From an optimization exercise on the open Yosys and OpenROAD flow, aimed at small area; shortcuts taken in it are not production practice. RTL that was checked went through simulation tests only; none was proved equivalent to the original. The series may have gaps, and a smaller design here may also do less where the tests do not look. Function not checked in runs 5 to 8: the RTL went through the layout flow alone.

Fig. 1: run 1, signal wires on met3
Scale bar: 200 um.
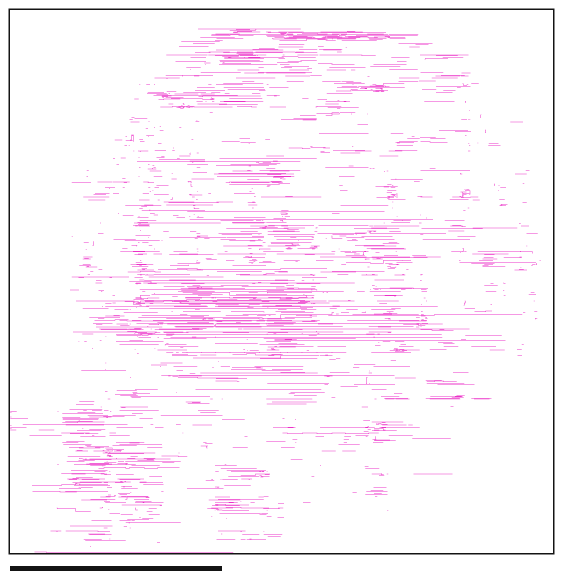
Fig. 2: run 1, M1 wires
Scale bar: 200 um. Supply wires on this layer in grey.
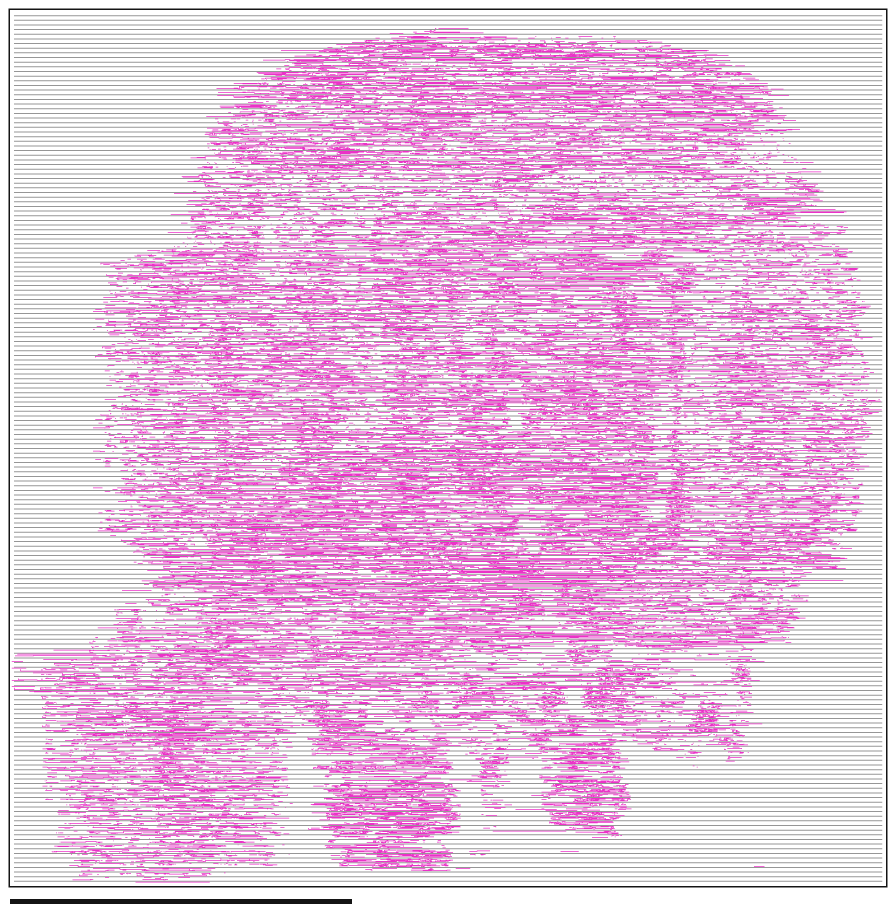
Fig. 3: run 1, routing congestion map
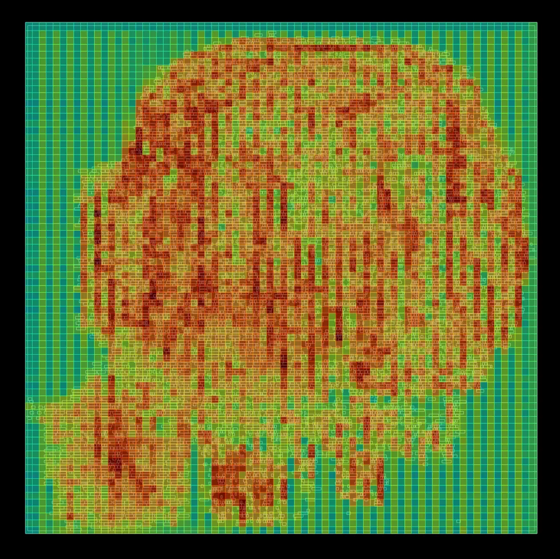
--- config.mk ---
export PLATFORM = sky130hd
export DESIGN_NAME = CV_LR5_TOP
export DESIGN_NICKNAME = CV_LR5_TOP
export VERILOG_FILES = /design/flow/design.v
export SDC_FILE = /design/flow/constraint.sdc
export NUM_CORES = 4
export LEC_CHECK = 0
export CAP_MARGIN = 20
export CORE_MARGIN = 2
export CORE_UTILIZATION = 40
export SLEW_MARGIN = 20
--- constraint.sdc ---
create_clock -name core_clock -period 15.0 [get_ports {CLK}]
set_input_delay 3.0000 -clock core_clock [delete_from_list [all_inputs] [get_ports {CLK}]]
set_output_delay 3.0000 -clock core_clock [all_outputs]
set_load 0.01 [all_outputs]
--- design.v ---
`timescale 1ns / 1ps
module CV_SYNCH
(
	input RXD, 
	input CLK, 
	input RST,
	output RXD_RG
);
reg a, b, c;
always@(posedge CLK, posedge RST)
begin
	if(RST)
	begin
		a <= 1'b1;
		b <= 1'b1;
		c <= 1'b1;
	end
	else
	begin
		a <= RXD;
		b <= a;
		c <= b;
	end
end 
assign RXD_RG = c;
endmodule
`timescale 1ns / 1ps
module CV_DIVIDER #
(
	parameter DIV_VALUE =  4,
	parameter CNT_WDT = 9
)
(
	input CLK, 
	input RST,
	output reg UART_CE
);
reg [CNT_WDT - 1:0] counter;
always @(posedge CLK, posedge RST) begin
	if(RST)
		counter <= {CNT_WDT{1'b0}};
	else if(counter == DIV_VALUE - 1)
		counter <= {CNT_WDT{1'b0}};
	else
		counter <= counter + 1;
end
always @(posedge CLK, posedge RST) begin
	if(RST)
		UART_CE <= 1'b0;
	else if(counter == {CNT_WDT{1'b0}})
		UART_CE <= 1'b1;
	else
		UART_CE <= 1'b0;
end
endmodule
`timescale 1ns / 1ps
module RX_FSM
(
	input RXD_RG, 
	input CLK, 
	input RST, 
	input RX_CE,
	output reg [9:0] RX_DATA_T, 
	output reg RX_DATA_EN,
	output reg RXCT_R
);
localparam IDLE  = 3'd0,
		   RSTRB = 3'd1,
	       RDT   = 3'd2,
		   RPARB = 3'd3,
	       RSTB1 = 3'd4,
		   WEND  = 3'd5;
reg [2:0] STATE;
reg [2:0] RX_DATA_CT;
always@(posedge CLK, posedge RST)
begin
	if(RST)
	begin
		STATE      <= IDLE;
		RX_DATA_EN <= 1'b0;
		RXCT_R     <= 1'b1;
		RX_DATA_T  <= {10{1'b0}};
		RX_DATA_CT <= {3{1'b0}}; 
	end
	else
	begin
		case(STATE)
			IDLE:
				if(~RXD_RG)
				begin
					RX_DATA_EN   <= 1'b0;
					RX_DATA_T[9] <= 1'b0;
					RXCT_R       <= 1'b0;
					STATE        <= RSTRB;
				end
				else RX_DATA_EN <= 1'b0;
			RSTRB:
				if(RX_CE)
				begin
					if(RXD_RG)
					begin
						RXCT_R <= 1'b1;
						STATE  <= IDLE;
					end
					else STATE <= RDT; 
				end
			RDT:
				if(RX_CE)
				begin
					RX_DATA_T[7:0] <= {RXD_RG, RX_DATA_T[7:1]};
					RX_DATA_CT     <= RX_DATA_CT + 1'b1;
					if(RX_DATA_CT == 4'h7) STATE <= RPARB;
				end
			RPARB:
				if(RX_CE)
				begin		
					RX_DATA_T[8] <= ^(RX_DATA_T[7:0]) ^ RXD_RG;
					STATE <= RSTB1;
				end
			RSTB1:
				if(RX_CE)
				begin
					if(RXD_RG)
						begin
							RX_DATA_EN <= 1'b1;
							RXCT_R     <= 1'b1;
							STATE      <= IDLE;
						end
					else
						begin
							RX_DATA_T[9] <= 1'b1;
							STATE        <= WEND;
						end
				end
			WEND:
				begin
					if(RXD_RG) 
					begin
						RX_DATA_EN <= 1'b1;
						RXCT_R     <= 1'b1;
						STATE      <= IDLE;
					end
				end
		endcase
	end
end
endmodule
`timescale 1ns / 1ps
module RX_SAMPLE_COUNTER
(
	input UART_CE, 
	input RXCT_R, 
	input CLK, 
	input RST,
	output RX_CE
);
reg [3:0] RX_SAMP_CT; 
always@(posedge CLK, posedge RST)
begin
	if(RST) RX_SAMP_CT <= 4'd0;
	else if(RXCT_R) RX_SAMP_CT <= 4'd0;
	else if(UART_CE)
	begin
		RX_SAMP_CT <= RX_SAMP_CT + 1'b1;
	end
end
assign RX_CE = UART_CE & (~RX_SAMP_CT[3]) & RX_SAMP_CT[2] & RX_SAMP_CT[1] & RX_SAMP_CT[0];
endmodule
`timescale 1ns / 1ps
module TX_FSM
(
    input  CLK,
    input RST,
    input UART_CE,
    input TX_CE,
    input [7:0] TX_DATA_R,
    input TX_RDY_T,
    output reg TXCT_R,
    output reg TX_RDY_R,
    output reg TXD
);
localparam IDLE = 3'd0,
           WCE = 3'd1,
           TSTRB = 3'd2,
           TDT = 3'd3,
           TPARB = 3'd4,
           TSTB1 = 3'd5;
reg [2:0] STATE;
reg [2:0] TX_DATA_CT;
reg [7:0] TX_DATA;
reg TX_PAR_BIT_RG;
always@(posedge CLK, posedge RST)
begin
    if(RST)
    begin
        TX_DATA       <= 8'h00;
        TX_PAR_BIT_RG <= 1'b0;
        TX_RDY_R      <= 1'b1;
        TX_DATA_CT    <= 3'b000;
        TXD           <= 1'b1;
        TXCT_R        <= 1'b1;
        STATE         <= IDLE;
    end
    else
    begin
        case(STATE)
            IDLE:
                if (TX_RDY_T)
                begin
                    TX_DATA       <= TX_DATA_R;
                    TX_PAR_BIT_RG <= ^(TX_DATA_R);
                    TX_RDY_R      <= 1'b0;
                    if (UART_CE)
                    begin
                        TXD    <= 1'b0;
                        TXCT_R <= 1'b0;
                        STATE  <= TSTRB;
                    end
                    else STATE <= WCE;
                end 
            WCE:
                if (UART_CE)
                begin
                    TXD    <= 1'b0;
                    TXCT_R <= 1'b0;
                    STATE  <= TSTRB;
                end
            TSTRB:
                if (TX_CE)
                begin
                    TXD     <= TX_DATA[0];
                    TX_DATA <= {1'b0, TX_DATA[7:1]};
                    STATE   <= TDT;
                end
            TDT:
                if (TX_CE)
                begin
                    TX_DATA    <= {1'b0, TX_DATA[7:1]};
                    TX_DATA_CT <= TX_DATA_CT + 1'b1;
                    if (TX_DATA_CT == 4'h7)
                    begin
                        TXD   <= TX_PAR_BIT_RG;
                        STATE <= TPARB;
                    end
                    else TXD <= TX_DATA[0];
                end
           TPARB:
                if (TX_CE)
                begin
                    TXD   <= 1'b1;
                    STATE <= TSTB1;
                end
           TSTB1:
                if (TX_CE)
                begin
                    TXD      <= 1'b1; 
                    STATE    <= IDLE;
                    TX_RDY_R <= 1'b1;
                    TXCT_R   <= 1'b1;
                end
       endcase
    end
end
endmodule
`timescale 1ns / 1ps
module TX_SAMPLE_COUNTER
(
    input UART_CE,
    input TXCT_R,
    input CLK,
    input RST,
    output TX_CE
);
reg [3:0] TX_SAMP_CT;
always@(posedge CLK, posedge RST)
begin
    if (RST) TX_SAMP_CT         <= 4'd0;
    else if (TXCT_R) TX_SAMP_CT <= 4'd0;
    else if (UART_CE)
    begin
        TX_SAMP_CT <= TX_SAMP_CT + 1'b1;
    end
end
assign TX_CE = UART_CE & TX_SAMP_CT[3] & TX_SAMP_CT[2] & TX_SAMP_CT[1] & TX_SAMP_CT[0];
endmodule
`timescale 1ns / 1ps
module CV_UART
(
	input RXD, 
    input CLK, 
    input RST,
    input wire [7:0] TX_DATA_R,
	input TX_RDY_T,
	output wire RX_DATA_EN, 
	output wire [9:0] RX_DATA_T,
	output TX_RDY_R,
	output TXD
);
wire RXD_RG;
wire UART_CE;
wire RXCT_R;
wire RX_CE;
CV_SYNCH synch
(
	.RXD(RXD),
	.CLK(CLK),
	.RST(RST),
	.RXD_RG(RXD_RG)
);
CV_DIVIDER divider
(
	.CLK(CLK),
	.RST(RST),
	.UART_CE(UART_CE)
);
RX_FSM rx_fsm
(
	.RXD_RG(RXD_RG),
	.CLK(CLK),
	.RST(RST),
	.RX_CE(RX_CE),
	.RXCT_R(RXCT_R),
	.RX_DATA_EN(RX_DATA_EN),
	.RX_DATA_T(RX_DATA_T)
);
RX_SAMPLE_COUNTER rx_samp_ct
(
	.UART_CE(UART_CE),
	.CLK(CLK),
	.RST(RST),
	.RXCT_R(RXCT_R),
	.RX_CE(RX_CE)
);
wire TX_CE;
wire TXCT_R;
TX_FSM tx_fsm
(
    .RST(RST),
    .CLK(CLK),
    .UART_CE(UART_CE),
    .TX_CE(TX_CE),
    .TX_RDY_T(TX_RDY_T),
    .TX_DATA_R(TX_DATA_R),
    .TXCT_R(TXCT_R),
    .TX_RDY_R(TX_RDY_R),
    .TXD(TXD)
);
TX_SAMPLE_COUNTER tx_samp_ct
(
    .RST(RST),
    .CLK(CLK),
    .UART_CE(UART_CE),
    .TXCT_R(TXCT_R),
    .TX_CE(TX_CE)
);
endmodule
`timescale 1ns / 1ps
module CV_DC_ASCII_HEX
(
    input [7:0] ASCII,
    output reg [3:0] HEX, 
    output reg HEX_FLG
);
always@(*)
begin
    case(ASCII)
        8'h30: begin
            HEX = 4'h0;
            HEX_FLG = 1'b1;
        end
        8'h31: begin
            HEX = 4'h1;
            HEX_FLG = 1'b1;
        end
        8'h32: begin
            HEX = 4'h2;
            HEX_FLG = 1'b1;
        end
        8'h33: begin
            HEX = 4'h3;
            HEX_FLG = 1'b1;
        end
        8'h34: begin
            HEX = 4'h4;
            HEX_FLG = 1'b1;
        end
        8'h35: begin
            HEX = 4'h5;
            HEX_FLG = 1'b1;
        end
        8'h36: begin
            HEX = 4'h6;
            HEX_FLG = 1'b1;
        end
        8'h37: begin
            HEX = 4'h7;
            HEX_FLG = 1'b1;
        end
        8'h38: begin
            HEX = 4'h8;
            HEX_FLG = 1'b1;
        end
        8'h39: begin
            HEX = 4'h9;
            HEX_FLG = 1'b1;
        end
        8'h41, 8'h61: begin
            HEX = 4'hA;
            HEX_FLG = 1'b1;
        end
        8'h42, 8'h62: begin
            HEX = 4'hB;
            HEX_FLG = 1'b1;
        end
        8'h43, 8'h63: begin
            HEX = 4'hC;
            HEX_FLG = 1'b1;
        end
        8'h44, 8'h64: begin
            HEX = 4'hD;
            HEX_FLG = 1'b1;
        end
        8'h45, 8'h65: begin
            HEX = 4'hE;
            HEX_FLG = 1'b1;
        end 
        8'h46, 8'h66: begin
            HEX = 4'hF;
            HEX_FLG = 1'b1;
        end
        default: begin
            HEX= 4'hF;
            HEX_FLG = 1'b0;
        end
    endcase      
end
endmodule
`timescale 1ns / 1ps
module CV_DC_HEX_ASCII
(
    input [3:0] HEX,
    output reg [7:0] ASCII
);
always@(*)
begin
    case(HEX)
        4'h0: ASCII = 8'h30;
        4'h1: ASCII = 8'h31;
        4'h2: ASCII = 8'h32;
        4'h3: ASCII = 8'h33;
        4'h4: ASCII = 8'h34;
        4'h5: ASCII = 8'h35;
        4'h6: ASCII = 8'h36;
        4'h7: ASCII = 8'h37;
        4'h8: ASCII = 8'h38;
        4'h9: ASCII = 8'h39;
        4'hA: ASCII = 8'h41;
        4'hB: ASCII = 8'h42;
        4'hC: ASCII = 8'h43;
        4'hD: ASCII = 8'h44;
        4'hE: ASCII = 8'h45;
        4'hF: ASCII = 8'h46;
    endcase
end
endmodule
`timescale 1ns / 1ps
module CV_ANALYZER
( 
    input CLK,
    input RST,
    input RX_DATA_EN,
    input [7:0] RX_DATA_R,    
    input HEX_FLG,
    input [3:0] DC_ASCII_HEX,
    input CMD_RDY_R,
    output [7:0] ASCII_DATA,
    output reg [130:0] CMD_DATA_T,
    output reg CMD_RDY_T
);
localparam A_add = 1,
           D_add1 = 2,
           D_add2= 3,
           num3_add = 4,
           num6_add = 5,
           M_mul = 6,
           U_mul = 7,
           L_mul = 8,
           num6_mul = 9,
           num4_mul = 10,
           W_wr = 11,
           R_wr = 12,
           num4_wr = 13,
           num0_wr = 14,
           underline_wr = 15,
           num8_wr = 16,
           O_onff = 17,
           N_on = 18,
           num4_on = 19,
           num0_on = 20,
           underline_on = 21,
           num8_on = 22,
           F_off1 = 24,
           F_off2 = 25,
           num4_off = 26,
           num0_off = 27,
           underline_off = 28,
           num8_off = 29,
           L_led = 30,
           E_led = 31,
           D_led = 32,
           num4_led = 33,
           num0_led = 34,
           underline_led = 35,
           num8_led = 36;
localparam IDLE = 0,
           SROPR = 37,
           TRANS = 38,
           ROPR = 39,
           EROPR = 40,
           ERCMD = 41;
localparam A = 8'h41,
           D = 8'h44,
           E = 8'h45,
           F = 8'h46,
           L = 8'h4C,
           M = 8'h4D,
           N = 8'h4E,
           O = 8'h4F,
           R = 8'h52,
           U = 8'h55,
           W = 8'h57,
           underline = 8'h5F,
           space = 8'h20,
           CR = 8'h0D,
           LF = 8'h0A,
           number_0 = 8'h30,
           number_1 = 8'h31,
           number_2 = 8'h32,
           number_3 = 8'h33,
           number_4 = 8'h34,
           number_5 = 8'h35,
           number_6 = 8'h36,
           number_7 = 8'h37,                        
           number_8 = 8'h38;
localparam ADD36 = 3'b001,
           MUL64 = 3'b010,
           WR40_8 = 3'b111,
           ON40_8 = 3'b000,
           OFF40_8 = 3'b011,
           LED40_8 = 3'b100,
           error = 3'b101;
reg [3:0] END_CT;
reg [5:0] STATE; 
reg [3:0] DATA_CT;
reg OPR2_FLG;
always @(posedge CLK, posedge RST)
    begin
        if (RST)
        begin
            CMD_RDY_T <= 1'b0;
            CMD_DATA_T <= {131{1'b0}};
            DATA_CT <= 4'h0;
            OPR2_FLG <= 1'b0;
            STATE <= IDLE;
        end
        else 
        case(STATE)
            IDLE:
            begin
                if (RX_DATA_EN)
                begin
                    if (RX_DATA_R == A) STATE <= A_add; 
                    else if (RX_DATA_R == M) STATE <= M_mul; 
                    else if (RX_DATA_R == W) STATE <= W_wr;  
                    else if (RX_DATA_R == O) STATE <= O_onff; 
                    else if (RX_DATA_R == L) STATE <= L_led;  
                    else 
                    begin
                        CMD_DATA_T[130 -: 3] <= error;
                        CMD_RDY_T <= 1'b1;
                        STATE <= TRANS;
                    end
                end
            end
            A_add: begin
                if (RX_DATA_EN) 
                begin
                    if (RX_DATA_R == D) STATE <= D_add1;
                    else 
                    begin
                        CMD_DATA_T[130 -: 3] <= error;
                        CMD_RDY_T <= 1'b1;
                        STATE <= TRANS;
                    end
                end 
            end   
            D_add1: begin
                if (RX_DATA_EN)
                    if (RX_DATA_R == D) STATE <= D_add2;
                    else 
                    begin
                        CMD_DATA_T[130 -: 3] <= error;
                        CMD_RDY_T <= 1'b1;
                        STATE <= TRANS;
                    end 
            end    
            D_add2: begin
                if (RX_DATA_EN)
                    if (RX_DATA_R == number_3) STATE <= num3_add;
                    else 
                    begin
                        CMD_DATA_T[130 -: 3] <= error;
                        CMD_RDY_T <= 1'b1;
                        STATE <= TRANS;
                    end
            end
            num3_add: begin
                if (RX_DATA_EN)
                    if (RX_DATA_R == number_6)
                        STATE <= num6_add;
                    else 
                    begin
                        CMD_DATA_T[130 -: 3] <= error;
                        CMD_RDY_T <= 1'b1;
                        STATE <= TRANS;
                    end
            end
            num6_add: begin
                if (RX_DATA_EN)
                    if (RX_DATA_R == space)
                    begin
                        CMD_DATA_T[130 -: 3] <= 3'b001;
                        STATE <= SROPR;
                    end
                    else 
                    begin
                        CMD_DATA_T[130 -: 3] <= error;
                        CMD_RDY_T <= 1'b1;
                        STATE <= TRANS;
                    end
             end
            M_mul: begin
                if (RX_DATA_EN)
                    if (RX_DATA_R == U)
                        STATE <= U_mul;
                    else 
                    begin
                        CMD_DATA_T[130 -: 3] <= error;
                        CMD_RDY_T <= 1'b1;
                        STATE <= TRANS;
                    end
            end
            U_mul: begin
                if (RX_DATA_EN)
                    if (RX_DATA_R == L)
                        STATE <= L_mul;
                    else 
                    begin
                        CMD_DATA_T[130 -: 3] <= error;
                        CMD_RDY_T <= 1'b1;
                        STATE <= TRANS;
                    end
            end
            L_mul: begin
                if (RX_DATA_EN)
                    if (RX_DATA_R == number_6)
                        STATE <= num6_mul;
                    else 
                    begin
                        CMD_DATA_T[130 -: 3] <= error;
                        CMD_RDY_T <= 1'b1;
                        STATE <= TRANS;
                    end
            end
            num6_mul: begin
                if (RX_DATA_EN)
                    if (RX_DATA_R == number_4)
                        STATE <= num4_mul;
                    else 
                    begin
                        CMD_DATA_T[130 -: 3] <= error;
                        CMD_RDY_T <= 1'b1;
                        STATE <= TRANS;
                    end
            end
            num4_mul: begin
                if (RX_DATA_EN)
                    if (RX_DATA_R == space)
                    begin
                        STATE <= SROPR;
                        CMD_DATA_T[130 -: 3] <= MUL64;
                    end
                    else 
                    begin
                        CMD_DATA_T[130 -: 3] <= error;
                        CMD_RDY_T <= 1'b1;
                        STATE <= TRANS;
                    end
            end
            W_wr: begin
                if (RX_DATA_EN)
                    if (RX_DATA_R == R)
                        STATE <= R_wr;
                    else 
                    begin
                        CMD_DATA_T[130 -: 3] <= error;
                        CMD_RDY_T <= 1'b1;
                        STATE <= TRANS;
                    end
            end
            R_wr: begin
                if (RX_DATA_EN)
                    if (RX_DATA_R == number_4)
                        STATE <= num4_wr;
                    else
                    begin
                        CMD_DATA_T[130 -: 3] <= error;
                        CMD_RDY_T <= 1'b1;
                        STATE <= TRANS;
                    end
            end
            num4_wr: begin
                if (RX_DATA_EN)
                    if (RX_DATA_R == number_0)
                        STATE <= num0_wr;
                    else 
                    begin
                        CMD_DATA_T[130 -: 3] <= error;
                        CMD_RDY_T <= 1'b1;
                        STATE <= TRANS;
                    end
            end
            num0_wr: begin
                if (RX_DATA_EN)
                    if (RX_DATA_R == underline)
                        STATE <= underline_wr;
                    else 
                    begin
                        CMD_DATA_T[130 -: 3] <= error;
                        CMD_RDY_T <= 1'b1;
                        STATE <= TRANS;
                    end
            end
            underline_wr: begin
                if (RX_DATA_EN)
                    if (RX_DATA_R == number_8)
                        STATE <= num8_wr;
                    else 
                    begin
                        CMD_DATA_T[130 -: 3] <= error;
                        CMD_RDY_T <= 1'b1;
                        STATE <= TRANS;
                    end
            end
            num8_wr: begin
                if (RX_DATA_EN)
                    if (RX_DATA_R == space)
                    begin
                        STATE <= SROPR;
                        CMD_DATA_T[130 -: 3] <= WR40_8;
                    end
                    else 
                    begin
                        CMD_DATA_T[130 -: 3] <= error;
                        CMD_RDY_T <= 1'b1;
                        STATE <= TRANS;
                    end
            end
            O_onff: begin
                if (RX_DATA_EN)
                    if (RX_DATA_R == N)
                        STATE <= N_on;
                    else if (RX_DATA_R == F)
                        STATE <= F_off1;
                    else
                    begin
                        CMD_DATA_T[130 -: 3] <= error;
                        CMD_RDY_T <= 1'b1;
                        STATE <= TRANS;
                    end
            end
            N_on: begin
                if (RX_DATA_EN)
                    if (RX_DATA_R == number_4)
                        STATE <= num4_on;
                    else 
                    begin
                        CMD_DATA_T[130 -: 3] <= error;
                        CMD_RDY_T <= 1'b1;
                        STATE <= TRANS;
                    end
            end
            num4_on: begin
                if (RX_DATA_EN)
                    if (RX_DATA_R == number_0)
                        STATE <= num0_on;
                    else 
                    begin
                        CMD_DATA_T[130 -: 3] <= error;
                        CMD_RDY_T <= 1'b1;
                        STATE <= TRANS;
                    end
            end
            num0_on: begin
                if (RX_DATA_EN)
                    if (RX_DATA_R == underline)
                        STATE <= underline_on;
                    else 
                    begin
                        CMD_DATA_T[130 -: 3] <= error;
                        CMD_RDY_T <= 1'b1;
                        STATE <= TRANS;
                    end
            end
            underline_on: begin
                if (RX_DATA_EN)
                    if (RX_DATA_R == number_8)
                        STATE <= num8_on;
                    else 
                    begin
                        CMD_DATA_T[130 -: 3] <= error;
                        CMD_RDY_T <= 1'b1;
                        STATE <= TRANS;
                    end
            end
            num8_on: begin
                if (RX_DATA_EN)
                    if (RX_DATA_R == space)
                    begin
                        STATE <= SROPR;
                        CMD_DATA_T[130 -: 3] <= 3'b000;
                    end
                    else 
                    begin
                        CMD_DATA_T[130 -: 3] <= error;
                        CMD_RDY_T <= 1'b1;
                        STATE <= TRANS;
                    end
            end            
            F_off1: begin
                if (RX_DATA_EN)
                    if (RX_DATA_R == F)
                        STATE <= F_off2;
                    else 
                    begin
                        CMD_DATA_T[130 -: 3] <= error;
                        CMD_RDY_T <= 1'b1;
                        STATE <= TRANS;
                    end
            end
            F_off2: begin
                if (RX_DATA_EN)
                    if (RX_DATA_R == number_4)
                        STATE <= num4_off;
                    else 
                    begin
                        CMD_DATA_T[130 -: 3] <= error;
                        CMD_RDY_T <= 1'b1;
                        STATE <= TRANS;
                    end
            end
            num4_off: begin
                if (RX_DATA_EN)
                    if (RX_DATA_R == number_0)
                        STATE <= num0_off;
                    else 
                    begin
                        CMD_DATA_T[130 -: 3] <= error;
                        CMD_RDY_T <= 1'b1;
                        STATE <= TRANS;
                    end
            end
            num0_off: begin
                if (RX_DATA_EN)
                    if (RX_DATA_R == underline)
                        STATE <= underline_off;
                    else 
                    begin
                        CMD_DATA_T[130 -: 3] <= error;
                        CMD_RDY_T <= 1'b1;
                        STATE <= TRANS;
                    end
            end
            underline_off: begin
                if (RX_DATA_EN)
                    if (RX_DATA_R == number_8)
                        STATE <= num8_off;
                    else 
                    begin
                        CMD_DATA_T[130 -: 3] <= error;
                        CMD_RDY_T <= 1'b1;
                        STATE <= TRANS;
                    end
            end
            num8_off: begin
                if (RX_DATA_EN)
                    if (RX_DATA_R == space)
                    begin
                        STATE <= SROPR;
                        CMD_DATA_T[130 -: 3] <= OFF40_8;
                    end
                    else 
                    begin
                        CMD_DATA_T[130 -: 3] <= error;
                        CMD_RDY_T <= 1'b1;
                        STATE <= TRANS;
                    end
            end        
            L_led: begin
                if (RX_DATA_EN)
                    if (RX_DATA_R == E)
                        STATE <= E_led;
                    else 
                    begin
                        CMD_DATA_T[130 -: 3] <= error;
                        CMD_RDY_T <= 1'b1;
                        STATE <= TRANS;
                    end
            end
            E_led: begin
                if (RX_DATA_EN)
                    if (RX_DATA_R == D)
                        STATE <= D_led;
                    else 
                    begin
                        CMD_DATA_T[130 -: 3] <= error;
                        CMD_RDY_T <= 1'b1;
                        STATE <= TRANS;
                    end
            end
            D_led: begin
                if (RX_DATA_EN)
                    if (RX_DATA_R == number_4)
                        STATE <= num4_led;
                    else 
                    begin
                        CMD_DATA_T[130 -: 3] <= error;
                        CMD_RDY_T <= 1'b1;
                        STATE <= TRANS;
                    end
            end
            num4_led: begin
                if (RX_DATA_EN)
                    if (RX_DATA_R == number_0)
                        STATE <= num0_led;
                    else 
                    begin
                        CMD_DATA_T[130 -: 3] <= error;
                        CMD_RDY_T <= 1'b1;
                        STATE <= TRANS;
                    end
            end
            num0_led: begin
                if (RX_DATA_EN)
                    if (RX_DATA_R == underline)
                        STATE <= underline_led;
                    else 
                    begin
                        CMD_DATA_T[130 -: 3] <= error;
                        CMD_RDY_T <= 1'b1;
                        STATE <= TRANS;
                    end
            end
            underline_led: begin
                if (RX_DATA_EN)
                    if (RX_DATA_R == number_8)
                        STATE <= num8_led;
                    else 
                    begin
                        CMD_DATA_T[130 -: 3] <= error;
                        CMD_RDY_T <= 1'b1;
                        STATE <= TRANS;
                    end
            end
            num8_led: begin
                if (RX_DATA_EN)
                    if (RX_DATA_R == space)
                    begin
                        STATE <= SROPR;
                        CMD_DATA_T[130 -: 3] <= LED40_8;
                    end
                    else 
                    begin
                        CMD_DATA_T[130 -: 3] <= error;
                        CMD_RDY_T <= 1'b1;
                        STATE <= TRANS;
                    end
            end        
            SROPR: begin
                if (RX_DATA_EN)
                    if (HEX_FLG)
                    begin
                        CMD_DATA_T[127:0] <= {CMD_DATA_T[123:0], DC_ASCII_HEX};
                        DATA_CT <= DATA_CT + 1'b1;
                        STATE <= ROPR;
                    end
                    else
                    begin
                        CMD_DATA_T[130 -: 3] <= error;
                        CMD_RDY_T <= 1'b1;
                        STATE <= TRANS;
                    end
            end
            ROPR: begin
                if (RX_DATA_EN)
                    if (HEX_FLG)
                    begin
                        CMD_DATA_T[127:0] <= {CMD_DATA_T[123:0], DC_ASCII_HEX};
                        if (DATA_CT == END_CT)
                        begin
                            DATA_CT <= 4'b0000;
                            STATE <= EROPR;
                        end
                        else DATA_CT <= DATA_CT + 1'b1;
                    end
                    else begin
                        CMD_DATA_T[130 -: 3] <= error;
                        CMD_RDY_T <= 1'b1;
                        STATE <= TRANS;
                    end
            end
            EROPR: begin
                if (RX_DATA_EN)
                    if (~OPR2_FLG && (RX_DATA_R == space))
                        begin
                            OPR2_FLG <= 1'b1;
                            STATE <= SROPR;
                        end
                    else if (OPR2_FLG && (RX_DATA_R == CR))
                    begin
                        STATE <= ERCMD;
                    end
                    else
                    begin
                        CMD_DATA_T[130 -: 3] <= error;
                        CMD_RDY_T <= 1'b1;
                        STATE <= TRANS;
                    end
            end
            ERCMD: begin
                if (RX_DATA_EN)
                begin
                    CMD_RDY_T <= 1'b1;
                    if (RX_DATA_R == LF)
                        STATE <= TRANS;
                    else begin
                        CMD_DATA_T[130 -: 3] <= error;
                        STATE <= TRANS;
                    end
                end
            end
            TRANS: begin
                if (CMD_RDY_R)
                begin
                    CMD_RDY_T <= 1'b0;
                    OPR2_FLG <= 1'b0;
                    DATA_CT <= 4'h0;
                    STATE <= IDLE;
                end
            end
        endcase
    end
assign ASCII_DATA[7:0] = RX_DATA_R[7:0];
always @*
begin
    if (~OPR2_FLG) begin
        case (CMD_DATA_T [130 -: 3])
            3'b000: END_CT = 4'd9;
            3'b001: END_CT = 4'd8;
            3'b010: END_CT = 4'd15;
            3'b011: END_CT = 4'd9;
            3'b100: END_CT = 4'd9;
            3'b101: END_CT = 4'd0;
            3'b110: END_CT = 4'd0;
            3'b111: END_CT = 4'd9;
        endcase
    end
    else begin
        case (CMD_DATA_T [130 -: 3])
            3'b000: END_CT = 4'd1;
            3'b001: END_CT = 4'd8;
            3'b010: END_CT = 4'd15;
            3'b011: END_CT = 4'd1;
            3'b100: END_CT = 4'd1;
            3'b101: END_CT = 4'd0;
            3'b110: END_CT = 4'd0;
            3'b111: END_CT = 4'd1;
        endcase
    end
end
endmodule
`timescale 1ns / 1ps
module CV_HANDLER_CMD 
(
    input CLK,
    input RST,
    input CMD_RDY_T,
    input [130:0] CMD_DATA_T, 
    input RES_RDY_R,
    input S_EX_ACK,
    input [7:0] S_D_RD,
    output reg CMD_RDY_R,
    output reg RES_RDY_T,
    output [80:0] RES_DATA_T,
    output reg S_EX_REQ,
    output reg [39:0] S_ADDR, 
    output reg [2:0] S_CMD, 
    output reg [7:0] S_D_WR 
);
reg [2:0] STATE;
localparam WDATA = 0,
           ALZ = 1,
           WR = 2,
           IORD = 3,
           IOWR = 4,
           TRANS = 5;
localparam ADD36 = 3'b001,
           MUL64 = 3'b010,
           WR40_8 = 3'b111,
           ON40_8 = 3'b000,
           OFF40_8 = 3'b011,
           LED40_8 = 3'b100,
           ERR = 3'b101;
reg [63:0] RES_DATA;
reg [6:0] START_ADDR;
reg [6:0] END_ADDR;
wire [2:0] RES_TYPE;
reg [130:0] CMD_DATA;
always @(posedge CLK, posedge RST)
begin
    if (RST)
    begin
        CMD_DATA <= {131{1'b0}}; 
        CMD_RDY_R <= 1'b1;
        RES_RDY_T <= 1'b0;
        RES_DATA <= {64{1'b0}};
        S_EX_REQ <= 1'b0;
        S_ADDR <= {40{1'b0}}; 
        S_CMD <= 3'b000;
        S_D_WR <= 8'h00;
        STATE <= WDATA;
    end
    else case (STATE)
        WDATA:
        if (CMD_RDY_T)
        begin
            CMD_DATA <= CMD_DATA_T; 
            CMD_RDY_R <= 1'b0;
            STATE <= ALZ;
        end
        ALZ:
        if (CMD_DATA[130:128] == 3'b001) 
        begin
            RES_DATA <= CMD_DATA[71:36] + CMD_DATA[35:0];
            RES_RDY_T <= 1'b1;
            STATE <= TRANS;
        end
        else if (CMD_DATA[130:128] == MUL64)
        begin
            RES_DATA <= CMD_DATA[127:64] * CMD_DATA[63:0];
            RES_RDY_T <= 1'b1;
            STATE <= TRANS;
        end
        else if (CMD_DATA[130:128] == ERR)
        begin
            RES_RDY_T <= 1'b1;
            STATE <= TRANS;
        end
        else if (CMD_DATA[130:128] == 3'b000 | CMD_DATA[130:128] == OFF40_8)
        begin
            S_EX_REQ <= 1'b1;
            S_ADDR <= CMD_DATA[47:8];
            S_CMD <= 3'b100; 
            STATE <= IORD;
        end
        else if (CMD_DATA[130:128] == LED40_8)
        begin
            S_EX_REQ <= 1'b1;
            S_ADDR <= CMD_DATA[47:8];
            S_CMD <= 3'b000; 
            S_D_WR <= CMD_DATA[7:0];
            STATE <= WR;
        end
        else if (CMD_DATA[130:128] == WR40_8)
        begin
            S_EX_REQ <= 1'b1;
            S_ADDR <= CMD_DATA[47:8];
            S_CMD <= 3'b001; 
            S_D_WR <= CMD_DATA[7:0];
            STATE <= WR;
        end
        WR:
        if (S_EX_ACK)
        begin
            RES_RDY_T <= 1'b1;
            S_EX_REQ <= 1'b0;
            STATE <= TRANS;
        end
        IORD:
        if (S_EX_ACK)
        begin
            S_CMD <= 3'b000; 
            if (CMD_DATA[130:128] == 3'b000) S_D_WR <= S_D_RD | CMD_DATA[7:0];
            else if (CMD_DATA[130:128] == OFF40_8) S_D_WR <= S_D_RD & ~CMD_DATA[7:0];
            STATE <= IOWR;
        end
        IOWR:
        if (S_EX_ACK)
        begin
            RES_RDY_T <= 1'b1;
            S_EX_REQ <= 1'b0;
            STATE <= TRANS;
        end
        TRANS:
        if (RES_RDY_R)
        begin
            RES_RDY_T <= 1'b0;
            CMD_RDY_R <= 1'b1;
            STATE <= WDATA;
        end
    endcase
end
always @(*)
begin
    case(CMD_DATA[130:128])
        3'b001:
        begin
            START_ADDR <= 7'h00;
            END_ADDR <= 7'h0D;
        end
        MUL64:
        begin
            START_ADDR <= 7'h0E;
            END_ADDR <= 7'h1B;
        end
        WR40_8:
        begin
            START_ADDR <= 7'h1C;
            END_ADDR <= 7'h29;
        end
        3'b000:
        begin
            START_ADDR <= 7'h2A;
            END_ADDR <= 7'h37;
        end
        OFF40_8:
        begin
            START_ADDR <= 7'h38;
            END_ADDR <= 7'h46;
        end
        LED40_8:
        begin
            START_ADDR <= 7'h47;
            END_ADDR <= 7'h55;
        end   
        ERR:
        begin
            START_ADDR <= 7'h56;
            END_ADDR <= 7'h65;
        end  
        default:
        begin
            START_ADDR <= 7'h00;
            END_ADDR <= 7'h00;     
        end
    endcase
end
assign RES_TYPE = CMD_DATA[130:128];
assign RES_DATA_T = {RES_TYPE, START_ADDR, END_ADDR, RES_DATA};
endmodule
`timescale 1ns / 1ps
module CV_GEN_MSG
(
    input CLK,
    input RST,
    input TX_RDY_R,
    output reg TX_RDY_T,
    output reg [7:0] TX_DATA_T,
    input RES_RDY_T,
    input [80:0] RES_DATA_R,
    output reg RES_RDY_R,
    input [7:0] DC_ASCII_DATA,
    output reg [3:0] HEX_DATA,
    input [7:0] DATA,
    output reg [6:0] ADDR
);
localparam IDLE = 0,
           TRES = 1,
           TMEM = 2,
           TDT = 3,
           TCR = 4,
           TLF = 5;
reg [2:0] STATE;
reg [6:0] END_ADDR;
reg [63:0] RES_DATA;
reg RES_FLG;
reg [3:0] RES_CT; 
wire [3:0] CT_MX; 
always@(posedge CLK, posedge RST)
begin
    if (RST)
    begin
        TX_RDY_T <= 1'b0;
        TX_DATA_T <= 8'h00;
        RES_RDY_R <= 1'b1;
        RES_CT <= 4'b0000; 
        ADDR <= {7{1'b0}};
        END_ADDR <= {7{1'b0}};
        RES_DATA <= {64{1'b0}};
        RES_FLG <= 1'b0;
        STATE <= IDLE;
    end
    else
    case (STATE)
        IDLE: 
        begin
            if (RES_RDY_T)
            begin
                RES_RDY_R <= 1'b0;
                ADDR <= RES_DATA_R[77 -: 7];
                END_ADDR <= RES_DATA_R[70 -: 7];
                RES_DATA <= RES_DATA_R[63:0];
                RES_FLG <= (RES_DATA_R[80 -: 3] == 3'b001) | (RES_DATA_R[80 -: 3] == 3'b010);
                RES_CT <= CT_MX; 
                STATE <= TRES;
            end
        end
        TRES:
        begin
            TX_DATA_T <= DATA;
            TX_RDY_T <= 1'b1;
            ADDR <= ADDR + 1'b1;
            STATE <= TMEM;
        end
        TMEM:
        begin
            if (TX_RDY_R)
            begin
                if (ADDR == END_ADDR+1)
                begin
                    if (RES_FLG)
                    begin
                        RES_FLG <= 1'b0;
                        TX_DATA_T <= DC_ASCII_DATA;
                        RES_CT <= RES_CT + 1'b1;
                        STATE <= TDT;
                    end
                    else
                    begin
                        TX_DATA_T <= 8'h0D;
                        STATE <= TCR;
                    end
                end
                else
                begin
                    TX_DATA_T <= DATA;
                    ADDR <= ADDR + 1'b1;
                end
            end
        end
        TDT:
        begin
            if (TX_RDY_R)
            begin
                if (~|RES_CT) 
                begin
                    TX_DATA_T <= 8'h0D;
                    STATE <= TCR; 
                end
                else
                begin
                    TX_DATA_T <= DC_ASCII_DATA;
                    RES_CT <= RES_CT + 1'b1;
                end
            end 
        end
        TCR:
        begin
            if (TX_RDY_R)
            begin
                TX_DATA_T <= 8'h0A;
                STATE <= TLF;
            end
        end
        TLF:
            if (TX_RDY_R)
            begin
                TX_RDY_T <= 1'b0;
                RES_RDY_R <= 1'b1;
                STATE <= IDLE;
            end
    endcase
end
assign CT_MX = (RES_DATA_R[80 -: 3] == 3'b001) ? 7 : 0;
always @*
begin
    case (RES_CT)
        4'b0000: HEX_DATA <= RES_DATA[63:60];
        4'b0001: HEX_DATA <= RES_DATA[59:56];
        4'b0010: HEX_DATA <= RES_DATA[55:52];
        4'b0011: HEX_DATA <= RES_DATA[51:48];
        4'b0100: HEX_DATA <= RES_DATA[47:44];
        4'b0101: HEX_DATA <= RES_DATA[43:40];
        4'b0110: HEX_DATA <= RES_DATA[39:36];
        4'b0111: HEX_DATA <= RES_DATA[35:32];
        4'b1000: HEX_DATA <= RES_DATA[31:28];
        4'b1001: HEX_DATA <= RES_DATA[27:24];
        4'b1010: HEX_DATA <= RES_DATA[23:20];
        4'b1011: HEX_DATA <= RES_DATA[19:16];
        4'b1100: HEX_DATA <= RES_DATA[15:12];
        4'b1101: HEX_DATA <= RES_DATA[11:8];
        4'b1110: HEX_DATA <= RES_DATA[7:4];
        4'b1111: HEX_DATA <= RES_DATA[3:0];
    endcase
end
endmodule
`timescale 1ns / 1ps
module CV_INFS_40B
(
    input T_S_EX_REQ,
          input wire [39:0] T_S_ADDR,
          input wire [2:0] T_S_CMD,
          input wire [7:0] T_S_D_WR,
    output T_S_EX_ACK,
           output wire [7:0] T_S_D_RD,
    output I1_S_EX_REQ,
           output I1_S_ADDR,
           output wire [2:0] I1_S_CMD,
           output wire [7:0] I1_S_D_WR,
    input I1_S_EX_ACK,
          input wire [7:0] I1_S_D_RD,
    output I2_S_EX_REQ,
           output wire [4:0] I2_S_ADDR,
           output wire [2:0] I2_S_CMD,
           output wire [7:0] I2_S_D_WR,
    input I2_S_EX_ACK,
          input wire [7:0] I2_S_D_RD                             
);
reg [1:0] EN;
always@(*)
begin
    casex({T_S_CMD, T_S_ADDR})
        43'bx00001011110111010100111001100110001110111x: EN = 2'b01;
        43'bx0110011011011111010001101011000101111xxxxx: EN = 2'b10;
        default: EN = 2'b00;
    endcase
end
assign I1_S_EX_REQ = EN[0] & T_S_EX_REQ;
assign I2_S_EX_REQ = EN[1] & T_S_EX_REQ;
assign I1_S_ADDR = T_S_ADDR[0];
assign I2_S_ADDR = T_S_ADDR[4:0];
assign I1_S_CMD = T_S_CMD;
assign I2_S_CMD = T_S_CMD;
assign I1_S_D_WR = T_S_D_WR;
assign I2_S_D_WR = T_S_D_WR;
assign T_S_EX_ACK = (I1_S_EX_ACK | ~EN[0]) & (I2_S_EX_ACK | ~EN[1]);
assign T_S_D_RD = (I1_S_D_RD | ~{8{EN[0]}}) & (I2_S_D_RD | ~{8{EN[1]}});
endmodule
`timescale 1ns / 1ps
module CV_RAM #(parameter AW = 5)
(
    input CLK,
    input S_EX_REQ,
    input [AW - 1:0] S_ADDR,
    input [2:0] S_CMD,
    input [7:0] S_D_WR,
    output S_EX_ACK,
    output [7:0] S_D_RD,
    input [AW - 1:0] ADDR,
    output [7:0] DATA
);
assign S_EX_ACK = 1;
reg [7:0] ROM0 [0:2**AW - 1];
assign DATA = ROM0[ADDR];
assign S_D_RD = ROM0[S_ADDR];
always@(posedge CLK) begin
    if(S_CMD[2:0]==1 & S_EX_REQ) begin
        ROM0[S_ADDR] <= S_D_WR;
    end
end
endmodule
`timescale 1ns / 1ps
module CV_CNTRL_LEDS 
(
    input CLK,
    input RST,
    input S_EX_REQ,
    input S_ADDR,
    input [2:0] S_CMD,
    input [7:0] S_D_WR,
    output S_EX_ACK,
    output reg [7:0] S_D_RD,
    output [7:0] LED,
    input [7:0] DATA,
    output reg [4:0] ADDR
);
reg [7:0] MASK;
always @*
begin
    if (S_ADDR)
        S_D_RD <= {3'b000, ADDR};
    else
        S_D_RD <= MASK;
end
always @(posedge CLK, posedge RST) begin
    if (RST) begin
        ADDR <= 5'b0000;
    end else if (S_EX_REQ & ~S_CMD[2] & S_ADDR) begin
        ADDR <= S_D_WR[4:0];
    end
end
always @(posedge CLK, posedge RST) begin
    if (RST) begin
        MASK <= 8'h00;
    end else if (S_EX_REQ & ~S_CMD[2] & ~S_ADDR) begin
        MASK <= S_D_WR;
    end
end
assign S_EX_ACK = 1'b1;
assign LED = DATA & MASK;
endmodule
`timescale 1ns / 1ps
module CV_ROM(
	input [6:0] ADDR,
	output [7:0] DATA
);
reg [7:0] ROM0 [127:0];
initial
	$readmemh("ROM.mem", ROM0);
assign DATA = ROM0[ADDR];
endmodule
`timescale 1ns / 1ps
module CV_LR5_TOP
(
    input CLK,
    input SYS_NRST,
    input UART_RXD,
    output wire UART_TXD,
    output [7:0] LED
);
wire [130:0] CMD_DATA_T; 
wire CMD_RDY_T;
wire CMD_RDY_R;
wire [80:0] RES_DATA_R;
wire RES_RDY_T;
wire RES_RDY_R;
wire RST;
wire CE_1KHz;
wire TX_RDY_T;
wire TX_RDY_R;
wire [7:0] TX_DATA_R;
wire [9:0]RX_DATA_T;
wire RX_DATA_EN;
wire [3:0] DC_HEX_DATA;
wire [3:0] HEX_DATA;
wire HEX_FLG;
wire [7:0] DC_ASCII_DATA;
wire [7:0] ASCII_DATA;
wire [6:0] ADDR;
wire [7:0] DATA; 
wire S_EX_REQ;
wire [7:0] S_D_RD;
wire [39:0] S_ADDR;
wire [2:0] S_CMD;
wire [7:0] S_D_WR;
wire I2_S_EX_REQ;
wire I1_S_EX_REQ;
wire I1_S_ADDR;
wire [2:0] I1_S_CMD;
wire [7:0] I1_S_D_WR;
wire I1_S_EX_ACK;
wire [7:0] I1_S_D_RD;
wire [4:0] I2_S_ADDR;
wire [2:0] I2_S_CMD;
wire [7:0] I2_S_D_WR;
wire I2_S_EX_ACK;
wire [7:0] I2_S_D_RD;
reg [1:0] SYNC_RST;
always@(posedge CLK, negedge SYS_NRST)
begin
    if(!SYS_NRST) SYNC_RST <= 2'b11;
    else SYNC_RST          <= {SYNC_RST[0], 1'b0};
end
assign RST = SYNC_RST[1];
CV_UART uart
(
    .RXD(UART_RXD),
    .CLK(CLK),
    .RST(RST),
    .TX_DATA_R(TX_DATA_R),
    .TX_RDY_T(TX_RDY_T),
    .RX_DATA_EN(RX_DATA_EN),
    .RX_DATA_T(RX_DATA_T),
    .TX_RDY_R(TX_RDY_R),
    .TXD(UART_TXD)
);
CV_DC_ASCII_HEX dc_ascii_hex
(
    .ASCII(ASCII_DATA),
    .HEX(DC_HEX_DATA),
    .HEX_FLG(HEX_FLG)
);
CV_DC_HEX_ASCII dc_hex_ascii
(
    .HEX(HEX_DATA),
    .ASCII(DC_ASCII_DATA)
);
CV_ANALYZER analyzer
(
    .CLK(CLK),
    .RST(RST),
    .RX_DATA_EN(RX_DATA_EN),
    .RX_DATA_R(RX_DATA_T[7:0]),
    .HEX_FLG(HEX_FLG),
    .DC_ASCII_HEX(DC_HEX_DATA),
    .CMD_RDY_R(CMD_RDY_R),
    .ASCII_DATA(ASCII_DATA),
    .CMD_DATA_T(CMD_DATA_T),
    .CMD_RDY_T(CMD_RDY_T)    
);
CV_HANDLER_CMD handler
(
    .CLK(CLK),
    .RST(RST),
    .CMD_RDY_T(CMD_RDY_T),
    .CMD_DATA_T(CMD_DATA_T),
    .RES_RDY_R(RES_RDY_R),
    .S_EX_ACK(S_EX_ACK),
    .S_D_RD(S_D_RD),
    .CMD_RDY_R(CMD_RDY_R),
    .RES_RDY_T(RES_RDY_T),
    .RES_DATA_T(RES_DATA_R),
    .S_EX_REQ(S_EX_REQ),
    .S_ADDR(S_ADDR), 
    .S_CMD(S_CMD), 
    .S_D_WR(S_D_WR) 
);
CV_GEN_MSG gen_msg 
(
    .CLK(CLK),
    .RST(RST),
    .TX_RDY_R(TX_RDY_R),
    .TX_RDY_T(TX_RDY_T),
    .TX_DATA_T(TX_DATA_R),
    .RES_RDY_T(RES_RDY_T),
    .RES_DATA_R (RES_DATA_R),
    .RES_RDY_R(RES_RDY_R),
    .DC_ASCII_DATA(DC_ASCII_DATA),
    .HEX_DATA(HEX_DATA),
    .ADDR(ADDR),
    .DATA(DATA)
);
CV_INFS_40B inf
(
    .T_S_EX_REQ(S_EX_REQ),
    .T_S_ADDR(S_ADDR),
    .T_S_CMD(S_CMD),
    .T_S_D_WR(S_D_WR),
    .T_S_EX_ACK(S_EX_ACK),
    .T_S_D_RD(S_D_RD),
    .I1_S_EX_ACK(I1_S_EX_ACK),
    .I1_S_D_RD(I1_S_D_RD),
    .I1_S_EX_REQ(I1_S_EX_REQ),
    .I1_S_ADDR(I1_S_ADDR),
    .I1_S_CMD(I1_S_CMD),
    .I1_S_D_WR(I1_S_D_WR),
    .I2_S_EX_REQ(I2_S_EX_REQ),
    .I2_S_ADDR(I2_S_ADDR),
    .I2_S_CMD(I2_S_CMD),
    .I2_S_D_WR(I2_S_D_WR),
    .I2_S_EX_ACK(I2_S_EX_ACK),
    .I2_S_D_RD(I2_S_D_RD)
);
wire [7:0] DATA_1;
wire [4:0] ADDR_1;
CV_RAM ram 
(
    .CLK(CLK),
    .S_EX_REQ(I2_S_EX_REQ),
    .S_ADDR(I2_S_ADDR),
    .S_CMD(I2_S_CMD),
    .S_D_WR(I2_S_D_WR),
    .S_EX_ACK(I2_S_EX_ACK),
    .S_D_RD(I2_S_D_RD),
    .ADDR(ADDR_1),
    .DATA(DATA_1)
);
CV_CNTRL_LEDS led 
( 
    .CLK(CLK),
    .RST(RST),
    .S_EX_REQ(I1_S_EX_REQ),
    .S_ADDR(I1_S_ADDR),
    .S_CMD(I1_S_CMD),
    .S_D_WR(I1_S_D_WR),
    .S_EX_ACK(I1_S_EX_ACK),
    .S_D_RD(I1_S_D_RD),
    .LED(LED),
    .DATA(DATA_1),
    .ADDR(ADDR_1)
);
CV_ROM rom
(
    .ADDR(ADDR),
    .DATA(DATA)
);
endmodule
--- ROM.mem ---
52 // R           ADD36
65 // e
73 // s
75 // u
6C // l
74 // t
20 //  
41 // A
44 // D
44 // D
33 // 3
36 // 6
3A // :
20 //  
52 // R           MUL64
65 // e
73 // s
75 // u
6C // l
74 // t
20 //  
4D // M
55 // U
4C // L
36 // 6
34 // 4
3A // :
20 //  
53 // S           WR40_8
75 // u
63 // c
63 // c
65 // e
73 // s
73 // s
20 //  
57 // W
52 // R
34 // 4
30 // 0
5F // _
38 // 8
53 // S           ON40_8
75 // u
63 // c
63 // c
65 // e
73 // s
73 // s
20 //  
4F // O
4E // N
34 // 4
30 // 0
5F // _
38 // 8
53 // S          OFF 40_8
75 // u
63 // c
63 // c
65 // e
73 // s
73 // s
20 //  
4F // O
46 // F
46 // F
34 // 4
30 // 0
5F // _
38 // 8
53 // S          LED40_8
75 // u
63 // c
63 // c
65 // e
73 // s
73 // s
20 //  
4C // L
45 // E
44 // D
34 // 4
30 // 0
5F // _
38 // 8
45 // E           ERROR
72 // r
72 // r
6F // o
72 // r
20 //  
63 // c
6F // o
6D // m
6D // m
61 // a
6E // n
64 // d
21 // !
21 // !
21 // !
--- run.sh ---
#!/bin/bash
# synth_recipe.tcl (not shown) runs the flow's synth.tcl, then flattens the netlist and writes it again
# the make line also repeats each setting of config.mk as NAME=value (left out here)
make -C /OpenROAD-flow-scripts/flow DESIGN_CONFIG=/design/flow/config.mk WORK_HOME=/design/flow/orfs CLKGATE_MAP_FILE= SYNTH_SCRIPT=/design/flow/synth_recipe.tcl finish
==> summary.txt, run 1 <==
Outcome
  • Status: timing/DRC/antenna clean

Logic synthesis
  • Syn_nets: approximately 13k
  • Number of synthesized register bits: 814
  • Async set-reset flop share out of synthesis: 0.686
  • Leading area contributor after synthesis: fa_1
  • Main synth FF type: dfrtp_1
  • Post-Syn Area: 103000 um^2
  • Yosys Warn Count: 17
  • Synth top area cells: fa_1, dfrtp_1, edfxtp_1
  • Post-synth top cells: inv_1, fa_1, nand2_1
  • Yosys cell types: 102
  • Cell with the most instances after synthesis: inv_1
  • Syn Inst Count: 10.4k
  • Post-synth EDFFs: 256
  • Post-synthesis sequential area ratio: 0.210

Setup path
  • R2R Path End: handler.RES_DATA[60]
  • RR Startpoint: handler.CMD_DATA[4]
  • CP dominant cell by count: fa_1
  • Worst Setup SP: handler.CMD_DATA[4]
  • Worst R2R Path Depth: 29
  • Worst Path Arrival: 10.50 ns
  • Setup slack, reg-to-reg: roughly 5.1 ns
  • Critical path class: flop to flop
  • Critical Path RT: between 15 and 20 ns
  • Max FO, Critical Path: 33
  • Crit. End Element: flop
  • Critical path launch point type: flop
  • CP peak stage delay: 0.81 ns

Global routing
  • Vias in the first global route: a little under 80k
  • Antenna violations before repair: 21
  • GRT overflow: 0
  • First-pass GRT wire length: 496000 um
  • Largest net degree at the start of global routing: 157

CTS
  • CTS sink cnt: 814
  • Post-CTS Setup Bufs: 0
  • Clock root buffer: clkbuf_16
  • Post_cts resized: 0
  • Skew-Pair Late Insertion Delay: 0.76 ns
  • Maximum clock path buffer count: 3
  • Clk slew on worst S/H paths: 0.07 ns
  • TritonCTS buffer count: 88

STA
  • Final hold violation count: 0
  • RSZ-0062 raised after global routing: no
  • Min cycle time layout: 9.88 ns
  • Setup ws final: around 5.1 ns
  • Final setup fails: 0
  • Measured slew at the worst slew-check pin: 1.15 ns
  • Clk_skew: 0.0820 ns
  • Final period util: 0.659
  • Max Clock Freq: just over 100 MHz
  • Hold WS: 0.137 ns
  • Slew Viols, Final: 0

Finish
  • Non-Clock Buffer Area Fraction: 0.0128
  • Commonest non-fill, non-tap cell in the layout: inv_1
  • Seq cells: 814
  • Area occupied by multi-input gates: 71600 um^2
  • Final-layout fill cell count: 24.6k
  • Final cell count without fillers: 13.5k
  • Final clock-cell share: 0.0277
  • Ratio of cells with drive above 1 in the final layout: 0.0895
  • Multi-In Gates: 6986
  • Dominant kind of cell: multi-input combinational cells
  • Ant diodes: 4
  • Sequential cell area share: 0.199
  • Most frequent cells in the layout: inv_1, fa_1, nand2_1
  • Area occupied by registers: 21800 um^2
  • Non-clk invs: 1979
  • Area added between synthesis and finish: 6.04%
  • Finished Cell Area: 109000 um^2
  • Final nets: 12.3k

Hold path
  • HP Class: flop to async pin

Routing
  • ANT nets after route: 0
  • WL/cell: 23.8 um
  • Met1 wire length: about 130000 um
  • TritonRoute pass-1 iters: 6
  • Length of routed met3 wiring: 28400 um
  • Detailed Route Iter0 Violations: ~7k
  • DRC: 0

Floorplan
  • Num rows: between 150 and 200
  • # Taps: around 3.4k
  • Die Width: 512 um
  • I/O Pins: 12
  • CORE AREA: 257000 um^2
  • Initial core utilization: 0.402
  • Die height: between 500 and 600 um

Place
  • Detailed placement HPWL: between 200000 and 250000 um
  • Area after DPL: 106000 um^2
  • Placement Setup Slack: between 5 and 6 ns
  • Post-Place Cells: 13.3k
  • Gp weighted congestion: 0.946

Run
  • Max-Cap Viols: 0
-- Fig. 1 (at the start) --
709 nets have wire on it. The layer carries 28.4 mm of wire. The layer holds 8.8% of the routed length.

-- Fig. 2 (at the start) --
The layer holds 41% of the routed length. The wires run mostly horizontal. 11260 nets have wire on it.
DRT Wirelength: 321000 um
grt met1 use: 0.342
routed via count: 73.6k

-- Fig. 3 (at the start) --
Finished Core Util: 0.426
Total GRT Usage: 0.250
gr busiest metal: met2
met3 usage in global routing: 0.0501
met2 Use GR: 0.398

run 1: critical path: cells and delay by family (launching register included):
family	cells	cell delay (ns)
fa+ha+maj	11	5.48
simple gates	8	1.72
buf+inv	6	0.82
flops	1	0.81
compound gates	4	0.81
run 1: state kept, by name, indices dropped and copies added, names as in the netlist, 7 cells and up:
| name | flops |
|---|---|
| gen_msg.END_ADDR | 7 |
| handler.S_D_WR | 8 |
| handler.S_ADDR | 40 |
| uart.tx_fsm.TX_DATA | 7 |
| ram.ROM0 | 256 |
| analyzer.CMD_DATA_T | 131 |
| gen_msg.ADDR | 7 |
| gen_msg.RES_DATA | 64 |
| gen_msg.TX_DATA_T | 7 |
| uart.divider.counter | 9 |
| handler.RES_DATA | 64 |
| uart.rx_fsm.RX_DATA_T | 8 |
| led.MASK | 8 |
| handler.CMD_DATA | 131 |
run 1: cell families (layout without fill, tap and decap cells):
kind of cell,count (synthesis),after routing,share of synthesized area
AO/OA/AOI/OAI,846,846,0.0527
XOR/XNOR,243,243,0.0206
adder cells (fa/ha/maj),2214,2214,0.402
buffers and inverters,2648,2321,0.0970
flip-flops,814,814,0.210
multiplexers,509,509,0.0717
other,1,5,0.0000363
AND/OR/NAND/NOR,3173,3173,0.146
==> run 2: a larger rewrite; changed files in full <==
removed: ROM.mem
==> design.v <==
`timescale 1ns / 1ps
module CV_LR5_TOP
(
    input CLK,
    input SYS_NRST,
    input UART_RXD,
    output wire UART_TXD,
    output [7:0] LED
);
localparam T_ADD = 3'd0, T_MUL = 3'd1, T_WR = 3'd2, T_ON = 3'd3,
           T_OFF = 3'd4, T_LED = 3'd5, T_ERR = 3'd6;
localparam S_IDLE = 4'd0, S_KW = 4'd1, S_SP1 = 4'd2, S_OP1 = 4'd3,
           S_SP2 = 4'd4, S_OP2 = 4'd5, S_TAIL = 4'd6, S_EXEC = 4'd7,
           S_TX = 4'd8;
reg [7:0] ph;
always @(posedge CLK) ph <= ph + 8'd1;
wire [5:0] p6 = ph[5:0];
wire pass_beg = (p6 == 6'd0);
wire pass_end = (p6 == 6'd63);
reg s1, s2;
always @(posedge CLK) begin
    s1 <= UART_RXD;
    s2 <= s1;
end
localparam RX_ARM = 2'd0, RX_BSY = 2'd1, RX_SKP = 2'd2, RX_RST = 2'd3;
reg [1:0] rxst;
reg [7:0] rsh;
wire rx_smp = (p6 == 6'd62);
always @(posedge CLK, negedge SYS_NRST)
begin
    if (!SYS_NRST) rxst <= RX_RST;
    else if (rx_smp)
        case (rxst)
            RX_ARM:  if (!s2) rxst <= RX_BSY;
            RX_BSY:  if (rsh[0]) rxst <= RX_SKP;
            default: rxst <= RX_ARM;
        endcase
end
always @(posedge CLK)
begin
    if (rx_smp) begin
        if (rxst == RX_ARM) begin
            if (!s2) rsh <= 8'h80;
        end
        else if (rxst == RX_BSY) rsh <= {s2, rsh[7:1]};
    end
end
wire rx_done = (rxst == RX_SKP) & pass_end;
wire [7:0] ch = rsh;
wire is_dig = (ch[7:4] == 4'h3) & (~ch[3] | (ch[2:1] == 2'b00));
wire is_let = (ch[7:5] == 3'b010 | ch[7:5] == 3'b011) & ~ch[4] & ~ch[3] &
              (ch[2:0] != 3'd0) & (ch[2:0] != 3'd7);
wire hexok = is_dig | is_let;
wire [3:0] hv = ch[6] ? ch[3:0] + 4'd9 : ch[3:0];
reg [3:0] st;
reg [2:0] ty;
reg [4:0] c;
reg wp;            
reg [4:0] dg;      
reg mled, mram;    
reg [7:0] rom_ch;
always @(*)
begin
    case ({ty, c})
        8'd0: rom_ch = 8'h0D;
        8'd1: rom_ch = 8'h0A;
        8'd9: rom_ch = 8'h52;
        8'd10: rom_ch = 8'h65;
        8'd11: rom_ch = 8'h73;
        8'd12: rom_ch = 8'h75;
        8'd13: rom_ch = 8'h6C;
        8'd14: rom_ch = 8'h74;
        8'd15: rom_ch = 8'h20;
        8'd16: rom_ch = 8'h41;
        8'd17: rom_ch = 8'h44;
        8'd18: rom_ch = 8'h44;
        8'd19: rom_ch = 8'h33;
        8'd20: rom_ch = 8'h36;
        8'd21: rom_ch = 8'h3A;
        8'd22: rom_ch = 8'h20;
        8'd32: rom_ch = 8'h0D;
        8'd33: rom_ch = 8'h0A;
        8'd34: rom_ch = 8'h52;
        8'd35: rom_ch = 8'h65;
        8'd36: rom_ch = 8'h73;
        8'd37: rom_ch = 8'h75;
        8'd38: rom_ch = 8'h6C;
        8'd39: rom_ch = 8'h74;
        8'd40: rom_ch = 8'h20;
        8'd41: rom_ch = 8'h4D;
        8'd42: rom_ch = 8'h55;
        8'd43: rom_ch = 8'h4C;
        8'd44: rom_ch = 8'h36;
        8'd45: rom_ch = 8'h34;
        8'd46: rom_ch = 8'h3A;
        8'd47: rom_ch = 8'h20;
        8'd64: rom_ch = 8'h0D;
        8'd65: rom_ch = 8'h0A;
        8'd79: rom_ch = 8'h20;
        8'd82: rom_ch = 8'h53;
        8'd83: rom_ch = 8'h75;
        8'd84: rom_ch = 8'h63;
        8'd85: rom_ch = 8'h63;
        8'd86: rom_ch = 8'h65;
        8'd87: rom_ch = 8'h73;
        8'd88: rom_ch = 8'h73;
        8'd89: rom_ch = 8'h20;
        8'd90: rom_ch = 8'h57;
        8'd91: rom_ch = 8'h52;
        8'd92: rom_ch = 8'h34;
        8'd93: rom_ch = 8'h30;
        8'd94: rom_ch = 8'h5F;
        8'd95: rom_ch = 8'h38;
        8'd96: rom_ch = 8'h0D;
        8'd97: rom_ch = 8'h0A;
        8'd111: rom_ch = 8'h20;
        8'd114: rom_ch = 8'h53;
        8'd115: rom_ch = 8'h75;
        8'd116: rom_ch = 8'h63;
        8'd117: rom_ch = 8'h63;
        8'd118: rom_ch = 8'h65;
        8'd119: rom_ch = 8'h73;
        8'd120: rom_ch = 8'h73;
        8'd121: rom_ch = 8'h20;
        8'd122: rom_ch = 8'h4F;
        8'd123: rom_ch = 8'h4E;
        8'd124: rom_ch = 8'h34;
        8'd125: rom_ch = 8'h30;
        8'd126: rom_ch = 8'h5F;
        8'd127: rom_ch = 8'h38;
        8'd128: rom_ch = 8'h0D;
        8'd129: rom_ch = 8'h0A;
        8'd143: rom_ch = 8'h20;
        8'd145: rom_ch = 8'h53;
        8'd146: rom_ch = 8'h75;
        8'd147: rom_ch = 8'h63;
        8'd148: rom_ch = 8'h63;
        8'd149: rom_ch = 8'h65;
        8'd150: rom_ch = 8'h73;
        8'd151: rom_ch = 8'h73;
        8'd152: rom_ch = 8'h20;
        8'd153: rom_ch = 8'h4F;
        8'd154: rom_ch = 8'h46;
        8'd155: rom_ch = 8'h46;
        8'd156: rom_ch = 8'h34;
        8'd157: rom_ch = 8'h30;
        8'd158: rom_ch = 8'h5F;
        8'd159: rom_ch = 8'h38;
        8'd160: rom_ch = 8'h0D;
        8'd161: rom_ch = 8'h0A;
        8'd175: rom_ch = 8'h20;
        8'd177: rom_ch = 8'h53;
        8'd178: rom_ch = 8'h75;
        8'd179: rom_ch = 8'h63;
        8'd180: rom_ch = 8'h63;
        8'd181: rom_ch = 8'h65;
        8'd182: rom_ch = 8'h73;
        8'd183: rom_ch = 8'h73;
        8'd184: rom_ch = 8'h20;
        8'd185: rom_ch = 8'h4C;
        8'd186: rom_ch = 8'h45;
        8'd187: rom_ch = 8'h44;
        8'd188: rom_ch = 8'h34;
        8'd189: rom_ch = 8'h30;
        8'd190: rom_ch = 8'h5F;
        8'd191: rom_ch = 8'h38;
        8'd192: rom_ch = 8'h0D;
        8'd193: rom_ch = 8'h0A;
        8'd208: rom_ch = 8'h45;
        8'd209: rom_ch = 8'h72;
        8'd210: rom_ch = 8'h72;
        8'd211: rom_ch = 8'h6F;
        8'd212: rom_ch = 8'h72;
        8'd213: rom_ch = 8'h20;
        8'd214: rom_ch = 8'h63;
        8'd215: rom_ch = 8'h6F;
        8'd216: rom_ch = 8'h6D;
        8'd217: rom_ch = 8'h6D;
        8'd218: rom_ch = 8'h61;
        8'd219: rom_ch = 8'h6E;
        8'd220: rom_ch = 8'h64;
        8'd221: rom_ch = 8'h21;
        8'd222: rom_ch = 8'h21;
        8'd223: rom_ch = 8'h21;
        default: rom_ch = 8'h00;
    endcase
end
wire ty_arith = (ty == T_ADD) | (ty == T_MUL);
wire kwend = (ty == T_ADD) ? (c == 5'd20) :
             (ty == T_MUL) ? (c == 5'd13) : (c == 5'd31);
wire [3:0] slot = ~c[3:0];
reg ledm, ramm;
always @(*)
begin
    case (slot)
        4'd9: begin ledm = (hv == 4'h2); ramm = (hv == 4'h9); end
        4'd8: begin ledm = (hv == 4'hF); ramm = (hv == 4'hB); end
        4'd7: begin ledm = (hv == 4'h7); ramm = (hv == 4'h7); end
        4'd6: begin ledm = (hv == 4'h5); ramm = (hv == 4'hD); end
        4'd5: begin ledm = (hv == 4'h3); ramm = (hv == 4'h1); end
        4'd4: begin ledm = (hv == 4'h9); ramm = (hv == 4'hA); end
        4'd3: begin ledm = (hv == 4'h9); ramm = (hv == 4'hC); end
        4'd2: begin ledm = (hv == 4'h8); ramm = (hv == 4'h5); end
        4'd1: begin ledm = (hv == 4'hE); ramm = (hv[3:1] == 3'b111); end
        default: begin ledm = (hv[3:1] == 3'b111); ramm = 1'b1; end
    endcase
end
wire hact = (ty == T_MUL) & (|dg[3:0]);
reg [10:0] sh;
reg txd;
wire sh_empty = ~|sh;
wire isdig = ((ty == T_ADD) & c[4] & (c[3] | (&c[2:0]))) | ((ty == T_MUL) & c[4]);
wire dig_ok = (p6 == {~c[3:0], 2'b00});
reg [63:0] ra, rp;
wire [3:0] nib = {rp[60], rp[61], rp[62], rp[63]};
wire [7:0] hexch = (nib < 4'd10) ? {4'h3, nib} : {4'h4, nib - 4'd9};
wire [7:0] txch = isdig ? hexch : rom_ch;
wire tx_load = (st == S_TX) & sh_empty & (~isdig | dig_ok);
reg [4:0] c_start;
always @(*)
begin
    case (ty)
        T_ADD: c_start = 5'd9;
        T_MUL: c_start = 5'd2;
        T_WR, T_ON: c_start = 5'd18;
        T_OFF, T_LED: c_start = 5'd17;
        default: c_start = 5'd16;
    endcase
end
wire win = (ph[7:3] == {dg[0], dg[4:1]});
always @(posedge CLK, negedge SYS_NRST)
begin
    if (!SYS_NRST) begin
        st <= S_IDLE;
        wp <= 1'b0;
    end
    else begin
        if (wp & pass_end) begin
            wp <= 1'b0;
            if (st == S_OP1 | st == S_OP2) begin
                c <= c + 5'd1;
                if (c[3:0] == 4'd15) st <= (st == S_OP1) ? S_SP2 : S_TAIL;
            end
        end
        if (rx_done) begin
            case (st)
                S_IDLE: begin
                    st <= S_KW;
                    if (ch == 8'h41)      begin ty <= T_ADD; c <= 5'd17; end
                    else if (ch == 8'h4D) begin ty <= T_MUL; c <= 5'd10; end
                    else if (ch == 8'h57) begin ty <= T_WR;  c <= 5'd27; end
                    else if (ch == 8'h4F) begin ty <= T_ON;  c <= 5'd27; end
                    else if (ch == 8'h4C) begin ty <= T_LED; c <= 5'd26; end
                    else begin ty <= T_ERR; c <= 5'd16; st <= S_TX; end
                end
                S_KW: begin
                    if (ch == rom_ch) begin
                        c <= c + 5'd1;
                        if (kwend) st <= S_SP1;
                    end
                    else if (ty == T_ON & c == 5'd27 & ch == 8'h46) ty <= T_OFF;
                    else begin ty <= T_ERR; c <= 5'd16; st <= S_TX; end
                end
                S_SP1, S_SP2: begin
                    if (ch == 8'h20) begin
                        if (st == S_SP1) begin
                            mled <= 1'b1;
                            mram <= 1'b1;
                            st <= S_OP1;
                            c <= (ty == T_ADD) ? 5'd7 : (ty == T_MUL) ? 5'd0 : 5'd6;
                        end
                        else begin
                            st <= S_OP2;
                            c <= (ty == T_ADD) ? 5'd23 : (ty == T_MUL) ? 5'd16 : 5'd30;
                        end
                    end
                    else begin ty <= T_ERR; c <= 5'd16; st <= S_TX; end
                end
                S_OP1, S_OP2: begin
                    if (hexok) begin
                        wp <= 1'b1;
                        if (st == S_OP1) begin
                            mled <= mled & ledm;
                            mram <= mram & ramm;
                        end
                    end
                    else begin ty <= T_ERR; c <= 5'd16; st <= S_TX; end
                end
                S_TAIL: begin
                    if (ch == rom_ch) begin
                        c <= c + 5'd1;
                        if (c[0]) st <= S_EXEC;
                        else if (ty == T_ADD) wp <= 1'b1;
                    end
                    else begin ty <= T_ERR; c <= 5'd16; st <= S_TX; end
                end
                default: ;
            endcase
        end
        if (st == S_EXEC & win & (ph[2:0] == 3'd7)) begin
            st <= S_TX;
            c <= c_start;
        end
        if (tx_load) begin
            c <= c + 5'd1;
            if (c == 5'd1) st <= S_IDLE;
        end
    end
end
always @(posedge CLK)
begin
    if (rx_done & hexok & (st == S_OP1) & ~ty_arith) dg <= {hv, dg[1]};
    else if (rx_done & hexok & (st == S_OP2) & (ty == T_MUL)) dg <= {hv, 1'b1};
    else if (pass_end & hact) dg <= {dg[3:0], 1'b0};
end
reg pd, cy;
wire dbit = hv[p6[1:0]];
wire [3:0] slot2 = ty_arith ? slot : {dg[3:1], ~c[0]};
wire zero_m = wp & (st == S_OP1) & (ty == T_MUL);
wire add_m  = wp & (st == S_TAIL) & (ty == T_ADD);
wire aw_m   = wp & (st == S_OP1) & (p6[5:2] == slot);
wire pw_m   = wp & (st == S_OP2) & (ty != T_MUL) & (p6[5:2] == slot2);
wire sx = hact ? (pd & ~pass_beg) : rp[63];
wire sy = ra[63] & (~hact | dg[4]);
wire ss = sx ^ sy ^ cy;
wire rp_in = zero_m ? 1'b0 : (hact | add_m) ? ss : pw_m ? dbit : rp[63];
wire ra_in = aw_m ? dbit : ra[63];
always @(posedge CLK)
begin
    ra <= {ra[62:0], ra_in};
    rp <= {rp[62:0], rp_in};
    pd <= rp[63];
    cy <= pass_end ? 1'b0 : ((sx & sy) | (sx & cy) | (sy & cy));
end
reg [255:0] ram;
wire ram_we = (st == S_EXEC) & win & (ty == T_WR) & mram;
always @(posedge CLK) ram <= {ram[254:0], ram_we ? rp[63] : ram[255]};
reg [7:0] mask;
reg [4:0] laddr;
wire [7:0] d = {rp[56], rp[57], rp[58], rp[59], rp[60], rp[61], rp[62], rp[63]};
wire led_up = (st == S_EXEC) & win & (ph[2:0] == 3'd0) & mled &
              (ty == T_ON | ty == T_OFF | ty == T_LED);
always @(posedge CLK, negedge SYS_NRST)
begin
    if (!SYS_NRST) begin
        mask <= 8'h00;
        laddr <= 5'd0;
    end
    else if (led_up) begin
        if (dg[1])
            laddr <= (ty == T_ON) ? (laddr | d[4:0]) : (ty == T_OFF) ? (laddr & ~d[4:0]) : d[4:0];
        else
            mask <= (ty == T_ON) ? (mask | d) : (ty == T_OFF) ? (mask & ~d) : d;
    end
end
reg [7:0] ledreg;
always @(posedge CLK)
    if (ph == {laddr, 3'd0})
        ledreg <= {ram[248], ram[249], ram[250], ram[251], ram[252], ram[253], ram[254], ram[255]};
assign LED = ledreg & mask;
always @(posedge CLK, negedge SYS_NRST)
begin
    if (!SYS_NRST) begin
        sh <= 11'd0;
        txd <= 1'b1;
    end
    else if (tx_load) sh <= {1'b1, ^txch, txch, 1'b0};
    else if (pass_beg) begin
        txd <= sh[0] | ~|sh[10:1];
        sh <= {1'b0, sh[10:1]};
    end
end
assign UART_TXD = txd;
endmodule
==> config.mk <==
export PLATFORM = sky130hd
export DESIGN_NAME = CV_LR5_TOP
export DESIGN_NICKNAME = CV_LR5_TOP
export VERILOG_FILES = /design/flow/design.v
export SDC_FILE = /design/flow/constraint.sdc
export NUM_CORES = 4
export LEC_CHECK = 0
export CAP_MARGIN = 20
export CORE_MARGIN = 2
export CORE_UTILIZATION = 60
export CTS_BUF_LIST = sky130_fd_sc_hd__clkbuf_2 sky130_fd_sc_hd__clkbuf_4
export SLEW_MARGIN = 20
==> summary.txt, run 2 <==
Outcome
  • Status: timing/DRC/antenna clean

Finish
  • Area occupied by registers: 9660 um^2 (-56%)
  • Max reg flops: 256 (unchanged)
  • Ant diodes: 1 (-3)
  • Commonest non-fill, non-tap cell in the layout: dfxtp_1
  • Largest Register: ram
  • Final clock-cell share: 0.0821 (+0.0544)
  • Finished Core Util: 0.676 (+0.249)
  • Sequential cell area share: 0.591 (+0.393)
  • Non-clk invs: 30 (-98%)

Logic synthesis
  • Yosys Warn Count: 1 (-16)
  • Main synth FF type: dfxtp_1
  • Syn_nets: 1278 (-90%)
  • Leading area contributor after synthesis: dfxtp_1
  • Syn Inst Count: 1250 (-88%)
  • Post-synth top cells: dfxtp_1, nand2_1, nor2_1
  • Cell with the most instances after synthesis: dfxtp_1

Place
  • Detailed placement HPWL: 19200 um (-92%)
  • Gp weighted congestion: 0.962 (+1.6%)
  • Post-Place Cells: 1534 (-89%)

Routing
  • Routed via count: 9583 (-87%)
  • Detailed Route Iter0 Violations: 859 (-88%)
  • DRC: 0 (unchanged)
  • ANT nets after route: 0 (unchanged)
  • DRT Wirelength: 30600 um (-90%)

Global routing
  • Antenna violations before repair: 1 (-95%)
  • Largest net degree at the start of global routing: 70 (-55%)
  • Total GRT Usage: 0.243 (-0.00620)
  • First-pass GRT wire length: 49700 um (-90%)

STA
  • Hold WS: 0.274 ns (+0.137 ns)
  • Slew Viols, Final: 0 (unchanged)
  • RSZ-0062 raised after global routing: no
  • Measured slew at the worst slew-check pin: 1.03 ns (-0.127 ns)
  • Final setup fails: 0 (unchanged)
  • Clk_skew: 0.0988 ns (+0.0168 ns)

CTS
  • TritonCTS buffer count: 101 (+15%)
  • CTS sink cnt: 459 (-44%)
  • Skew-Pair Late Insertion Delay: 0.78 ns (+0.02 ns)
  • Clock root buffer: clkbuf_4
  • Post-CTS Setup Bufs: 0 (unchanged)

Setup path
  • Critical path class: flop to output pin
  • Critical path depth in cells: 1 (-97%)
  • RR Startpoint: c[1]
  • Worst R2R Path Depth: 10 (-66%)
  • Crit path buf inv count: 1 (-5)

Floorplan
  • Die Width: 161 um (-69%)
  • Initial core utilization: 0.609 (+0.207)
  • I/O Pins: 12 (unchanged)
  • Num rows: 57 (-69%)
  • # Taps: 324 (-90%)

Run
  • Max-Cap Viols: 0 (unchanged)
==> run 2: layer usage <==
layer | share of wire | wire (um) | GRT usage | vias to the layer above
li1 | - | - | - | 4597
met1 | 0.47 | 14400 | 0.352 | 4548
met2 | 0.43 | 13100 | 0.344 | 350
met3 | 0.069 | 2110 | 0.0584 | 88
met4 | 0.033 | 1020 | 0.120 | 0
met5 | 0 | 0 | 0 | -
==> run 2: final timing paths <==
path	end
max reg2reg	c[1]
max	UART_TXD
min in group asynchronous	wp
min	rp[21]
min reg2reg	rp[21]
max in group asynchronous	laddr[4]
==> run 2: cell families after synthesis <==
group | Yosys count | synth area share
compound gates | 264 | 0.124
fa+ha+maj | 25 | 0.0218
simple gates | 348 | 0.125
xor+xnor | 46 | 0.0292
buf+inv | 92 | 0.0299
flops | 459 | 0.656
mux | 16 | 0.0130
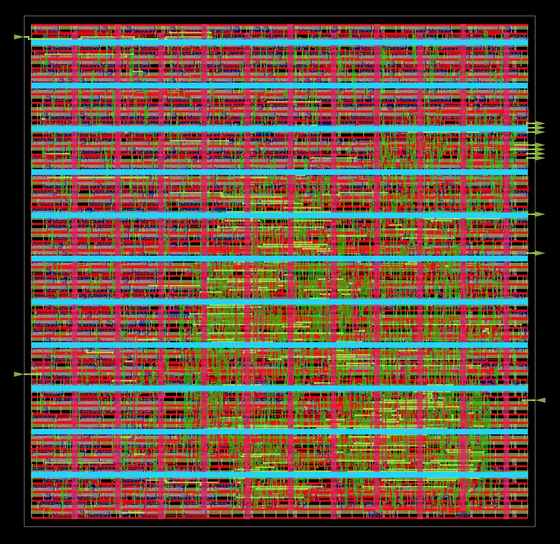
Fig. 4. Finished layout with every layer on (run 2).
final cell count without fillers: 1714
die height: 161 um

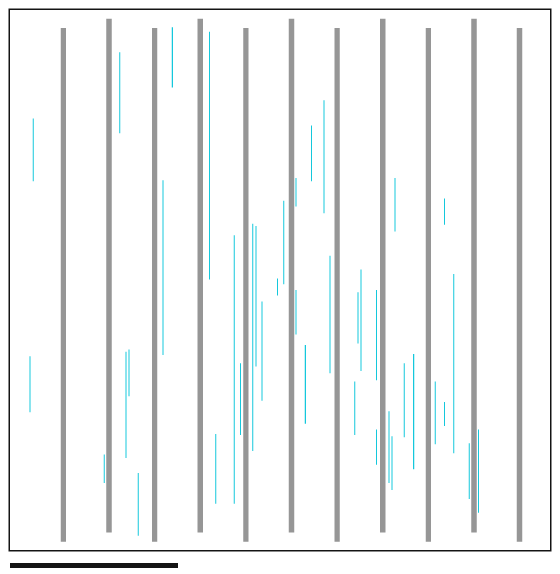
Fig. 5. Metal 4 (run 2).
Scale bar: 50 um. Supply wires on this layer in grey.
The longest straight run is 79.6 um. 28 nets have wire on it. The layer holds 3.3% of the routed length. The wires run mostly vertical.

--- run 3 (diff from run 2) ---
--- a/config.mk
+++ b/config.mk
@@ -9,4 +9,4 @@
 export CORE_MARGIN = 2
-export CORE_UTILIZATION = 60
-export CTS_BUF_LIST = sky130_fd_sc_hd__clkbuf_2 sky130_fd_sc_hd__clkbuf_4
+export CORE_UTILIZATION = 40
+export CTS_BUF_LIST = sky130_fd_sc_hd__clkbuf_4
 export SLEW_MARGIN = 20
==> summary.txt, run 3 <==
Outcome
  • Status: timing/DRC/antenna clean

Routing
  • Met1 wire length: 15100 um (+4.7%)
  • Detailed Route Iter0 Violations: 905 (+5.4%)
  • Wire length on met2: 13500 um (+3.3%)
  • ANT nets after route: 0 (unchanged)
  • DR top layer: met4
  • DRC: 0 (unchanged)

Global routing
  • Antenna violations before repair: 2 (+1)
  • First-pass GRT wire length: 51500 um (+3.7%)
  • Largest net degree at the start of global routing: 70 (unchanged)
  • Gr busiest metal: met2

Floorplan
  • Die Width: 196 um (+22%)
  • Num rows: 70 (+23%)
  • Die height: 196 um (+22%)
  • I/O Pins: 12 (unchanged)
  • Initial core utilization: 0.404 (-0.205)

STA
  • Hold WS: 0.270 ns (-0.00396 ns)
  • Slew Viols, Final: 0 (unchanged)
  • RSZ-0062 raised after global routing: no
  • Clk_skew: 0.0828 ns (-0.0160 ns)

Place
  • Gp weighted congestion: 0.901 (-6.3%)
  • Post-Place Cells: 1679 (+9.5%)

Finish
  • Max reg flops: 256 (unchanged)
  • Finished Core Util: 0.456 (-0.220)
  • Commonest non-fill, non-tap cell in the layout: dfxtp_1

CTS
  • Clock root buffer: clkbuf_4
  • Skew-Pair Late Insertion Delay: 0.79 ns (about the same)
  • CTS sink cnt: 459 (unchanged)
  • TritonCTS buffer count: 105 (+4.0%)

Setup path
  • Worst Path Arrival: 1.83 ns
  • Critical path class: flop to output pin
  • Crit path buf inv count: 1 (unchanged)

Logic synthesis
  • Syn_nets: 1278 (unchanged)
  • Cell with the most instances after synthesis: dfxtp_1
  • Main synth FF type: dfxtp_1
  • Syn Inst Count: 1250 (unchanged)
  • Yosys Warn Count: 1 (unchanged)
  • Leading area contributor after synthesis: dfxtp_1

Run
  • Max-Cap Viols: 0 (unchanged)
-- run 3: logic make-up (layout without fill, tap and decap cells) --
family	after synthesis	in the layout	synth area share
DFF	459	459	0.656
and+or+nand+nor	348	348	0.125
AOI/OAI and AO/OA	264	264	0.124
buffers and inverters	92	244	0.0299
xor gates and xnor gates	46	46	0.0292
adders and majority gates	25	25	0.0218
muxes	16	16	0.0130
other	0	2	0
-- run 3: area by class of cell --
cell class,count,area [um^2]
sequential,459,9660
timing repair buffer,23,195
clock inverter,27,184
clock buffer,164,1230
antenna,2,5.00
tap,468,586
fill,3449,19800
multi-input combinational,699,4630
inverter,30,115
-- run 3: final timing paths --
kind,start,endpoint,cells past startpoint
worst max-delay path,txd,UART_TXD,1
worst min-delay path,ram[12],ram[13],0
worst max register to register,c[0],c[1],11
worst min register to register,ram[12],ram[13],0
max in group asynchronous,SYS_NRST,mask[6],2
min in group asynchronous,SYS_NRST,st[1],2
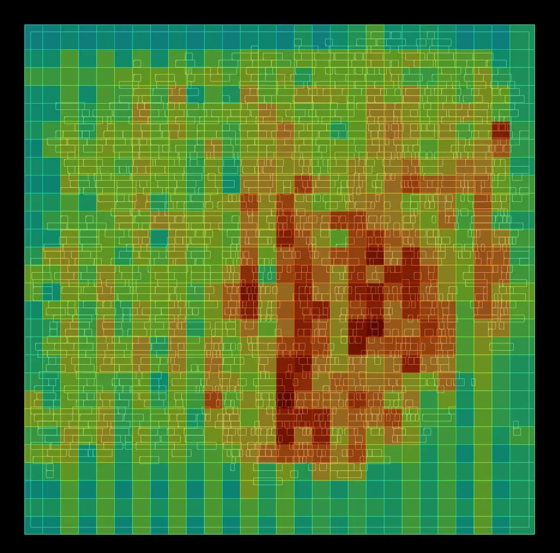
Fig. 6. Routing congestion map (run 3).
WL/cell: 17.1 um
grt met1 use: 0.236
met2 Use GR: 0.239
met3 usage in global routing: 0.0431
Total GRT Usage: 0.170

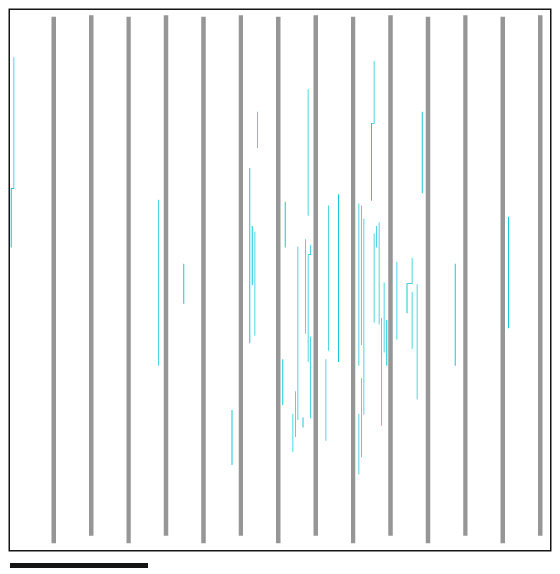
Fig. 7. Metal 4 (run 3).
Scale bar: 50 um. Supply wires on this layer in grey.
routed via count: 9690
DRT Wirelength: 31900 um

--- run 4 (diff from run 3) ---
--- a/config.mk
+++ b/config.mk
@@ -10,3 +10,2 @@
 export CORE_UTILIZATION = 40
-export CTS_BUF_LIST = sky130_fd_sc_hd__clkbuf_4
 export SLEW_MARGIN = 20
==> summary.txt, run 4 <==
Place
  • Area after DPL: approximately 15000 um^2
  • Post-Place Cells: 1679 (unchanged)
  • I/O Buffers: 11
  • Gp weighted congestion: 0.901 (unchanged)

Finish
  • Most frequent cells in the layout: dfxtp_1, nand2_1, nor2_1
  • Commonest non-fill, non-tap cell in the layout: dfxtp_1
  • Ant diodes: 0 (-2)
  • Final-layout fill cell count: 3383 (-1.9%)
  • Finished Core Util: 0.454 (-0.00175)
  • Biggest regs: ram: 256 flops, ra: 64 flops, rp: 64 flops
  • Ratio of cells with drive above 1 in the final layout: 0.0954
  • Final nets: 1284
  • Area added between synthesis and finish: 12.4%
  • Max reg flops: 256 (unchanged)

STA
  • Final setup fails: 0
  • RSZ-0062 raised after global routing: no
  • Max Clock Freq: about 220 MHz
  • Slew HR: 0.371
  • Slew Viols, Final: 0 (unchanged)
  • Setup ws final: about 10 ns
  • Hold WS: 0.305 ns (+0.0347 ns)
  • Clk_skew: 0.0314 ns (-0.0514 ns)

CTS
  • Clock root buffer: clkbuf_16
  • CTS sink cnt: 459 (unchanged)
  • Clk slew on worst S/H paths: ~0.060 ns
  • Skew-Pair Late Insertion Delay: 0.57 ns (-0.22 ns)
  • TritonCTS buffer count: 43 (-59%)
  • Post-CTS Hold Fix Bufs: 0
  • H-tree levels: 2
  • Maximum clock path buffer count: 3

Logic synthesis
  • Yosys Warn Count: 1 (unchanged)
  • Cell with the most instances after synthesis: dfxtp_1
  • Yosys top cell area share: 0.539
  • Syn Inst Count: 1250 (unchanged)
  • Post-synth top cells: dfxtp_1, nand2_1, nor2_1
  • Post-synth EDFFs: 31
  • Post-Syn Area: 14700 um^2
  • Complex-gate fraction of the synthesized area: 0.124 (unchanged)
  • Leading area contributor after synthesis: dfxtp_1
  • Synth Area in Adders: 0.0218 (unchanged)
  • Largest family of logic cells by synthesized area: simple AND/OR/NAND/NOR gates
  • Number of synthesized register bits: 459
  • Post-synthesis sequential area ratio: 0.656
  • Post-Synth Simple-Gate Area: 0.125 (unchanged)
  • Async set-reset flop share out of synthesis: 0.0697
  • Post-synthesis xor/xnor area fraction: 0.0292 (unchanged)
  • Post-synthesis mux area share: 0.0130 (unchanged)
  • Main synth FF type: dfxtp_1
  • Syn_nets: 1278 (unchanged)

Floorplan
  • DIE AREA: between 30000 and 40000 um^2
  • I/O Pins: 12 (unchanged)
  • Num rows: 70 (unchanged)
  • Initial core utilization: 0.404 (unchanged)

Outcome
  • Status: timing/DRC/antenna clean

Setup path
  • Slowest cell on crit path: dfstp_2
  • RR Startpoint: c[0]
  • Worst Path Arrival: 1.61 ns (-0.22 ns)
  • Worst Setup SP: txd
  • Critical path class: flop to output pin
  • Crit path buf inv count: 1 (unchanged)
  • Max FO, Critical Path: 2
  • Crit. End Element: output pin
  • Critical Path RT: 12.00 ns

Global routing
  • First-pass GRT wire length: 50000 um (-3.0%)
  • Largest net degree at the start of global routing: 70 (unchanged)
  • Total GRT Usage: 0.165 (-0.00526)
  • Antenna violations before repair: 0 (-2)

Routing
  • TritonRoute pass-1 iters: 5
  • DRC: 0 (unchanged)
  • ANT nets after route: 0 (unchanged)
  • Detailed Route Iter0 Violations: 905 (unchanged)
  • WL/cell: 17.9 um (+4.7%)

Hold path
  • Hold Startpoint: ram[1]

Run
  • Max-Cap Viols: 0 (unchanged)
==> run 4: worst paths after layout <==
check	end	slack, ns	cells after the start
max	UART_TXD	10.39	1
min	ram[2]	0.30	0
max reg2reg	c[1]	10.92	11
min reg2reg	ram[2]	0.30	0
max in group asynchronous	mask[3]	12.08	2
min in group asynchronous	st[0]	2.51	2
==> run 4: final cells by class <==
cell class,instances,area (um^2),share of cell area
flip-flops and latches,459,9660,0.584
well taps,468,586,0.0354
multi-input cells,699,4630,0.280
inverters,30,115,0.00696
clock buffers,61,1210,0.0734
clock inverters,17,141,0.00855
repair buffers,23,195,0.0118
==> run 4: per-layer routing <==
layer | up-vias | share of wire | GRT usage
li1 | 4427 | - | -
met1 | 4397 | 0.47 | 0.235
met2 | 348 | 0.42 | 0.238
met3 | 73 | 0.074 | 0.0378
met4 | 0 | 0.039 | 0.0738
met5 | - | 0 | 0
==> run 4: worst register-to-register path: cells and delay by family (launching register included) <==
kind	cells	cell delay [ns]
adders and majority gates	1	0.55
buffers and inverters	2	0.63
and+or+nand+nor	2	0.59
AOI/OAI and AO/OA	5	1.58
xor gates and xnor gates	1	0.19
DFF	1	0.36
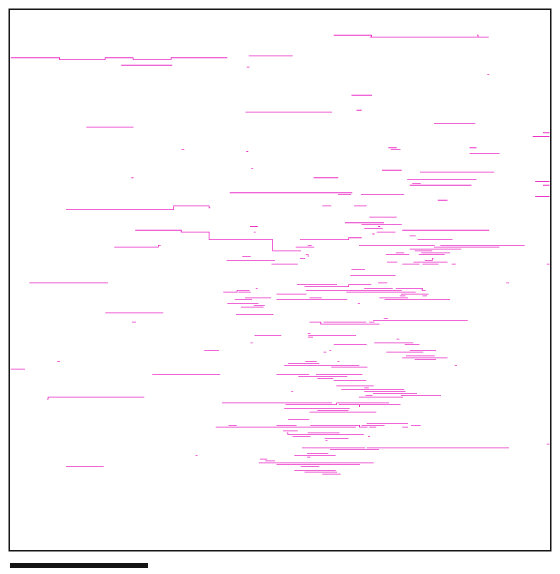
Fig. 8. Signal wires on met3 (run 4).
Scale bar: 50 um.
The layer carries 2330 um of wire. 117 nets have wire on it. The layer holds 7.4% of the routed length. The wires run mostly horizontal.
met3 usage in global routing: 0.0378
routed via count: 9245
DRT Wirelength: 31400 um

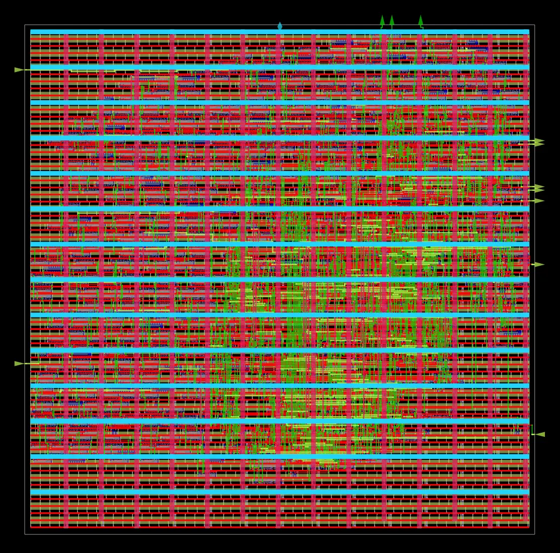
Fig. 9. Finished layout with every layer on (run 4).
final cell count without fillers: 1757
die height: 196 um
Die Width: 196 um

==> run 5: a larger rewrite; changed files in full <==
==> design.v <==
`timescale 1ns / 1ps
module CV_LR5_TOP
(
    input CLK,
    input SYS_NRST,
    input UART_RXD,
    output wire UART_TXD,
    output [7:0] LED
);
localparam T_ADD = 3'd0, T_MUL = 3'd1, T_WR = 3'd2, T_ON = 3'd3,
           T_OFF = 3'd4, T_LED = 3'd5, T_ERR = 3'd6;
localparam S_IDLE = 4'd0, S_KW = 4'd1, S_OP1 = 4'd3,
           S_SP2 = 4'd4, S_OP2 = 4'd5, S_CR = 4'd6, S_LF = 4'd7,
           S_EXEC = 4'd8, S_TX = 4'd9;
reg [7:0] ph;
always @(posedge CLK) ph <= ph + 8'd1;
wire [5:0] p6 = ph[5:0];
wire pass_beg = (p6 == 6'd0);
wire pass_end = (p6 == 6'd63);
reg s1, s2;
always @(posedge CLK) begin
    s1 <= UART_RXD;
    s2 <= s1;
end
localparam RX_ARM = 2'd0, RX_BSY = 2'd1, RX_SKP = 2'd2, RX_RST = 2'd3;
reg [1:0] rxst;
reg [7:0] rsh;
wire rx_smp = (p6 == 6'd62);
always @(posedge CLK, negedge SYS_NRST)
begin
    if (!SYS_NRST) rxst <= RX_RST;
    else if (rx_smp)
        case (rxst)
            RX_ARM:  if (!s2) rxst <= RX_BSY;
            RX_BSY:  if (rsh[0]) rxst <= RX_SKP;      
            default: rxst <= RX_ARM;
        endcase
end
always @(posedge CLK)
begin
    if (rx_smp) begin
        if (rxst == RX_ARM) begin
            if (!s2) rsh <= 8'h80;
        end
        else if (rxst == RX_BSY) rsh <= {s2, rsh[7:1]};
    end
end
wire rx_done = (rxst == RX_SKP) & pass_end;
wire [7:0] ch = rsh;
wire is_dig = (ch[7:4] == 4'h3) & (~ch[3] | (ch[2:1] == 2'b00));
wire is_let = (ch[7:6] == 2'b01) & ~ch[4] & ~ch[3] & (ch[2:0] != 3'd0) & (ch[2:0] != 3'd7);
wire hexok = is_dig | is_let;
wire [3:0] hv = ch[6] ? ch[3:0] + 4'd9 : ch[3:0];
reg [3:0] st;
reg [2:0] ty;
reg [4:0] c;
reg wp;            
reg [4:0] dg;      
reg mat;           
reg [7:0] rom_ch;
always @(*)
begin
    case ({ty, c})
        8'd2: rom_ch = 8'h52;
        8'd3: rom_ch = 8'h65;
        8'd4: rom_ch = 8'h73;
        8'd5: rom_ch = 8'h75;
        8'd6: rom_ch = 8'h6C;
        8'd7: rom_ch = 8'h74;
        8'd8: rom_ch = 8'h20;
        8'd9: rom_ch = 8'h41;
        8'd10: rom_ch = 8'h44;
        8'd11: rom_ch = 8'h44;
        8'd12: rom_ch = 8'h33;
        8'd13: rom_ch = 8'h36;
        8'd14: rom_ch = 8'h3A;
        8'd15: rom_ch = 8'h20;
        8'd25: rom_ch = 8'h0D;
        8'd26: rom_ch = 8'h0A;
        8'd32: rom_ch = 8'h0D;
        8'd33: rom_ch = 8'h0A;
        8'd34: rom_ch = 8'h52;
        8'd35: rom_ch = 8'h65;
        8'd36: rom_ch = 8'h73;
        8'd37: rom_ch = 8'h75;
        8'd38: rom_ch = 8'h6C;
        8'd39: rom_ch = 8'h74;
        8'd40: rom_ch = 8'h20;
        8'd41: rom_ch = 8'h4D;
        8'd42: rom_ch = 8'h55;
        8'd43: rom_ch = 8'h4C;
        8'd44: rom_ch = 8'h36;
        8'd45: rom_ch = 8'h34;
        8'd46: rom_ch = 8'h3A;
        8'd47: rom_ch = 8'h20;
        8'd66: rom_ch = 8'h53;
        8'd67: rom_ch = 8'h75;
        8'd68: rom_ch = 8'h63;
        8'd69: rom_ch = 8'h63;
        8'd70: rom_ch = 8'h65;
        8'd71: rom_ch = 8'h73;
        8'd72: rom_ch = 8'h73;
        8'd73: rom_ch = 8'h20;
        8'd74: rom_ch = 8'h57;
        8'd75: rom_ch = 8'h52;
        8'd76: rom_ch = 8'h34;
        8'd77: rom_ch = 8'h30;
        8'd78: rom_ch = 8'h5F;
        8'd79: rom_ch = 8'h38;
        8'd80: rom_ch = 8'h0D;
        8'd81: rom_ch = 8'h0A;
        8'd98: rom_ch = 8'h53;
        8'd99: rom_ch = 8'h75;
        8'd100: rom_ch = 8'h63;
        8'd101: rom_ch = 8'h63;
        8'd102: rom_ch = 8'h65;
        8'd103: rom_ch = 8'h73;
        8'd104: rom_ch = 8'h73;
        8'd105: rom_ch = 8'h20;
        8'd106: rom_ch = 8'h4F;
        8'd107: rom_ch = 8'h4E;
        8'd108: rom_ch = 8'h34;
        8'd109: rom_ch = 8'h30;
        8'd110: rom_ch = 8'h5F;
        8'd111: rom_ch = 8'h38;
        8'd112: rom_ch = 8'h0D;
        8'd113: rom_ch = 8'h0A;
        8'd130: rom_ch = 8'h53;
        8'd131: rom_ch = 8'h75;
        8'd132: rom_ch = 8'h63;
        8'd133: rom_ch = 8'h63;
        8'd134: rom_ch = 8'h65;
        8'd135: rom_ch = 8'h73;
        8'd136: rom_ch = 8'h73;
        8'd137: rom_ch = 8'h20;
        8'd138: rom_ch = 8'h4F;
        8'd139: rom_ch = 8'h46;
        8'd140: rom_ch = 8'h46;
        8'd141: rom_ch = 8'h34;
        8'd142: rom_ch = 8'h30;
        8'd143: rom_ch = 8'h5F;
        8'd144: rom_ch = 8'h38;
        8'd145: rom_ch = 8'h0D;
        8'd146: rom_ch = 8'h0A;
        8'd162: rom_ch = 8'h53;
        8'd163: rom_ch = 8'h75;
        8'd164: rom_ch = 8'h63;
        8'd165: rom_ch = 8'h63;
        8'd166: rom_ch = 8'h65;
        8'd167: rom_ch = 8'h73;
        8'd168: rom_ch = 8'h73;
        8'd169: rom_ch = 8'h20;
        8'd170: rom_ch = 8'h4C;
        8'd171: rom_ch = 8'h45;
        8'd172: rom_ch = 8'h44;
        8'd173: rom_ch = 8'h34;
        8'd174: rom_ch = 8'h30;
        8'd175: rom_ch = 8'h5F;
        8'd176: rom_ch = 8'h38;
        8'd177: rom_ch = 8'h0D;
        8'd178: rom_ch = 8'h0A;
        8'd194: rom_ch = 8'h45;
        8'd195: rom_ch = 8'h72;
        8'd196: rom_ch = 8'h72;
        8'd197: rom_ch = 8'h6F;
        8'd198: rom_ch = 8'h72;
        8'd199: rom_ch = 8'h20;
        8'd200: rom_ch = 8'h63;
        8'd201: rom_ch = 8'h6F;
        8'd202: rom_ch = 8'h6D;
        8'd203: rom_ch = 8'h6D;
        8'd204: rom_ch = 8'h61;
        8'd205: rom_ch = 8'h6E;
        8'd206: rom_ch = 8'h64;
        8'd207: rom_ch = 8'h21;
        8'd208: rom_ch = 8'h21;
        8'd209: rom_ch = 8'h21;
        8'd210: rom_ch = 8'h0D;
        8'd211: rom_ch = 8'h0A;
        default: rom_ch = 8'h00;
    endcase
end
wire ty_add = (ty == T_ADD);
wire ty_mul = (ty == T_MUL);
wire ty_arith = ty_add | ty_mul;
wire ty_short = (ty == T_WR) | (ty == T_ON);
wire kwdone = (rom_ch == 8'h3A) | (rom_ch == 8'h0D);
wire kwspec = (ty == T_ON) & (c == 5'd11) & (ch == 8'h46);    
wire last1 = ty_add ? (c[3:0] == 4'd8) : ty_mul ? (c[3:0] == 4'd15) : (c[3:0] == 4'd9);
wire last2 = ty_add ? (c[3:0] == 4'd8) : ty_mul ? (c[3:0] == 4'd15) : (c[3:0] == 4'd1);
wire hact = ty_mul & (|dg[3:0]);
reg [3:0] k;
reg txd;
reg [63:0] ra, rp;
wire isdig = c[4] & (ty_mul | (ty_add & (~c[3] | (c[2:0] == 3'd0))));
wire tx_bnd = (st == S_TX) & (p6 == {~c[3:0], 2'b00});
wire [3:0] nib = {rp[60], rp[61], rp[62], rp[63]};
wire [7:0] hexch = (nib < 4'd10) ? {4'h3, nib} : {4'h4, nib - 4'd9};
wire [7:0] txch = isdig ? hexch : rom_ch;
wire ch_end = tx_bnd & (k == 4'd11);
wire win = (ph[7:3] == {dg[0], dg[4:1]});
always @(posedge CLK, negedge SYS_NRST)
begin
    if (!SYS_NRST) begin
        st <= S_IDLE;
        wp <= 1'b0;
    end
    else begin
        if (wp & pass_end) begin
            wp <= 1'b0;
            if (st == S_OP1 | st == S_OP2) begin
                c <= c + 5'd1;
                if (st == S_OP1 & last1) st <= S_SP2;
                if (st == S_OP2 & last2) st <= S_CR;
            end
        end
        if (rx_done) begin
            case (st)
                S_IDLE: begin
                    st <= S_KW;
                    c <= 5'd11;
                    if (ch == 8'h41)      begin ty <= T_ADD; c <= 5'd10; end
                    else if (ch == 8'h4D) begin ty <= T_MUL; c <= 5'd10; end
                    else if (ch == 8'h57) ty <= T_WR;
                    else if (ch == 8'h4F) ty <= T_ON;
                    else if (ch == 8'h4C) ty <= T_LED;
                    else begin ty <= T_ERR; c <= 5'd2; st <= S_TX; end
                end
                S_KW: begin
                    if (kwdone & (ch == 8'h20)) begin
                        c <= 5'd0;
                        st <= S_OP1;
                    end
                    else if (~kwdone & (ch == rom_ch | kwspec)) begin
                        c <= c + 5'd1;
                        if (kwspec) ty <= T_OFF;
                    end
                    else begin ty <= T_ERR; c <= 5'd2; st <= S_TX; end
                end
                S_SP2: begin
                    if (ch == 8'h20) begin
                        c <= 5'd0;
                        st <= S_OP2;
                    end
                    else begin ty <= T_ERR; c <= 5'd2; st <= S_TX; end
                end
                S_OP1, S_OP2: begin
                    if (hexok) wp <= 1'b1;
                    else begin ty <= T_ERR; c <= 5'd2; st <= S_TX; end
                end
                S_CR: begin
                    if (ch == 8'h0D) begin
                        st <= S_LF;
                        if (ty_add) wp <= 1'b1;
                    end
                    else begin ty <= T_ERR; c <= 5'd2; st <= S_TX; end
                end
                S_LF: begin
                    if (ch == 8'h0A) st <= S_EXEC;
                    else begin ty <= T_ERR; c <= 5'd2; st <= S_TX; end
                end
                default: ;
            endcase
        end
        if (st == S_EXEC & win & (ph[2:0] == 3'd7)) begin
            st <= S_TX;
            c <= 5'd2;
        end
        if (ch_end) begin
            c <= c + 5'd1;
            if (txch == 8'h0A) st <= S_IDLE;
        end
    end
end
wire [63:0] led_k = {40'h2F753998EE, 24'd0};
wire [63:0] ram_k = {40'h9B7D1AC5E0, 24'd0};
wire a_ok = (ty == T_WR) ? ((p6 < 6'd29) | (ra[63] == ram_k[p6]))
                         : ((p6 < 6'd25) | (ra[63] == led_k[p6]));
always @(posedge CLK)
    if (st == S_SP2) mat <= a_ok & (mat | pass_beg);
always @(posedge CLK)
begin
    if (rx_done & hexok & (st == S_OP1) & ~ty_arith) dg <= {hv, dg[1]};
    else if (rx_done & hexok & (st == S_OP2) & ty_mul) dg <= {hv, 1'b1};
    else if (pass_end & hact) dg <= {dg[3:0], 1'b0};
end
reg pd, cy;
wire dbit = hv[p6[1:0]];
wire [3:0] slot = ~c[3:0];
wire [3:0] slot2 = ty_arith ? slot : {dg[3:1], ~c[0]};
wire zero_m = wp & (st == S_OP1) & ty_mul;
wire add_m  = wp & (st == S_LF) & ty_add;
wire aw_m   = wp & (st == S_OP1) & (p6[5:2] == slot);
wire pw_m   = wp & (st == S_OP2) & ~ty_mul & (p6[5:2] == slot2);
wire sx = hact ? (pd & ~pass_beg) : rp[63];
wire sy = ra[63] & (~hact | dg[4]);
wire ss = sx ^ sy ^ cy;
wire rp_in = zero_m ? 1'b0 : (hact | add_m) ? ss : pw_m ? dbit : rp[63];
wire ra_in = aw_m ? dbit : ra[63];
always @(posedge CLK)
begin
    ra <= {ra[62:0], ra_in};
    rp <= {rp[62:0], rp_in};
    pd <= rp[63];
    cy <= (pass_end | (add_m & (p6 == 6'd27))) ? 1'b0 : ((sx & sy) | (sx & cy) | (sy & cy));
end
reg [255:0] ram;
wire ram_we = (st == S_EXEC) & win & (ty == T_WR) & mat;
always @(posedge CLK) ram <= {ram[254:0], ram_we ? rp[63] : ram[255]};
reg [7:0] mask;
reg [4:0] laddr;
wire led_up = (st == S_EXEC) & win & mat & (ty == T_ON | ty == T_OFF | ty == T_LED);
wire lm_old = dg[1] ? laddr[0] : mask[0];
wire lm_new = (ty == T_ON) ? (lm_old | rp[63]) : (ty == T_OFF) ? (lm_old & ~rp[63]) : rp[63];
always @(posedge CLK, negedge SYS_NRST)
begin
    if (!SYS_NRST) begin
        mask <= 8'h00;
        laddr <= 5'd0;
    end
    else if (led_up) begin
        if (dg[1]) begin
            if (~ph[2] | (ph[1:0] == 2'd0)) laddr <= {lm_new, laddr[4:1]};
        end
        else mask <= {lm_new, mask[7:1]};
    end
end
reg [7:0] ledreg;
always @(posedge CLK)
    if (ph == {laddr, 3'd0})
        ledreg <= {ram[248], ram[249], ram[250], ram[251], ram[252], ram[253], ram[254], ram[255]};
assign LED = ledreg & mask;
always @(posedge CLK, negedge SYS_NRST)
begin
    if (!SYS_NRST) begin
        k <= 4'd0;
        txd <= 1'b1;
    end
    else if (tx_bnd) begin
        k <= (k == 4'd11) ? 4'd0 : k + 4'd1;
        case (k)
            4'd0: txd <= 1'b0;
            4'd1: txd <= txch[0];
            4'd2: txd <= txch[1];
            4'd3: txd <= txch[2];
            4'd4: txd <= txch[3];
            4'd5: txd <= txch[4];
            4'd6: txd <= txch[5];
            4'd7: txd <= txch[6];
            4'd8: txd <= txch[7];
            4'd9: txd <= ^txch;
            default: txd <= 1'b1;
        endcase
    end
end
assign UART_TXD = txd;
endmodule
==> config.mk <==
export PLATFORM = sky130hd
export DESIGN_NAME = CV_LR5_TOP
export DESIGN_NICKNAME = CV_LR5_TOP
export VERILOG_FILES = /design/flow/design.v
export SDC_FILE = /design/flow/constraint.sdc
export NUM_CORES = 4
export LEC_CHECK = 0
export CAP_MARGIN = 20
export CORE_MARGIN = 2
export CORE_UTILIZATION = 60
export CTS_BUF_LIST = sky130_fd_sc_hd__clkbuf_16
export CTS_CLUSTER_DIAMETER = 80
export CTS_CLUSTER_SIZE = 25
export SLEW_MARGIN = 20
==> summary.txt, run 5 <==
Logic synthesis
  • Yosys Warn Count: 1 (unchanged)
  • Syn Inst Count: 1121 (-10%)
  • Main synth FF type: dfxtp_1
  • Post-synth top cells: dfxtp_1, nor2_1, nand2_1
  • Post-synthesis mux area share: 0.0278 (+0.0148)
  • Async set-reset flop share out of synthesis: 0.0554 (-0.0143)
  • Synth Area in Adders: 0.0268 (+0.00508)
  • Post-synth EDFFs: 30 (-3.2%)
  • Leading area contributor after synthesis: dfxtp_1
  • Cell with the most instances after synthesis: dfxtp_1
  • Post-synthesis sequential area ratio: 0.686 (+0.0291)
  • Number of synthesized register bits: 451 (-1.7%)
  • Yosys top cell area share: 0.575 (+0.0360)
  • Largest family of logic cells by synthesized area: simple AND/OR/NAND/NOR gates
  • Post-synthesis xor/xnor area fraction: 0.0267 (-0.00258)
  • Post-Syn Area: 13800 um^2 (-6.3%)
  • Syn_nets: 1153 (-9.8%)
  • Post-Synth Simple-Gate Area: 0.109 (-0.0160)
  • Complex-gate fraction of the synthesized area: 0.0979 (-0.0262)

Setup path
  • Critical Path RT: 12.00 ns (about the same)
  • Setup slack, reg-to-reg: 10.56 ns (-0.36 ns)
  • Worst R2R Path Depth: 12 (+1)
  • RR Startpoint: c[1]
  • Worst Path Arrival: 1.59 ns (-0.02 ns)
  • R2R Path End: ty[0]
  • Critical path class: flop to output pin
  • Crit path buf inv count: 1 (unchanged)
  • Crit. End Element: output pin
  • Max FO, Critical Path: 2 (unchanged)
  • Slowest cell on crit path: dfstp_2

Finish
  • Multi-In Gates: 586 (-16%)
  • Final cell count without fillers: 1405 (-20%)
  • Most frequent cells in the layout: dfxtp_1, nor2_1, nand2_1
  • Area added between synthesis and finish: 6.92%
  • Multi-input gate share of the layout cell area: 0.271 (-0.00903)
  • Area occupied by registers: 9460 um^2 (-2.1%)
  • Biggest regs: ram: 256 flops, ra: 64 flops, rp: 64 flops
  • Commonest non-fill, non-tap cell in the layout: dfxtp_1
  • Clock buffer count: 23 (-62%)
  • Final-layout fill cell count: 1699 (-50%)
  • Non-Clock Buffer Area Fraction: 0.0120 (+0.000246)
  • Non-clk invs: 29 (-3.3%)
  • Area occupied by multi-input gates: 3990 um^2 (-14%)
  • Non-Clock Buffer Count: 20 (-13%)
  • Seq cells: 451 (-1.7%)
  • Ant diodes: 0 (unchanged)
  • Sequential cell area share: 0.641 (+0.0570)
  • Ratio of cells with drive above 1 in the final layout: 0.0813 (-0.0142)
  • Dominant kind of cell: registers
  • Max reg flops: 256 (unchanged)
  • Final nets: 1142 (-11%)
  • Final clock-cell share: 0.0445 (-0.0375)

STA
  • Max Clock Freq: 218 MHz (+0.37%)
  • Hold WS: 0.317 ns (+0.0120 ns)
  • Slew HR: 0.372 (+0.00185)
  • Clk_skew: 0.0154 ns (-0.0160 ns)
  • TNS Setup: 0 ns
  • Setup ws final: 10.41 ns (+0.0172 ns)
  • RSZ-0062 raised after global routing: no
  • Slew Viols, Final: 0 (unchanged)
  • Measured slew at the worst slew-check pin: 0.927 ns
  • Final setup fails: 0 (unchanged)

Floorplan
  • Initial core utilization: 0.611 (+0.207)
  • Num rows: 55 (-21%)
  • Die Width: 156 um (-21%)
  • Die height: 156 um (-21%)
  • DIE AREA: 24200 um^2 (-37%)
  • # Taps: 285 (-39%)
  • I/O Pins: 12 (unchanged)

Routing
  • DRC: 0 (unchanged)
  • Wire length on met2: 10900 um (-17%)
  • Met1 wire length: 12200 um (-17%)
  • Detailed Route Iter0 Violations: 472 (-48%)
  • DR top layer: met4
  • ANT nets after route: 0 (unchanged)
  • Length of routed met3 wiring: 1250 um (-46%)
  • TritonRoute pass-1 iters: 5 (unchanged)

Global routing
  • Met3 usage in global routing: 0.0306 (-0.00726)
  • First-pass GRT wire length: 40400 um (-19%)
  • Total GRT Usage: 0.209 (+0.0448)
  • Antenna violations before repair: 0 (unchanged)
  • Gr busiest metal: met2
  • Largest net degree at the start of global routing: 60 (-14%)

CTS
  • Post-CTS Setup Bufs: 0
  • Post-CTS Hold Fix Bufs: 0 (unchanged)
  • CTS sink cnt: 451 (-1.7%)
  • TritonCTS buffer count: 22 (-49%)
  • Clk slew on worst S/H paths: 0.10 ns (+0.04 ns)
  • H-tree levels: 1 (-1)
  • Maximum clock path buffer count: 3 (unchanged)
  • Clock root buffer: clkbuf_16
  • Skew-Pair Late Insertion Delay: 0.53 ns (-0.04 ns)

Outcome
  • Status: timing/DRC/antenna clean

Place
  • Gp weighted congestion: 0.929 (+3.0%)
  • Area after DPL: 14100 um^2 (-7.2%)
  • Post-Place Cells: 1371 (-18%)
  • I/O Buffers: 11 (unchanged)

Hold path
  • WHS Path Cells: 0 (unchanged)
  • Hold Path Sink: ram[64]
  • Hold Startpoint: ram[63]

Run
  • Max-Cap Viols: 0 (unchanged)
run 5: changes by cell type after synthesis, moves of 7 or more:
| cell | change |
|---|---|
| a2111oi_0 | +7 |
| a21oi_1 | -11 |
| a22oi_1 | -14 |
| dfrtp_1 | -7 |
| mux2_2 | +20 |
| nand2_1 | -24 |
| nand3_1 | +7 |
| nand4_1 | -8 |
| nor2_1 | -8 |
| nor2b_1 | -8 |
| o211ai_1 | -9 |
| o21ai_0 | -19 |
run 5: worst max-delay path by stage:
stage	from	endpoint	cells after the start
floorplan	SYS_NRST	ty[0]	2
global placement	SYS_NRST	ty[0]	4
detailed placement	SYS_NRST	ty[0]	4
CTS	mask[0]	LED[0]	2
global route	c[2]	txd	15
finish	txd	UART_TXD	1
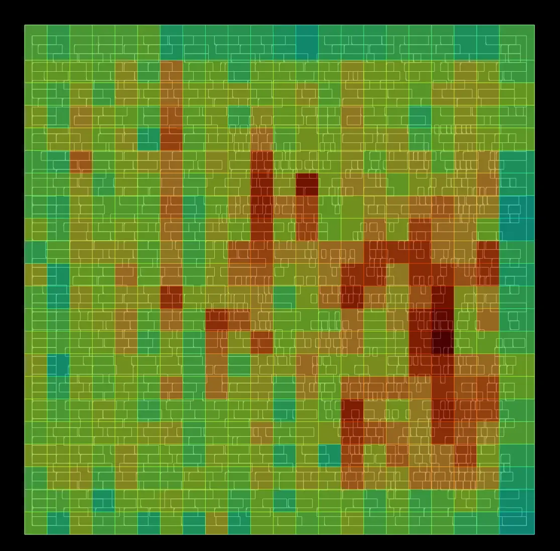
Fig. 10. Routing congestion map (run 5).
Finished Core Util: 0.653
met2 Use GR: 0.319
grt met1 use: 0.310
WL/cell: 17.8 um

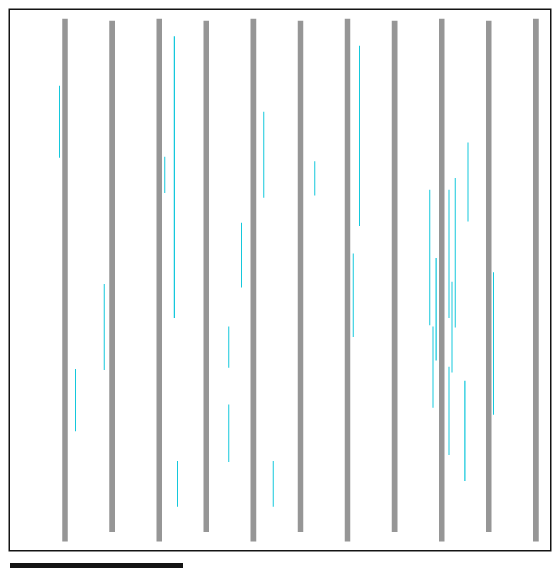
Fig. 11. Metal 4 (run 5).
Scale bar: 50 um. Supply wires on this layer in grey.
15 nets have wire on it. The layer carries 649 um of wire.
DRT Wirelength: 25000 um
routed via count: 7845

--- run 6 (diff from run 5) ---
--- a/config.mk
+++ b/config.mk
@@ -10,5 +10,5 @@
 export CORE_UTILIZATION = 60
-export CTS_BUF_LIST = sky130_fd_sc_hd__clkbuf_16
-export CTS_CLUSTER_DIAMETER = 80
-export CTS_CLUSTER_SIZE = 25
+export CTS_BUF_LIST = sky130_fd_sc_hd__clkbuf_8
+export CTS_CLUSTER_DIAMETER = 60
+export CTS_CLUSTER_SIZE = 15
 export SLEW_MARGIN = 20
==> summary.txt, run 6 <==
Outcome
  • Status: timing/DRC/antenna clean

Setup path
  • Critical Path End: LED[0]
  • Critical Path RT: 12.00 ns (about the same)
  • Max FO, Critical Path: 3 (+1)
  • R2R Path End: ty[0]
  • Worst Path Arrival: 1.62 ns (+0.03 ns)
  • Critical path class: flop to output pin
  • Worst R2R Path Depth: 12 (unchanged)
  • RR Startpoint: c[1]
  • Slowest cell on crit path: clkdlybuf4s50_1
  • Setup slack, reg-to-reg: 10.57 ns (about the same)

CTS
  • H-tree levels: 2 (+1)
  • Post-CTS Setup Bufs: 0 (unchanged)
  • Post-CTS Hold Fix Bufs: 0 (unchanged)
  • CTS sink cnt: 451 (unchanged)
  • Clock root buffer: clkbuf_8
  • Maximum clock path buffer count: 3 (unchanged)
  • CTS tree: done
  • Clk slew on worst S/H paths: 0.10 ns (about the same)
  • Skew-Pair Late Insertion Delay: 0.56 ns (+0.03 ns)
  • TritonCTS buffer count: 37 (+68%)

Logic synthesis
  • Post-Synth Simple-Gate Area: 0.109 (unchanged)
  • Yosys top cell area share: 0.575 (unchanged)
  • Leading area contributor after synthesis: dfxtp_1
  • Number of synthesized register bits: 451 (unchanged)
  • Post-synthesis xor/xnor area fraction: 0.0267 (unchanged)
  • Complex-gate fraction of the synthesized area: 0.0979 (unchanged)
  • Cell with the most instances after synthesis: dfxtp_1
  • Post-synth EDFFs: 30 (unchanged)
  • Post-synthesis sequential area ratio: 0.686 (unchanged)
  • Async set-reset flop share out of synthesis: 0.0554 (unchanged)
  • Synth Area in Adders: 0.0268 (unchanged)
  • Post-synth top cells: dfxtp_1, nor2_1, nand2_1
  • Post-synthesis mux area share: 0.0278 (unchanged)
  • Main synth FF type: dfxtp_1
  • Post-Syn Area: 13800 um^2 (unchanged)
  • Yosys Warn Count: 1 (unchanged)

STA
  • TNS Setup: 0 ns (unchanged)
  • Final setup fails: 0 (unchanged)
  • Clk_skew: 0.0267 ns (+0.0113 ns)
  • Slew Viols, Final: 0 (unchanged)
  • Measured slew at the worst slew-check pin: 0.918 ns (-0.00862 ns)
  • RSZ-0062 raised after global routing: no
  • Setup ws final: 10.38 ns (-0.0326 ns)

Floorplan
  • I/O Pins: 12 (unchanged)
  • Initial core utilization: 0.611 (unchanged)
  • Num rows: 55 (unchanged)
  • # Taps: 285 (unchanged)
  • DIE AREA: 24200 um^2 (unchanged)
  • Die height: 156 um (unchanged)
  • Die Width: 156 um (unchanged)

Routing
  • WL/cell: 17.2 um (-3.6%)
  • DRC: 0 (unchanged)
  • Detailed Route Iter0 Violations: 491 (+4.0%)
  • Routed via count: 7871 (+0.33%)
  • DRT Wirelength: 24400 um (-2.3%)

Finish
  • Ant diodes: 0 (unchanged)
  • Non-Clock Buffer Count: 20 (unchanged)
  • Most frequent cells in the layout: dfxtp_1, nor2_1, nand2_1
  • Ratio of cells with drive above 1 in the final layout: 0.0949 (+0.0137)
  • Commonest non-fill, non-tap cell in the layout: dfxtp_1
  • Non-Clock Buffer Area Fraction: 0.0121 (+0.0000452)
  • Area occupied by multi-input gates: 3990 um^2 (unchanged)
  • Multi-input gate share of the layout cell area: 0.272 (+0.00101)
  • Final clock-cell share: 0.0410 (-0.00358)
  • Area added between synthesis and finish: 6.52%
  • Area occupied by registers: 9460 um^2 (unchanged)
  • Dominant kind of cell: registers
  • Max reg flops: 256 (unchanged)
  • Final-layout fill cell count: 1709 (+0.59%)
  • Biggest regs: ram: 256 flops, ra: 64 flops, rp: 64 flops
  • Multi-In Gates: 586 (unchanged)
  • Non-clk invs: 29 (unchanged)
  • Sequential cell area share: 0.644 (+0.00240)

Hold path
  • Hold Path Sink: ram[64]
  • Hold Startpoint: ram[63]
  • WHS Path Cells: 0 (unchanged)

Global routing
  • Antenna violations before repair: 0 (unchanged)
  • First-pass GRT wire length: 39500 um (-2.2%)
  • Largest net degree at the start of global routing: 60 (unchanged)
  • GRT overflow: 0
  • Total GRT Usage: 0.206 (-0.00316)

Run
  • Max-Cap Viols: 0 (unchanged)

Place
  • I/O Buffers: 11 (unchanged)
  • Gp weighted congestion: 0.929 (unchanged)
-- run 6: cell counts after synthesis --
Identical to the previous run, type by type.
-- run 6: metrics by stage --
| step | hold WS (ns) | instances | instance area, um^2 |
|---|---|---|---|
| final | 0.312 | 1423 | 14700 |
| after global routing | 0.322 | 1423 | 14700 |
| after CTS | 0.315 | 1423 | 14700 |
| after detailed placement | 0.312 | 1371 | 14100 |
| after global placement | 0.311 | 1371 | 14100 |
| after floorplan | 0.310 | 1121 | 13800 |
-- run 6: critical path: cells and delay by family, from the launching register on --
| family | cells | cell delay [ns] |
|---|---|---|
| flip-flops | 1 | 0.40 |
| AND/OR/NAND/NOR | 1 | 0.13 |
| buffers and inverters | 1 | 0.53 |
-- run 6: metal layers --
layer | vias up | GRT usage | share of wire
li1 | 3875 | - | -
met1 | 3731 | 0.309 | 0.50
met2 | 216 | 0.295 | 0.42
met3 | 49 | 0.0414 | 0.055
met4 | 0 | 0.0813 | 0.027
met5 | - | 0 | 0
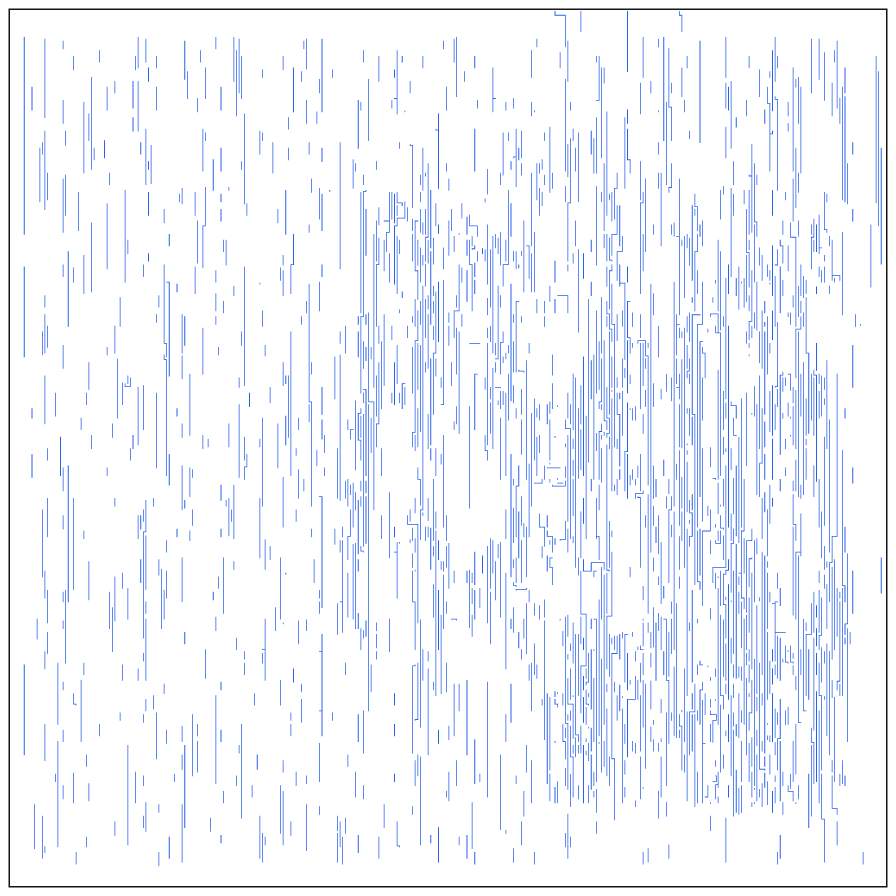
Fig. 12. Met2 routing (run 6).
The longest straight run is 54.4 um. The layer holds 42% of the routed length. The layer carries 10200 um of wire. The wires run mostly vertical. 941 nets have wire on it.

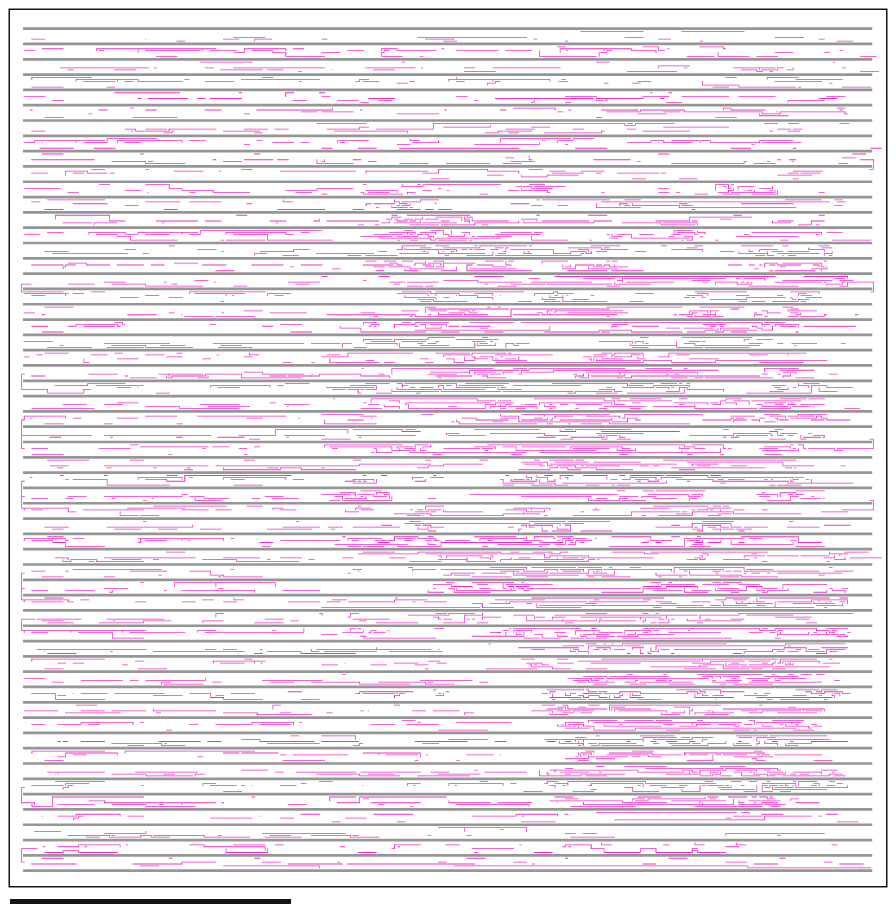
Fig. 13. M1 wires (run 6).
Scale bar: 50 um. Supply wires on this layer in grey.
The longest straight run is 52.3 um. 1096 nets have wire on it. The wires run mostly horizontal. The layer carries 12200 um of wire.

--- run 7 (diff from run 6) ---
==> flow/run.sh (new file) <==
#!/bin/bash
set -euo pipefail
cd "$(dirname "$0")/.."
bash standard.sh SYNTH_SCRIPT="$PWD/flow/area_synth.tcl" finish > flow_make.log 2>&1
==> flow/area_synth.tcl (new file) <==
# The standard flow's synthesis script (synth_recipe.tcl, beside flow/), with one change:
# the combinational logic is mapped by Yosys's default ABC script, which aims
# at area, instead of ORFS's delay-driven script with buffering and sizing.
# Flip-flop mapping, names and everything else are unchanged.
proc abc {args} {
  set keep [list]
  set skip 0
  foreach a $args {
    if { $skip } { set skip 0; continue }
    if { $a in {-script -constr -D} } { set skip 1; continue }
    lappend keep $a
  }
  yosys abc {*}$keep
}
source [file join [file dirname [file normalize [info script]]] .. synth_recipe.tcl]
==> standard.sh (new file) <==
#!/bin/bash
# synth_recipe.tcl (not shown) runs the flow's synth.tcl, then flattens the netlist and writes it again
# the make line also repeats each setting of config.mk as NAME=value (left out here)
make -C /OpenROAD-flow-scripts/flow DESIGN_CONFIG=/design/flow/config.mk WORK_HOME=/design/flow/orfs CLKGATE_MAP_FILE= SYNTH_SCRIPT=/design/flow/synth_recipe.tcl "${@:-finish}"
removed: run.sh
==> summary.txt, run 7 <==
Routing
  • DRC: 0 (unchanged)
  • Length of routed met3 wiring: 1580 um (+17%)
  • Wire length on met2: 9990 um (-1.9%)
  • Detailed Route Iter0 Violations: 526 (+7.1%)
  • Met1 wire length: 11800 um (-3.2%)

Finish
  • Ant diodes: 0 (unchanged)
  • Max reg flops: 256 (unchanged)
  • Commonest non-fill, non-tap cell in the layout: dfxtp_1
  • Ratio of cells with drive above 1 in the final layout: 0.0519 (-0.0430)
  • Final cell count without fillers: 1417 (-0.42%)
  • Biggest regs: ram: 256 flops, ra: 64 flops, rp: 64 flops
  • Final-layout fill cell count: 1637 (-4.2%)
  • Finished Cell Area: 14400 um^2 (-1.7%)

Place
  • Gp weighted congestion: 0.967 (+4.1%)
  • Area after DPL: 13800 um^2 (-2.2%)
  • Post-Place Cells: 1362 (-0.66%)

STA
  • Measured slew at the worst slew-check pin: 1.01 ns (+0.0930 ns)
  • TNS Setup: 0 ns (unchanged)
  • Clk_skew: 0.0191 ns (-0.00760 ns)
  • RSZ-0062 raised after global routing: no
  • Slew Viols, Final: 0 (unchanged)

Logic synthesis
  • Post-synth top cells: dfxtp_1, nand2_1, nor2_1
  • Async set-reset flop share out of synthesis: 0.0554 (unchanged)
  • Synth Area in Adders: 0.0279 (+0.00108)
  • Yosys top cell area share: 0.598 (+0.0231)
  • Main synth FF type: dfxtp_1
  • Number of synthesized register bits: 451 (unchanged)
  • Cell with the most instances after synthesis: dfxtp_1
  • Post-Synth Simple-Gate Area: 0.107 (-0.00202)
  • Post-synth EDFFs: 30 (unchanged)
  • Post-synthesis xor/xnor area fraction: 0.0192 (-0.00751)
  • Yosys Warn Count: 1 (unchanged)
  • Post-synthesis sequential area ratio: 0.713 (+0.0276)

Setup path
  • Worst Path Arrival: 5.27 ns (+3.65 ns)
  • R2R Path End: ty[0]
  • Setup slack, reg-to-reg: 9.93 ns (-0.64 ns)
  • RR Startpoint: c[0]
  • Worst R2R Path Depth: 12 (unchanged)
  • Critical path class: flop to flop
  • Critical Path RT: 15.20 ns (+3.20 ns)

Global routing
  • Antenna violations before repair: 0 (unchanged)
  • GRT overflow: 0 (unchanged)
  • First-pass GRT wire length: 38800 um (-1.9%)
  • Met3 usage in global routing: 0.0438 (+0.00241)
  • Largest net degree at the start of global routing: 41 (-32%)
  • Met2 Use GR: 0.296 (+0.000552)

Run
  • Max-Cap Viols: 0 (unchanged)

Floorplan
  • Die Width: 153 um (-1.9%)
  • Die height: 153 um (-1.9%)
  • Initial core utilization: 0.610 (-0.00158)
  • I/O Pins: 12 (unchanged)
  • DIE AREA: 23300 um^2 (-3.8%)

CTS
  • Clk slew on worst S/H paths: 0.09 ns (about the same)
  • Post-CTS Hold Fix Bufs: 0 (unchanged)
  • Post-CTS Setup Bufs: 0 (unchanged)
  • CTS sink cnt: 451 (unchanged)
  • Clock root buffer: clkbuf_8
  • Maximum clock path buffer count: 3 (unchanged)
  • Skew-Pair Late Insertion Delay: 0.54 ns (-0.02 ns)
  • H-tree levels: 2 (unchanged)

Hold path
  • WHS Path Cells: 0 (unchanged)
  • Hold Path Sink: ram[144]
  • Hold Startpoint: ram[143]

Outcome
  • Status: timing/DRC/antenna clean
-- run 7: changes by cell type after synthesis, sizes merged, moves of 7 or more --
cell    delta
o21ai     +12
clkinv    +29
xnor2     -14
inv       -27
nand3     -13
a31oi      +7
mux2      -11
clkbuf    -30
a21oi     +18
buf       -25
and2       +8
nand2b    -10
-- run 7: critical path: stages, from the launching register on --
cell	delay, ns
edfxtp_1	0.73
clkinv_1	0.37
ha_1	0.39
nor3b_1	0.52
a2111oi_0	0.21
o211ai_1	0.21
o311ai_0	0.35
a2111o_1	0.53
mux2_1	0.35
or2_0	0.29
a31o_1	0.21
a21oi_1	0.16
nor3b_1	0.40
-- run 7: through the flow --
stage	worst slack [ns]	hold slack [ns]
after global placement	10.16	0.311
after detailed placement	10.11	0.312
after CTS	10.08	0.315
final	9.93	0.316
after floorplan	10.86	0.310
after global routing	9.73	0.320
-- run 7: layout make-up --
class                           instances  area share
Clock inverter                         15     0.00788
Multi-Input combinational cell        581       0.255
Sequential cell                       451       0.655
Inverter                               31     0.00805
Clock buffer                           40      0.0381
Timing Repair Buffer                   19      0.0118
Tap cell                              280      0.0242
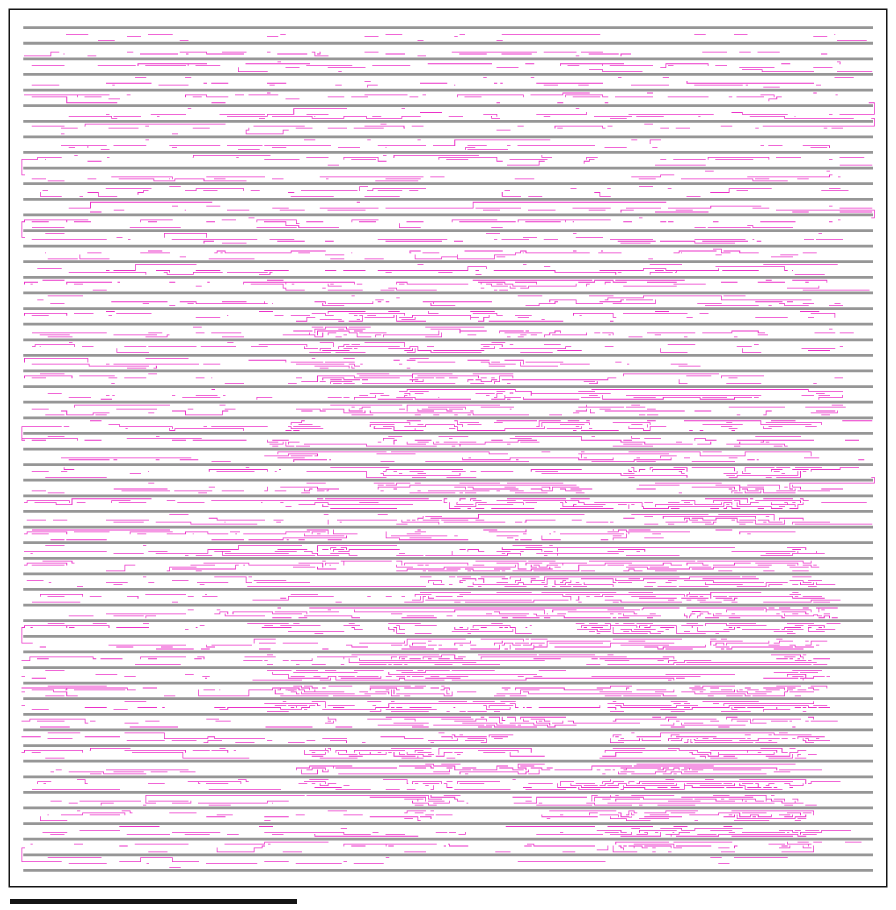
Fig. 14. M1 wires (run 7).
Scale bar: 50 um. Supply wires on this layer in grey.
1096 nets have wire on it. The wires run mostly horizontal.
routed via count: 7776
DRT Wirelength: 24000 um

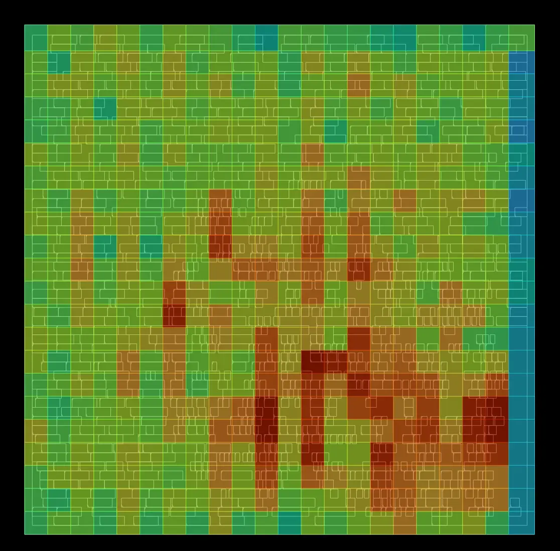
Fig. 15. Routing congestion map (run 7).
WL/cell: 17.0 um
grt met1 use: 0.308
Total GRT Usage: 0.205
Finished Core Util: 0.664

--- run 8 (diff from run 7) ---
==> flow/run.sh (replaced) <==
#!/bin/bash
set -euo pipefail
cd "$(dirname "$0")/.."
bash standard.sh SYNTH_SCRIPT="$PWD/flow/area_synth.tcl" \
    "BUFFER_PORTS_ARGS=-buffer_cell sky130_fd_sc_hd__buf_1" finish > flow_make.log 2>&1
==> config.mk (replaced) <==
export PLATFORM = sky130hd
export DESIGN_NAME = CV_LR5_TOP
export DESIGN_NICKNAME = CV_LR5_TOP
export VERILOG_FILES = /design/flow/design.v
export SDC_FILE = /design/flow/constraint.sdc
export NUM_CORES = 4
export LEC_CHECK = 0
export CAP_MARGIN = 0
export CORE_MARGIN = 2
export CORE_UTILIZATION = 70
export CTS_BUF_LIST = sky130_fd_sc_hd__clkbuf_4
export CTS_CLUSTER_DIAMETER = 50
export CTS_CLUSTER_SIZE = 10
export SLEW_MARGIN = 0
==> summary.txt, run 8 <==
Outcome
  • Status: timing/DRC/antenna clean

Finish
  • Finished Cell Area: 14200 um^2 (-1.7%)
  • Commonest non-fill, non-tap cell in the layout: dfxtp_1
  • Max reg flops: 256 (unchanged)
  • Final-layout fill cell count: 1090 (-33%)
  • Ratio of cells with drive above 1 in the final layout: 0.0719 (+0.0200)
  • Final nets: 1167
  • Area occupied by registers: 9460 um^2
  • Finished Core Util: 0.762 (+0.0975)
  • Area occupied by multi-input gates: 3690 um^2
  • Biggest regs: ram: 256 flops, ra: 64 flops, rp: 64 flops

Setup path
  • Cells along the critical path: clkinv_1 -> ha_1 -> nor3b_1 -> a2111oi_0 -> o211ai_1 -> o311ai_0 -> a2111o_1 -> mux2_1 -> or2_0 -> a31o_1 -> a21oi_1 -> nor3b_1
  • Worst R2R Path Depth: 12 (unchanged)
  • Worst Path Arrival: 5.53 ns (+0.26 ns)
  • Critical path depth in cells: 12 (unchanged)
  • Critical path class: flop to flop
  • CP peak stage delay: 0.77 ns (+0.04 ns)
  • R2R Path End: ty[0]
  • Slowest cell on crit path: edfxtp_1
  • Critical path's top delay family: compound AO/OA/AOI/OAI gates
  • Critical Path RT: 15.38 ns (+0.18 ns)
  • CP dominant cell by count: nor3b_1
  • RR Startpoint: c[0]
  • Crit path buf inv count: 1 (unchanged)
  • Setup slack, reg-to-reg: 9.85 ns (-0.09 ns)

Routing
  • WL/cell: 19.9 um (+18%)
  • Routed via count: 8387 (+7.9%)
  • Detailed Route Iter0 Violations: 776 (+48%)
  • DRC: 0 (unchanged)

Place
  • Gp weighted congestion: 0.964 (-0.32%)
  • I/O Buffers: 11
  • Area after DPL: 13700 um^2 (-0.96%)

CTS
  • Post-CTS Setup Bufs: 0 (unchanged)
  • Post-CTS Hold Fix Bufs: 0 (unchanged)
  • Clk slew on worst S/H paths: 0.12 ns (+0.03 ns)
  • H-tree levels: 2 (unchanged)
  • Clock root buffer: clkbuf_4
  • CTS sink cnt: 451 (unchanged)
  • Skew-Pair Late Insertion Delay: 0.72 ns (+0.18 ns)
  • Maximum clock path buffer count: 3 (unchanged)

Logic synthesis
  • Number of synthesized register bits: 451 (unchanged)
  • Synth Area in Adders: 0.0279 (unchanged)
  • Cell with the most instances after synthesis: dfxtp_1
  • Post-synthesis xor/xnor area fraction: 0.0192 (unchanged)
  • Main synth FF type: dfxtp_1
  • Yosys top cell area share: 0.598 (unchanged)
  • Post-Synth Simple-Gate Area: 0.107 (unchanged)
  • Synth top area cells: dfxtp_1, edfxtp_1, dfrtp_1
  • Post-synthesis mux area share: 0.0164
  • Syn Inst Count: 1063
  • Complex-gate fraction of the synthesized area: 0.107
  • Async set-reset flop share out of synthesis: 0.0554 (unchanged)
  • Post-synth top cells: dfxtp_1, nand2_1, nor2_1
  • Post-synthesis sequential area ratio: 0.713 (unchanged)
  • Yosys Warn Count: 1 (unchanged)
  • Leading area contributor after synthesis: dfxtp_1
  • Post-synth EDFFs: 30 (unchanged)

Global routing
  • Met3 usage in global routing: 0.0678 (+0.0240)
  • GRT overflow: 0 (unchanged)
  • Antenna violations before repair: 4 (+4)
  • Largest net degree at the start of global routing: 50 (+22%)
  • Met2 Use GR: 0.447 (+0.151)
  • Gr busiest metal: met2
  • Total GRT Usage: 0.284 (+0.0792)
  • First-pass GRT wire length: 44000 um (+13%)
  • Grt met1 use: 0.382 (+0.0739)

Hold path
  • Hold Startpoint: rp[52]
  • Hold Path Sink: rp[53]
  • WHS Path Cells: 0 (unchanged)

STA
  • TNS Setup: 0 ns (unchanged)
  • Clk_skew: 0.0589 ns (+0.0398 ns)
  • RSZ-0062 raised after global routing: no
  • Measured slew at the worst slew-check pin: 0.967 ns (-0.0442 ns)
  • Slew Viols, Final: 0 (unchanged)

Floorplan
  • Initial core utilization: 0.711 (+0.102)
  • Die Width: 142 um (-7.2%)
  • I/O Pins: 12 (unchanged)

Run
  • Max-Cap Viols: 0 (unchanged)
==> run 8: cell counts after synthesis <==
Identical to the previous run, type by type.
==> run 8: cell type report <==
type | instances | area share
Antenna cell | 2 | 0.000352
Clock buffer | 67 | 0.0354
Clock inverter | 6 | 0.00282
Inverter | 31 | 0.00820
Multi-Input combinational cell | 581 | 0.260
Sequential cell | 451 | 0.666
Tap cell | 234 | 0.0206
Timing Repair Buffer | 18 | 0.00670
==> run 8: through the flow <==
stage,setup WS (ns),std cells,hold slack [ns]
floorplan,10.86,1063,0.310
global placement,10.18,1315,0.311
detailed placement,10.04,1315,0.312
CTS,10.0,1388,0.294
global route,9.64,1390,0.319
finish,9.85,1390,0.285
==> run 8: metal layers <==
metal,routed length (um),vias up
met2,12800,442
li1,-,3906
met4,875,2
met5,19,-
met3,2230,81
met1,11800,3956
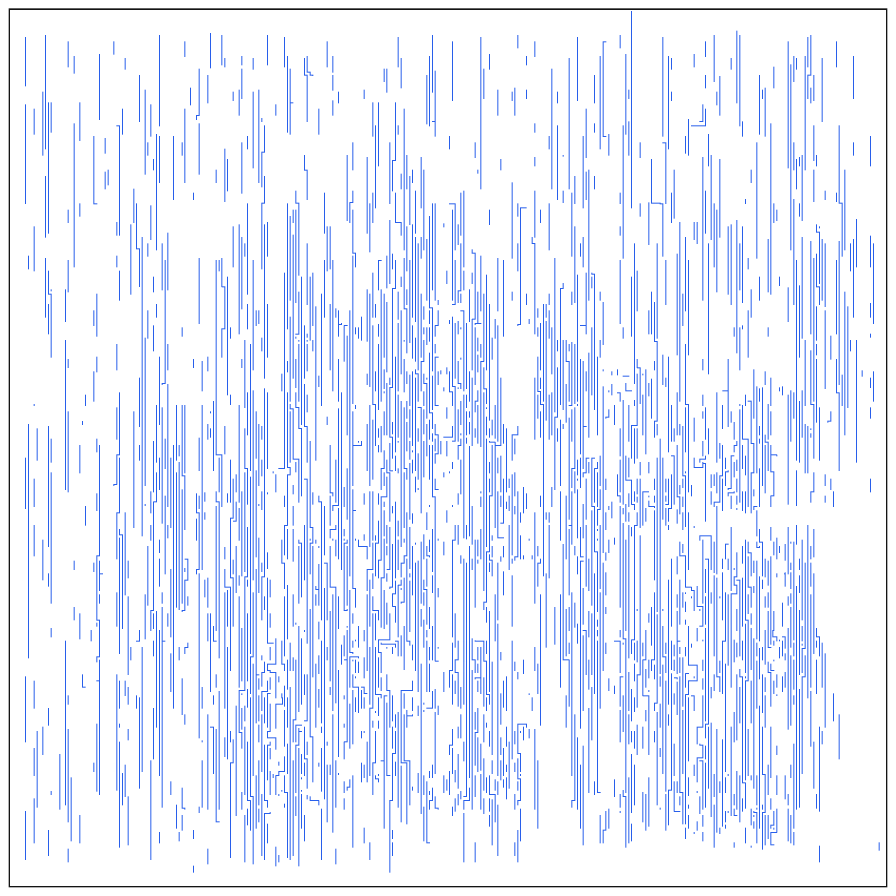
Fig. 16. Met2 routing (run 8).
The layer holds 46% of the routed length. The longest straight run is 48.3 um. The layer carries 12800 um of wire.

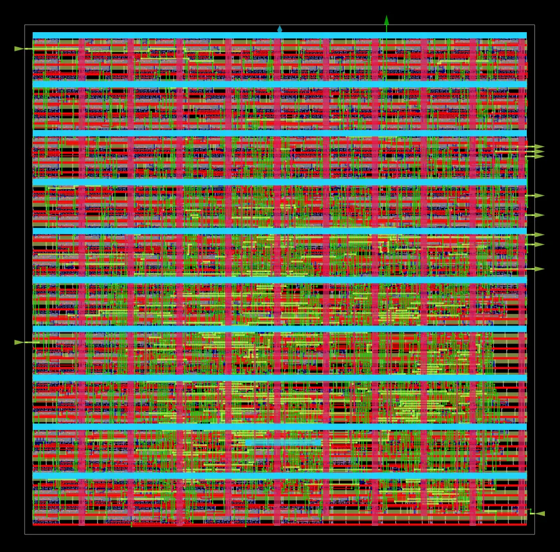
Fig. 17. Finished layout with every layer on (run 8).
DRT Wirelength: 27700 um
die height: 142 um
DIE AREA: 20100 um^2

## Run 9: files that changed since run 8, shown whole
==> design.v <==
`timescale 1ns / 1ps
module CV_LR5_TOP
(
    input CLK,
    input SYS_NRST,
    input UART_RXD,
    output wire UART_TXD,
    output [7:0] LED
);
localparam T_ADD = 3'd1, T_MUL = 3'd5, T_WR = 3'd3, T_ON = 3'd7,
           T_OFF = 3'd0, T_LED = 3'd4, T_ERR = 3'd2;
localparam S_IDLE = 4'd0, S_KW = 4'd1, S_KW1 = 4'd2, S_OP1 = 4'd3,
           S_SP2 = 4'd4, S_OP2 = 4'd5, S_CR = 4'd6, S_LF = 4'd7,
           S_EXEC = 4'd8, S_TX = 4'd9;
reg [9:0] ph;
always @(posedge CLK) ph <= ph + 10'd1;
wire [5:0] p6 = ph[5:0];
wire pass_beg = (p6 == 6'd0);
wire pass_end = (p6 == 6'd63);
reg s1, s2;
always @(posedge CLK) begin
    s1 <= UART_RXD;
    s2 <= s1;
end
localparam RX_ARM = 2'd0, RX_BSY = 2'd1, RX_SKP = 2'd2, RX_RST = 2'd3;
reg [1:0] rxst;
reg [7:0] rsh;
wire rx_smp = (p6 == 6'd62);
always @(posedge CLK, negedge SYS_NRST)
begin
    if (!SYS_NRST) rxst <= RX_RST;
    else if (rx_smp)
        case (rxst)
            RX_ARM:  if (!s2) rxst <= RX_BSY;
            RX_BSY:  if (rsh[0]) rxst <= RX_SKP;      
            default: rxst <= RX_ARM;
        endcase
end
always @(posedge CLK)
begin
    if (rx_smp) begin
        if (rxst == RX_ARM) begin
            if (!s2) rsh <= 8'h80;
        end
        else if (rxst == RX_BSY) rsh <= {s2, rsh[7:1]};
    end
end
wire rx_done = (rxst == RX_SKP) & pass_end;
wire [7:0] ch = rsh;
wire is_dig = (ch[7:4] == 4'h3) & (~ch[3] | (ch[2:1] == 2'b00));
wire is_let = (ch[7:6] == 2'b01) & ~ch[4] & ~ch[3] & (ch[2:0] != 3'd0) & (ch[2:0] != 3'd7);
wire hexok = is_dig | is_let;
wire [3:0] hv = ch[6] ? ch[3:0] + 4'd9 : ch[3:0];
reg [3:0] st;
reg [2:0] ty;
reg [4:0] c;
reg wp;            
reg [4:0] dg;      
reg mat;           
reg [7:0] rom_ch;
always @(*)
begin
    case ({ty, c})
        8'd1: rom_ch = 8'h53;
        8'd2: rom_ch = 8'h75;
        8'd3: rom_ch = 8'h63;
        8'd4: rom_ch = 8'h63;
        8'd5: rom_ch = 8'h65;
        8'd6: rom_ch = 8'h73;
        8'd7: rom_ch = 8'h73;
        8'd8: rom_ch = 8'h20;
        8'd9: rom_ch = 8'h4F;
        8'd10: rom_ch = 8'h46;
        8'd11: rom_ch = 8'h46;
        8'd12: rom_ch = 8'h34;
        8'd13: rom_ch = 8'h30;
        8'd14: rom_ch = 8'h5F;
        8'd15: rom_ch = 8'h38;
        8'd16: rom_ch = 8'h0D;
        8'd17: rom_ch = 8'h0A;
        8'd34: rom_ch = 8'h52;
        8'd35: rom_ch = 8'h65;
        8'd36: rom_ch = 8'h73;
        8'd37: rom_ch = 8'h75;
        8'd38: rom_ch = 8'h6C;
        8'd39: rom_ch = 8'h74;
        8'd40: rom_ch = 8'h20;
        8'd41: rom_ch = 8'h41;
        8'd42: rom_ch = 8'h44;
        8'd43: rom_ch = 8'h44;
        8'd44: rom_ch = 8'h33;
        8'd45: rom_ch = 8'h36;
        8'd46: rom_ch = 8'h3A;
        8'd47: rom_ch = 8'h20;
        8'd57: rom_ch = 8'h0D;
        8'd58: rom_ch = 8'h0A;
        8'd66: rom_ch = 8'h45;
        8'd67: rom_ch = 8'h72;
        8'd68: rom_ch = 8'h72;
        8'd69: rom_ch = 8'h6F;
        8'd70: rom_ch = 8'h72;
        8'd71: rom_ch = 8'h20;
        8'd72: rom_ch = 8'h63;
        8'd73: rom_ch = 8'h6F;
        8'd74: rom_ch = 8'h6D;
        8'd75: rom_ch = 8'h6D;
        8'd76: rom_ch = 8'h61;
        8'd77: rom_ch = 8'h6E;
        8'd78: rom_ch = 8'h64;
        8'd79: rom_ch = 8'h21;
        8'd80: rom_ch = 8'h21;
        8'd81: rom_ch = 8'h21;
        8'd82: rom_ch = 8'h0D;
        8'd83: rom_ch = 8'h0A;
        8'd97: rom_ch = 8'h53;
        8'd98: rom_ch = 8'h75;
        8'd99: rom_ch = 8'h63;
        8'd100: rom_ch = 8'h63;
        8'd101: rom_ch = 8'h65;
        8'd102: rom_ch = 8'h73;
        8'd103: rom_ch = 8'h73;
        8'd104: rom_ch = 8'h20;
        8'd105: rom_ch = 8'h57;
        8'd106: rom_ch = 8'h52;
        8'd107: rom_ch = 8'h34;
        8'd108: rom_ch = 8'h30;
        8'd109: rom_ch = 8'h5F;
        8'd110: rom_ch = 8'h38;
        8'd111: rom_ch = 8'h0D;
        8'd112: rom_ch = 8'h0A;
        8'd129: rom_ch = 8'h53;
        8'd130: rom_ch = 8'h75;
        8'd131: rom_ch = 8'h63;
        8'd132: rom_ch = 8'h63;
        8'd133: rom_ch = 8'h65;
        8'd134: rom_ch = 8'h73;
        8'd135: rom_ch = 8'h73;
        8'd136: rom_ch = 8'h20;
        8'd137: rom_ch = 8'h4C;
        8'd138: rom_ch = 8'h45;
        8'd139: rom_ch = 8'h44;
        8'd140: rom_ch = 8'h34;
        8'd141: rom_ch = 8'h30;
        8'd142: rom_ch = 8'h5F;
        8'd143: rom_ch = 8'h38;
        8'd144: rom_ch = 8'h0D;
        8'd145: rom_ch = 8'h0A;
        8'd160: rom_ch = 8'h0D;
        8'd161: rom_ch = 8'h0A;
        8'd162: rom_ch = 8'h52;
        8'd163: rom_ch = 8'h65;
        8'd164: rom_ch = 8'h73;
        8'd165: rom_ch = 8'h75;
        8'd166: rom_ch = 8'h6C;
        8'd167: rom_ch = 8'h74;
        8'd168: rom_ch = 8'h20;
        8'd169: rom_ch = 8'h4D;
        8'd170: rom_ch = 8'h55;
        8'd171: rom_ch = 8'h4C;
        8'd172: rom_ch = 8'h36;
        8'd173: rom_ch = 8'h34;
        8'd174: rom_ch = 8'h3A;
        8'd175: rom_ch = 8'h20;
        8'd225: rom_ch = 8'h53;
        8'd226: rom_ch = 8'h75;
        8'd227: rom_ch = 8'h63;
        8'd228: rom_ch = 8'h63;
        8'd229: rom_ch = 8'h65;
        8'd230: rom_ch = 8'h73;
        8'd231: rom_ch = 8'h73;
        8'd232: rom_ch = 8'h20;
        8'd233: rom_ch = 8'h4F;
        8'd234: rom_ch = 8'h4E;
        8'd235: rom_ch = 8'h34;
        8'd236: rom_ch = 8'h30;
        8'd237: rom_ch = 8'h5F;
        8'd238: rom_ch = 8'h38;
        8'd239: rom_ch = 8'h0D;
        8'd240: rom_ch = 8'h0A;
        default: rom_ch = 8'h00;
    endcase
end
wire ty_add = (ty == T_ADD);
wire ty_mul = (ty == T_MUL);
wire ty_arith = ty_add | ty_mul;
wire ty_short = (ty == T_WR) | (ty == T_ON);
wire kwdone = (rom_ch == 8'h3A) | (rom_ch == 8'h0D);
wire kwspec = (ty == T_ON) & (c == 5'd10) & (ch == 8'h46);    
wire last1 = ty_add ? (c[3:0] == 4'd8) : ty_mul ? (c[3:0] == 4'd15) : (c[3:0] == 4'd9);
wire last2 = ty_add ? (c[3:0] == 4'd8) : ty_mul ? (c[3:0] == 4'd15) : (c[3:0] == 4'd1);
wire hact = ty_mul & (|dg[3:0]);
reg txb;           
reg txd;
reg [63:0] ra, rp;
wire isdig = c[4] & (ty_mul | (ty_add & (~c[3] | (c[2:0] == 3'd0))));
wire tx_bnd = (st == S_TX) & (p6 == {~c[3:0], 2'b00});
wire [3:0] nib = {rp[60], rp[61], rp[62], rp[63]};
wire [7:0] hexch = (nib < 4'd10) ? {4'h3, nib} : {4'h4, nib - 4'd9};
wire [7:0] txch = isdig ? hexch : rom_ch;
wire [3:0] k = ph[9:6];
wire ch_end = tx_bnd & txb & (k == 4'd11);
wire win = (ph[7:3] == {dg[0], dg[4:1]});
always @(posedge CLK, negedge SYS_NRST)
begin
    if (!SYS_NRST) begin
        st <= S_IDLE;
        wp <= 1'b0;
    end
    else begin
        if (wp & pass_end) begin
            wp <= 1'b0;
            if (st == S_OP1 | st == S_OP2) begin
                c <= c + 5'd1;
                if (st == S_OP1 & last1) st <= S_SP2;
                if (st == S_OP2 & last2) st <= S_CR;
            end
        end
        if (rx_done) begin
            case (st)
                S_IDLE: begin
                    st <= S_KW1;
                    ty <= {ch[3], ch[1], ch[0]};
                    c <= 5'd9;
                end
                S_KW: begin
                    if (kwdone & (ch == 8'h20)) begin
                        c <= 5'd0;
                        st <= S_OP1;
                    end
                    else if (~kwdone & (ch == rom_ch | kwspec)) begin
                        c <= c + 5'd1;
                        if (kwspec) ty <= T_OFF;
                    end
                    else begin ty <= T_ERR; c <= 5'd2; st <= S_TX; end
                end
                S_SP2: begin
                    if (ch == 8'h20) begin
                        c <= 5'd0;
                        st <= S_OP2;
                    end
                    else begin ty <= T_ERR; c <= 5'd2; st <= S_TX; end
                end
                S_OP1, S_OP2: begin
                    if (hexok) wp <= 1'b1;
                    else begin ty <= T_ERR; c <= 5'd2; st <= S_TX; end
                end
                S_CR: begin
                    if (ch == 8'h0D) begin
                        st <= S_LF;
                        if (ty_add) wp <= 1'b1;
                    end
                    else begin ty <= T_ERR; c <= 5'd2; st <= S_TX; end
                end
                S_LF: begin
                    if (ch == 8'h0A) st <= S_EXEC;
                    else begin ty <= T_ERR; c <= 5'd2; st <= S_TX; end
                end
                default: ;
            endcase
        end
        if (st == S_KW1) begin
            if (ch == rom_ch) begin
                st <= S_KW;
                c <= 5'd10;
            end
            else begin ty <= T_ERR; c <= 5'd2; st <= S_TX; end
        end
        if (st == S_EXEC & win & (ph[2:0] == 3'd7)) begin
            st <= S_TX;
            c <= ty_arith ? 5'd2 : 5'd1;
        end
        if (ch_end) begin
            c <= c + 5'd1;
            if (txch == 8'h0A) st <= S_IDLE;
        end
    end
end
wire [63:0] led_k = {40'h2F753998EE, 24'd0};
wire [63:0] ram_k = {40'h9B7D1AC5E0, 24'd0};
wire a_ok = (ty == T_WR) ? ((p6 < 6'd29) | (ra[63] == ram_k[p6]))
                         : ((p6 < 6'd25) | (ra[63] == led_k[p6]));
always @(posedge CLK)
    if (st == S_SP2) mat <= a_ok & (mat | pass_beg);
always @(posedge CLK)
begin
    if (rx_done & hexok & (st == S_OP1) & ~ty_arith) dg <= {hv, dg[1]};
    else if (rx_done & hexok & (st == S_OP2) & ty_mul) dg <= {hv, 1'b1};
    else if (pass_end & hact) dg <= {dg[3:0], 1'b0};
end
reg pd, cy;
wire dbit = hv[p6[1:0]];
wire [3:0] slot = ~c[3:0];
wire [3:0] slot2 = ty_arith ? slot : {dg[3:1], ~c[0]};
wire zero_m = wp & (st == S_OP1) & ty_mul;
wire add_m  = wp & (st == S_LF) & ty_add;
wire aw_m   = wp & (st == S_OP1) & (p6[5:2] == slot);
wire pw_m   = wp & (st == S_OP2) & ~ty_mul & (p6[5:2] == slot2);
wire sx = hact ? (pd & ~pass_beg) : rp[63];
wire sy = ra[63] & (~hact | dg[4]);
wire ss = sx ^ sy ^ cy;
wire rp_in = zero_m ? 1'b0 : (hact | add_m) ? ss : pw_m ? dbit : rp[63];
wire ra_in = aw_m ? dbit : ra[63];
always @(posedge CLK)
begin
    ra <= {ra[62:0], ra_in};
    rp <= {rp[62:0], rp_in};
    pd <= rp[63];
    cy <= (pass_end | (add_m & (p6 == 6'd27))) ? 1'b0 : ((sx & sy) | (sx & cy) | (sy & cy));
end
reg [255:0] ram;
wire ram_we = (st == S_EXEC) & win & (ty == T_WR) & mat;
always @(posedge CLK) ram <= {ram[254:0], ram_we ? rp[63] : ram[255]};
reg [7:0] mask;
reg [4:0] laddr;
wire led_up = (st == S_EXEC) & win & mat & (ty == T_ON | ty == T_OFF | ty == T_LED);
wire lm_old = dg[1] ? laddr[0] : mask[0];
wire lm_new = (ty == T_ON) ? (lm_old | rp[63]) : (ty == T_OFF) ? (lm_old & ~rp[63]) : rp[63];
always @(posedge CLK, negedge SYS_NRST)
begin
    if (!SYS_NRST) begin
        mask <= 8'h00;
        laddr <= 5'd0;
    end
    else if (led_up) begin
        if (dg[1]) begin
            if (~ph[2] | (ph[1:0] == 2'd0)) laddr <= {lm_new, laddr[4:1]};
        end
        else mask <= {lm_new, mask[7:1]};
    end
end
reg [7:0] ledreg;
always @(posedge CLK)
    if (ph == {laddr, 3'd0})
        ledreg <= {ram[248], ram[249], ram[250], ram[251], ram[252], ram[253], ram[254], ram[255]};
assign LED = ledreg & mask;
always @(posedge CLK, negedge SYS_NRST)
begin
    if (!SYS_NRST) begin
        txb <= 1'b0;
        txd <= 1'b1;
    end
    else if (tx_bnd & (txb | (k == 4'd0))) begin
        txb <= (k != 4'd11);
        case (k)
            4'd0: txd <= 1'b0;
            4'd1: txd <= txch[0];
            4'd2: txd <= txch[1];
            4'd3: txd <= txch[2];
            4'd4: txd <= txch[3];
            4'd5: txd <= txch[4];
            4'd6: txd <= txch[5];
            4'd7: txd <= txch[6];
            4'd8: txd <= txch[7];
            4'd9: txd <= ^txch;
            default: txd <= 1'b1;
        endcase
    end
end
assign UART_TXD = txd;
endmodule
==> config.mk <==
export PLATFORM = sky130hd
export DESIGN_NAME = CV_LR5_TOP
export DESIGN_NICKNAME = CV_LR5_TOP
export VERILOG_FILES = /design/flow/design.v
export SDC_FILE = /design/flow/constraint.sdc
export NUM_CORES = 4
export LEC_CHECK = 0
export CAP_MARGIN = 0
export CORE_MARGIN = 2
export CORE_UTILIZATION = 70
export CTS_BUF_LIST = sky130_fd_sc_hd__clkbuf_8
export CTS_CLUSTER_DIAMETER = 45
export CTS_CLUSTER_SIZE = 20
export SLEW_MARGIN = 0
==> summary.txt, run 9 <==
Outcome
  • Status: timing/DRC/antenna clean

Setup path
  • Cells along the critical path: ha_1 -> ha_1 -> or3_1 -> nor4_1 -> nor3_1 -> a2111oi_0 -> o221a_1 -> o21ai_0 -> mux2i_1 -> clkinv_1 -> ha_1 -> a221oi_1 -> o2bb2ai_1 -> a31o_1 -> or4_1
  • Crit path buf inv count: 1 (unchanged)
  • Critical path class: flop to flop
  • Slowest cell on crit path: nor4_1
  • CP peak stage delay: 0.95 ns (+0.18 ns)
  • Worst Path Arrival: 6.69 ns (+1.16 ns)

Global routing
  • First-pass GRT wire length: 47400 um (+7.8%)
  • Met2 Use GR: 0.501 (+0.0542)
  • Gr busiest metal: met2
  • Grt met1 use: 0.401 (+0.0190)
  • GRT overflow: 0 (unchanged)
  • Largest net degree at the start of global routing: 43 (-14%)
  • Antenna violations before repair: 0 (-4)
  • Total GRT Usage: 0.310 (+0.0257)

Routing
  • Wire length on met2: 14100 um (+9.9%)
  • Routed via count: 8351 (-0.43%)
  • DR top layer: met4
  • Length of routed met3 wiring: 2850 um (+28%)
  • Met1 wire length: 11900 um (+1.4%)
  • WL/cell: 22.3 um (+12%)
  • DRT Wirelength: 30200 um (+9.0%)

Floorplan
  • I/O Pins: 12 (unchanged)
  • Die Width: 142 um (+0.12%)
  • Die height: 142 um (+0.12%)
  • DIE AREA: 20100 um^2 (+0.25%)

Logic synthesis
  • Synth top area cells: dfxtp_1, edfxtp_1, dfrtp_1
  • Main synth FF type: dfxtp_1
  • Number of synthesized register bits: 457 (+1.3%)
  • Yosys top cell area share: 0.610 (+0.0120)
  • Syn Inst Count: 1045 (-1.7%)
  • Leading area contributor after synthesis: dfxtp_1
  • Post-synth EDFFs: 30 (unchanged)
  • Yosys Warn Count: 1 (unchanged)
  • Async set-reset flop share out of synthesis: 0.0481 (-0.00729)

CTS
  • Maximum clock path buffer count: 3 (unchanged)
  • H-tree levels: 2 (unchanged)
  • Post-CTS Setup Bufs: 0 (unchanged)
  • Skew-Pair Late Insertion Delay: 0.58 ns (-0.14 ns)
  • CTS sink cnt: 457 (+1.3%)
  • Clock root buffer: clkbuf_8
  • Clk slew on worst S/H paths: 0.12 ns (about the same)

Finish
  • Ant diodes: 0 (-2)
  • Finished Core Util: 0.770 (+0.00832)
  • Max reg flops: 256 (unchanged)
  • Area occupied by multi-input gates: 3630 um^2 (-1.6%)
  • Area occupied by registers: 9560 um^2 (+1.1%)
  • Final nets: 1132 (-3.0%)

Run
  • Max-Cap Viols: 0 (unchanged)

Place
  • I/O Buffers: 11 (unchanged)

STA
  • TNS Setup: 0 ns (unchanged)
  • Clk_skew: 0.0542 ns (-0.00473 ns)
  • RSZ-0062 raised after global routing: no
  • Hold WS: 0.325 ns (+0.0397 ns)
  • Slew Viols, Final: 0 (unchanged)
  • Measured slew at the worst slew-check pin: 1.19 ns (+0.219 ns)
run 9: final timing paths:
path / startpoint / end / slack [ns] / cells past startpoint
max in group asynchronous: SYS_NRST / rxst[1] / 12.08 / 2
worst max-delay path: rsh[0] / rom_ch[3] / 8.73 / 15
worst max register to register: rsh[0] / rom_ch[3] / 8.73 / 15
worst min register to register: ram[106] / ram[107] / 0.33 / 0
min in group asynchronous: SYS_NRST / st[1] / 2.51 / 2
worst min-delay path: ram[106] / ram[107] / 0.33 / 0
run 9: kinds of logic after synthesis:
logic type	Yosys count	synth area share
compound gates	202	0.100
xor+xnor	32	0.0211
fa+ha+maj	27	0.0260
buf+inv	29	0.00819
flops	457	0.719
mux	29	0.0237
simple gates	269	0.102
run 9: stage by stage:
step,cell area [um^2],std cells,setup WS [ns]
after floorplan,13300,1045,9.59
after global placement,13700,1299,8.58
after detailed placement,13700,1299,8.55
after CTS,14400,1352,8.97
after global routing,14400,1352,8.50
final,14400,1352,8.73
run 9: layout make-up:
type,count,share of cell area
Inverter,29,0.00758
Multi-Input combinational cell,559,0.253
Timing Repair Buffer,20,0.00767
Sequential cell,457,0.666
Clock inverter,17,0.0106
Clock buffer,36,0.0345
Tap cell,234,0.0204
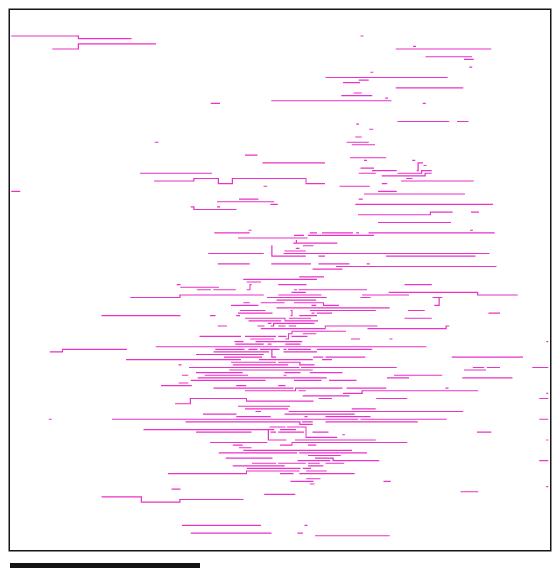
Fig. 18. Signal wires on met3 (run 9).
Scale bar: 50 um.
The layer carries 2850 um of wire. The layer holds 9.4% of the routed length. The wires run mostly horizontal. 167 nets have wire on it.

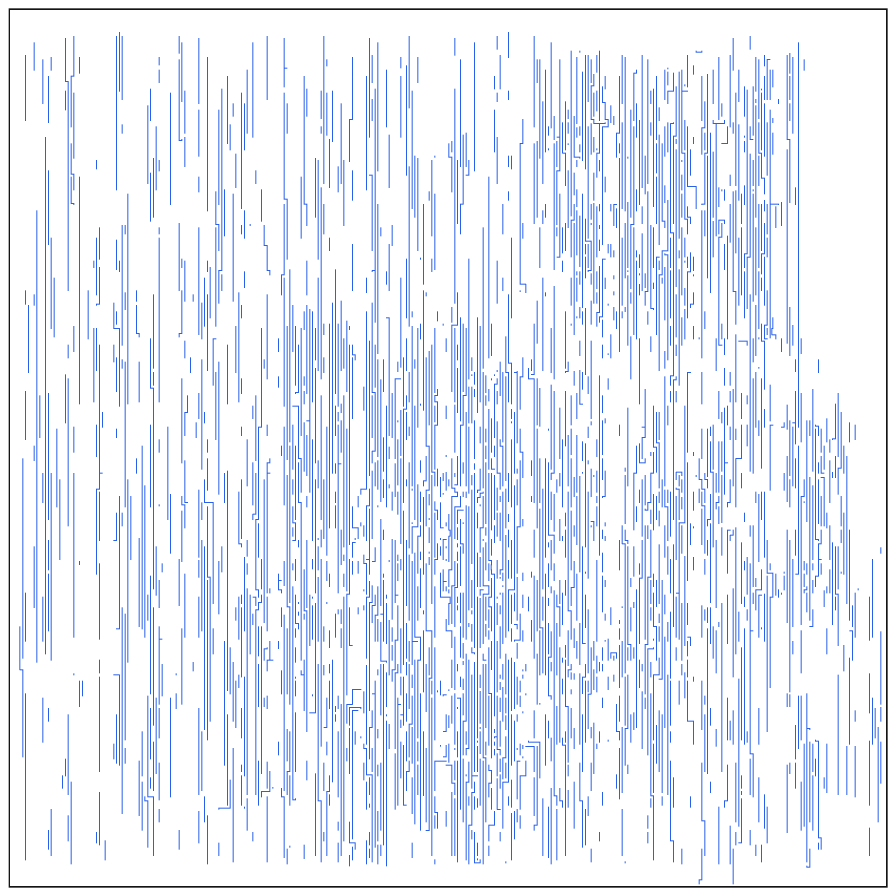
Fig. 19. Met2 routing (run 9).
The wires run mostly vertical. The longest straight run is 83.6 um. 1011 nets have wire on it. The layer holds 47% of the routed length. The layer carries 14100 um of wire.

--- run 10 (diff from run 9) ---
--- a/config.mk
+++ b/config.mk
@@ -11,4 +11,4 @@
 export CTS_BUF_LIST = sky130_fd_sc_hd__clkbuf_8
-export CTS_CLUSTER_DIAMETER = 45
-export CTS_CLUSTER_SIZE = 20
+export CTS_CLUSTER_DIAMETER = 60
+export CTS_CLUSTER_SIZE = 18
 export SLEW_MARGIN = 0
==> summary.txt, run 10 <==
Outcome
  • Status: timing/DRC/antenna clean

STA
  • Measured slew at the worst slew-check pin: 1.17 ns (-0.0160 ns)
  • Clk_skew: 0.0250 ns (-0.0293 ns)
  • RSZ-0062 raised after global routing: no
  • Hold WS: 0.323 ns (-0.00243 ns)
  • Slew Viols, Final: 0 (unchanged)
  • TNS Setup: 0 ns (unchanged)
  • Setup ws final: 8.81 ns (+0.0799 ns)

Routing
  • WL/cell: 22.2 um (-0.64%)

Setup path
  • Crit path buf inv count: 1 (unchanged)
  • R2R Path End: rom_ch[3]
  • Setup slack, reg-to-reg: 8.81 ns (+0.08 ns)
  • Worst R2R Path Depth: 15 (unchanged)
  • Worst Setup SP: rsh[0]
  • Worst Path Arrival: 6.65 ns (-0.04 ns)
  • Slowest cell on crit path: nor4_1
  • RR Startpoint: rsh[0]
  • Critical path class: flop to flop
  • Critical path depth in cells: 15 (unchanged)

Logic synthesis
  • Main synth FF type: dfxtp_1
  • Yosys Warn Count: 1 (unchanged)
  • Syn Inst Count: 1045 (unchanged)
  • Async set-reset flop share out of synthesis: 0.0481 (unchanged)
  • Leading area contributor after synthesis: dfxtp_1
  • Synth top area cells: dfxtp_1, edfxtp_1, dfrtp_1
  • Yosys top cell area share: 0.610 (unchanged)

Floorplan
  • Initial core utilization: 0.713
  • DIE AREA: 20100 um^2 (unchanged)

CTS
  • Clk slew on worst S/H paths: 0.12 ns (about the same)
  • Post-CTS Setup Bufs: 0 (unchanged)
  • CTS sink cnt: 457 (unchanged)
  • Maximum clock path buffer count: 3 (unchanged)
  • H-tree levels: 1 (-1)
  • Skew-Pair Late Insertion Delay: 0.60 ns (+0.02 ns)

Global routing
  • Largest net degree at the start of global routing: 43 (unchanged)
  • First-pass GRT wire length: 46800 um (-1.3%)
  • Antenna violations before repair: 1 (+1)
  • GRT overflow: 0 (unchanged)

Finish
  • Finished Core Util: 0.761 (-0.00852)
  • Ant diodes: 0 (unchanged)
  • Final cell count without fillers: 1340 (-0.89%)
  • Final nets: 1127 (-0.44%)
  • Max reg flops: 256 (unchanged)

Place
  • Placement Setup Slack: 8.55 ns (unchanged)
  • Area after DPL: 13700 um^2 (unchanged)
  • Post-Place Cells: 1299 (unchanged)
  • I/O Buffers: 11 (unchanged)

Hold path
  • Hold Startpoint: ra[34]
  • WHS Path Cells: 0 (unchanged)
  • Hold Path Sink: ra[35]

Run
  • Max-Cap Viols: 0 (unchanged)
## run 10: cell types whose count changed in the layout (fill, tap and decap cells not counted), sizes merged
cell / delta
clkbuf: -5
clkinv: -3
inv: -4
## run 10: cells by family (layout without fill, tap and decap cells)
| group | Yosys count | count (layout) | share of synthesized area |
|---|---|---|---|
| AO/OA/AOI/OAI | 202 | 202 | 0.100 |
| flip-flops | 457 | 457 | 0.719 |
| XOR/XNOR | 32 | 32 | 0.0211 |
| multiplexers | 29 | 29 | 0.0237 |
| buffers and inverters | 29 | 90 | 0.00819 |
| adder cells (fa/ha/maj) | 27 | 27 | 0.0260 |
| AND/OR/NAND/NOR | 269 | 269 | 0.102 |
## run 10: area by class of cell
type | instances | area (um^2)
flip-flops and latches | 457 | 9560
fillers | 1056 | 4450
multi-input cells | 559 | 3630
clock buffers | 31 | 427
well taps | 234 | 293
repair buffers | 20 | 110
inverters | 29 | 109
clock inverters | 10 | 62.6
## run 10: routing by layer
metal,GRT usage,share of wire,wire length (um),vias to the layer above
li1,-,-,-,3791
met2,0.485,0.46,13700,551
met3,0.0712,0.099,2960,134
met5,0,0,0,-
met1,0.403,0.40,11900,3850
met4,0.117,0.042,1240,0
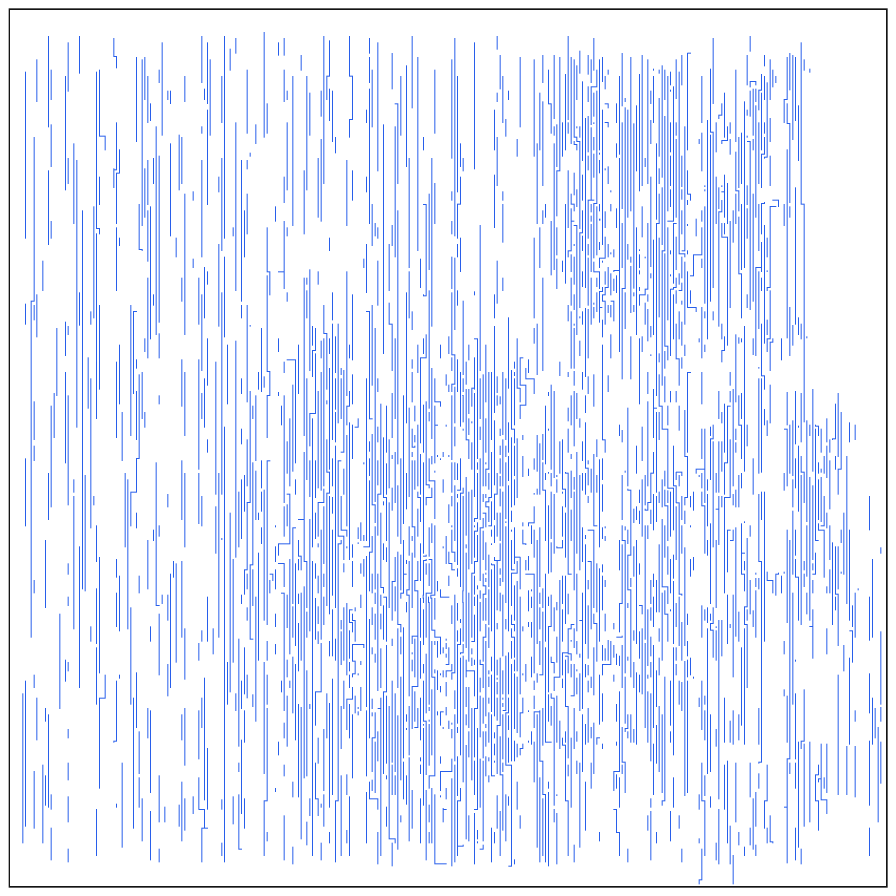
Fig. 20. Met2 routing (run 10).
993 nets have wire on it. The layer carries 13700 um of wire. The layer holds 46% of the routed length. The longest straight run is 70.4 um.
routed via count: 8326
DRT Wirelength: 29800 um
met2 Use GR: 0.485

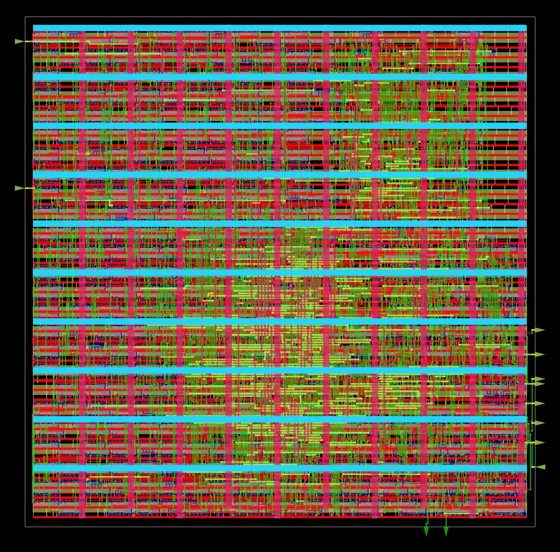
Fig. 21. Finished layout with every layer on (run 10).
Die Width: 142 um
Finished Cell Area: 14200 um^2
num rows: 50
die height: 142 um
I/O Pins: 12

==> run 11: a larger rewrite; changed files in full <==
==> design.v <==
`timescale 1ns / 1ps
module CV_LR5_TOP
(
    input CLK,
    input SYS_NRST,
    input UART_RXD,
    output wire UART_TXD,
    output [7:0] LED
);
localparam T_ADD = 3'd1, T_MUL = 3'd5, T_WR = 3'd3, T_ON = 3'd7,
           T_OFF = 3'd6, T_LED = 3'd4, T_ERR = 3'd0;
localparam S_IDLE = 4'd0, S_KW = 4'd1, S_KW1 = 4'd2, S_OP1 = 4'd3,
           S_SP2 = 4'd4, S_OP2 = 4'd5, S_CR = 4'd6, S_LF = 4'd7,
           S_EXEC = 4'd8, S_TX = 4'd9;
reg [9:0] ph;
always @(posedge CLK) ph <= ph + 10'd1;
wire [5:0] p6 = ph[5:0];
wire pass_beg = (p6 == 6'd0);
wire pass_end = (p6 == 6'd63);
reg s1, s2;
always @(posedge CLK) begin
    s1 <= UART_RXD;
    s2 <= s1;
end
localparam RX_ARM = 2'd0, RX_BSY = 2'd1, RX_SKP = 2'd2, RX_RST = 2'd3;
reg [1:0] rxst;
reg [7:0] rsh;
wire rx_smp = (p6 == 6'd62);
always @(posedge CLK, negedge SYS_NRST)
begin
    if (!SYS_NRST) rxst <= RX_RST;
    else if (rx_smp)
        case (rxst)
            RX_ARM:  if (!s2) rxst <= RX_BSY;
            RX_BSY:  if (rsh[0]) rxst <= RX_SKP;      
            default: rxst <= RX_ARM;
        endcase
end
always @(posedge CLK)
begin
    if (rx_smp) begin
        if (rxst == RX_ARM) begin
            if (!s2) rsh <= 8'h80;
        end
        else if (rxst == RX_BSY) rsh <= {s2, rsh[7:1]};
    end
end
wire rx_done = (rxst == RX_SKP) & pass_end;
wire [7:0] ch = rsh;
wire is_dig = (ch[7:4] == 4'h3) & (~ch[3] | (ch[2:1] == 2'b00));
wire is_let = (ch[7:6] == 2'b01) & ~ch[4] & ~ch[3] & (ch[2:0] != 3'd0) & (ch[2:0] != 3'd7);
wire hexok = is_dig | is_let;
wire [3:0] hv = ch[6] ? ch[3:0] + 4'd9 : ch[3:0];
reg [3:0] st;
reg [2:0] ty;
reg [4:0] c;
reg wp;            
reg [4:0] dg;      
reg mat;           
wire [7:0] rom_ch;
wire [7:0] ri = {ty, c};
assign rom_ch[0] = (~ri[3] & ~ri[4] & ri[6])
                   | (~ri[3] & ~ri[4] & ~ri[5] & ri[7])
                   | (~ri[0] & ~ri[2] & ~ri[3] & ~ri[5])
                   | (ri[0] & ~ri[1] & ~ri[2] & ri[3] & ri[5])
                   | (~ri[1] & ri[2] & ~ri[3] & ri[5])
                   | (ri[0] & ri[2] & ri[5] & ri[6])
                   | (~ri[2] & ri[3] & ~ri[5] & ~ri[6] & ~ri[7])
                   | (ri[0] & ~ri[1] & ~ri[3] & ~ri[7])
                   | (ri[0] & ri[1] & ~ri[2] & ~ri[3] & ri[5])
                   | (~ri[0] & ri[1] & ri[2] & ~ri[5] & ri[7])
                   | (~ri[0] & ~ri[1] & ri[2] & ri[3] & ~ri[6] & ~ri[7])
                   | (~ri[0] & ri[1] & ~ri[2] & ri[3] & ~ri[6] & ri[7])
                   | (~ri[0] & ~ri[1] & ~ri[2] & ~ri[3] & ~ri[4])
                   | (ri[0] & ri[1] & ri[3] & ~ri[5] & ~ri[7])
                   | (ri[0] & ~ri[1] & ~ri[2] & ri[3] & ri[6] & ri[7]);
assign rom_ch[1] = (~ri[0] & ~ri[1] & ri[2] & ~ri[3])
                   | (ri[0] & ~ri[2] & ~ri[3] & ri[6])
                   | (ri[1] & ri[2] & ~ri[3] & ri[6])
                   | (ri[0] & ~ri[1] & ri[3] & ri[5] & ri[6])
                   | (~ri[0] & ri[2] & ri[3] & ri[5] & ~ri[6])
                   | (~ri[0] & ri[4] & ri[5])
                   | (ri[0] & ri[1] & ~ri[2] & ~ri[3] & ~ri[5])
                   | (~ri[0] & ri[1] & ~ri[2] & ri[3] & ri[6])
                   | (ri[0] & ~ri[1] & ~ri[2] & ~ri[3] & ri[7])
                   | (~ri[0] & ri[1] & ri[2] & ~ri[5] & ri[7])
                   | (ri[0] & ~ri[1] & ~ri[4] & ~ri[5] & ~ri[6] & ~ri[7])
                   | (ri[0] & ~ri[2] & ~ri[5] & ri[6] & ri[7])
                   | (~ri[0] & ri[1] & ~ri[2] & ~ri[3] & ri[5] & ~ri[6])
                   | (~ri[0] & ri[2] & ~ri[3] & ~ri[5])
                   | (ri[0] & ~ri[1] & ri[2] & ri[3] & ~ri[7])
                   | (ri[0] & ri[1] & ~ri[3] & ~ri[5] & ri[7])
                   | (~ri[0] & ~ri[1] & ~ri[2] & ri[3] & ~ri[5] & ~ri[7]);
assign rom_ch[2] = (ri[0] & ~ri[1] & ri[2] & ri[5])
                   | (ri[0] & ~ri[2] & ri[3] & ri[7])
                   | (~ri[0] & ri[1] & ~ri[2] & ~ri[5])
                   | (ri[0] & ri[3] & ri[5] & ri[6])
                   | (ri[1] & ~ri[2] & ri[3] & ~ri[4] & ~ri[6])
                   | (ri[0] & ri[1] & ~ri[3] & ri[5] & ~ri[6])
                   | (~ri[0] & ri[2] & ri[3] & ~ri[5] & ri[7])
                   | (ri[0] & ~ri[1] & ri[2] & ~ri[3])
                   | (~ri[0] & ri[4] & ~ri[5] & ri[7])
                   | (~ri[0] & ri[1] & ~ri[2] & ~ri[3] & ri[6])
                   | (ri[1] & ri[2] & ~ri[3] & ri[5] & ~ri[6])
                   | (ri[0] & ~ri[1] & ri[3] & ~ri[5] & ~ri[6] & ~ri[7])
                   | (ri[0] & ri[3] & ri[4])
                   | (~ri[0] & ri[1] & ri[3] & ~ri[5])
                   | (ri[1] & ~ri[2] & ri[3] & ri[7])
                   | (~ri[0] & ~ri[1] & ~ri[2] & ~ri[3] & ~ri[4])
                   | (~ri[0] & ~ri[1] & ri[2] & ri[3] & ~ri[6] & ri[7]);
assign rom_ch[3] = (ri[1] & ri[2] & ri[3] & ri[6])
                   | (ri[4] & ri[7])
                   | (~ri[0] & ri[1] & ri[2] & ri[5] & ~ri[6])
                   | (ri[0] & ~ri[1] & ~ri[2] & ri[3] & ri[7])
                   | (ri[1] & ri[4])
                   | (ri[0] & ~ri[1] & ~ri[4] & ~ri[5] & ~ri[6] & ~ri[7])
                   | (ri[4] & ri[5])
                   | (ri[0] & ri[2] & ri[3] & ri[5] & ri[6])
                   | (~ri[1] & ~ri[2] & ~ri[3] & ri[5] & ~ri[6])
                   | (ri[1] & ~ri[2] & ri[3] & ~ri[5] & ~ri[7])
                   | (ri[1] & ri[2] & ri[3] & ~ri[5] & ri[7])
                   | (~ri[0] & ri[1] & ri[3] & ri[5] & ri[6] & ri[7])
                   | (ri[0] & ~ri[2] & ri[3] & ri[5] & ~ri[6] & ri[7]);
assign rom_ch[4] = (~ri[0] & ri[2] & ri[3] & ri[5])
                   | (ri[1] & ri[2] & ~ri[5] & ri[7])
                   | (~ri[1] & ri[2] & ri[5] & ~ri[6])
                   | (~ri[0] & ri[1] & ~ri[3] & ri[6])
                   | (~ri[1] & ri[2] & ri[3] & ri[7])
                   | (ri[0] & ri[1] & ri[2] & ~ri[3] & ri[5])
                   | (~ri[1] & ~ri[2] & ~ri[3] & ~ri[4] & ri[6])
                   | (~ri[0] & ri[1] & ~ri[2] & ~ri[3] & ri[5])
                   | (~ri[0] & ri[2] & ~ri[3] & ~ri[5] & ~ri[7])
                   | (ri[1] & ~ri[2] & ri[3] & ri[6] & ~ri[7])
                   | (ri[0] & ~ri[1] & ri[3] & ri[5] & ri[6] & ~ri[7])
                   | (~ri[1] & ~ri[2] & ~ri[3] & ~ri[4] & ~ri[5])
                   | (~ri[0] & ri[1] & ~ri[2] & ~ri[3] & ri[7])
                   | (ri[0] & ri[1] & ~ri[2] & ri[3] & ri[5] & ri[6])
                   | (ri[0] & ~ri[2] & ~ri[3] & ~ri[4] & ~ri[5] & ~ri[7])
                   | (~ri[0] & ri[1] & ~ri[2] & ri[5] & ~ri[6] & ri[7]);
assign rom_ch[5] = (ri[2] & ~ri[3])
                   | (~ri[0] & ~ri[1] & ri[3])
                   | (ri[0] & ri[2] & ~ri[6])
                   | (ri[0] & ri[1] & ~ri[3] & ~ri[4])
                   | (~ri[0] & ri[2] & ri[5])
                   | (ri[3] & ~ri[5] & ~ri[6] & ~ri[7])
                   | (ri[1] & ~ri[3] & ri[6])
                   | (ri[0] & ri[2] & ~ri[5])
                   | (~ri[1] & ~ri[3] & ~ri[5] & ~ri[7])
                   | (ri[0] & ri[1] & ~ri[2] & ri[5] & ri[6])
                   | (ri[1] & ~ri[3] & ~ri[5] & ri[7]);
assign rom_ch[6] = (~ri[3] & ~ri[4] & ri[6])
                   | (ri[1] & ~ri[2] & ~ri[4] & ~ri[6])
                   | (~ri[0] & ri[2] & ~ri[3])
                   | (~ri[1] & ~ri[4] & ~ri[5] & ~ri[6] & ~ri[7])
                   | (ri[2] & ~ri[3] & ri[5])
                   | (~ri[0] & ri[1] & ri[3] & ~ri[5])
                   | (ri[0] & ~ri[1] & ri[5] & ri[6])
                   | (ri[0] & ~ri[2] & ~ri[4] & ~ri[5] & ri[7])
                   | (ri[2] & ~ri[3] & ri[7])
                   | (~ri[0] & ri[1] & ~ri[2] & ~ri[4])
                   | (ri[0] & ~ri[2] & ri[3] & ~ri[4] & ~ri[6]);
assign rom_ch[7] = 1'b0;
wire ty_add = (ty == T_ADD);
wire ty_mul = (ty == T_MUL);
wire ty_arith = ty_add | ty_mul;
wire ty_short = (ty == T_WR) | (ty == T_ON);
wire kwdone = (rom_ch == 8'h3A) | (rom_ch == 8'h0D);
wire kwspec = (ty == T_ON) & (c == 5'd10) & (ch == 8'h46);    
wire last1 = ty_add ? (c[3:0] == 4'd8) : ty_mul ? (c[3:0] == 4'd15) : (c[3:0] == 4'd9);
wire last2 = ty_add ? (c[3:0] == 4'd8) : ty_mul ? (c[3:0] == 4'd15) : (c[3:0] == 4'd1);
wire hact = ty_mul & (|dg[3:0]);
reg txb;           
reg txd;
reg [63:0] ra, rp;
wire isdig = c[4] & (ty_mul | (ty_add & (~c[3] | (c[2:0] == 3'd0))));
wire tx_bnd = (st == S_TX) & (p6 == {~c[3:0], 2'b00});
wire [3:0] nib = {rp[60], rp[61], rp[62], rp[63]};
wire [7:0] hexch = (nib < 4'd10) ? {4'h3, nib} : {4'h4, nib - 4'd9};
wire [7:0] txch = isdig ? hexch : rom_ch;
wire [3:0] k = ph[9:6];
wire ch_end = tx_bnd & txb & (k == 4'd11);
wire win = (ph[7:3] == {dg[0], dg[4:1]});
always @(posedge CLK, negedge SYS_NRST)
begin
    if (!SYS_NRST) begin
        st <= S_IDLE;
        wp <= 1'b0;
    end
    else begin
        if (wp & pass_end) begin
            wp <= 1'b0;
            if (st == S_OP1 | st == S_OP2) begin
                c <= c + 5'd1;
                if (st == S_OP1 & last1) st <= S_SP2;
                if (st == S_OP2 & last2) st <= S_CR;
            end
        end
        if (rx_done) begin
            case (st)
                S_IDLE: begin
                    st <= S_KW1;
                    ty <= {ch[3], ch[1], ch[0]};
                    c <= 5'd9;
                end
                S_KW: begin
                    if (kwdone & (ch == 8'h20)) begin
                        c <= 5'd0;
                        st <= S_OP1;
                    end
                    else if (~kwdone & (ch == rom_ch | kwspec)) begin
                        c <= c + 5'd1;
                        if (kwspec) ty <= T_OFF;
                    end
                    else begin ty <= T_ERR; c <= 5'd2; st <= S_TX; end
                end
                S_SP2: begin
                    if (ch == 8'h20) begin
                        c <= 5'd0;
                        st <= S_OP2;
                    end
                    else begin ty <= T_ERR; c <= 5'd2; st <= S_TX; end
                end
                S_OP1, S_OP2: begin
                    if (hexok) wp <= 1'b1;
                    else begin ty <= T_ERR; c <= 5'd2; st <= S_TX; end
                end
                S_CR: begin
                    if (ch == 8'h0D) begin
                        st <= S_LF;
                        if (ty_add) wp <= 1'b1;
                    end
                    else begin ty <= T_ERR; c <= 5'd2; st <= S_TX; end
                end
                S_LF: begin
                    if (ch == 8'h0A) st <= S_EXEC;
                    else begin ty <= T_ERR; c <= 5'd2; st <= S_TX; end
                end
                default: ;
            endcase
        end
        if (st == S_KW1) begin
            if (ch == rom_ch) begin
                st <= S_KW;
                c <= 5'd10;
            end
            else begin ty <= T_ERR; c <= 5'd2; st <= S_TX; end
        end
        if (st == S_EXEC & win & (ph[2:0] == 3'd7)) begin
            st <= S_TX;
            c <= ty_arith ? 5'd2 : 5'd1;
        end
        if (ch_end) begin
            c <= c + 5'd1;
            if (txch == 8'h0A) st <= S_IDLE;
        end
    end
end
wire [63:0] led_k = {40'h2F753998EE, 24'd0};
wire [63:0] ram_k = {40'h9B7D1AC5E0, 24'd0};
wire a_ok = (ty == T_WR) ? ((p6 < 6'd29) | (ra[63] == ram_k[p6]))
                         : ((p6 < 6'd25) | (ra[63] == led_k[p6]));
always @(posedge CLK)
    if (st == S_SP2) mat <= a_ok & (mat | pass_beg);
always @(posedge CLK)
begin
    if (rx_done & hexok & (st == S_OP1) & ~ty_arith) dg <= {hv, dg[1]};
    else if (rx_done & hexok & (st == S_OP2) & ty_mul) dg <= {hv, 1'b1};
    else if (pass_end & hact) dg <= {dg[3:0], 1'b0};
end
reg pd, cy;
wire dbit = hv[p6[1:0]];
wire [3:0] slot = ~c[3:0];
wire [3:0] slot2 = ty_arith ? slot : {dg[3:1], ~c[0]};
wire zero_m = wp & (st == S_OP1) & ty_mul;
wire add_m  = wp & (st == S_LF) & ty_add;
wire aw_m   = wp & (st == S_OP1) & (p6[5:2] == slot);
wire pw_m   = wp & (st == S_OP2) & ~ty_mul & (p6[5:2] == slot2);
wire sx = hact ? (pd & ~pass_beg) : rp[63];
wire sy = ra[63] & (~hact | dg[4]);
wire ss = sx ^ sy ^ cy;
wire rp_in = zero_m ? 1'b0 : (hact | add_m) ? ss : pw_m ? dbit : rp[63];
wire ra_in = aw_m ? dbit : ra[63];
always @(posedge CLK)
begin
    ra <= {ra[62:0], ra_in};
    rp <= {rp[62:0], rp_in};
    pd <= rp[63];
    cy <= (pass_end | (add_m & (p6 == 6'd27))) ? 1'b0 : ((sx & sy) | (sx & cy) | (sy & cy));
end
reg [255:0] ram;
wire ram_we = (st == S_EXEC) & win & (ty == T_WR) & mat;
always @(posedge CLK) ram <= {ram[254:0], ram_we ? rp[63] : ram[255]};
reg [7:0] mask;
reg [4:0] laddr;
wire led_up = (st == S_EXEC) & win & mat & (ty == T_ON | ty == T_OFF | ty == T_LED);
wire lm_old = dg[1] ? laddr[0] : mask[0];
wire lm_new = (ty == T_ON) ? (lm_old | rp[63]) : (ty == T_OFF) ? (lm_old & ~rp[63]) : rp[63];
always @(posedge CLK, negedge SYS_NRST)
begin
    if (!SYS_NRST) begin
        mask <= 8'h00;
        laddr <= 5'd0;
    end
    else if (led_up) begin
        if (dg[1]) begin
            if (~ph[2] | (ph[1:0] == 2'd0)) laddr <= {lm_new, laddr[4:1]};
        end
        else mask <= {lm_new, mask[7:1]};
    end
end
reg [7:0] ledreg;
always @(posedge CLK)
    if (ph == {laddr, 3'd0})
        ledreg <= {ram[248], ram[249], ram[250], ram[251], ram[252], ram[253], ram[254], ram[255]};
assign LED = ledreg & mask;
always @(posedge CLK, negedge SYS_NRST)
begin
    if (!SYS_NRST) begin
        txb <= 1'b0;
        txd <= 1'b1;
    end
    else if (tx_bnd & (txb | (k == 4'd0))) begin
        txb <= (k != 4'd11);
        case (k)
            4'd0: txd <= 1'b0;
            4'd1: txd <= txch[0];
            4'd2: txd <= txch[1];
            4'd3: txd <= txch[2];
            4'd4: txd <= txch[3];
            4'd5: txd <= txch[4];
            4'd6: txd <= txch[5];
            4'd7: txd <= txch[6];
            4'd8: txd <= txch[7];
            4'd9: txd <= ^txch;
            default: txd <= 1'b1;
        endcase
    end
end
assign UART_TXD = txd;
endmodule
==> config.mk <==
export PLATFORM = sky130hd
export DESIGN_NAME = CV_LR5_TOP
export DESIGN_NICKNAME = CV_LR5_TOP
export VERILOG_FILES = /design/flow/design.v
export SDC_FILE = /design/flow/constraint.sdc
export NUM_CORES = 4
export LEC_CHECK = 0
export CAP_MARGIN = 0
export CORE_MARGIN = 2
export CORE_UTILIZATION = 70
export CTS_BUF_LIST = sky130_fd_sc_hd__clkbuf_8
export CTS_CLUSTER_DIAMETER = 60
export CTS_CLUSTER_SIZE = 18
export GPL_TIMING_DRIVEN = 0
export SLEW_MARGIN = 0
==> summary.txt, run 11 <==
Place
  • Placement Setup Slack: 9.88 ns (+1.34 ns)
  • Post-Place Cells: 1256 (-3.3%)
  • Area after DPL: 13400 um^2 (-2.5%)

STA
  • TNS Setup: 0 ns (unchanged)
  • Measured slew at the worst slew-check pin: 1.37 ns (+0.200 ns)
  • Clk_skew: 0.0364 ns (+0.0115 ns)
  • Slew Viols, Final: 0 (unchanged)
  • Hold WS: 0.320 ns (-0.00224 ns)
  • RSZ-0062 raised after global routing: no
  • Setup ws final: 9.92 ns (+1.11 ns)

Floorplan
  • DIE AREA: 19700 um^2 (-2.0%)
  • Num rows: 49 (-2.0%)
  • # Taps: 229 (-2.1%)
  • I/O Pins: 12 (unchanged)
  • Die Width: 140 um (-0.98%)
  • Initial core utilization: 0.720 (+0.00715)

CTS
  • H-tree levels: 1 (unchanged)
  • Skew-Pair Late Insertion Delay: 0.61 ns (about the same)
  • CTS sink cnt: 450 (-1.5%)
  • Maximum clock path buffer count: 3 (unchanged)
  • Post-CTS Setup Bufs: 0 (unchanged)

Finish
  • Max reg flops: 256 (unchanged)
  • Non-Clock Buffer Area Fraction: 0.00342 (-0.00433)
  • Final-layout fill cell count: 1041 (-1.4%)
  • Sequential cell area share: 0.678 (+0.00447)
  • Dominant kind of cell: registers
  • Ratio of cells with drive above 1 in the final layout: 0.0392
  • Non-Clock Buffer Count: 12 (-40%)
  • Ant diodes: 0 (unchanged)
  • Area occupied by multi-input gates: 3510 um^2 (-3.3%)
  • Seq cells: 450 (-1.5%)
  • Finished Core Util: 0.768 (+0.00684)
  • Final clock-cell share: 0.0383 (+0.00381)
  • Multi-input gate share of the layout cell area: 0.253 (-0.00303)
  • Clock buffer count: 30 (-3.2%)
  • Multi-In Gates: 541 (-3.2%)

Setup path
  • Crit path buf inv count: 1 (unchanged)
  • Slowest cell on crit path: edfxtp_1
  • Critical path class: flop to flop

Routing
  • Wire length on met2: 11700 um (-15%)
  • Met1 wire length: 11100 um (-6.4%)
  • DRT Wirelength: 25100 um (-16%)
  • ANT nets after route: 0
  • Routed via count: 7806 (-6.2%)
  • DR top layer: met4

Logic synthesis
  • Yosys Warn Count: 1 (unchanged)
  • Leading area contributor after synthesis: dfxtp_1
  • Yosys top cell area share: 0.612 (+0.00178)
  • Syn Inst Count: 1016 (-2.8%)
  • Synth top area cells: dfxtp_1, edfxtp_1, dfrtp_1
  • Main synth FF type: dfxtp_1

Outcome
  • Status: timing/DRC/antenna clean

Global routing
  • First-pass GRT wire length: 40800 um (-13%)
  • Gr busiest metal: met2
  • Met2 Use GR: 0.421 (-0.0644)
  • GRT overflow: 0 (unchanged)
  • Grt met1 use: 0.371 (-0.0318)
  • Antenna violations before repair: 0 (-1)
  • Met3 usage in global routing: 0.0400 (-0.0312)

Run
  • Max-Cap Viols: 0 (unchanged)
-- run 11: changes by cell type after synthesis, sizes merged, moves of 5 or more --
cell,previous run,this run
nor2,74,59
a21oi,51,38
nand2b,2,14
xor2,18,8
nand3,19,27
nand4b,2,10
xnor2,14,22
dfxtp,405,398
a211oi,11,5
ha,26,20
a22o,5,0
nand2,57,62
-- run 11: worst paths after layout --
check	end	cells after the start	slack (ns)	from
setup / recovery	ty[0]	11	9.92	c[2]
hold / removal	ram[142]	0	0.32	ram[141]
setup reg to reg	ty[0]	11	9.92	c[2]
hold reg to reg	ram[142]	0	0.32	ram[141]
max in group asynchronous	laddr[3]	1	12.07	SYS_NRST
min in group asynchronous	st[0]	1	2.46	SYS_NRST
-- run 11: logic make-up (layout without fill, tap and decap cells) --
group                      count (synthesis)  after routing  synth area share
AOI/OAI and AO/OA                        170            170            0.0853
xor gates and xnor gates                  30             30            0.0202
adders and majority gates                 21             21            0.0207
buffers and inverters                     25             81           0.00720
DFF                                      450            450             0.723
muxes                                     26             26            0.0237
and+or+nand+nor                          294            294             0.120
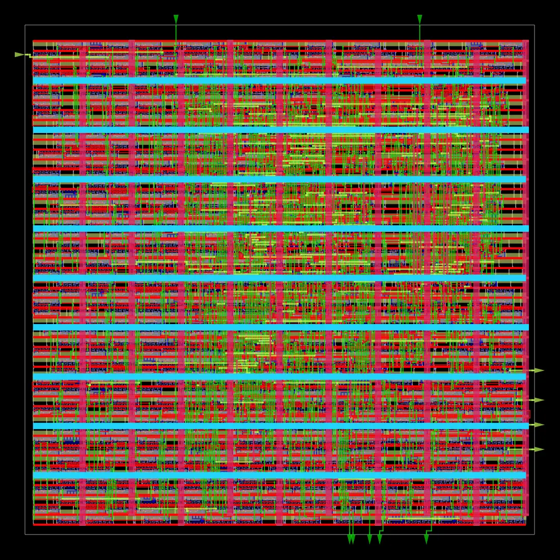
Fig. 22. Finished layout with every layer on (run 11).
Finished Cell Area: 13900 um^2
final cell count without fillers: 1301
die height: 140 um

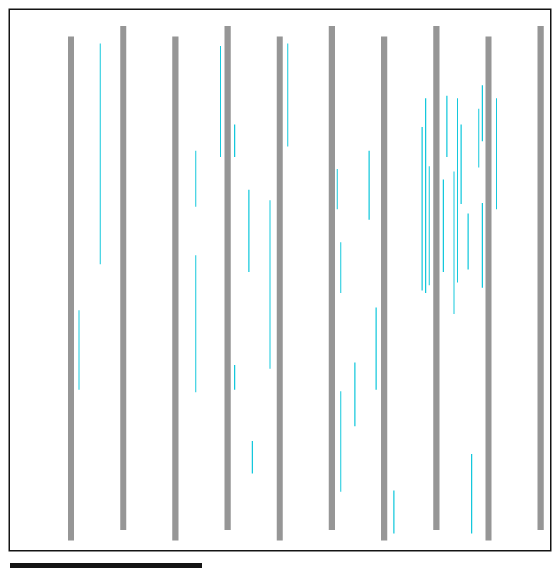
Fig. 23. Metal 4 (run 11).
Scale bar: 50 um. Supply wires on this layer in grey.
The layer carries 766 um of wire. The longest straight run is 57.1 um. 26 nets have wire on it.

--- run 12 (diff from run 11) ---
--- a/config.mk
+++ b/config.mk
@@ -13,3 +13,2 @@
 export CTS_CLUSTER_SIZE = 18
-export GPL_TIMING_DRIVEN = 0
 export SLEW_MARGIN = 0
==> summary.txt, run 12 <==
Outcome
  • Status: timing/DRC/antenna clean

CTS
  • Skew-Pair Late Insertion Delay: 0.61 ns (about the same)
  • Maximum clock path buffer count: 3 (unchanged)
  • Post-CTS Setup Bufs: 0 (unchanged)

Setup path
  • Worst Setup SP: c[0]
  • Critical path class: flop to flop
  • Crit path buf inv count: 1 (unchanged)
  • Setup slack, reg-to-reg: 9.94 ns (about the same)
  • Critical path depth in cells: 12 (+1)
  • Worst R2R Path Depth: 12 (+1)
  • Slowest cell on crit path: edfxtp_1

Global routing
  • First-pass GRT wire length: 45700 um (+12%)

Floorplan
  • Num rows: 49 (unchanged)
  • Die Width: 140 um (unchanged)
  • Initial core utilization: 0.720 (unchanged)
  • I/O Pins: 12 (unchanged)

Logic synthesis
  • Largest family of logic cells by synthesized area: simple AND/OR/NAND/NOR gates
  • Yosys top cell area share: 0.612 (unchanged)
  • Main synth FF type: dfxtp_1
  • Post-synthesis xor/xnor area fraction: 0.0202 (unchanged)
  • Leading area contributor after synthesis: dfxtp_1
  • Post-synthesis mux area share: 0.0237 (unchanged)
  • Synth top area cells: dfxtp_1, edfxtp_1, dfrtp_1
  • Yosys Warn Count: 1 (unchanged)

Hold path
  • WHS Path Cells: 0 (unchanged)

STA
  • Clk_skew: 0.0208 ns (-0.0156 ns)
  • Measured slew at the worst slew-check pin: 1.10 ns (-0.272 ns)
  • RSZ-0062 raised after global routing: no

Finish
  • Final cell count without fillers: 1308 (+0.54%)
  • Final clock-cell share: 0.0366 (-0.00169)
  • Max reg flops: 256 (unchanged)
  • Finished Cell Area: 13900 um^2 (+0.18%)
  • Finished Core Util: 0.770 (+0.00138)
  • Clock buffer count: 30 (unchanged)
  • Seq cells: 450 (unchanged)
  • Sequential cell area share: 0.677 (-0.00122)
  • Ant diodes: 0 (unchanged)
  • Dominant kind of cell: registers
  • Non-Clock Buffer Area Fraction: 0.00683 (+0.00341)
  • Ratio of cells with drive above 1 in the final layout: 0.0436 (+0.00438)
  • Multi-input gate share of the layout cell area: 0.252 (-0.000454)

Routing
  • ANT nets after route: 0 (unchanged)

Run
  • Max-Cap Viols: 0 (unchanged)

Place
  • Area after DPL: 13400 um^2 (+0.39%)
  • Post-Place Cells: 1263 (+0.56%)
## run 12: cell counts after synthesis
Identical to the previous run, type by type.
## run 12: worst register-to-register path: cells and delay by family, from the launching register on
| family | cells | cell delay, ns |
|---|---|---|
| adders and majority gates | 1 | 0.37 |
| AOI/OAI and AO/OA | 7 | 2.47 |
| DFF | 1 | 0.89 |
| and+or+nand+nor | 3 | 0.91 |
| buffers and inverters | 1 | 0.28 |
## run 12: through the flow
step | setup slack, ns | hold slack [ns]
2_1_floorplan | 11.24 | 0.310
3_3_place_gp | 10.35 | 0.310
3_5_place_dp | 10.21 | 0.312
4_1_cts | 10.17 | 0.327
5_1_grt | 9.76 | 0.331
6_report | 9.94 | 0.319
## run 12: metal layers
metal,share of wire,vias to the layer above,track usage
li1,-,3683,-
met1,0.41,3884,0.394
met3,0.078,126,0.0516
met4,0.050,0,0.138
met2,0.46,486,0.478
met5,0,-,0
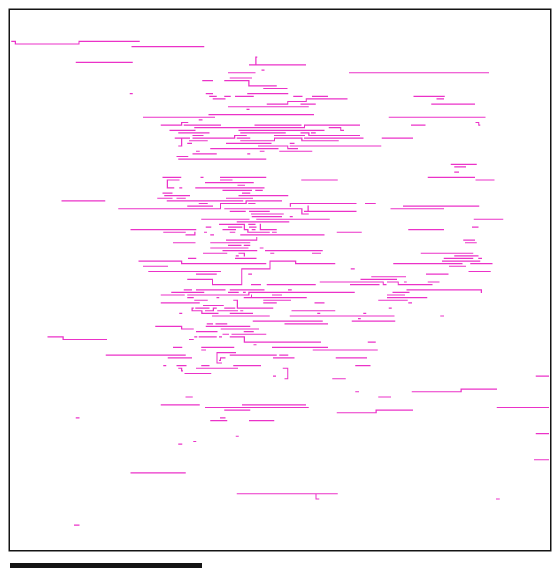
Fig. 24. Signal wires on met3 (run 12).
Scale bar: 50 um.
DRT Wirelength: 29000 um
met3 usage in global routing: 0.0516

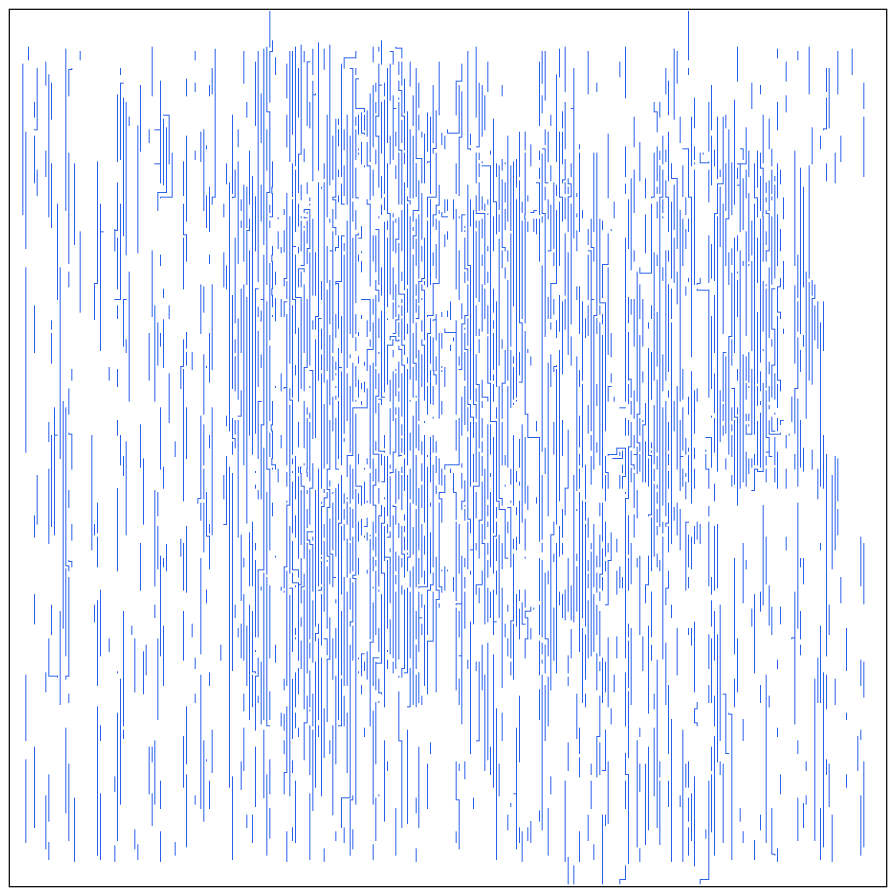
Fig. 25. Met2 routing (run 12).
The longest straight run is 52.8 um. The layer holds 46% of the routed length. 985 nets have wire on it. The wires run mostly vertical. The layer carries 13500 um of wire.
routed via count: 8179
met2 Use GR: 0.478

--- run 13 (diff from run 12) ---
==> flow/run.sh (replaced) <==
#!/bin/bash
set -euo pipefail
cd "$(dirname "$0")/.."
bash standard.sh SYNTH_SCRIPT="$PWD/flow/area_synth.tcl" ADDER_MAP_FILE= \
    "BUFFER_PORTS_ARGS=-buffer_cell sky130_fd_sc_hd__buf_1" finish > flow_make.log 2>&1
==> flow/area_synth.tcl (replaced) <==
# The standard flow's synthesis script (synth_recipe.tcl, beside flow/), with one change:
# the combinational logic is mapped by ABC with an area-oriented script
# (&deepsyn resynthesis, then area mapping) instead of ORFS's delay-driven
# script with buffering and sizing.  Flip-flop mapping and names, and every
# other step, are those of the standard synthesis.
proc abc {args} {
  set keep [list]
  set skip 0
  foreach a $args {
    if { $skip } { set skip 0; continue }
    if { $a in {-script -constr -D} } { set skip 1; continue }
    lappend keep $a
  }
  yosys abc {*}$keep -script {+strash;&get,-n;&deepsyn,-T,60;&put;dch,-f;map,-a}
}
source [file join [file dirname [file normalize [info script]]] .. synth_recipe.tcl]
--- a/config.mk
+++ b/config.mk
@@ -13,2 +13,3 @@
 export CTS_CLUSTER_SIZE = 18
+export GPL_TIMING_DRIVEN = 0
 export SLEW_MARGIN = 0
==> summary.txt, run 13 <==
Outcome
  • Status: timing/DRC/antenna clean

Global routing
  • Gr busiest metal: met2
  • Largest net degree at the start of global routing: 31
  • Grt met1 use: 0.395 (+0.000988)
  • Met2 Use GR: 0.399 (-0.0789)
  • GRT overflow: 0
  • First-pass GRT wire length: 38300 um (-16%)

STA
  • Measured slew at the worst slew-check pin: 1.00 ns (-0.0963 ns)
  • Clk_skew: 0.0221 ns (+0.00135 ns)
  • RSZ-0062 raised after global routing: no
  • Hold WS: 0.315 ns (-0.00344 ns)
  • Final period util: 0.364

Logic synthesis
  • Yosys Warn Count: 1 (unchanged)
  • Syn Inst Count: between 1k and 1.5k
  • Main synth FF type: dfxtp_1
  • Synth top area cells: dfxtp_1, edfxtp_1, nor2_1
  • Leading area contributor after synthesis: dfxtp_1
  • Yosys top cell area share: 0.649 (+0.0373)
  • Syn_nets: around 1.1k

Run
  • Max-Cap Viols: 0 (unchanged)

Hold path
  • Hold Path Sink: ram[143]
  • WHS Path Cells: 0 (unchanged)

Routing
  • Wire length on met2: 10500 um (-22%)
  • ANT nets after route: 0 (unchanged)
  • Met1 wire length: 10800 um (-8.4%)
  • Length of routed met3 wiring: 1950 um (-13%)
  • DR top layer: met4

Setup path
  • R2R Path End: ty[0]
  • Crit. End Element: flop
  • Worst Setup SP: ty[0]
  • Worst Path Arrival: a little under 6 ns
  • Worst R2R Path Depth: 18 (+6)
  • Setup slack, reg-to-reg: 9.54 ns (-0.40 ns)
  • Critical path depth in cells: 18 (+6)
  • Crit path buf inv count: 4 (+3)
  • Critical path class: flop to flop
  • Critical path launch point type: flop
  • Slowest cell on crit path: o41ai_1

Finish
  • Multi-input gate share of the layout cell area: 0.185 (-0.0677)
  • Final clock-cell share: 0.0386 (+0.00202)
  • Dominant kind of cell: registers
  • Sequential cell area share: 0.718 (+0.0409)
  • Clock buffer count: 30 (unchanged)
  • Ant diodes: 0 (unchanged)
  • Non-Clock Buffer Area Fraction: 0.00400 (-0.00283)
  • Seq cells: 450 (unchanged)
  • Ratio of cells with drive above 1 in the final layout: 0.0443 (+0.000705)
  • Max reg flops: 256 (unchanged)
  • Area added between synthesis and finish: 6.90%
  • Area occupied by registers: about 9400 um^2
  • Non-Clock Buffer Count: 13

Floorplan
  • Initial core utilization: 0.712 (-0.00798)
  • I/O Pins: 12 (unchanged)
  • Num rows: 48 (-2.0%)
  • DIE AREA: 18600 um^2

CTS
  • Maximum clock path buffer count: 3 (unchanged)
  • Post-CTS Setup Bufs: 0 (unchanged)
  • Skew-Pair Late Insertion Delay: 0.63 ns (+0.02 ns)
[run 13: cell count changes after synthesis, sizes merged, moves of 10 or more]
cell    before  now
nor2b       17    0
nor2        59  132
nand4b      10    0
and2        17    2
ha          20    0
o21ai       43   61
nand2       62   86
nand2b      14    0
clkinv      25  117
xnor2       22    2
mux2        19    0
[run 13: through the flow]
stage	utilization	setup WS, ns	instance area [um^2]	std cells
2_1_floorplan	-	11.31	12300	1051
3_3_place_gp	0.731	9.64	12600	1287
3_5_place_dp	0.732	9.73	12600	1288
4_1_cts	0.761	9.68	13100	1331
5_1_grt	0.762	9.15	13100	1332
6_report	0.762	9.54	13100	1332
[run 13: kinds of logic after synthesis]
| group | Yosys count | synth area share |
|---|---|---|
| DFF | 450 | 0.767 |
| and+or+nand+nor | 297 | 0.102 |
| AOI/OAI and AO/OA | 169 | 0.0818 |
| buffers and inverters | 117 | 0.0358 |
| xor gates and xnor gates | 18 | 0.0128 |
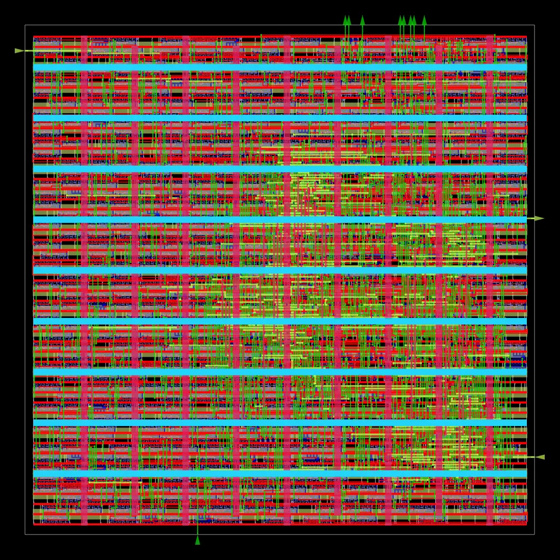
Fig. 26. Finished layout with every layer on (run 13).
DRT Wirelength: 24200 um
Finished Cell Area: 13100 um^2
Die Width: 136 um

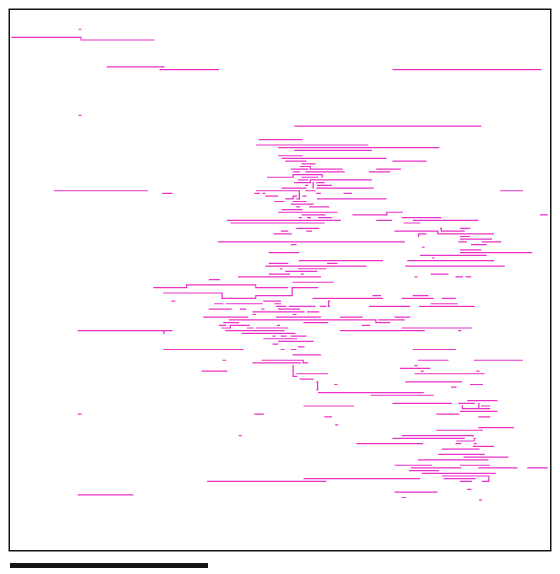
Fig. 27. Signal wires on met3 (run 13).
Scale bar: 50 um.
routed via count: 7509
met3 usage in global routing: 0.0511

--- run 14 (diff from run 13) ---
--- a/design.v
+++ b/design.v
@@ -173,2 +173,3 @@
 reg txd;
+reg txp;           
 reg [63:0] ra, rp;
@@ -184,9 +185,5 @@
 begin
-    if (!SYS_NRST) begin
-        st <= S_IDLE;
-        wp <= 1'b0;
-    end
+    if (!SYS_NRST) st <= S_IDLE;
     else begin
         if (wp & pass_end) begin
-            wp <= 1'b0;
             if (st == S_OP1 | st == S_OP2) begin
@@ -223,10 +220,6 @@
                 S_OP1, S_OP2: begin
-                    if (hexok) wp <= 1'b1;
-                    else begin ty <= T_ERR; c <= 5'd2; st <= S_TX; end
+                    if (~hexok) begin ty <= T_ERR; c <= 5'd2; st <= S_TX; end
                 end
                 S_CR: begin
-                    if (ch == 8'h0D) begin
-                        st <= S_LF;
-                        if (ty_add) wp <= 1'b1;
-                    end
+                    if (ch == 8'h0D) st <= S_LF;
                     else begin ty <= T_ERR; c <= 5'd2; st <= S_TX; end
@@ -264,2 +257,5 @@
 always @(posedge CLK)
+    if (rx_done) wp <= ((st == S_OP1 | st == S_OP2) & hexok) | ((st == S_CR) & ty_add & (ch == 8'h0D));
+    else if (pass_end) wp <= 1'b0;
+always @(posedge CLK)
 begin
@@ -273,3 +269,3 @@
 wire [3:0] slot2 = ty_arith ? slot : {dg[3:1], ~c[0]};
-wire zero_m = wp & (st == S_OP1) & ty_mul;
+wire zero_m = wp & (st == S_OP1) & ty_arith;
 wire add_m  = wp & (st == S_LF) & ty_add;
@@ -287,3 +283,3 @@
     pd <= rp[63];
-    cy <= (pass_end | (add_m & (p6 == 6'd27))) ? 1'b0 : ((sx & sy) | (sx & cy) | (sy & cy));
+    cy <= pass_end ? 1'b0 : ((sx & sy) | (sx & cy) | (sy & cy));
 end
@@ -333,3 +329,3 @@
             4'd8: txd <= txch[7];
-            4'd9: txd <= ^txch;
+            4'd9: txd <= txp ^ txd;
             default: txd <= 1'b1;
@@ -338,2 +334,4 @@
 end
+always @(posedge CLK)
+    if (tx_bnd) txp <= (k != 4'd0) & (txp ^ txd);
 assign UART_TXD = txd;
==> flow/area_synth.tcl (replaced) <==
# The standard flow's synthesis script (synth_recipe.tcl, beside flow/), with one change:
# the combinational logic is mapped by ABC with an area-oriented script
# (&deepsyn resynthesis, then area mapping with amap) instead of ORFS's
# delay-driven script with buffering and sizing.  Flip-flop mapping and
# names, and every other step, are those of the standard synthesis.
proc abc {args} {
  set keep [list]
  set skip 0
  foreach a $args {
    if { $skip } { set skip 0; continue }
    if { $a in {-script -constr -D} } { set skip 1; continue }
    lappend keep $a
  }
  yosys abc {*}$keep -script {+strash;&get,-n;&deepsyn,-T,60;&put;dch,-f;amap}
}
source [file join [file dirname [file normalize [info script]]] .. synth_recipe.tcl]
--- a/config.mk
+++ b/config.mk
@@ -9,3 +9,3 @@
 export CORE_MARGIN = 2
-export CORE_UTILIZATION = 70
+export CORE_UTILIZATION = 80
 export CTS_BUF_LIST = sky130_fd_sc_hd__clkbuf_8
==> summary.txt, run 14 <==
Outcome
  • Status: stopped before the end
  • Stop stage: detailed placement
  • Error: [ERROR DPL-0033] detailed placement checks failed during check placement.

Floorplan
  • Die height: 127 um
  • Initial core utilization: 0.823 (+0.111)
  • Die Width: 127 um (-7.1%)
  • Num rows: 44 (-8.3%)
  • I/O Pins: 12 (unchanged)

Logic synthesis
  • Cell with the most instances after synthesis: dfxtp_1
  • Post-synth top cells: dfxtp_1, nor2_1, clkinv_1
  • Leading area contributor after synthesis: dfxtp_1
  • Yosys top cell area share: 0.661 (+0.0120)
  • Syn Area/Cell: 12.5 um^2
  • Main synth FF type: dfxtp_1
  • Post-synthesis sequential area ratio: 0.784
  • Yosys Warn Count: 1 (unchanged)
  • Syn_nets: 969 (-8.1%)
  • Syn Inst Count: 966 (-8.1%)
  • Async set-reset flop share out of synthesis: 0.0466
  • Yosys cell types: 47
  • Post-Syn Area: 12100 um^2
  • Synth top area cells: dfxtp_1, edfxtp_1, nor2_1
  • Post-synth EDFFs: 32
  • Number of synthesized register bits: between 400 and 500

Place
  • Detailed placement HPWL: roughly 18000 um
  • Gp weighted congestion: 1.08
  • I/O Buffers: 11
## run 14: cell types whose count changed after synthesis, moves of 6 or more
cell | previous run | this run
nor2_1 | 132 | 142
xor2_1 | 16 | 0
o21ai_0 | 61 | 23
and2_0 | 0 | 8
o21a_1 | 0 | 6
o22a_1 | 0 | 12
clkinv_1 | 117 | 78
nand2_1 | 86 | 43
nor3_1 | 21 | 38
nand3_1 | 31 | 9
## run 14: cells by family after synthesis
family          count (synthesis)  share of synthesized area
flops                         451                      0.784
simple gates                  274                     0.0994
compound gates                163                     0.0918
buf+inv                        78                     0.0243
## run 14: worst max-delay path by stage
| stage | start | slack, ns | to |
|---|---|---|---|
| global placement | ty[0] | 8.63 | c[1] |
| floorplan | ty[0] | 10.39 | c[1] |
## run 14: metrics by stage
step	worst slack [ns]	cell area (um^2)	hold WS, ns	std cells
after floorplan	10.39	12100	0.310	966
after global placement	8.63	12300	0.311	1161
--- run 15 (diff from run 14) ---
--- a/config.mk
+++ b/config.mk
@@ -9,3 +9,3 @@
 export CORE_MARGIN = 2
-export CORE_UTILIZATION = 80
+export CORE_UTILIZATION = 70
 export CTS_BUF_LIST = sky130_fd_sc_hd__clkbuf_8
==> summary.txt, run 15 <==
Place
  • I/O Buffers: 11 (unchanged)
  • Detailed placement HPWL: 17300 um (-4.4%)
  • Gp weighted congestion: 0.919 (-15%)

STA
  • TNS Setup: 0 ns
  • Slew Viols, Final: 0
  • Final hold violation count: 0
  • Measured slew at the worst slew-check pin: between 1 and 1.5 ns
  • RSZ-0062 raised after global routing: no
  • Final setup fails: 0
  • Final period util: 0.452

Floorplan
  • Die Width: 135 um (+6.7%)
  • I/O Pins: 12 (unchanged)
  • Initial core utilization: 0.722 (-0.101)
  • CORE AREA: 16700 um^2
  • Num rows: 47 (+6.8%)
  • Die height: 135 um (+6.7%)

Finish
  • Multi-input gate share of the layout cell area: 0.179
  • Ratio of cells with drive above 1 in the final layout: 0.0402
  • Ant diodes: 0
  • Non-Clock Buffer Count: 12
  • Dominant kind of cell: registers
  • Area occupied by multi-input gates: 2310 um^2
  • Final clock-cell share: 0.0394
  • Commonest non-fill, non-tap cell in the layout: dfxtp_1
  • Multi-In Gates: 435
  • Final nets: just over 1k
  • Final-layout fill cell count: 939
  • Max reg flops: 256
  • Seq cells: 451
  • Biggest regs: ram: 256 flops, ra: 64 flops, rp: 64 flops
  • Area added between synthesis and finish: 6.90%
  • Most frequent cells in the layout: dfxtp_1, nor2_1, clkinv_1
  • Finished Cell Area: about 13000 um^2

Run
  • Max-Cap Viols: 0

Logic synthesis
  • Synth top area cells: dfxtp_1, edfxtp_1, nor2_1
  • Cell with the most instances after synthesis: dfxtp_1
  • Syn Area/Cell: 12.5 um^2 (+0.31%)
  • Post-synth top cells: dfxtp_1, nor2_1, clkinv_1
  • Post-synth EDFFs: 32 (unchanged)
  • Leading area contributor after synthesis: dfxtp_1
  • Yosys cell types: 46 (-2.1%)
  • Complex-gate fraction of the synthesized area: 0.0911 (-0.000726)
  • Post-synthesis mux area share: 0 (unchanged)
  • Synth Area in Adders: 0 (unchanged)
  • Post-synthesis sequential area ratio: 0.784 (unchanged)
  • Number of synthesized register bits: 451 (unchanged)
  • Post-Syn Area: 12100 um^2 (unchanged)
  • Main synth FF type: dfxtp_1
  • Post-Synth Simple-Gate Area: 0.0997 (+0.000311)
  • Yosys top cell area share: 0.661 (unchanged)
  • Largest family of logic cells by synthesized area: simple AND/OR/NAND/NOR gates
  • Syn_nets: 966 (-0.31%)
  • Yosys Warn Count: 1 (unchanged)
  • Post-synthesis xor/xnor area fraction: 0.000726 (+0.000726)
  • Syn Inst Count: 963 (-0.31%)
  • Async set-reset flop share out of synthesis: 0.0466 (unchanged)

CTS
  • Skew-Pair Late Insertion Delay: approximately 0.63 ns
  • Post-CTS Setup Bufs: 0
  • Post_cts resized: 0
  • CTS tree: done
  • Post-CTS Hold Fix Bufs: 0
  • Clock root buffer: clkbuf_8
  • TritonCTS buffer count: 30

Setup path
  • Cells along the critical path: clkinv_1 -> nor2_1 -> nor2_1 -> or3_1 -> o311ai_0 -> a211oi_1 -> a31oi_1 -> nor2_1 -> clkinv_1 -> o22ai_1 -> a2111oi_0 -> o21ai_0 -> a2111oi_0 -> clkinv_1 -> a21oi_1 -> nor2_1 -> a211oi_1 -> nor2_1 -> a2111oi_0 -> nor2_1 -> nor2_1 -> a211oi_1
  • Critical path's top delay family: compound AO/OA/AOI/OAI gates
  • Worst Path Arrival: 7.12 ns
  • Critical Path RT: 15.34 ns
  • Worst Setup SP: ty[0]
  • Slowest cell on crit path: nor2_1
  • Max FO, Critical Path: 10
  • Crit path buf inv count: 3
  • Critical path launch point type: flop
  • Critical path class: flop to flop
  • Critical path depth in cells: 22
  • CP dominant cell by count: nor2_1
  • Setup slack, reg-to-reg: a little over 8 ns

Global routing
  • Antenna violations before repair: 0
  • GRT overflow: 0
  • Vias in the first global route: 7718
  • Largest net degree at the start of global routing: 30

Outcome
  • Status: timing/DRC/antenna clean

Routing
  • Routed via count: 7631
  • WL/cell: 22.2 um
  • Vias per cell: 6.15
  • TritonRoute pass-1 iters: 6
  • Detailed Route Iter0 Violations: 1125
  • DRT Wirelength: 27600 um

Hold path
  • Hold Startpoint: ram[200]
  • HP Class: flop to flop
==> run 15: through the flow <==
stage	hold slack, ns	cells	worst slack (ns)	utilization
global route	0.331	1240	7.75	0.772
global placement	0.310	1194	8.71	0.741
CTS	0.315	1239	8.50	0.771
finish	0.321	1240	8.22	0.772
floorplan	0.310	963	10.37	-
detailed placement	0.312	1194	8.56	0.741
==> run 15: metal layers <==
| layer | track usage | routed length, um |
|---|---|---|
| met1 | 0.394 | 10500 |
| met4 | 0.165 | 1860 |
| met3 | 0.0655 | 2600 |
| met2 | 0.510 | 12600 |
| met5 | 0 | 0 |
==> run 15: worst reg2reg max path: stages, from the launching register on <==
cell and delay (ns):
edfxtp_1 0.56, clkinv_1 0.36, nor2_1 0.92, nor2_1 0.21, or3_1 0.47, o311ai_0 0.22
a211oi_1 0.19, a31oi_1 0.39, nor2_1 0.19, clkinv_1 0.12, o22ai_1 0.08, a2111oi_0 0.37
o21ai_0 0.24, a2111oi_0 0.66, clkinv_1 0.16, a21oi_1 0.23, nor2_1 0.11, a211oi_1 0.20
nor2_1 0.07, a2111oi_0 0.45, nor2_1 0.13, nor2_1 0.13, a211oi_1 0.06
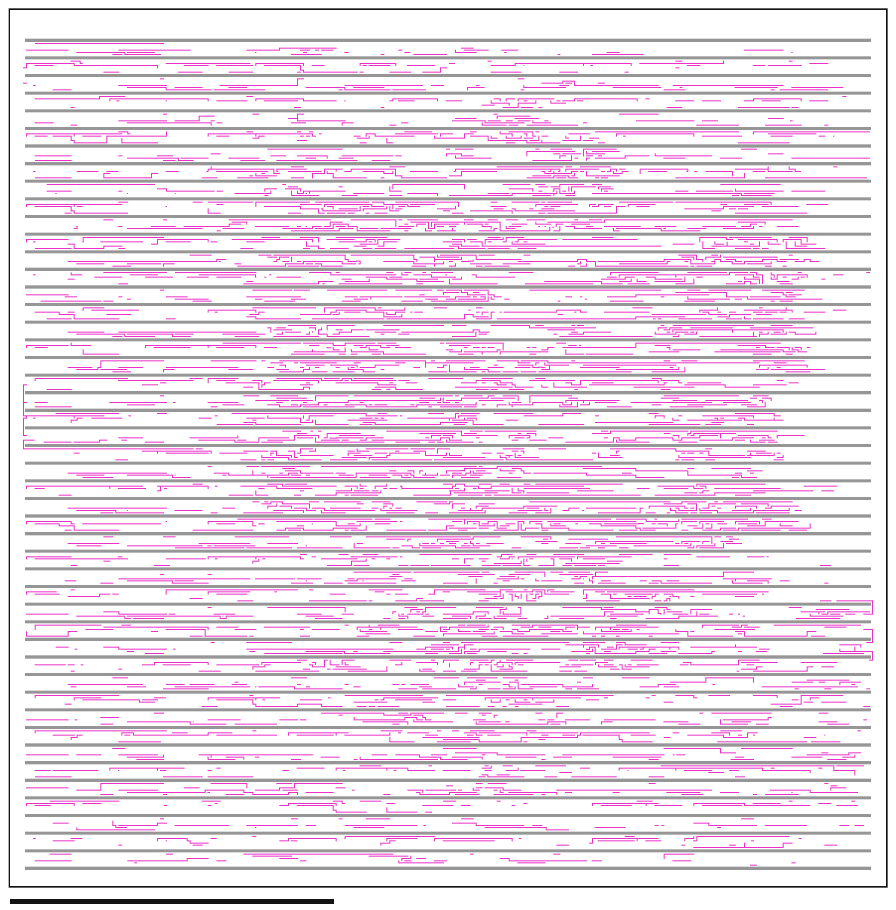
Fig. 28. M1 wires (run 15).
Scale bar: 50 um. Supply wires on this layer in grey.
977 nets have wire on it. The layer carries 10500 um of wire. The layer holds 38% of the routed length. The wires run mostly horizontal.

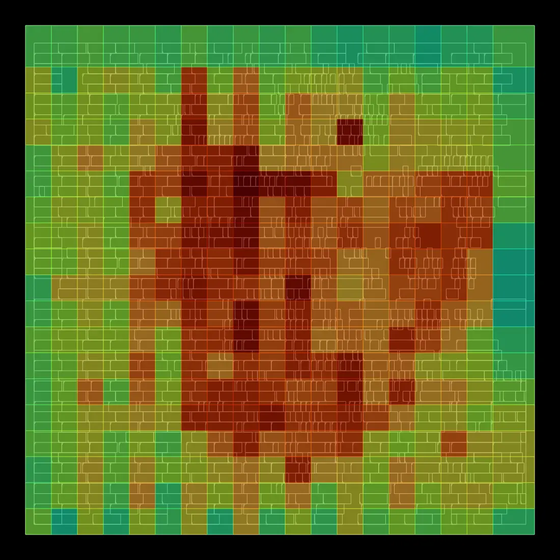
Fig. 29. Routing congestion map (run 15).
Finished Core Util: 0.772
Total GRT Usage: 0.312
grt met1 use: 0.394

--- run 16 (diff from run 15) ---
--- a/config.mk
+++ b/config.mk
@@ -11,4 +11,4 @@
 export CTS_BUF_LIST = sky130_fd_sc_hd__clkbuf_8
-export CTS_CLUSTER_DIAMETER = 60
-export CTS_CLUSTER_SIZE = 18
+export CTS_CLUSTER_DIAMETER = 55
+export CTS_CLUSTER_SIZE = 15
 export GPL_TIMING_DRIVEN = 0
==> summary.txt, run 16 <==
Outcome
  • Status: timing/DRC/antenna clean

Setup path
  • Worst Setup SP: ty[0]
  • Worst Path Arrival: 7.28 ns (+0.16 ns)
  • Critical path class: flop to flop
  • Critical path launch point type: flop
  • Critical Path RT: 15.32 ns (-0.02 ns)

Logic synthesis
  • Syn Area/Cell: 12.5 um^2 (unchanged)
  • Syn Inst Count: 963 (unchanged)
  • Synth Area in Adders: 0 (unchanged)
  • Post-synthesis mux area share: 0 (unchanged)
  • Post-synthesis sequential area ratio: 0.784 (unchanged)
  • Post-Syn Area: 12100 um^2 (unchanged)
  • Number of synthesized register bits: 451 (unchanged)
  • Async set-reset flop share out of synthesis: 0.0466 (unchanged)
  • Syn_nets: 966 (unchanged)
  • Post-synth EDFFs: 32 (unchanged)
  • Yosys top cell area share: 0.661 (unchanged)
  • Synth top area cells: dfxtp_1, edfxtp_1, nor2_1
  • Cell with the most instances after synthesis: dfxtp_1
  • Largest family of logic cells by synthesized area: simple AND/OR/NAND/NOR gates
  • Main synth FF type: dfxtp_1
  • Yosys cell types: 46 (unchanged)

CTS
  • Skew-Pair Late Insertion Delay: 0.57 ns (-0.06 ns)

Floorplan
  • Die height: 135 um (unchanged)
  • CORE AREA: 16700 um^2 (unchanged)
  • Initial core utilization: 0.722 (unchanged)
  • Die Width: 135 um (unchanged)
  • Num rows: 47 (unchanged)
  • I/O Pins: 12 (unchanged)

STA
  • Hold WS: 0.323 ns (+0.00142 ns)
  • Final setup fails: 0 (unchanged)
  • TNS Setup: 0 ns (unchanged)
  • Final hold violation count: 0 (unchanged)
  • Final period util: 0.464 (+0.0121)

Finish
  • Final nets: 1015 (+0.50%)
  • Commonest non-fill, non-tap cell in the layout: dfxtp_1
  • Area added between synthesis and finish: 7.68%
  • Final cell count without fillers: 1247 (+0.56%)
  • Most frequent cells in the layout: dfxtp_1, nor2_1, clkinv_1
  • Finished Core Util: 0.777 (+0.00562)
  • Max reg flops: 256 (unchanged)

Global routing
  • GRT overflow: 0 (unchanged)
  • Total GRT Usage: 0.316 (+0.00386)
  • Met3 usage in global routing: 0.0700 (+0.00449)
  • Met2 Use GR: 0.512 (+0.00169)
  • Gr busiest metal: met2

Routing
  • TritonRoute pass-1 iters: 5 (-1)
  • WL/cell: 22.6 um (+1.9%)
  • Vias per cell: 6.14 (-0.22%)
  • Detailed Route Iter0 Violations: 1062 (-5.6%)

Place
  • Post-Place Cells: 1194 (unchanged)
[run 16: area by class of cell]
type,count,area (um^2)
timing repair buffer,11,42.5
antenna,1,2.50
multi-input combinational,435,2320
clock inverter,14,76.3
clock buffer,38,523
sequential,451,9460
tap,220,275
fill,927,3720
inverter,77,289
[run 16: worst max-delay path, stage by stage, from the launching register on]
cell	delay, ns
edfxtp_1	0.56
clkinv_1	0.37
nor2_1	1.04
nor2_1	0.17
or3_1	0.46
o311ai_0	0.23
a211oi_1	0.20
a31oi_1	0.39
nor2_1	0.18
clkinv_1	0.12
o22ai_1	0.08
a2111oi_0	0.37
o21ai_0	0.23
a2111oi_0	0.72
clkinv_1	0.16
a21oi_1	0.24
nor2_1	0.11
a211oi_1	0.20
nor2_1	0.07
a2111oi_0	0.46
nor2_1	0.13
nor2_1	0.13
a211oi_1	0.06
[run 16: metal layers]
metal	up-vias	part of all wire
met5	-	0
met4	0	0.060
met3	158	0.094
met2	555	0.47
li1	3389	-
met1	3555	0.37
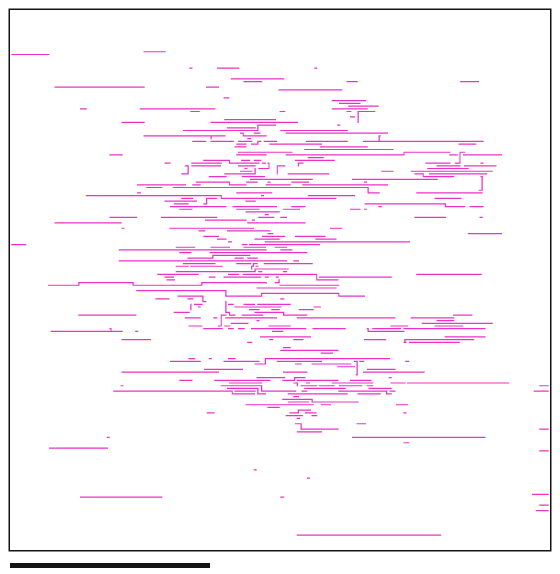
Fig. 30. Signal wires on met3 (run 16).
Scale bar: 50 um.
The layer holds 9.4% of the routed length. The wires run mostly horizontal. 200 nets have wire on it. The longest straight run is 48.8 um.

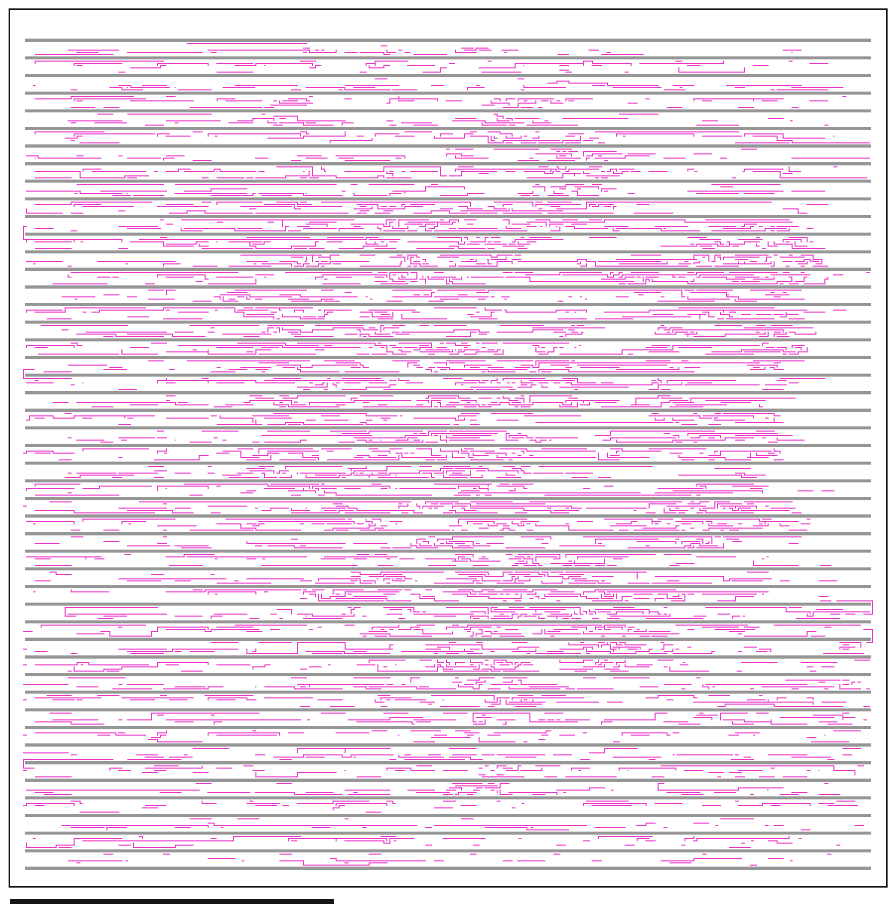
Fig. 31. M1 wires (run 16).
Scale bar: 50 um. Supply wires on this layer in grey.
The longest straight run is 41.9 um. The layer holds 37% of the routed length. The wires run mostly horizontal. 985 nets have wire on it.
grt met1 use: 0.397
DRT Wirelength: 28200 um
routed via count: 7657

--- run 17 (diff from run 16) ---
--- a/design.v
+++ b/design.v
@@ -24,3 +24,3 @@
 end
-localparam RX_ARM = 2'd0, RX_BSY = 2'd1, RX_SKP = 2'd2, RX_RST = 2'd3;
+localparam RX_RST = 2'd0, RX_ARM = 2'd1, RX_BSY = 2'd2, RX_SKP = 2'd3;
 reg [1:0] rxst;
@@ -210,3 +210,3 @@
                     end
-                    else begin ty <= T_ERR; c <= 5'd2; st <= S_TX; end
+                    else begin ty <= T_ERR; c <= 5'd0; st <= S_EXEC; end
                 end
@@ -217,6 +217,6 @@
                     end
-                    else begin ty <= T_ERR; c <= 5'd2; st <= S_TX; end
+                    else begin ty <= T_ERR; c <= 5'd0; st <= S_EXEC; end
                 end
                 S_OP1, S_OP2: begin
-                    if (~hexok) begin ty <= T_ERR; c <= 5'd2; st <= S_TX; end
+                    if (~hexok) begin ty <= T_ERR; c <= 5'd0; st <= S_EXEC; end
                 end
@@ -224,7 +224,10 @@
                     if (ch == 8'h0D) st <= S_LF;
-                    else begin ty <= T_ERR; c <= 5'd2; st <= S_TX; end
+                    else begin ty <= T_ERR; c <= 5'd0; st <= S_EXEC; end
                 end
                 S_LF: begin
-                    if (ch == 8'h0A) st <= S_EXEC;
-                    else begin ty <= T_ERR; c <= 5'd2; st <= S_TX; end
+                    if (ch == 8'h0A) begin
+                        c <= 5'd0;
+                        st <= S_EXEC;
+                    end
+                    else begin ty <= T_ERR; c <= 5'd0; st <= S_EXEC; end
                 end
@@ -238,7 +241,10 @@
             end
-            else begin ty <= T_ERR; c <= 5'd2; st <= S_TX; end
+            else begin ty <= T_ERR; c <= 5'd0; st <= S_EXEC; end
         end
-        if (st == S_EXEC & win & (ph[2:0] == 3'd7)) begin
-            st <= S_TX;
-            c <= ty_arith ? 5'd2 : 5'd1;
+        if (st == S_EXEC & pass_end) begin
+            c <= c + 5'd1;
+            if (c[2] & c[0]) begin
+                st <= S_TX;
+                c <= (ty_arith | (ty == T_ERR)) ? 5'd2 : 5'd1;
+            end
         end
--- a/config.mk
+++ b/config.mk
@@ -9,6 +9,6 @@
 export CORE_MARGIN = 2
-export CORE_UTILIZATION = 70
+export CORE_UTILIZATION = 75
 export CTS_BUF_LIST = sky130_fd_sc_hd__clkbuf_8
-export CTS_CLUSTER_DIAMETER = 55
-export CTS_CLUSTER_SIZE = 15
+export CTS_CLUSTER_DIAMETER = 60
+export CTS_CLUSTER_SIZE = 18
 export GPL_TIMING_DRIVEN = 0
==> summary.txt, run 17 <==
Finish
  • Area added between synthesis and finish: 6.88%
  • Final-layout fill cell count: 729 (-21%)
  • Ant diodes: 0 (-1)
  • Ratio of cells with drive above 1 in the final layout: 0.0390
  • Most frequent cells in the layout: dfxtp_1, nor2_1, clkinv_1
  • Commonest non-fill, non-tap cell in the layout: dfxtp_1
  • Max reg flops: 256 (unchanged)
  • Final nets: 992 (-2.3%)

Logic synthesis
  • Yosys top cell area share: 0.663 (+0.00199)
  • Post-Syn Area: 12000 um^2 (-0.30%)
  • Syn Area/Cell: 12.7 um^2 (+1.6%)
  • Post-synth top cells: dfxtp_1, nor2_1, clkinv_1
  • Leading area contributor after synthesis: dfxtp_1
  • Syn Inst Count: 945 (-1.9%)
  • Async set-reset flop share out of synthesis: 0.0466 (unchanged)
  • Main synth FF type: dfxtp_1
  • Post-synth EDFFs: 32 (unchanged)
  • Number of synthesized register bits: 451 (unchanged)
  • Cell with the most instances after synthesis: dfxtp_1
  • Yosys cell types: 49 (+6.5%)
  • Yosys Warn Count: 1
  • Synth top area cells: dfxtp_1, edfxtp_1, dfrtp_1
  • Post-synthesis sequential area ratio: 0.787 (+0.00216)
  • Syn_nets: 948 (-1.9%)

CTS
  • TritonCTS buffer count: 30
  • Clk slew on worst S/H paths: 0.11 ns
  • Skew-Pair Late Insertion Delay: 0.64 ns (+0.07 ns)
  • Post-CTS Hold Fix Bufs: 0
  • CTS tree: done
  • Clock root buffer: clkbuf_8
  • CTS sink cnt: 451
  • H-tree levels: 1
  • Maximum clock path buffer count: 3

Routing
  • DRT Wirelength: 28600 um (+1.4%)
  • Length of routed met3 wiring: 3330 um (+25%)
  • Routed via count: 7899 (+3.2%)
  • Wire length on met2: 13000 um (-2.2%)
  • Met1 wire length: 10200 um (-3.5%)
  • Vias per cell: 6.50 (+5.8%)
  • Detailed Route Iter0 Violations: 1132 (+6.6%)
  • DR top layer: met4
  • TritonRoute pass-1 iters: 10 (+5)

Setup path
  • Worst Path Arrival: 6.12 ns (-1.16 ns)
  • Cells along the critical path: clkinv_1 -> nor2_1 -> nor2_1 -> o21ai_0 -> nor2_1 -> nor2_1 -> o21ai_0 -> a21oi_1 -> nand3_1 -> a41oi_1 -> nand3_1 -> o2111ai_1 -> clkinv_1 -> o22ai_1 -> nand4_1 -> a21boi_0 -> nand3_1 -> a221o_1 -> a31oi_1 -> o21ai_0 -> o21a_1
  • CP peak stage delay: 0.78 ns (-0.26 ns)
  • Critical path launch point type: flop
  • Critical Path RT: 15.38 ns (+0.06 ns)
  • Worst Setup SP: c[3]
  • Slowest cell on crit path: edfxtp_1
  • RR Startpoint: c[3]
  • Max FO, Critical Path: 16
  • CP dominant cell by count: nor2_1
  • Crit path buf inv count: 2 (-1)
  • Critical path's top delay family: compound AO/OA/AOI/OAI gates
  • Critical path class: flop to flop

Floorplan
  • Initial core utilization: 0.762 (+0.0403)
  • CORE AREA: 15800 um^2 (-5.6%)
  • I/O Pins: 12 (unchanged)
  • Die Width: 131 um (-3.4%)
  • Num rows: 46 (-2.1%)
  • Die height: 131 um (-3.4%)

STA
  • Measured slew at the worst slew-check pin: 1.17 ns
  • Final setup fails: 0 (unchanged)
  • Setup ws final: slightly above 9 ns
  • TNS Setup: 0 ns (unchanged)
  • Clk_skew: 0.0434 ns
  • Final period util: 0.383 (-0.0817)
  • Slew Viols, Final: 0
  • Final hold violation count: 0 (unchanged)
  • Min cycle time layout: 5.74 ns
  • RSZ-0062 raised after global routing: no

Outcome
  • Status: timing/DRC/antenna clean

Global routing
  • Total GRT Usage: 0.346 (+0.0302)
  • Gr busiest metal: met2
  • GRT overflow: 0 (unchanged)
  • Vias in the first global route: just under 8k
  • Largest net degree at the start of global routing: 30

Place
  • Gp weighted congestion: 0.989
  • Placement Setup Slack: 9.21 ns

Hold path
  • Hold Startpoint: ra[29]
  • Hold Path Sink: ra[30]
  • WHS Path Cells: 0
  • HP Class: flop to flop

Run
  • Max-Cap Viols: 0
run 17: stage by stage:
step,instances,cell area (um^2),hold WS [ns],util
after floorplan,945,12000,0.310,-
after global placement,1172,12300,0.310,0.782
after detailed placement,1172,12300,0.312,0.782
after CTS,1215,12800,0.317,0.814
after global routing,1216,12800,0.318,0.815
final,1216,12800,0.311,0.815
run 17: worst max-delay path by stage:
stage / end / slack [ns] / depth (start not counted)
after global placement: c[3] / 9.65 / 21
final: c[3] / 9.26 / 21
after floorplan: c[3] / 11.13 / 21
after CTS: dg[1] / 8.97 / 14
after detailed placement: dg[0] / 9.21 / 14
after global routing: c[3] / 8.96 / 21
run 17: area by class of cell:
class	instances	area (um^2)	share of cell area
flip-flops and latches	451	9460	0.736
multi-input cells	425	2310	0.180
clock buffers	30	413	0.0321
well taps	216	270	0.0210
inverters	69	259	0.0202
clock inverters	13	88.8	0.00691
repair buffers	12	47.5	0.00370
run 17: logic make-up after synthesis:
family,after synthesis,synth area share
flops,451,0.787
simple gates,251,0.0946
compound gates,174,0.0972
buf+inv,69,0.0215
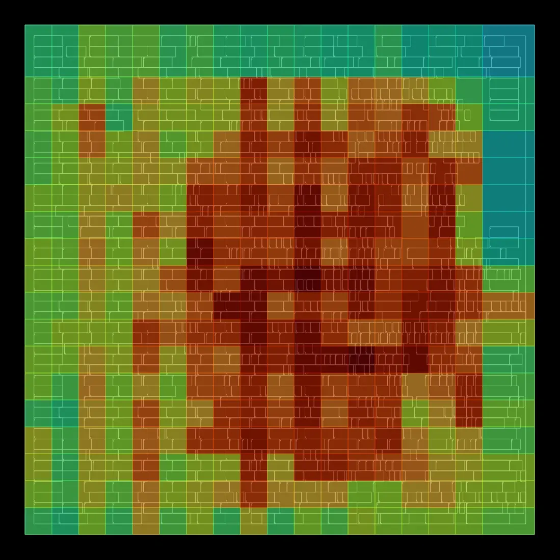
Fig. 32. Routing congestion map (run 17).
WL/cell: 23.5 um
Finished Core Util: 0.815
met2 Use GR: 0.547
grt met1 use: 0.431
met3 usage in global routing: 0.100

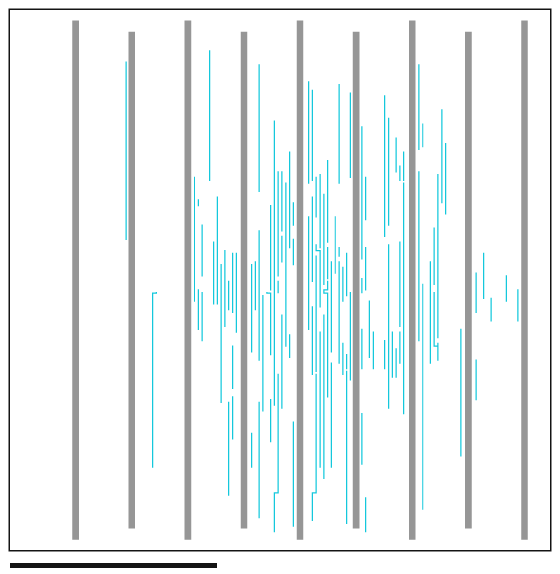
Fig. 33. Metal 4 (run 17).
Scale bar: 50 um. Supply wires on this layer in grey.
The wires run mostly vertical. The longest straight run is 68.7 um.

--- run 18 (diff from run 17) ---
--- a/config.mk
+++ b/config.mk
@@ -9,3 +9,3 @@
 export CORE_MARGIN = 2
-export CORE_UTILIZATION = 75
+export CORE_UTILIZATION = 70
 export CTS_BUF_LIST = sky130_fd_sc_hd__clkbuf_8
==> summary.txt, run 18 <==
Finish
  • Area added between synthesis and finish: 6.84% (about the same)
  • Ant diodes: 0 (unchanged)
  • Most frequent cells in the layout: dfxtp_1, nor2_1, clkinv_1
  • Max reg flops: 256 (unchanged)
  • Finished Cell Area: 12800 um^2 (about the same)
  • Commonest non-fill, non-tap cell in the layout: dfxtp_1
  • Final nets: 993 (+0.10%)
  • Finished Core Util: 0.769 (-0.0457)
  • Final cell count without fillers: 1223 (+0.58%)
  • Ratio of cells with drive above 1 in the final layout: 0.0379 (-0.00111)

STA
  • Hold WS: 0.327 ns (+0.0164 ns)
  • RSZ-0062 raised after global routing: no
  • Clk_skew: 0.0185 ns (-0.0249 ns)
  • Final setup fails: 0 (unchanged)
  • Final hold violation count: 0 (unchanged)
  • Final period util: 0.400 (+0.0171)
  • Min cycle time layout: 6.00 ns (+0.257 ns)
  • TNS Setup: 0 ns (unchanged)
  • Setup ws final: 9.00 ns (-0.257 ns)
  • Measured slew at the worst slew-check pin: 1.06 ns (-0.110 ns)

Setup path
  • Critical path launch point type: flop
  • RR Startpoint: c[3]
  • CP peak stage delay: 0.74 ns (-0.04 ns)
  • CP dominant cell by count: nor2_1
  • Cells along the critical path: clkinv_1 -> nor2_1 -> nor2_1 -> o21ai_0 -> nor2_1 -> nor2_1 -> o21ai_0 -> a21oi_1 -> nand3_1 -> a41oi_1 -> nand3_1 -> o2111ai_1 -> clkinv_1 -> o22ai_1 -> nand4_1 -> a21boi_0 -> nand3_1 -> a221o_1 -> a31oi_1 -> o21ai_0 -> o21a_1
  • Critical path class: flop to flop
  • Critical Path RT: 15.39 ns (about the same)
  • Worst Setup SP: c[3]
  • Max FO, Critical Path: 16 (unchanged)
  • Critical path's top delay family: compound AO/OA/AOI/OAI gates
  • Slowest cell on crit path: edfxtp_1
  • Worst Path Arrival: 6.39 ns (+0.27 ns)

Run
  • Max-Cap Viols: 0 (unchanged)

Floorplan
  • Num rows: 47 (+2.2%)
  • I/O Pins: 12 (unchanged)
  • Initial core utilization: 0.720 (-0.0425)
  • CORE AREA: 16700 um^2 (+5.9%)
  • Die Width: 135 um (+3.4%)
  • Die height: 135 um (+3.4%)

Logic synthesis
  • Syn_nets: 948 (unchanged)
  • Async set-reset flop share out of synthesis: 0.0466 (unchanged)
  • Post-synth EDFFs: 32 (unchanged)
  • Syn Inst Count: 945 (unchanged)
  • Yosys top cell area share: 0.663 (unchanged)
  • Yosys Warn Count: 1 (unchanged)
  • Post-synth top cells: dfxtp_1, nor2_1, clkinv_1
  • Syn Area/Cell: 12.7 um^2 (unchanged)
  • Leading area contributor after synthesis: dfxtp_1
  • Cell with the most instances after synthesis: dfxtp_1
  • Post-Syn Area: 12000 um^2 (unchanged)
  • Synth top area cells: dfxtp_1, edfxtp_1, dfrtp_1

Place
  • Post-Place Cells: 1176 (+0.34%)
  • Placement Setup Slack: 9.29 ns (+0.0781 ns)
  • Gp weighted congestion: 0.929 (-6.1%)
  • Area after DPL: 12300 um^2 (about the same)

Global routing
  • GRT overflow: 0 (unchanged)
  • Total GRT Usage: 0.303 (-0.0429)
  • Largest net degree at the start of global routing: 30 (unchanged)
  • First-pass GRT wire length: 42000 um

CTS
  • CTS sink cnt: 451 (unchanged)
  • Clk slew on worst S/H paths: 0.11 ns (about the same)
  • CTS tree: done
  • Maximum clock path buffer count: 3 (unchanged)
  • TritonCTS buffer count: 29 (-3.3%)
  • Clock root buffer: clkbuf_8
  • Post-CTS Hold Fix Bufs: 0 (unchanged)
  • Post_cts resized: 0
  • Skew-Pair Late Insertion Delay: 0.62 ns (-0.02 ns)
  • H-tree levels: 1 (unchanged)

Hold path
  • HP Class: flop to flop
  • Hold Startpoint: ram[138]

Outcome
  • Status: timing/DRC/antenna clean

Routing
  • WL/cell: 22.0 um (-6.4%)
  • Detailed Route Iter0 Violations: 967 (-15%)
  • Vias per cell: 6.13 (-5.7%)
## run 18: per-layer routing
layer / up-vias / global-route usage / share of wire
met5: - / 0 / 0
met4: 0 / 0.147 / 0.055
met3: 150 / 0.0559 / 0.092
met2: 514 / 0.479 / 0.46
met1: 3482 / 0.409 / 0.40
li1: 3347 / - / -
## run 18: final cells by class
cell class                 count  area, um^2
timing repair buffer          14        58.8
inverter                      69         259
multi-input combinational    425        2320
fill                         965        3860
sequential                   451        9460
clock inverter                15        76.3
tap                          220         275
clock buffer                  29         399
## run 18: cells by family (layout without fill, tap and decap cells)
group | after synthesis | after routing | synth area share
DFF | 451 | 451 | 0.787
buffers and inverters | 69 | 127 | 0.0215
and+or+nand+nor | 251 | 251 | 0.0946
AOI/OAI and AO/OA | 174 | 174 | 0.0972
## run 18: final timing paths
kind | end | cells after the start | slack (ns)
setup / recovery | c[3] | 21 | 9.00
hold / removal | ram[139] | 0 | 0.33
setup reg to reg | c[3] | 21 | 9.00
hold reg to reg | ram[139] | 0 | 0.33
max in group asynchronous | txb | 1 | 12.08
min in group asynchronous | mask[4] | 1 | 2.43
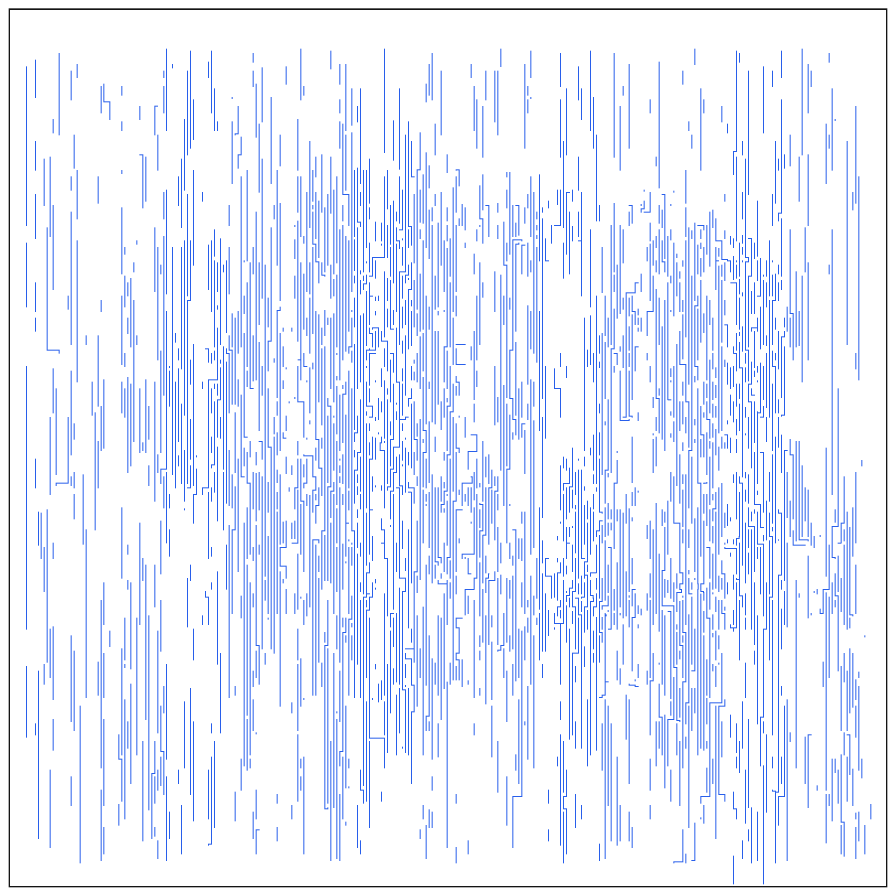
Fig. 34. Met2 routing (run 18).
met2 Use GR: 0.479
DRT Wirelength: 26900 um

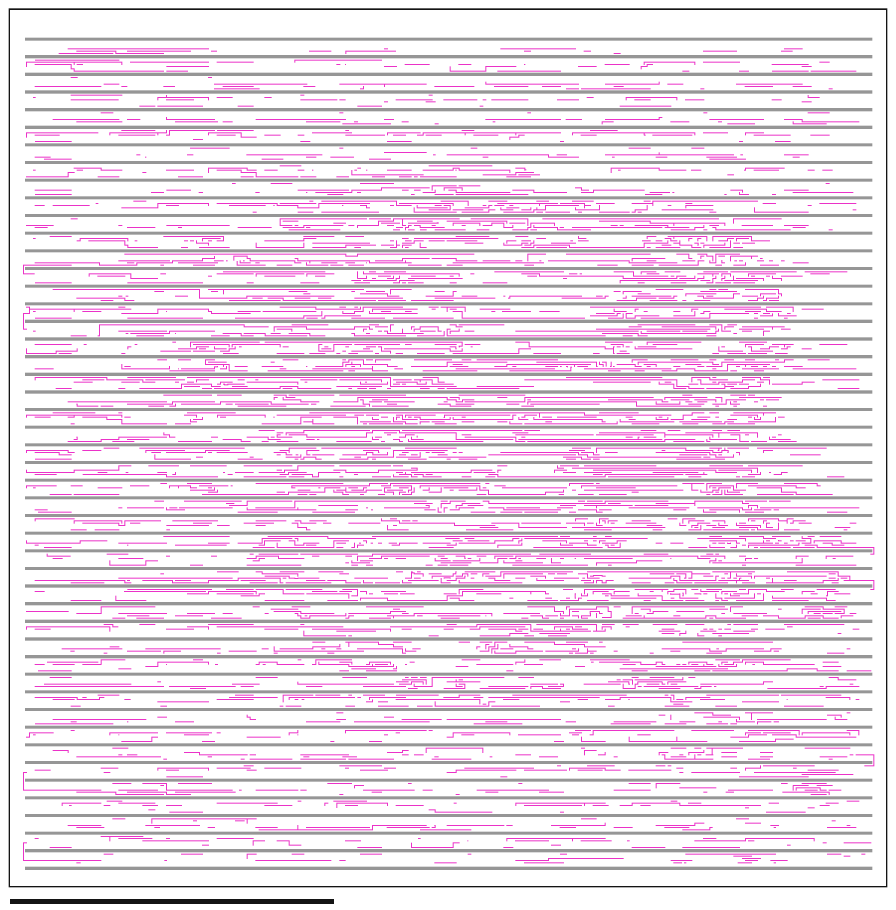
Fig. 35. M1 wires (run 18).
Scale bar: 50 um. Supply wires on this layer in grey.
The layer holds 40% of the routed length. The longest straight run is 42.3 um.
routed via count: 7493
grt met1 use: 0.409

-- afterwards: timing with drivers on the ports --
How much do the figures lean on ideal ports? The routed layouts below were timed once more, with nothing changed but the port constraints. Step 1 sets driving cells, clkbuf_16 on the clock port and buf_2 on the other inputs (assumed; they add their load-dependent delay and slew). Step 2, shift: input delay + t, output delay - t, t = (earliest + latest rising clock arrival at the registers) / 2. This alone moves slack from input paths to output paths. Three values: ideal ports, drivers, drivers and shift; two values: the first two.
run	t (ns)	setup slack, ns	worst slew at a driven data input, ns
run 1	0.809	5.115 / 5.115 / 5.115	0.04
run 2	0.772	10.223 / 10.176 / 10.583	0.03
run 3	0.792	10.171 / 10.130 / 10.526	0.03
run 4	0.597	10.394 / 10.347 / 10.555	0.03
run 5	0.568	10.412 / 10.364 / 10.046	0.03
run 6	0.585	10.379 / 10.336 / 10.053	0.03
run 7	0.577	9.933 / 9.933 / 9.933	0.03
run 8	0.732	9.847 / 9.847 / 9.847	0.03
run 9	0.596	8.728 / 8.728 / 8.493	0.03
run 10	0.628	8.808 / 8.808 / 8.473	0.03
run 11	0.632	9.923 / 9.923 / 9.923	0.03
run 12	0.642	9.936 / 9.936 / 9.936	0.03
run 13	0.660	9.538 / 9.538 / 9.538	0.03
run 15	0.651	8.216 / 8.216 / 8.216	0.03
run 16	0.596	8.034 / 8.034 / 8.034	0.03
run 17	0.647	9.259 / 9.259 / 9.259	0.03
run 18	0.659	9.002 / 9.002 / 9.002	0.03
After both steps setup and hold are still met in every run listed. The setup slack of run 5, which loses most, moves by -0.048 ns with the drivers and by -0.366 ns with both steps.
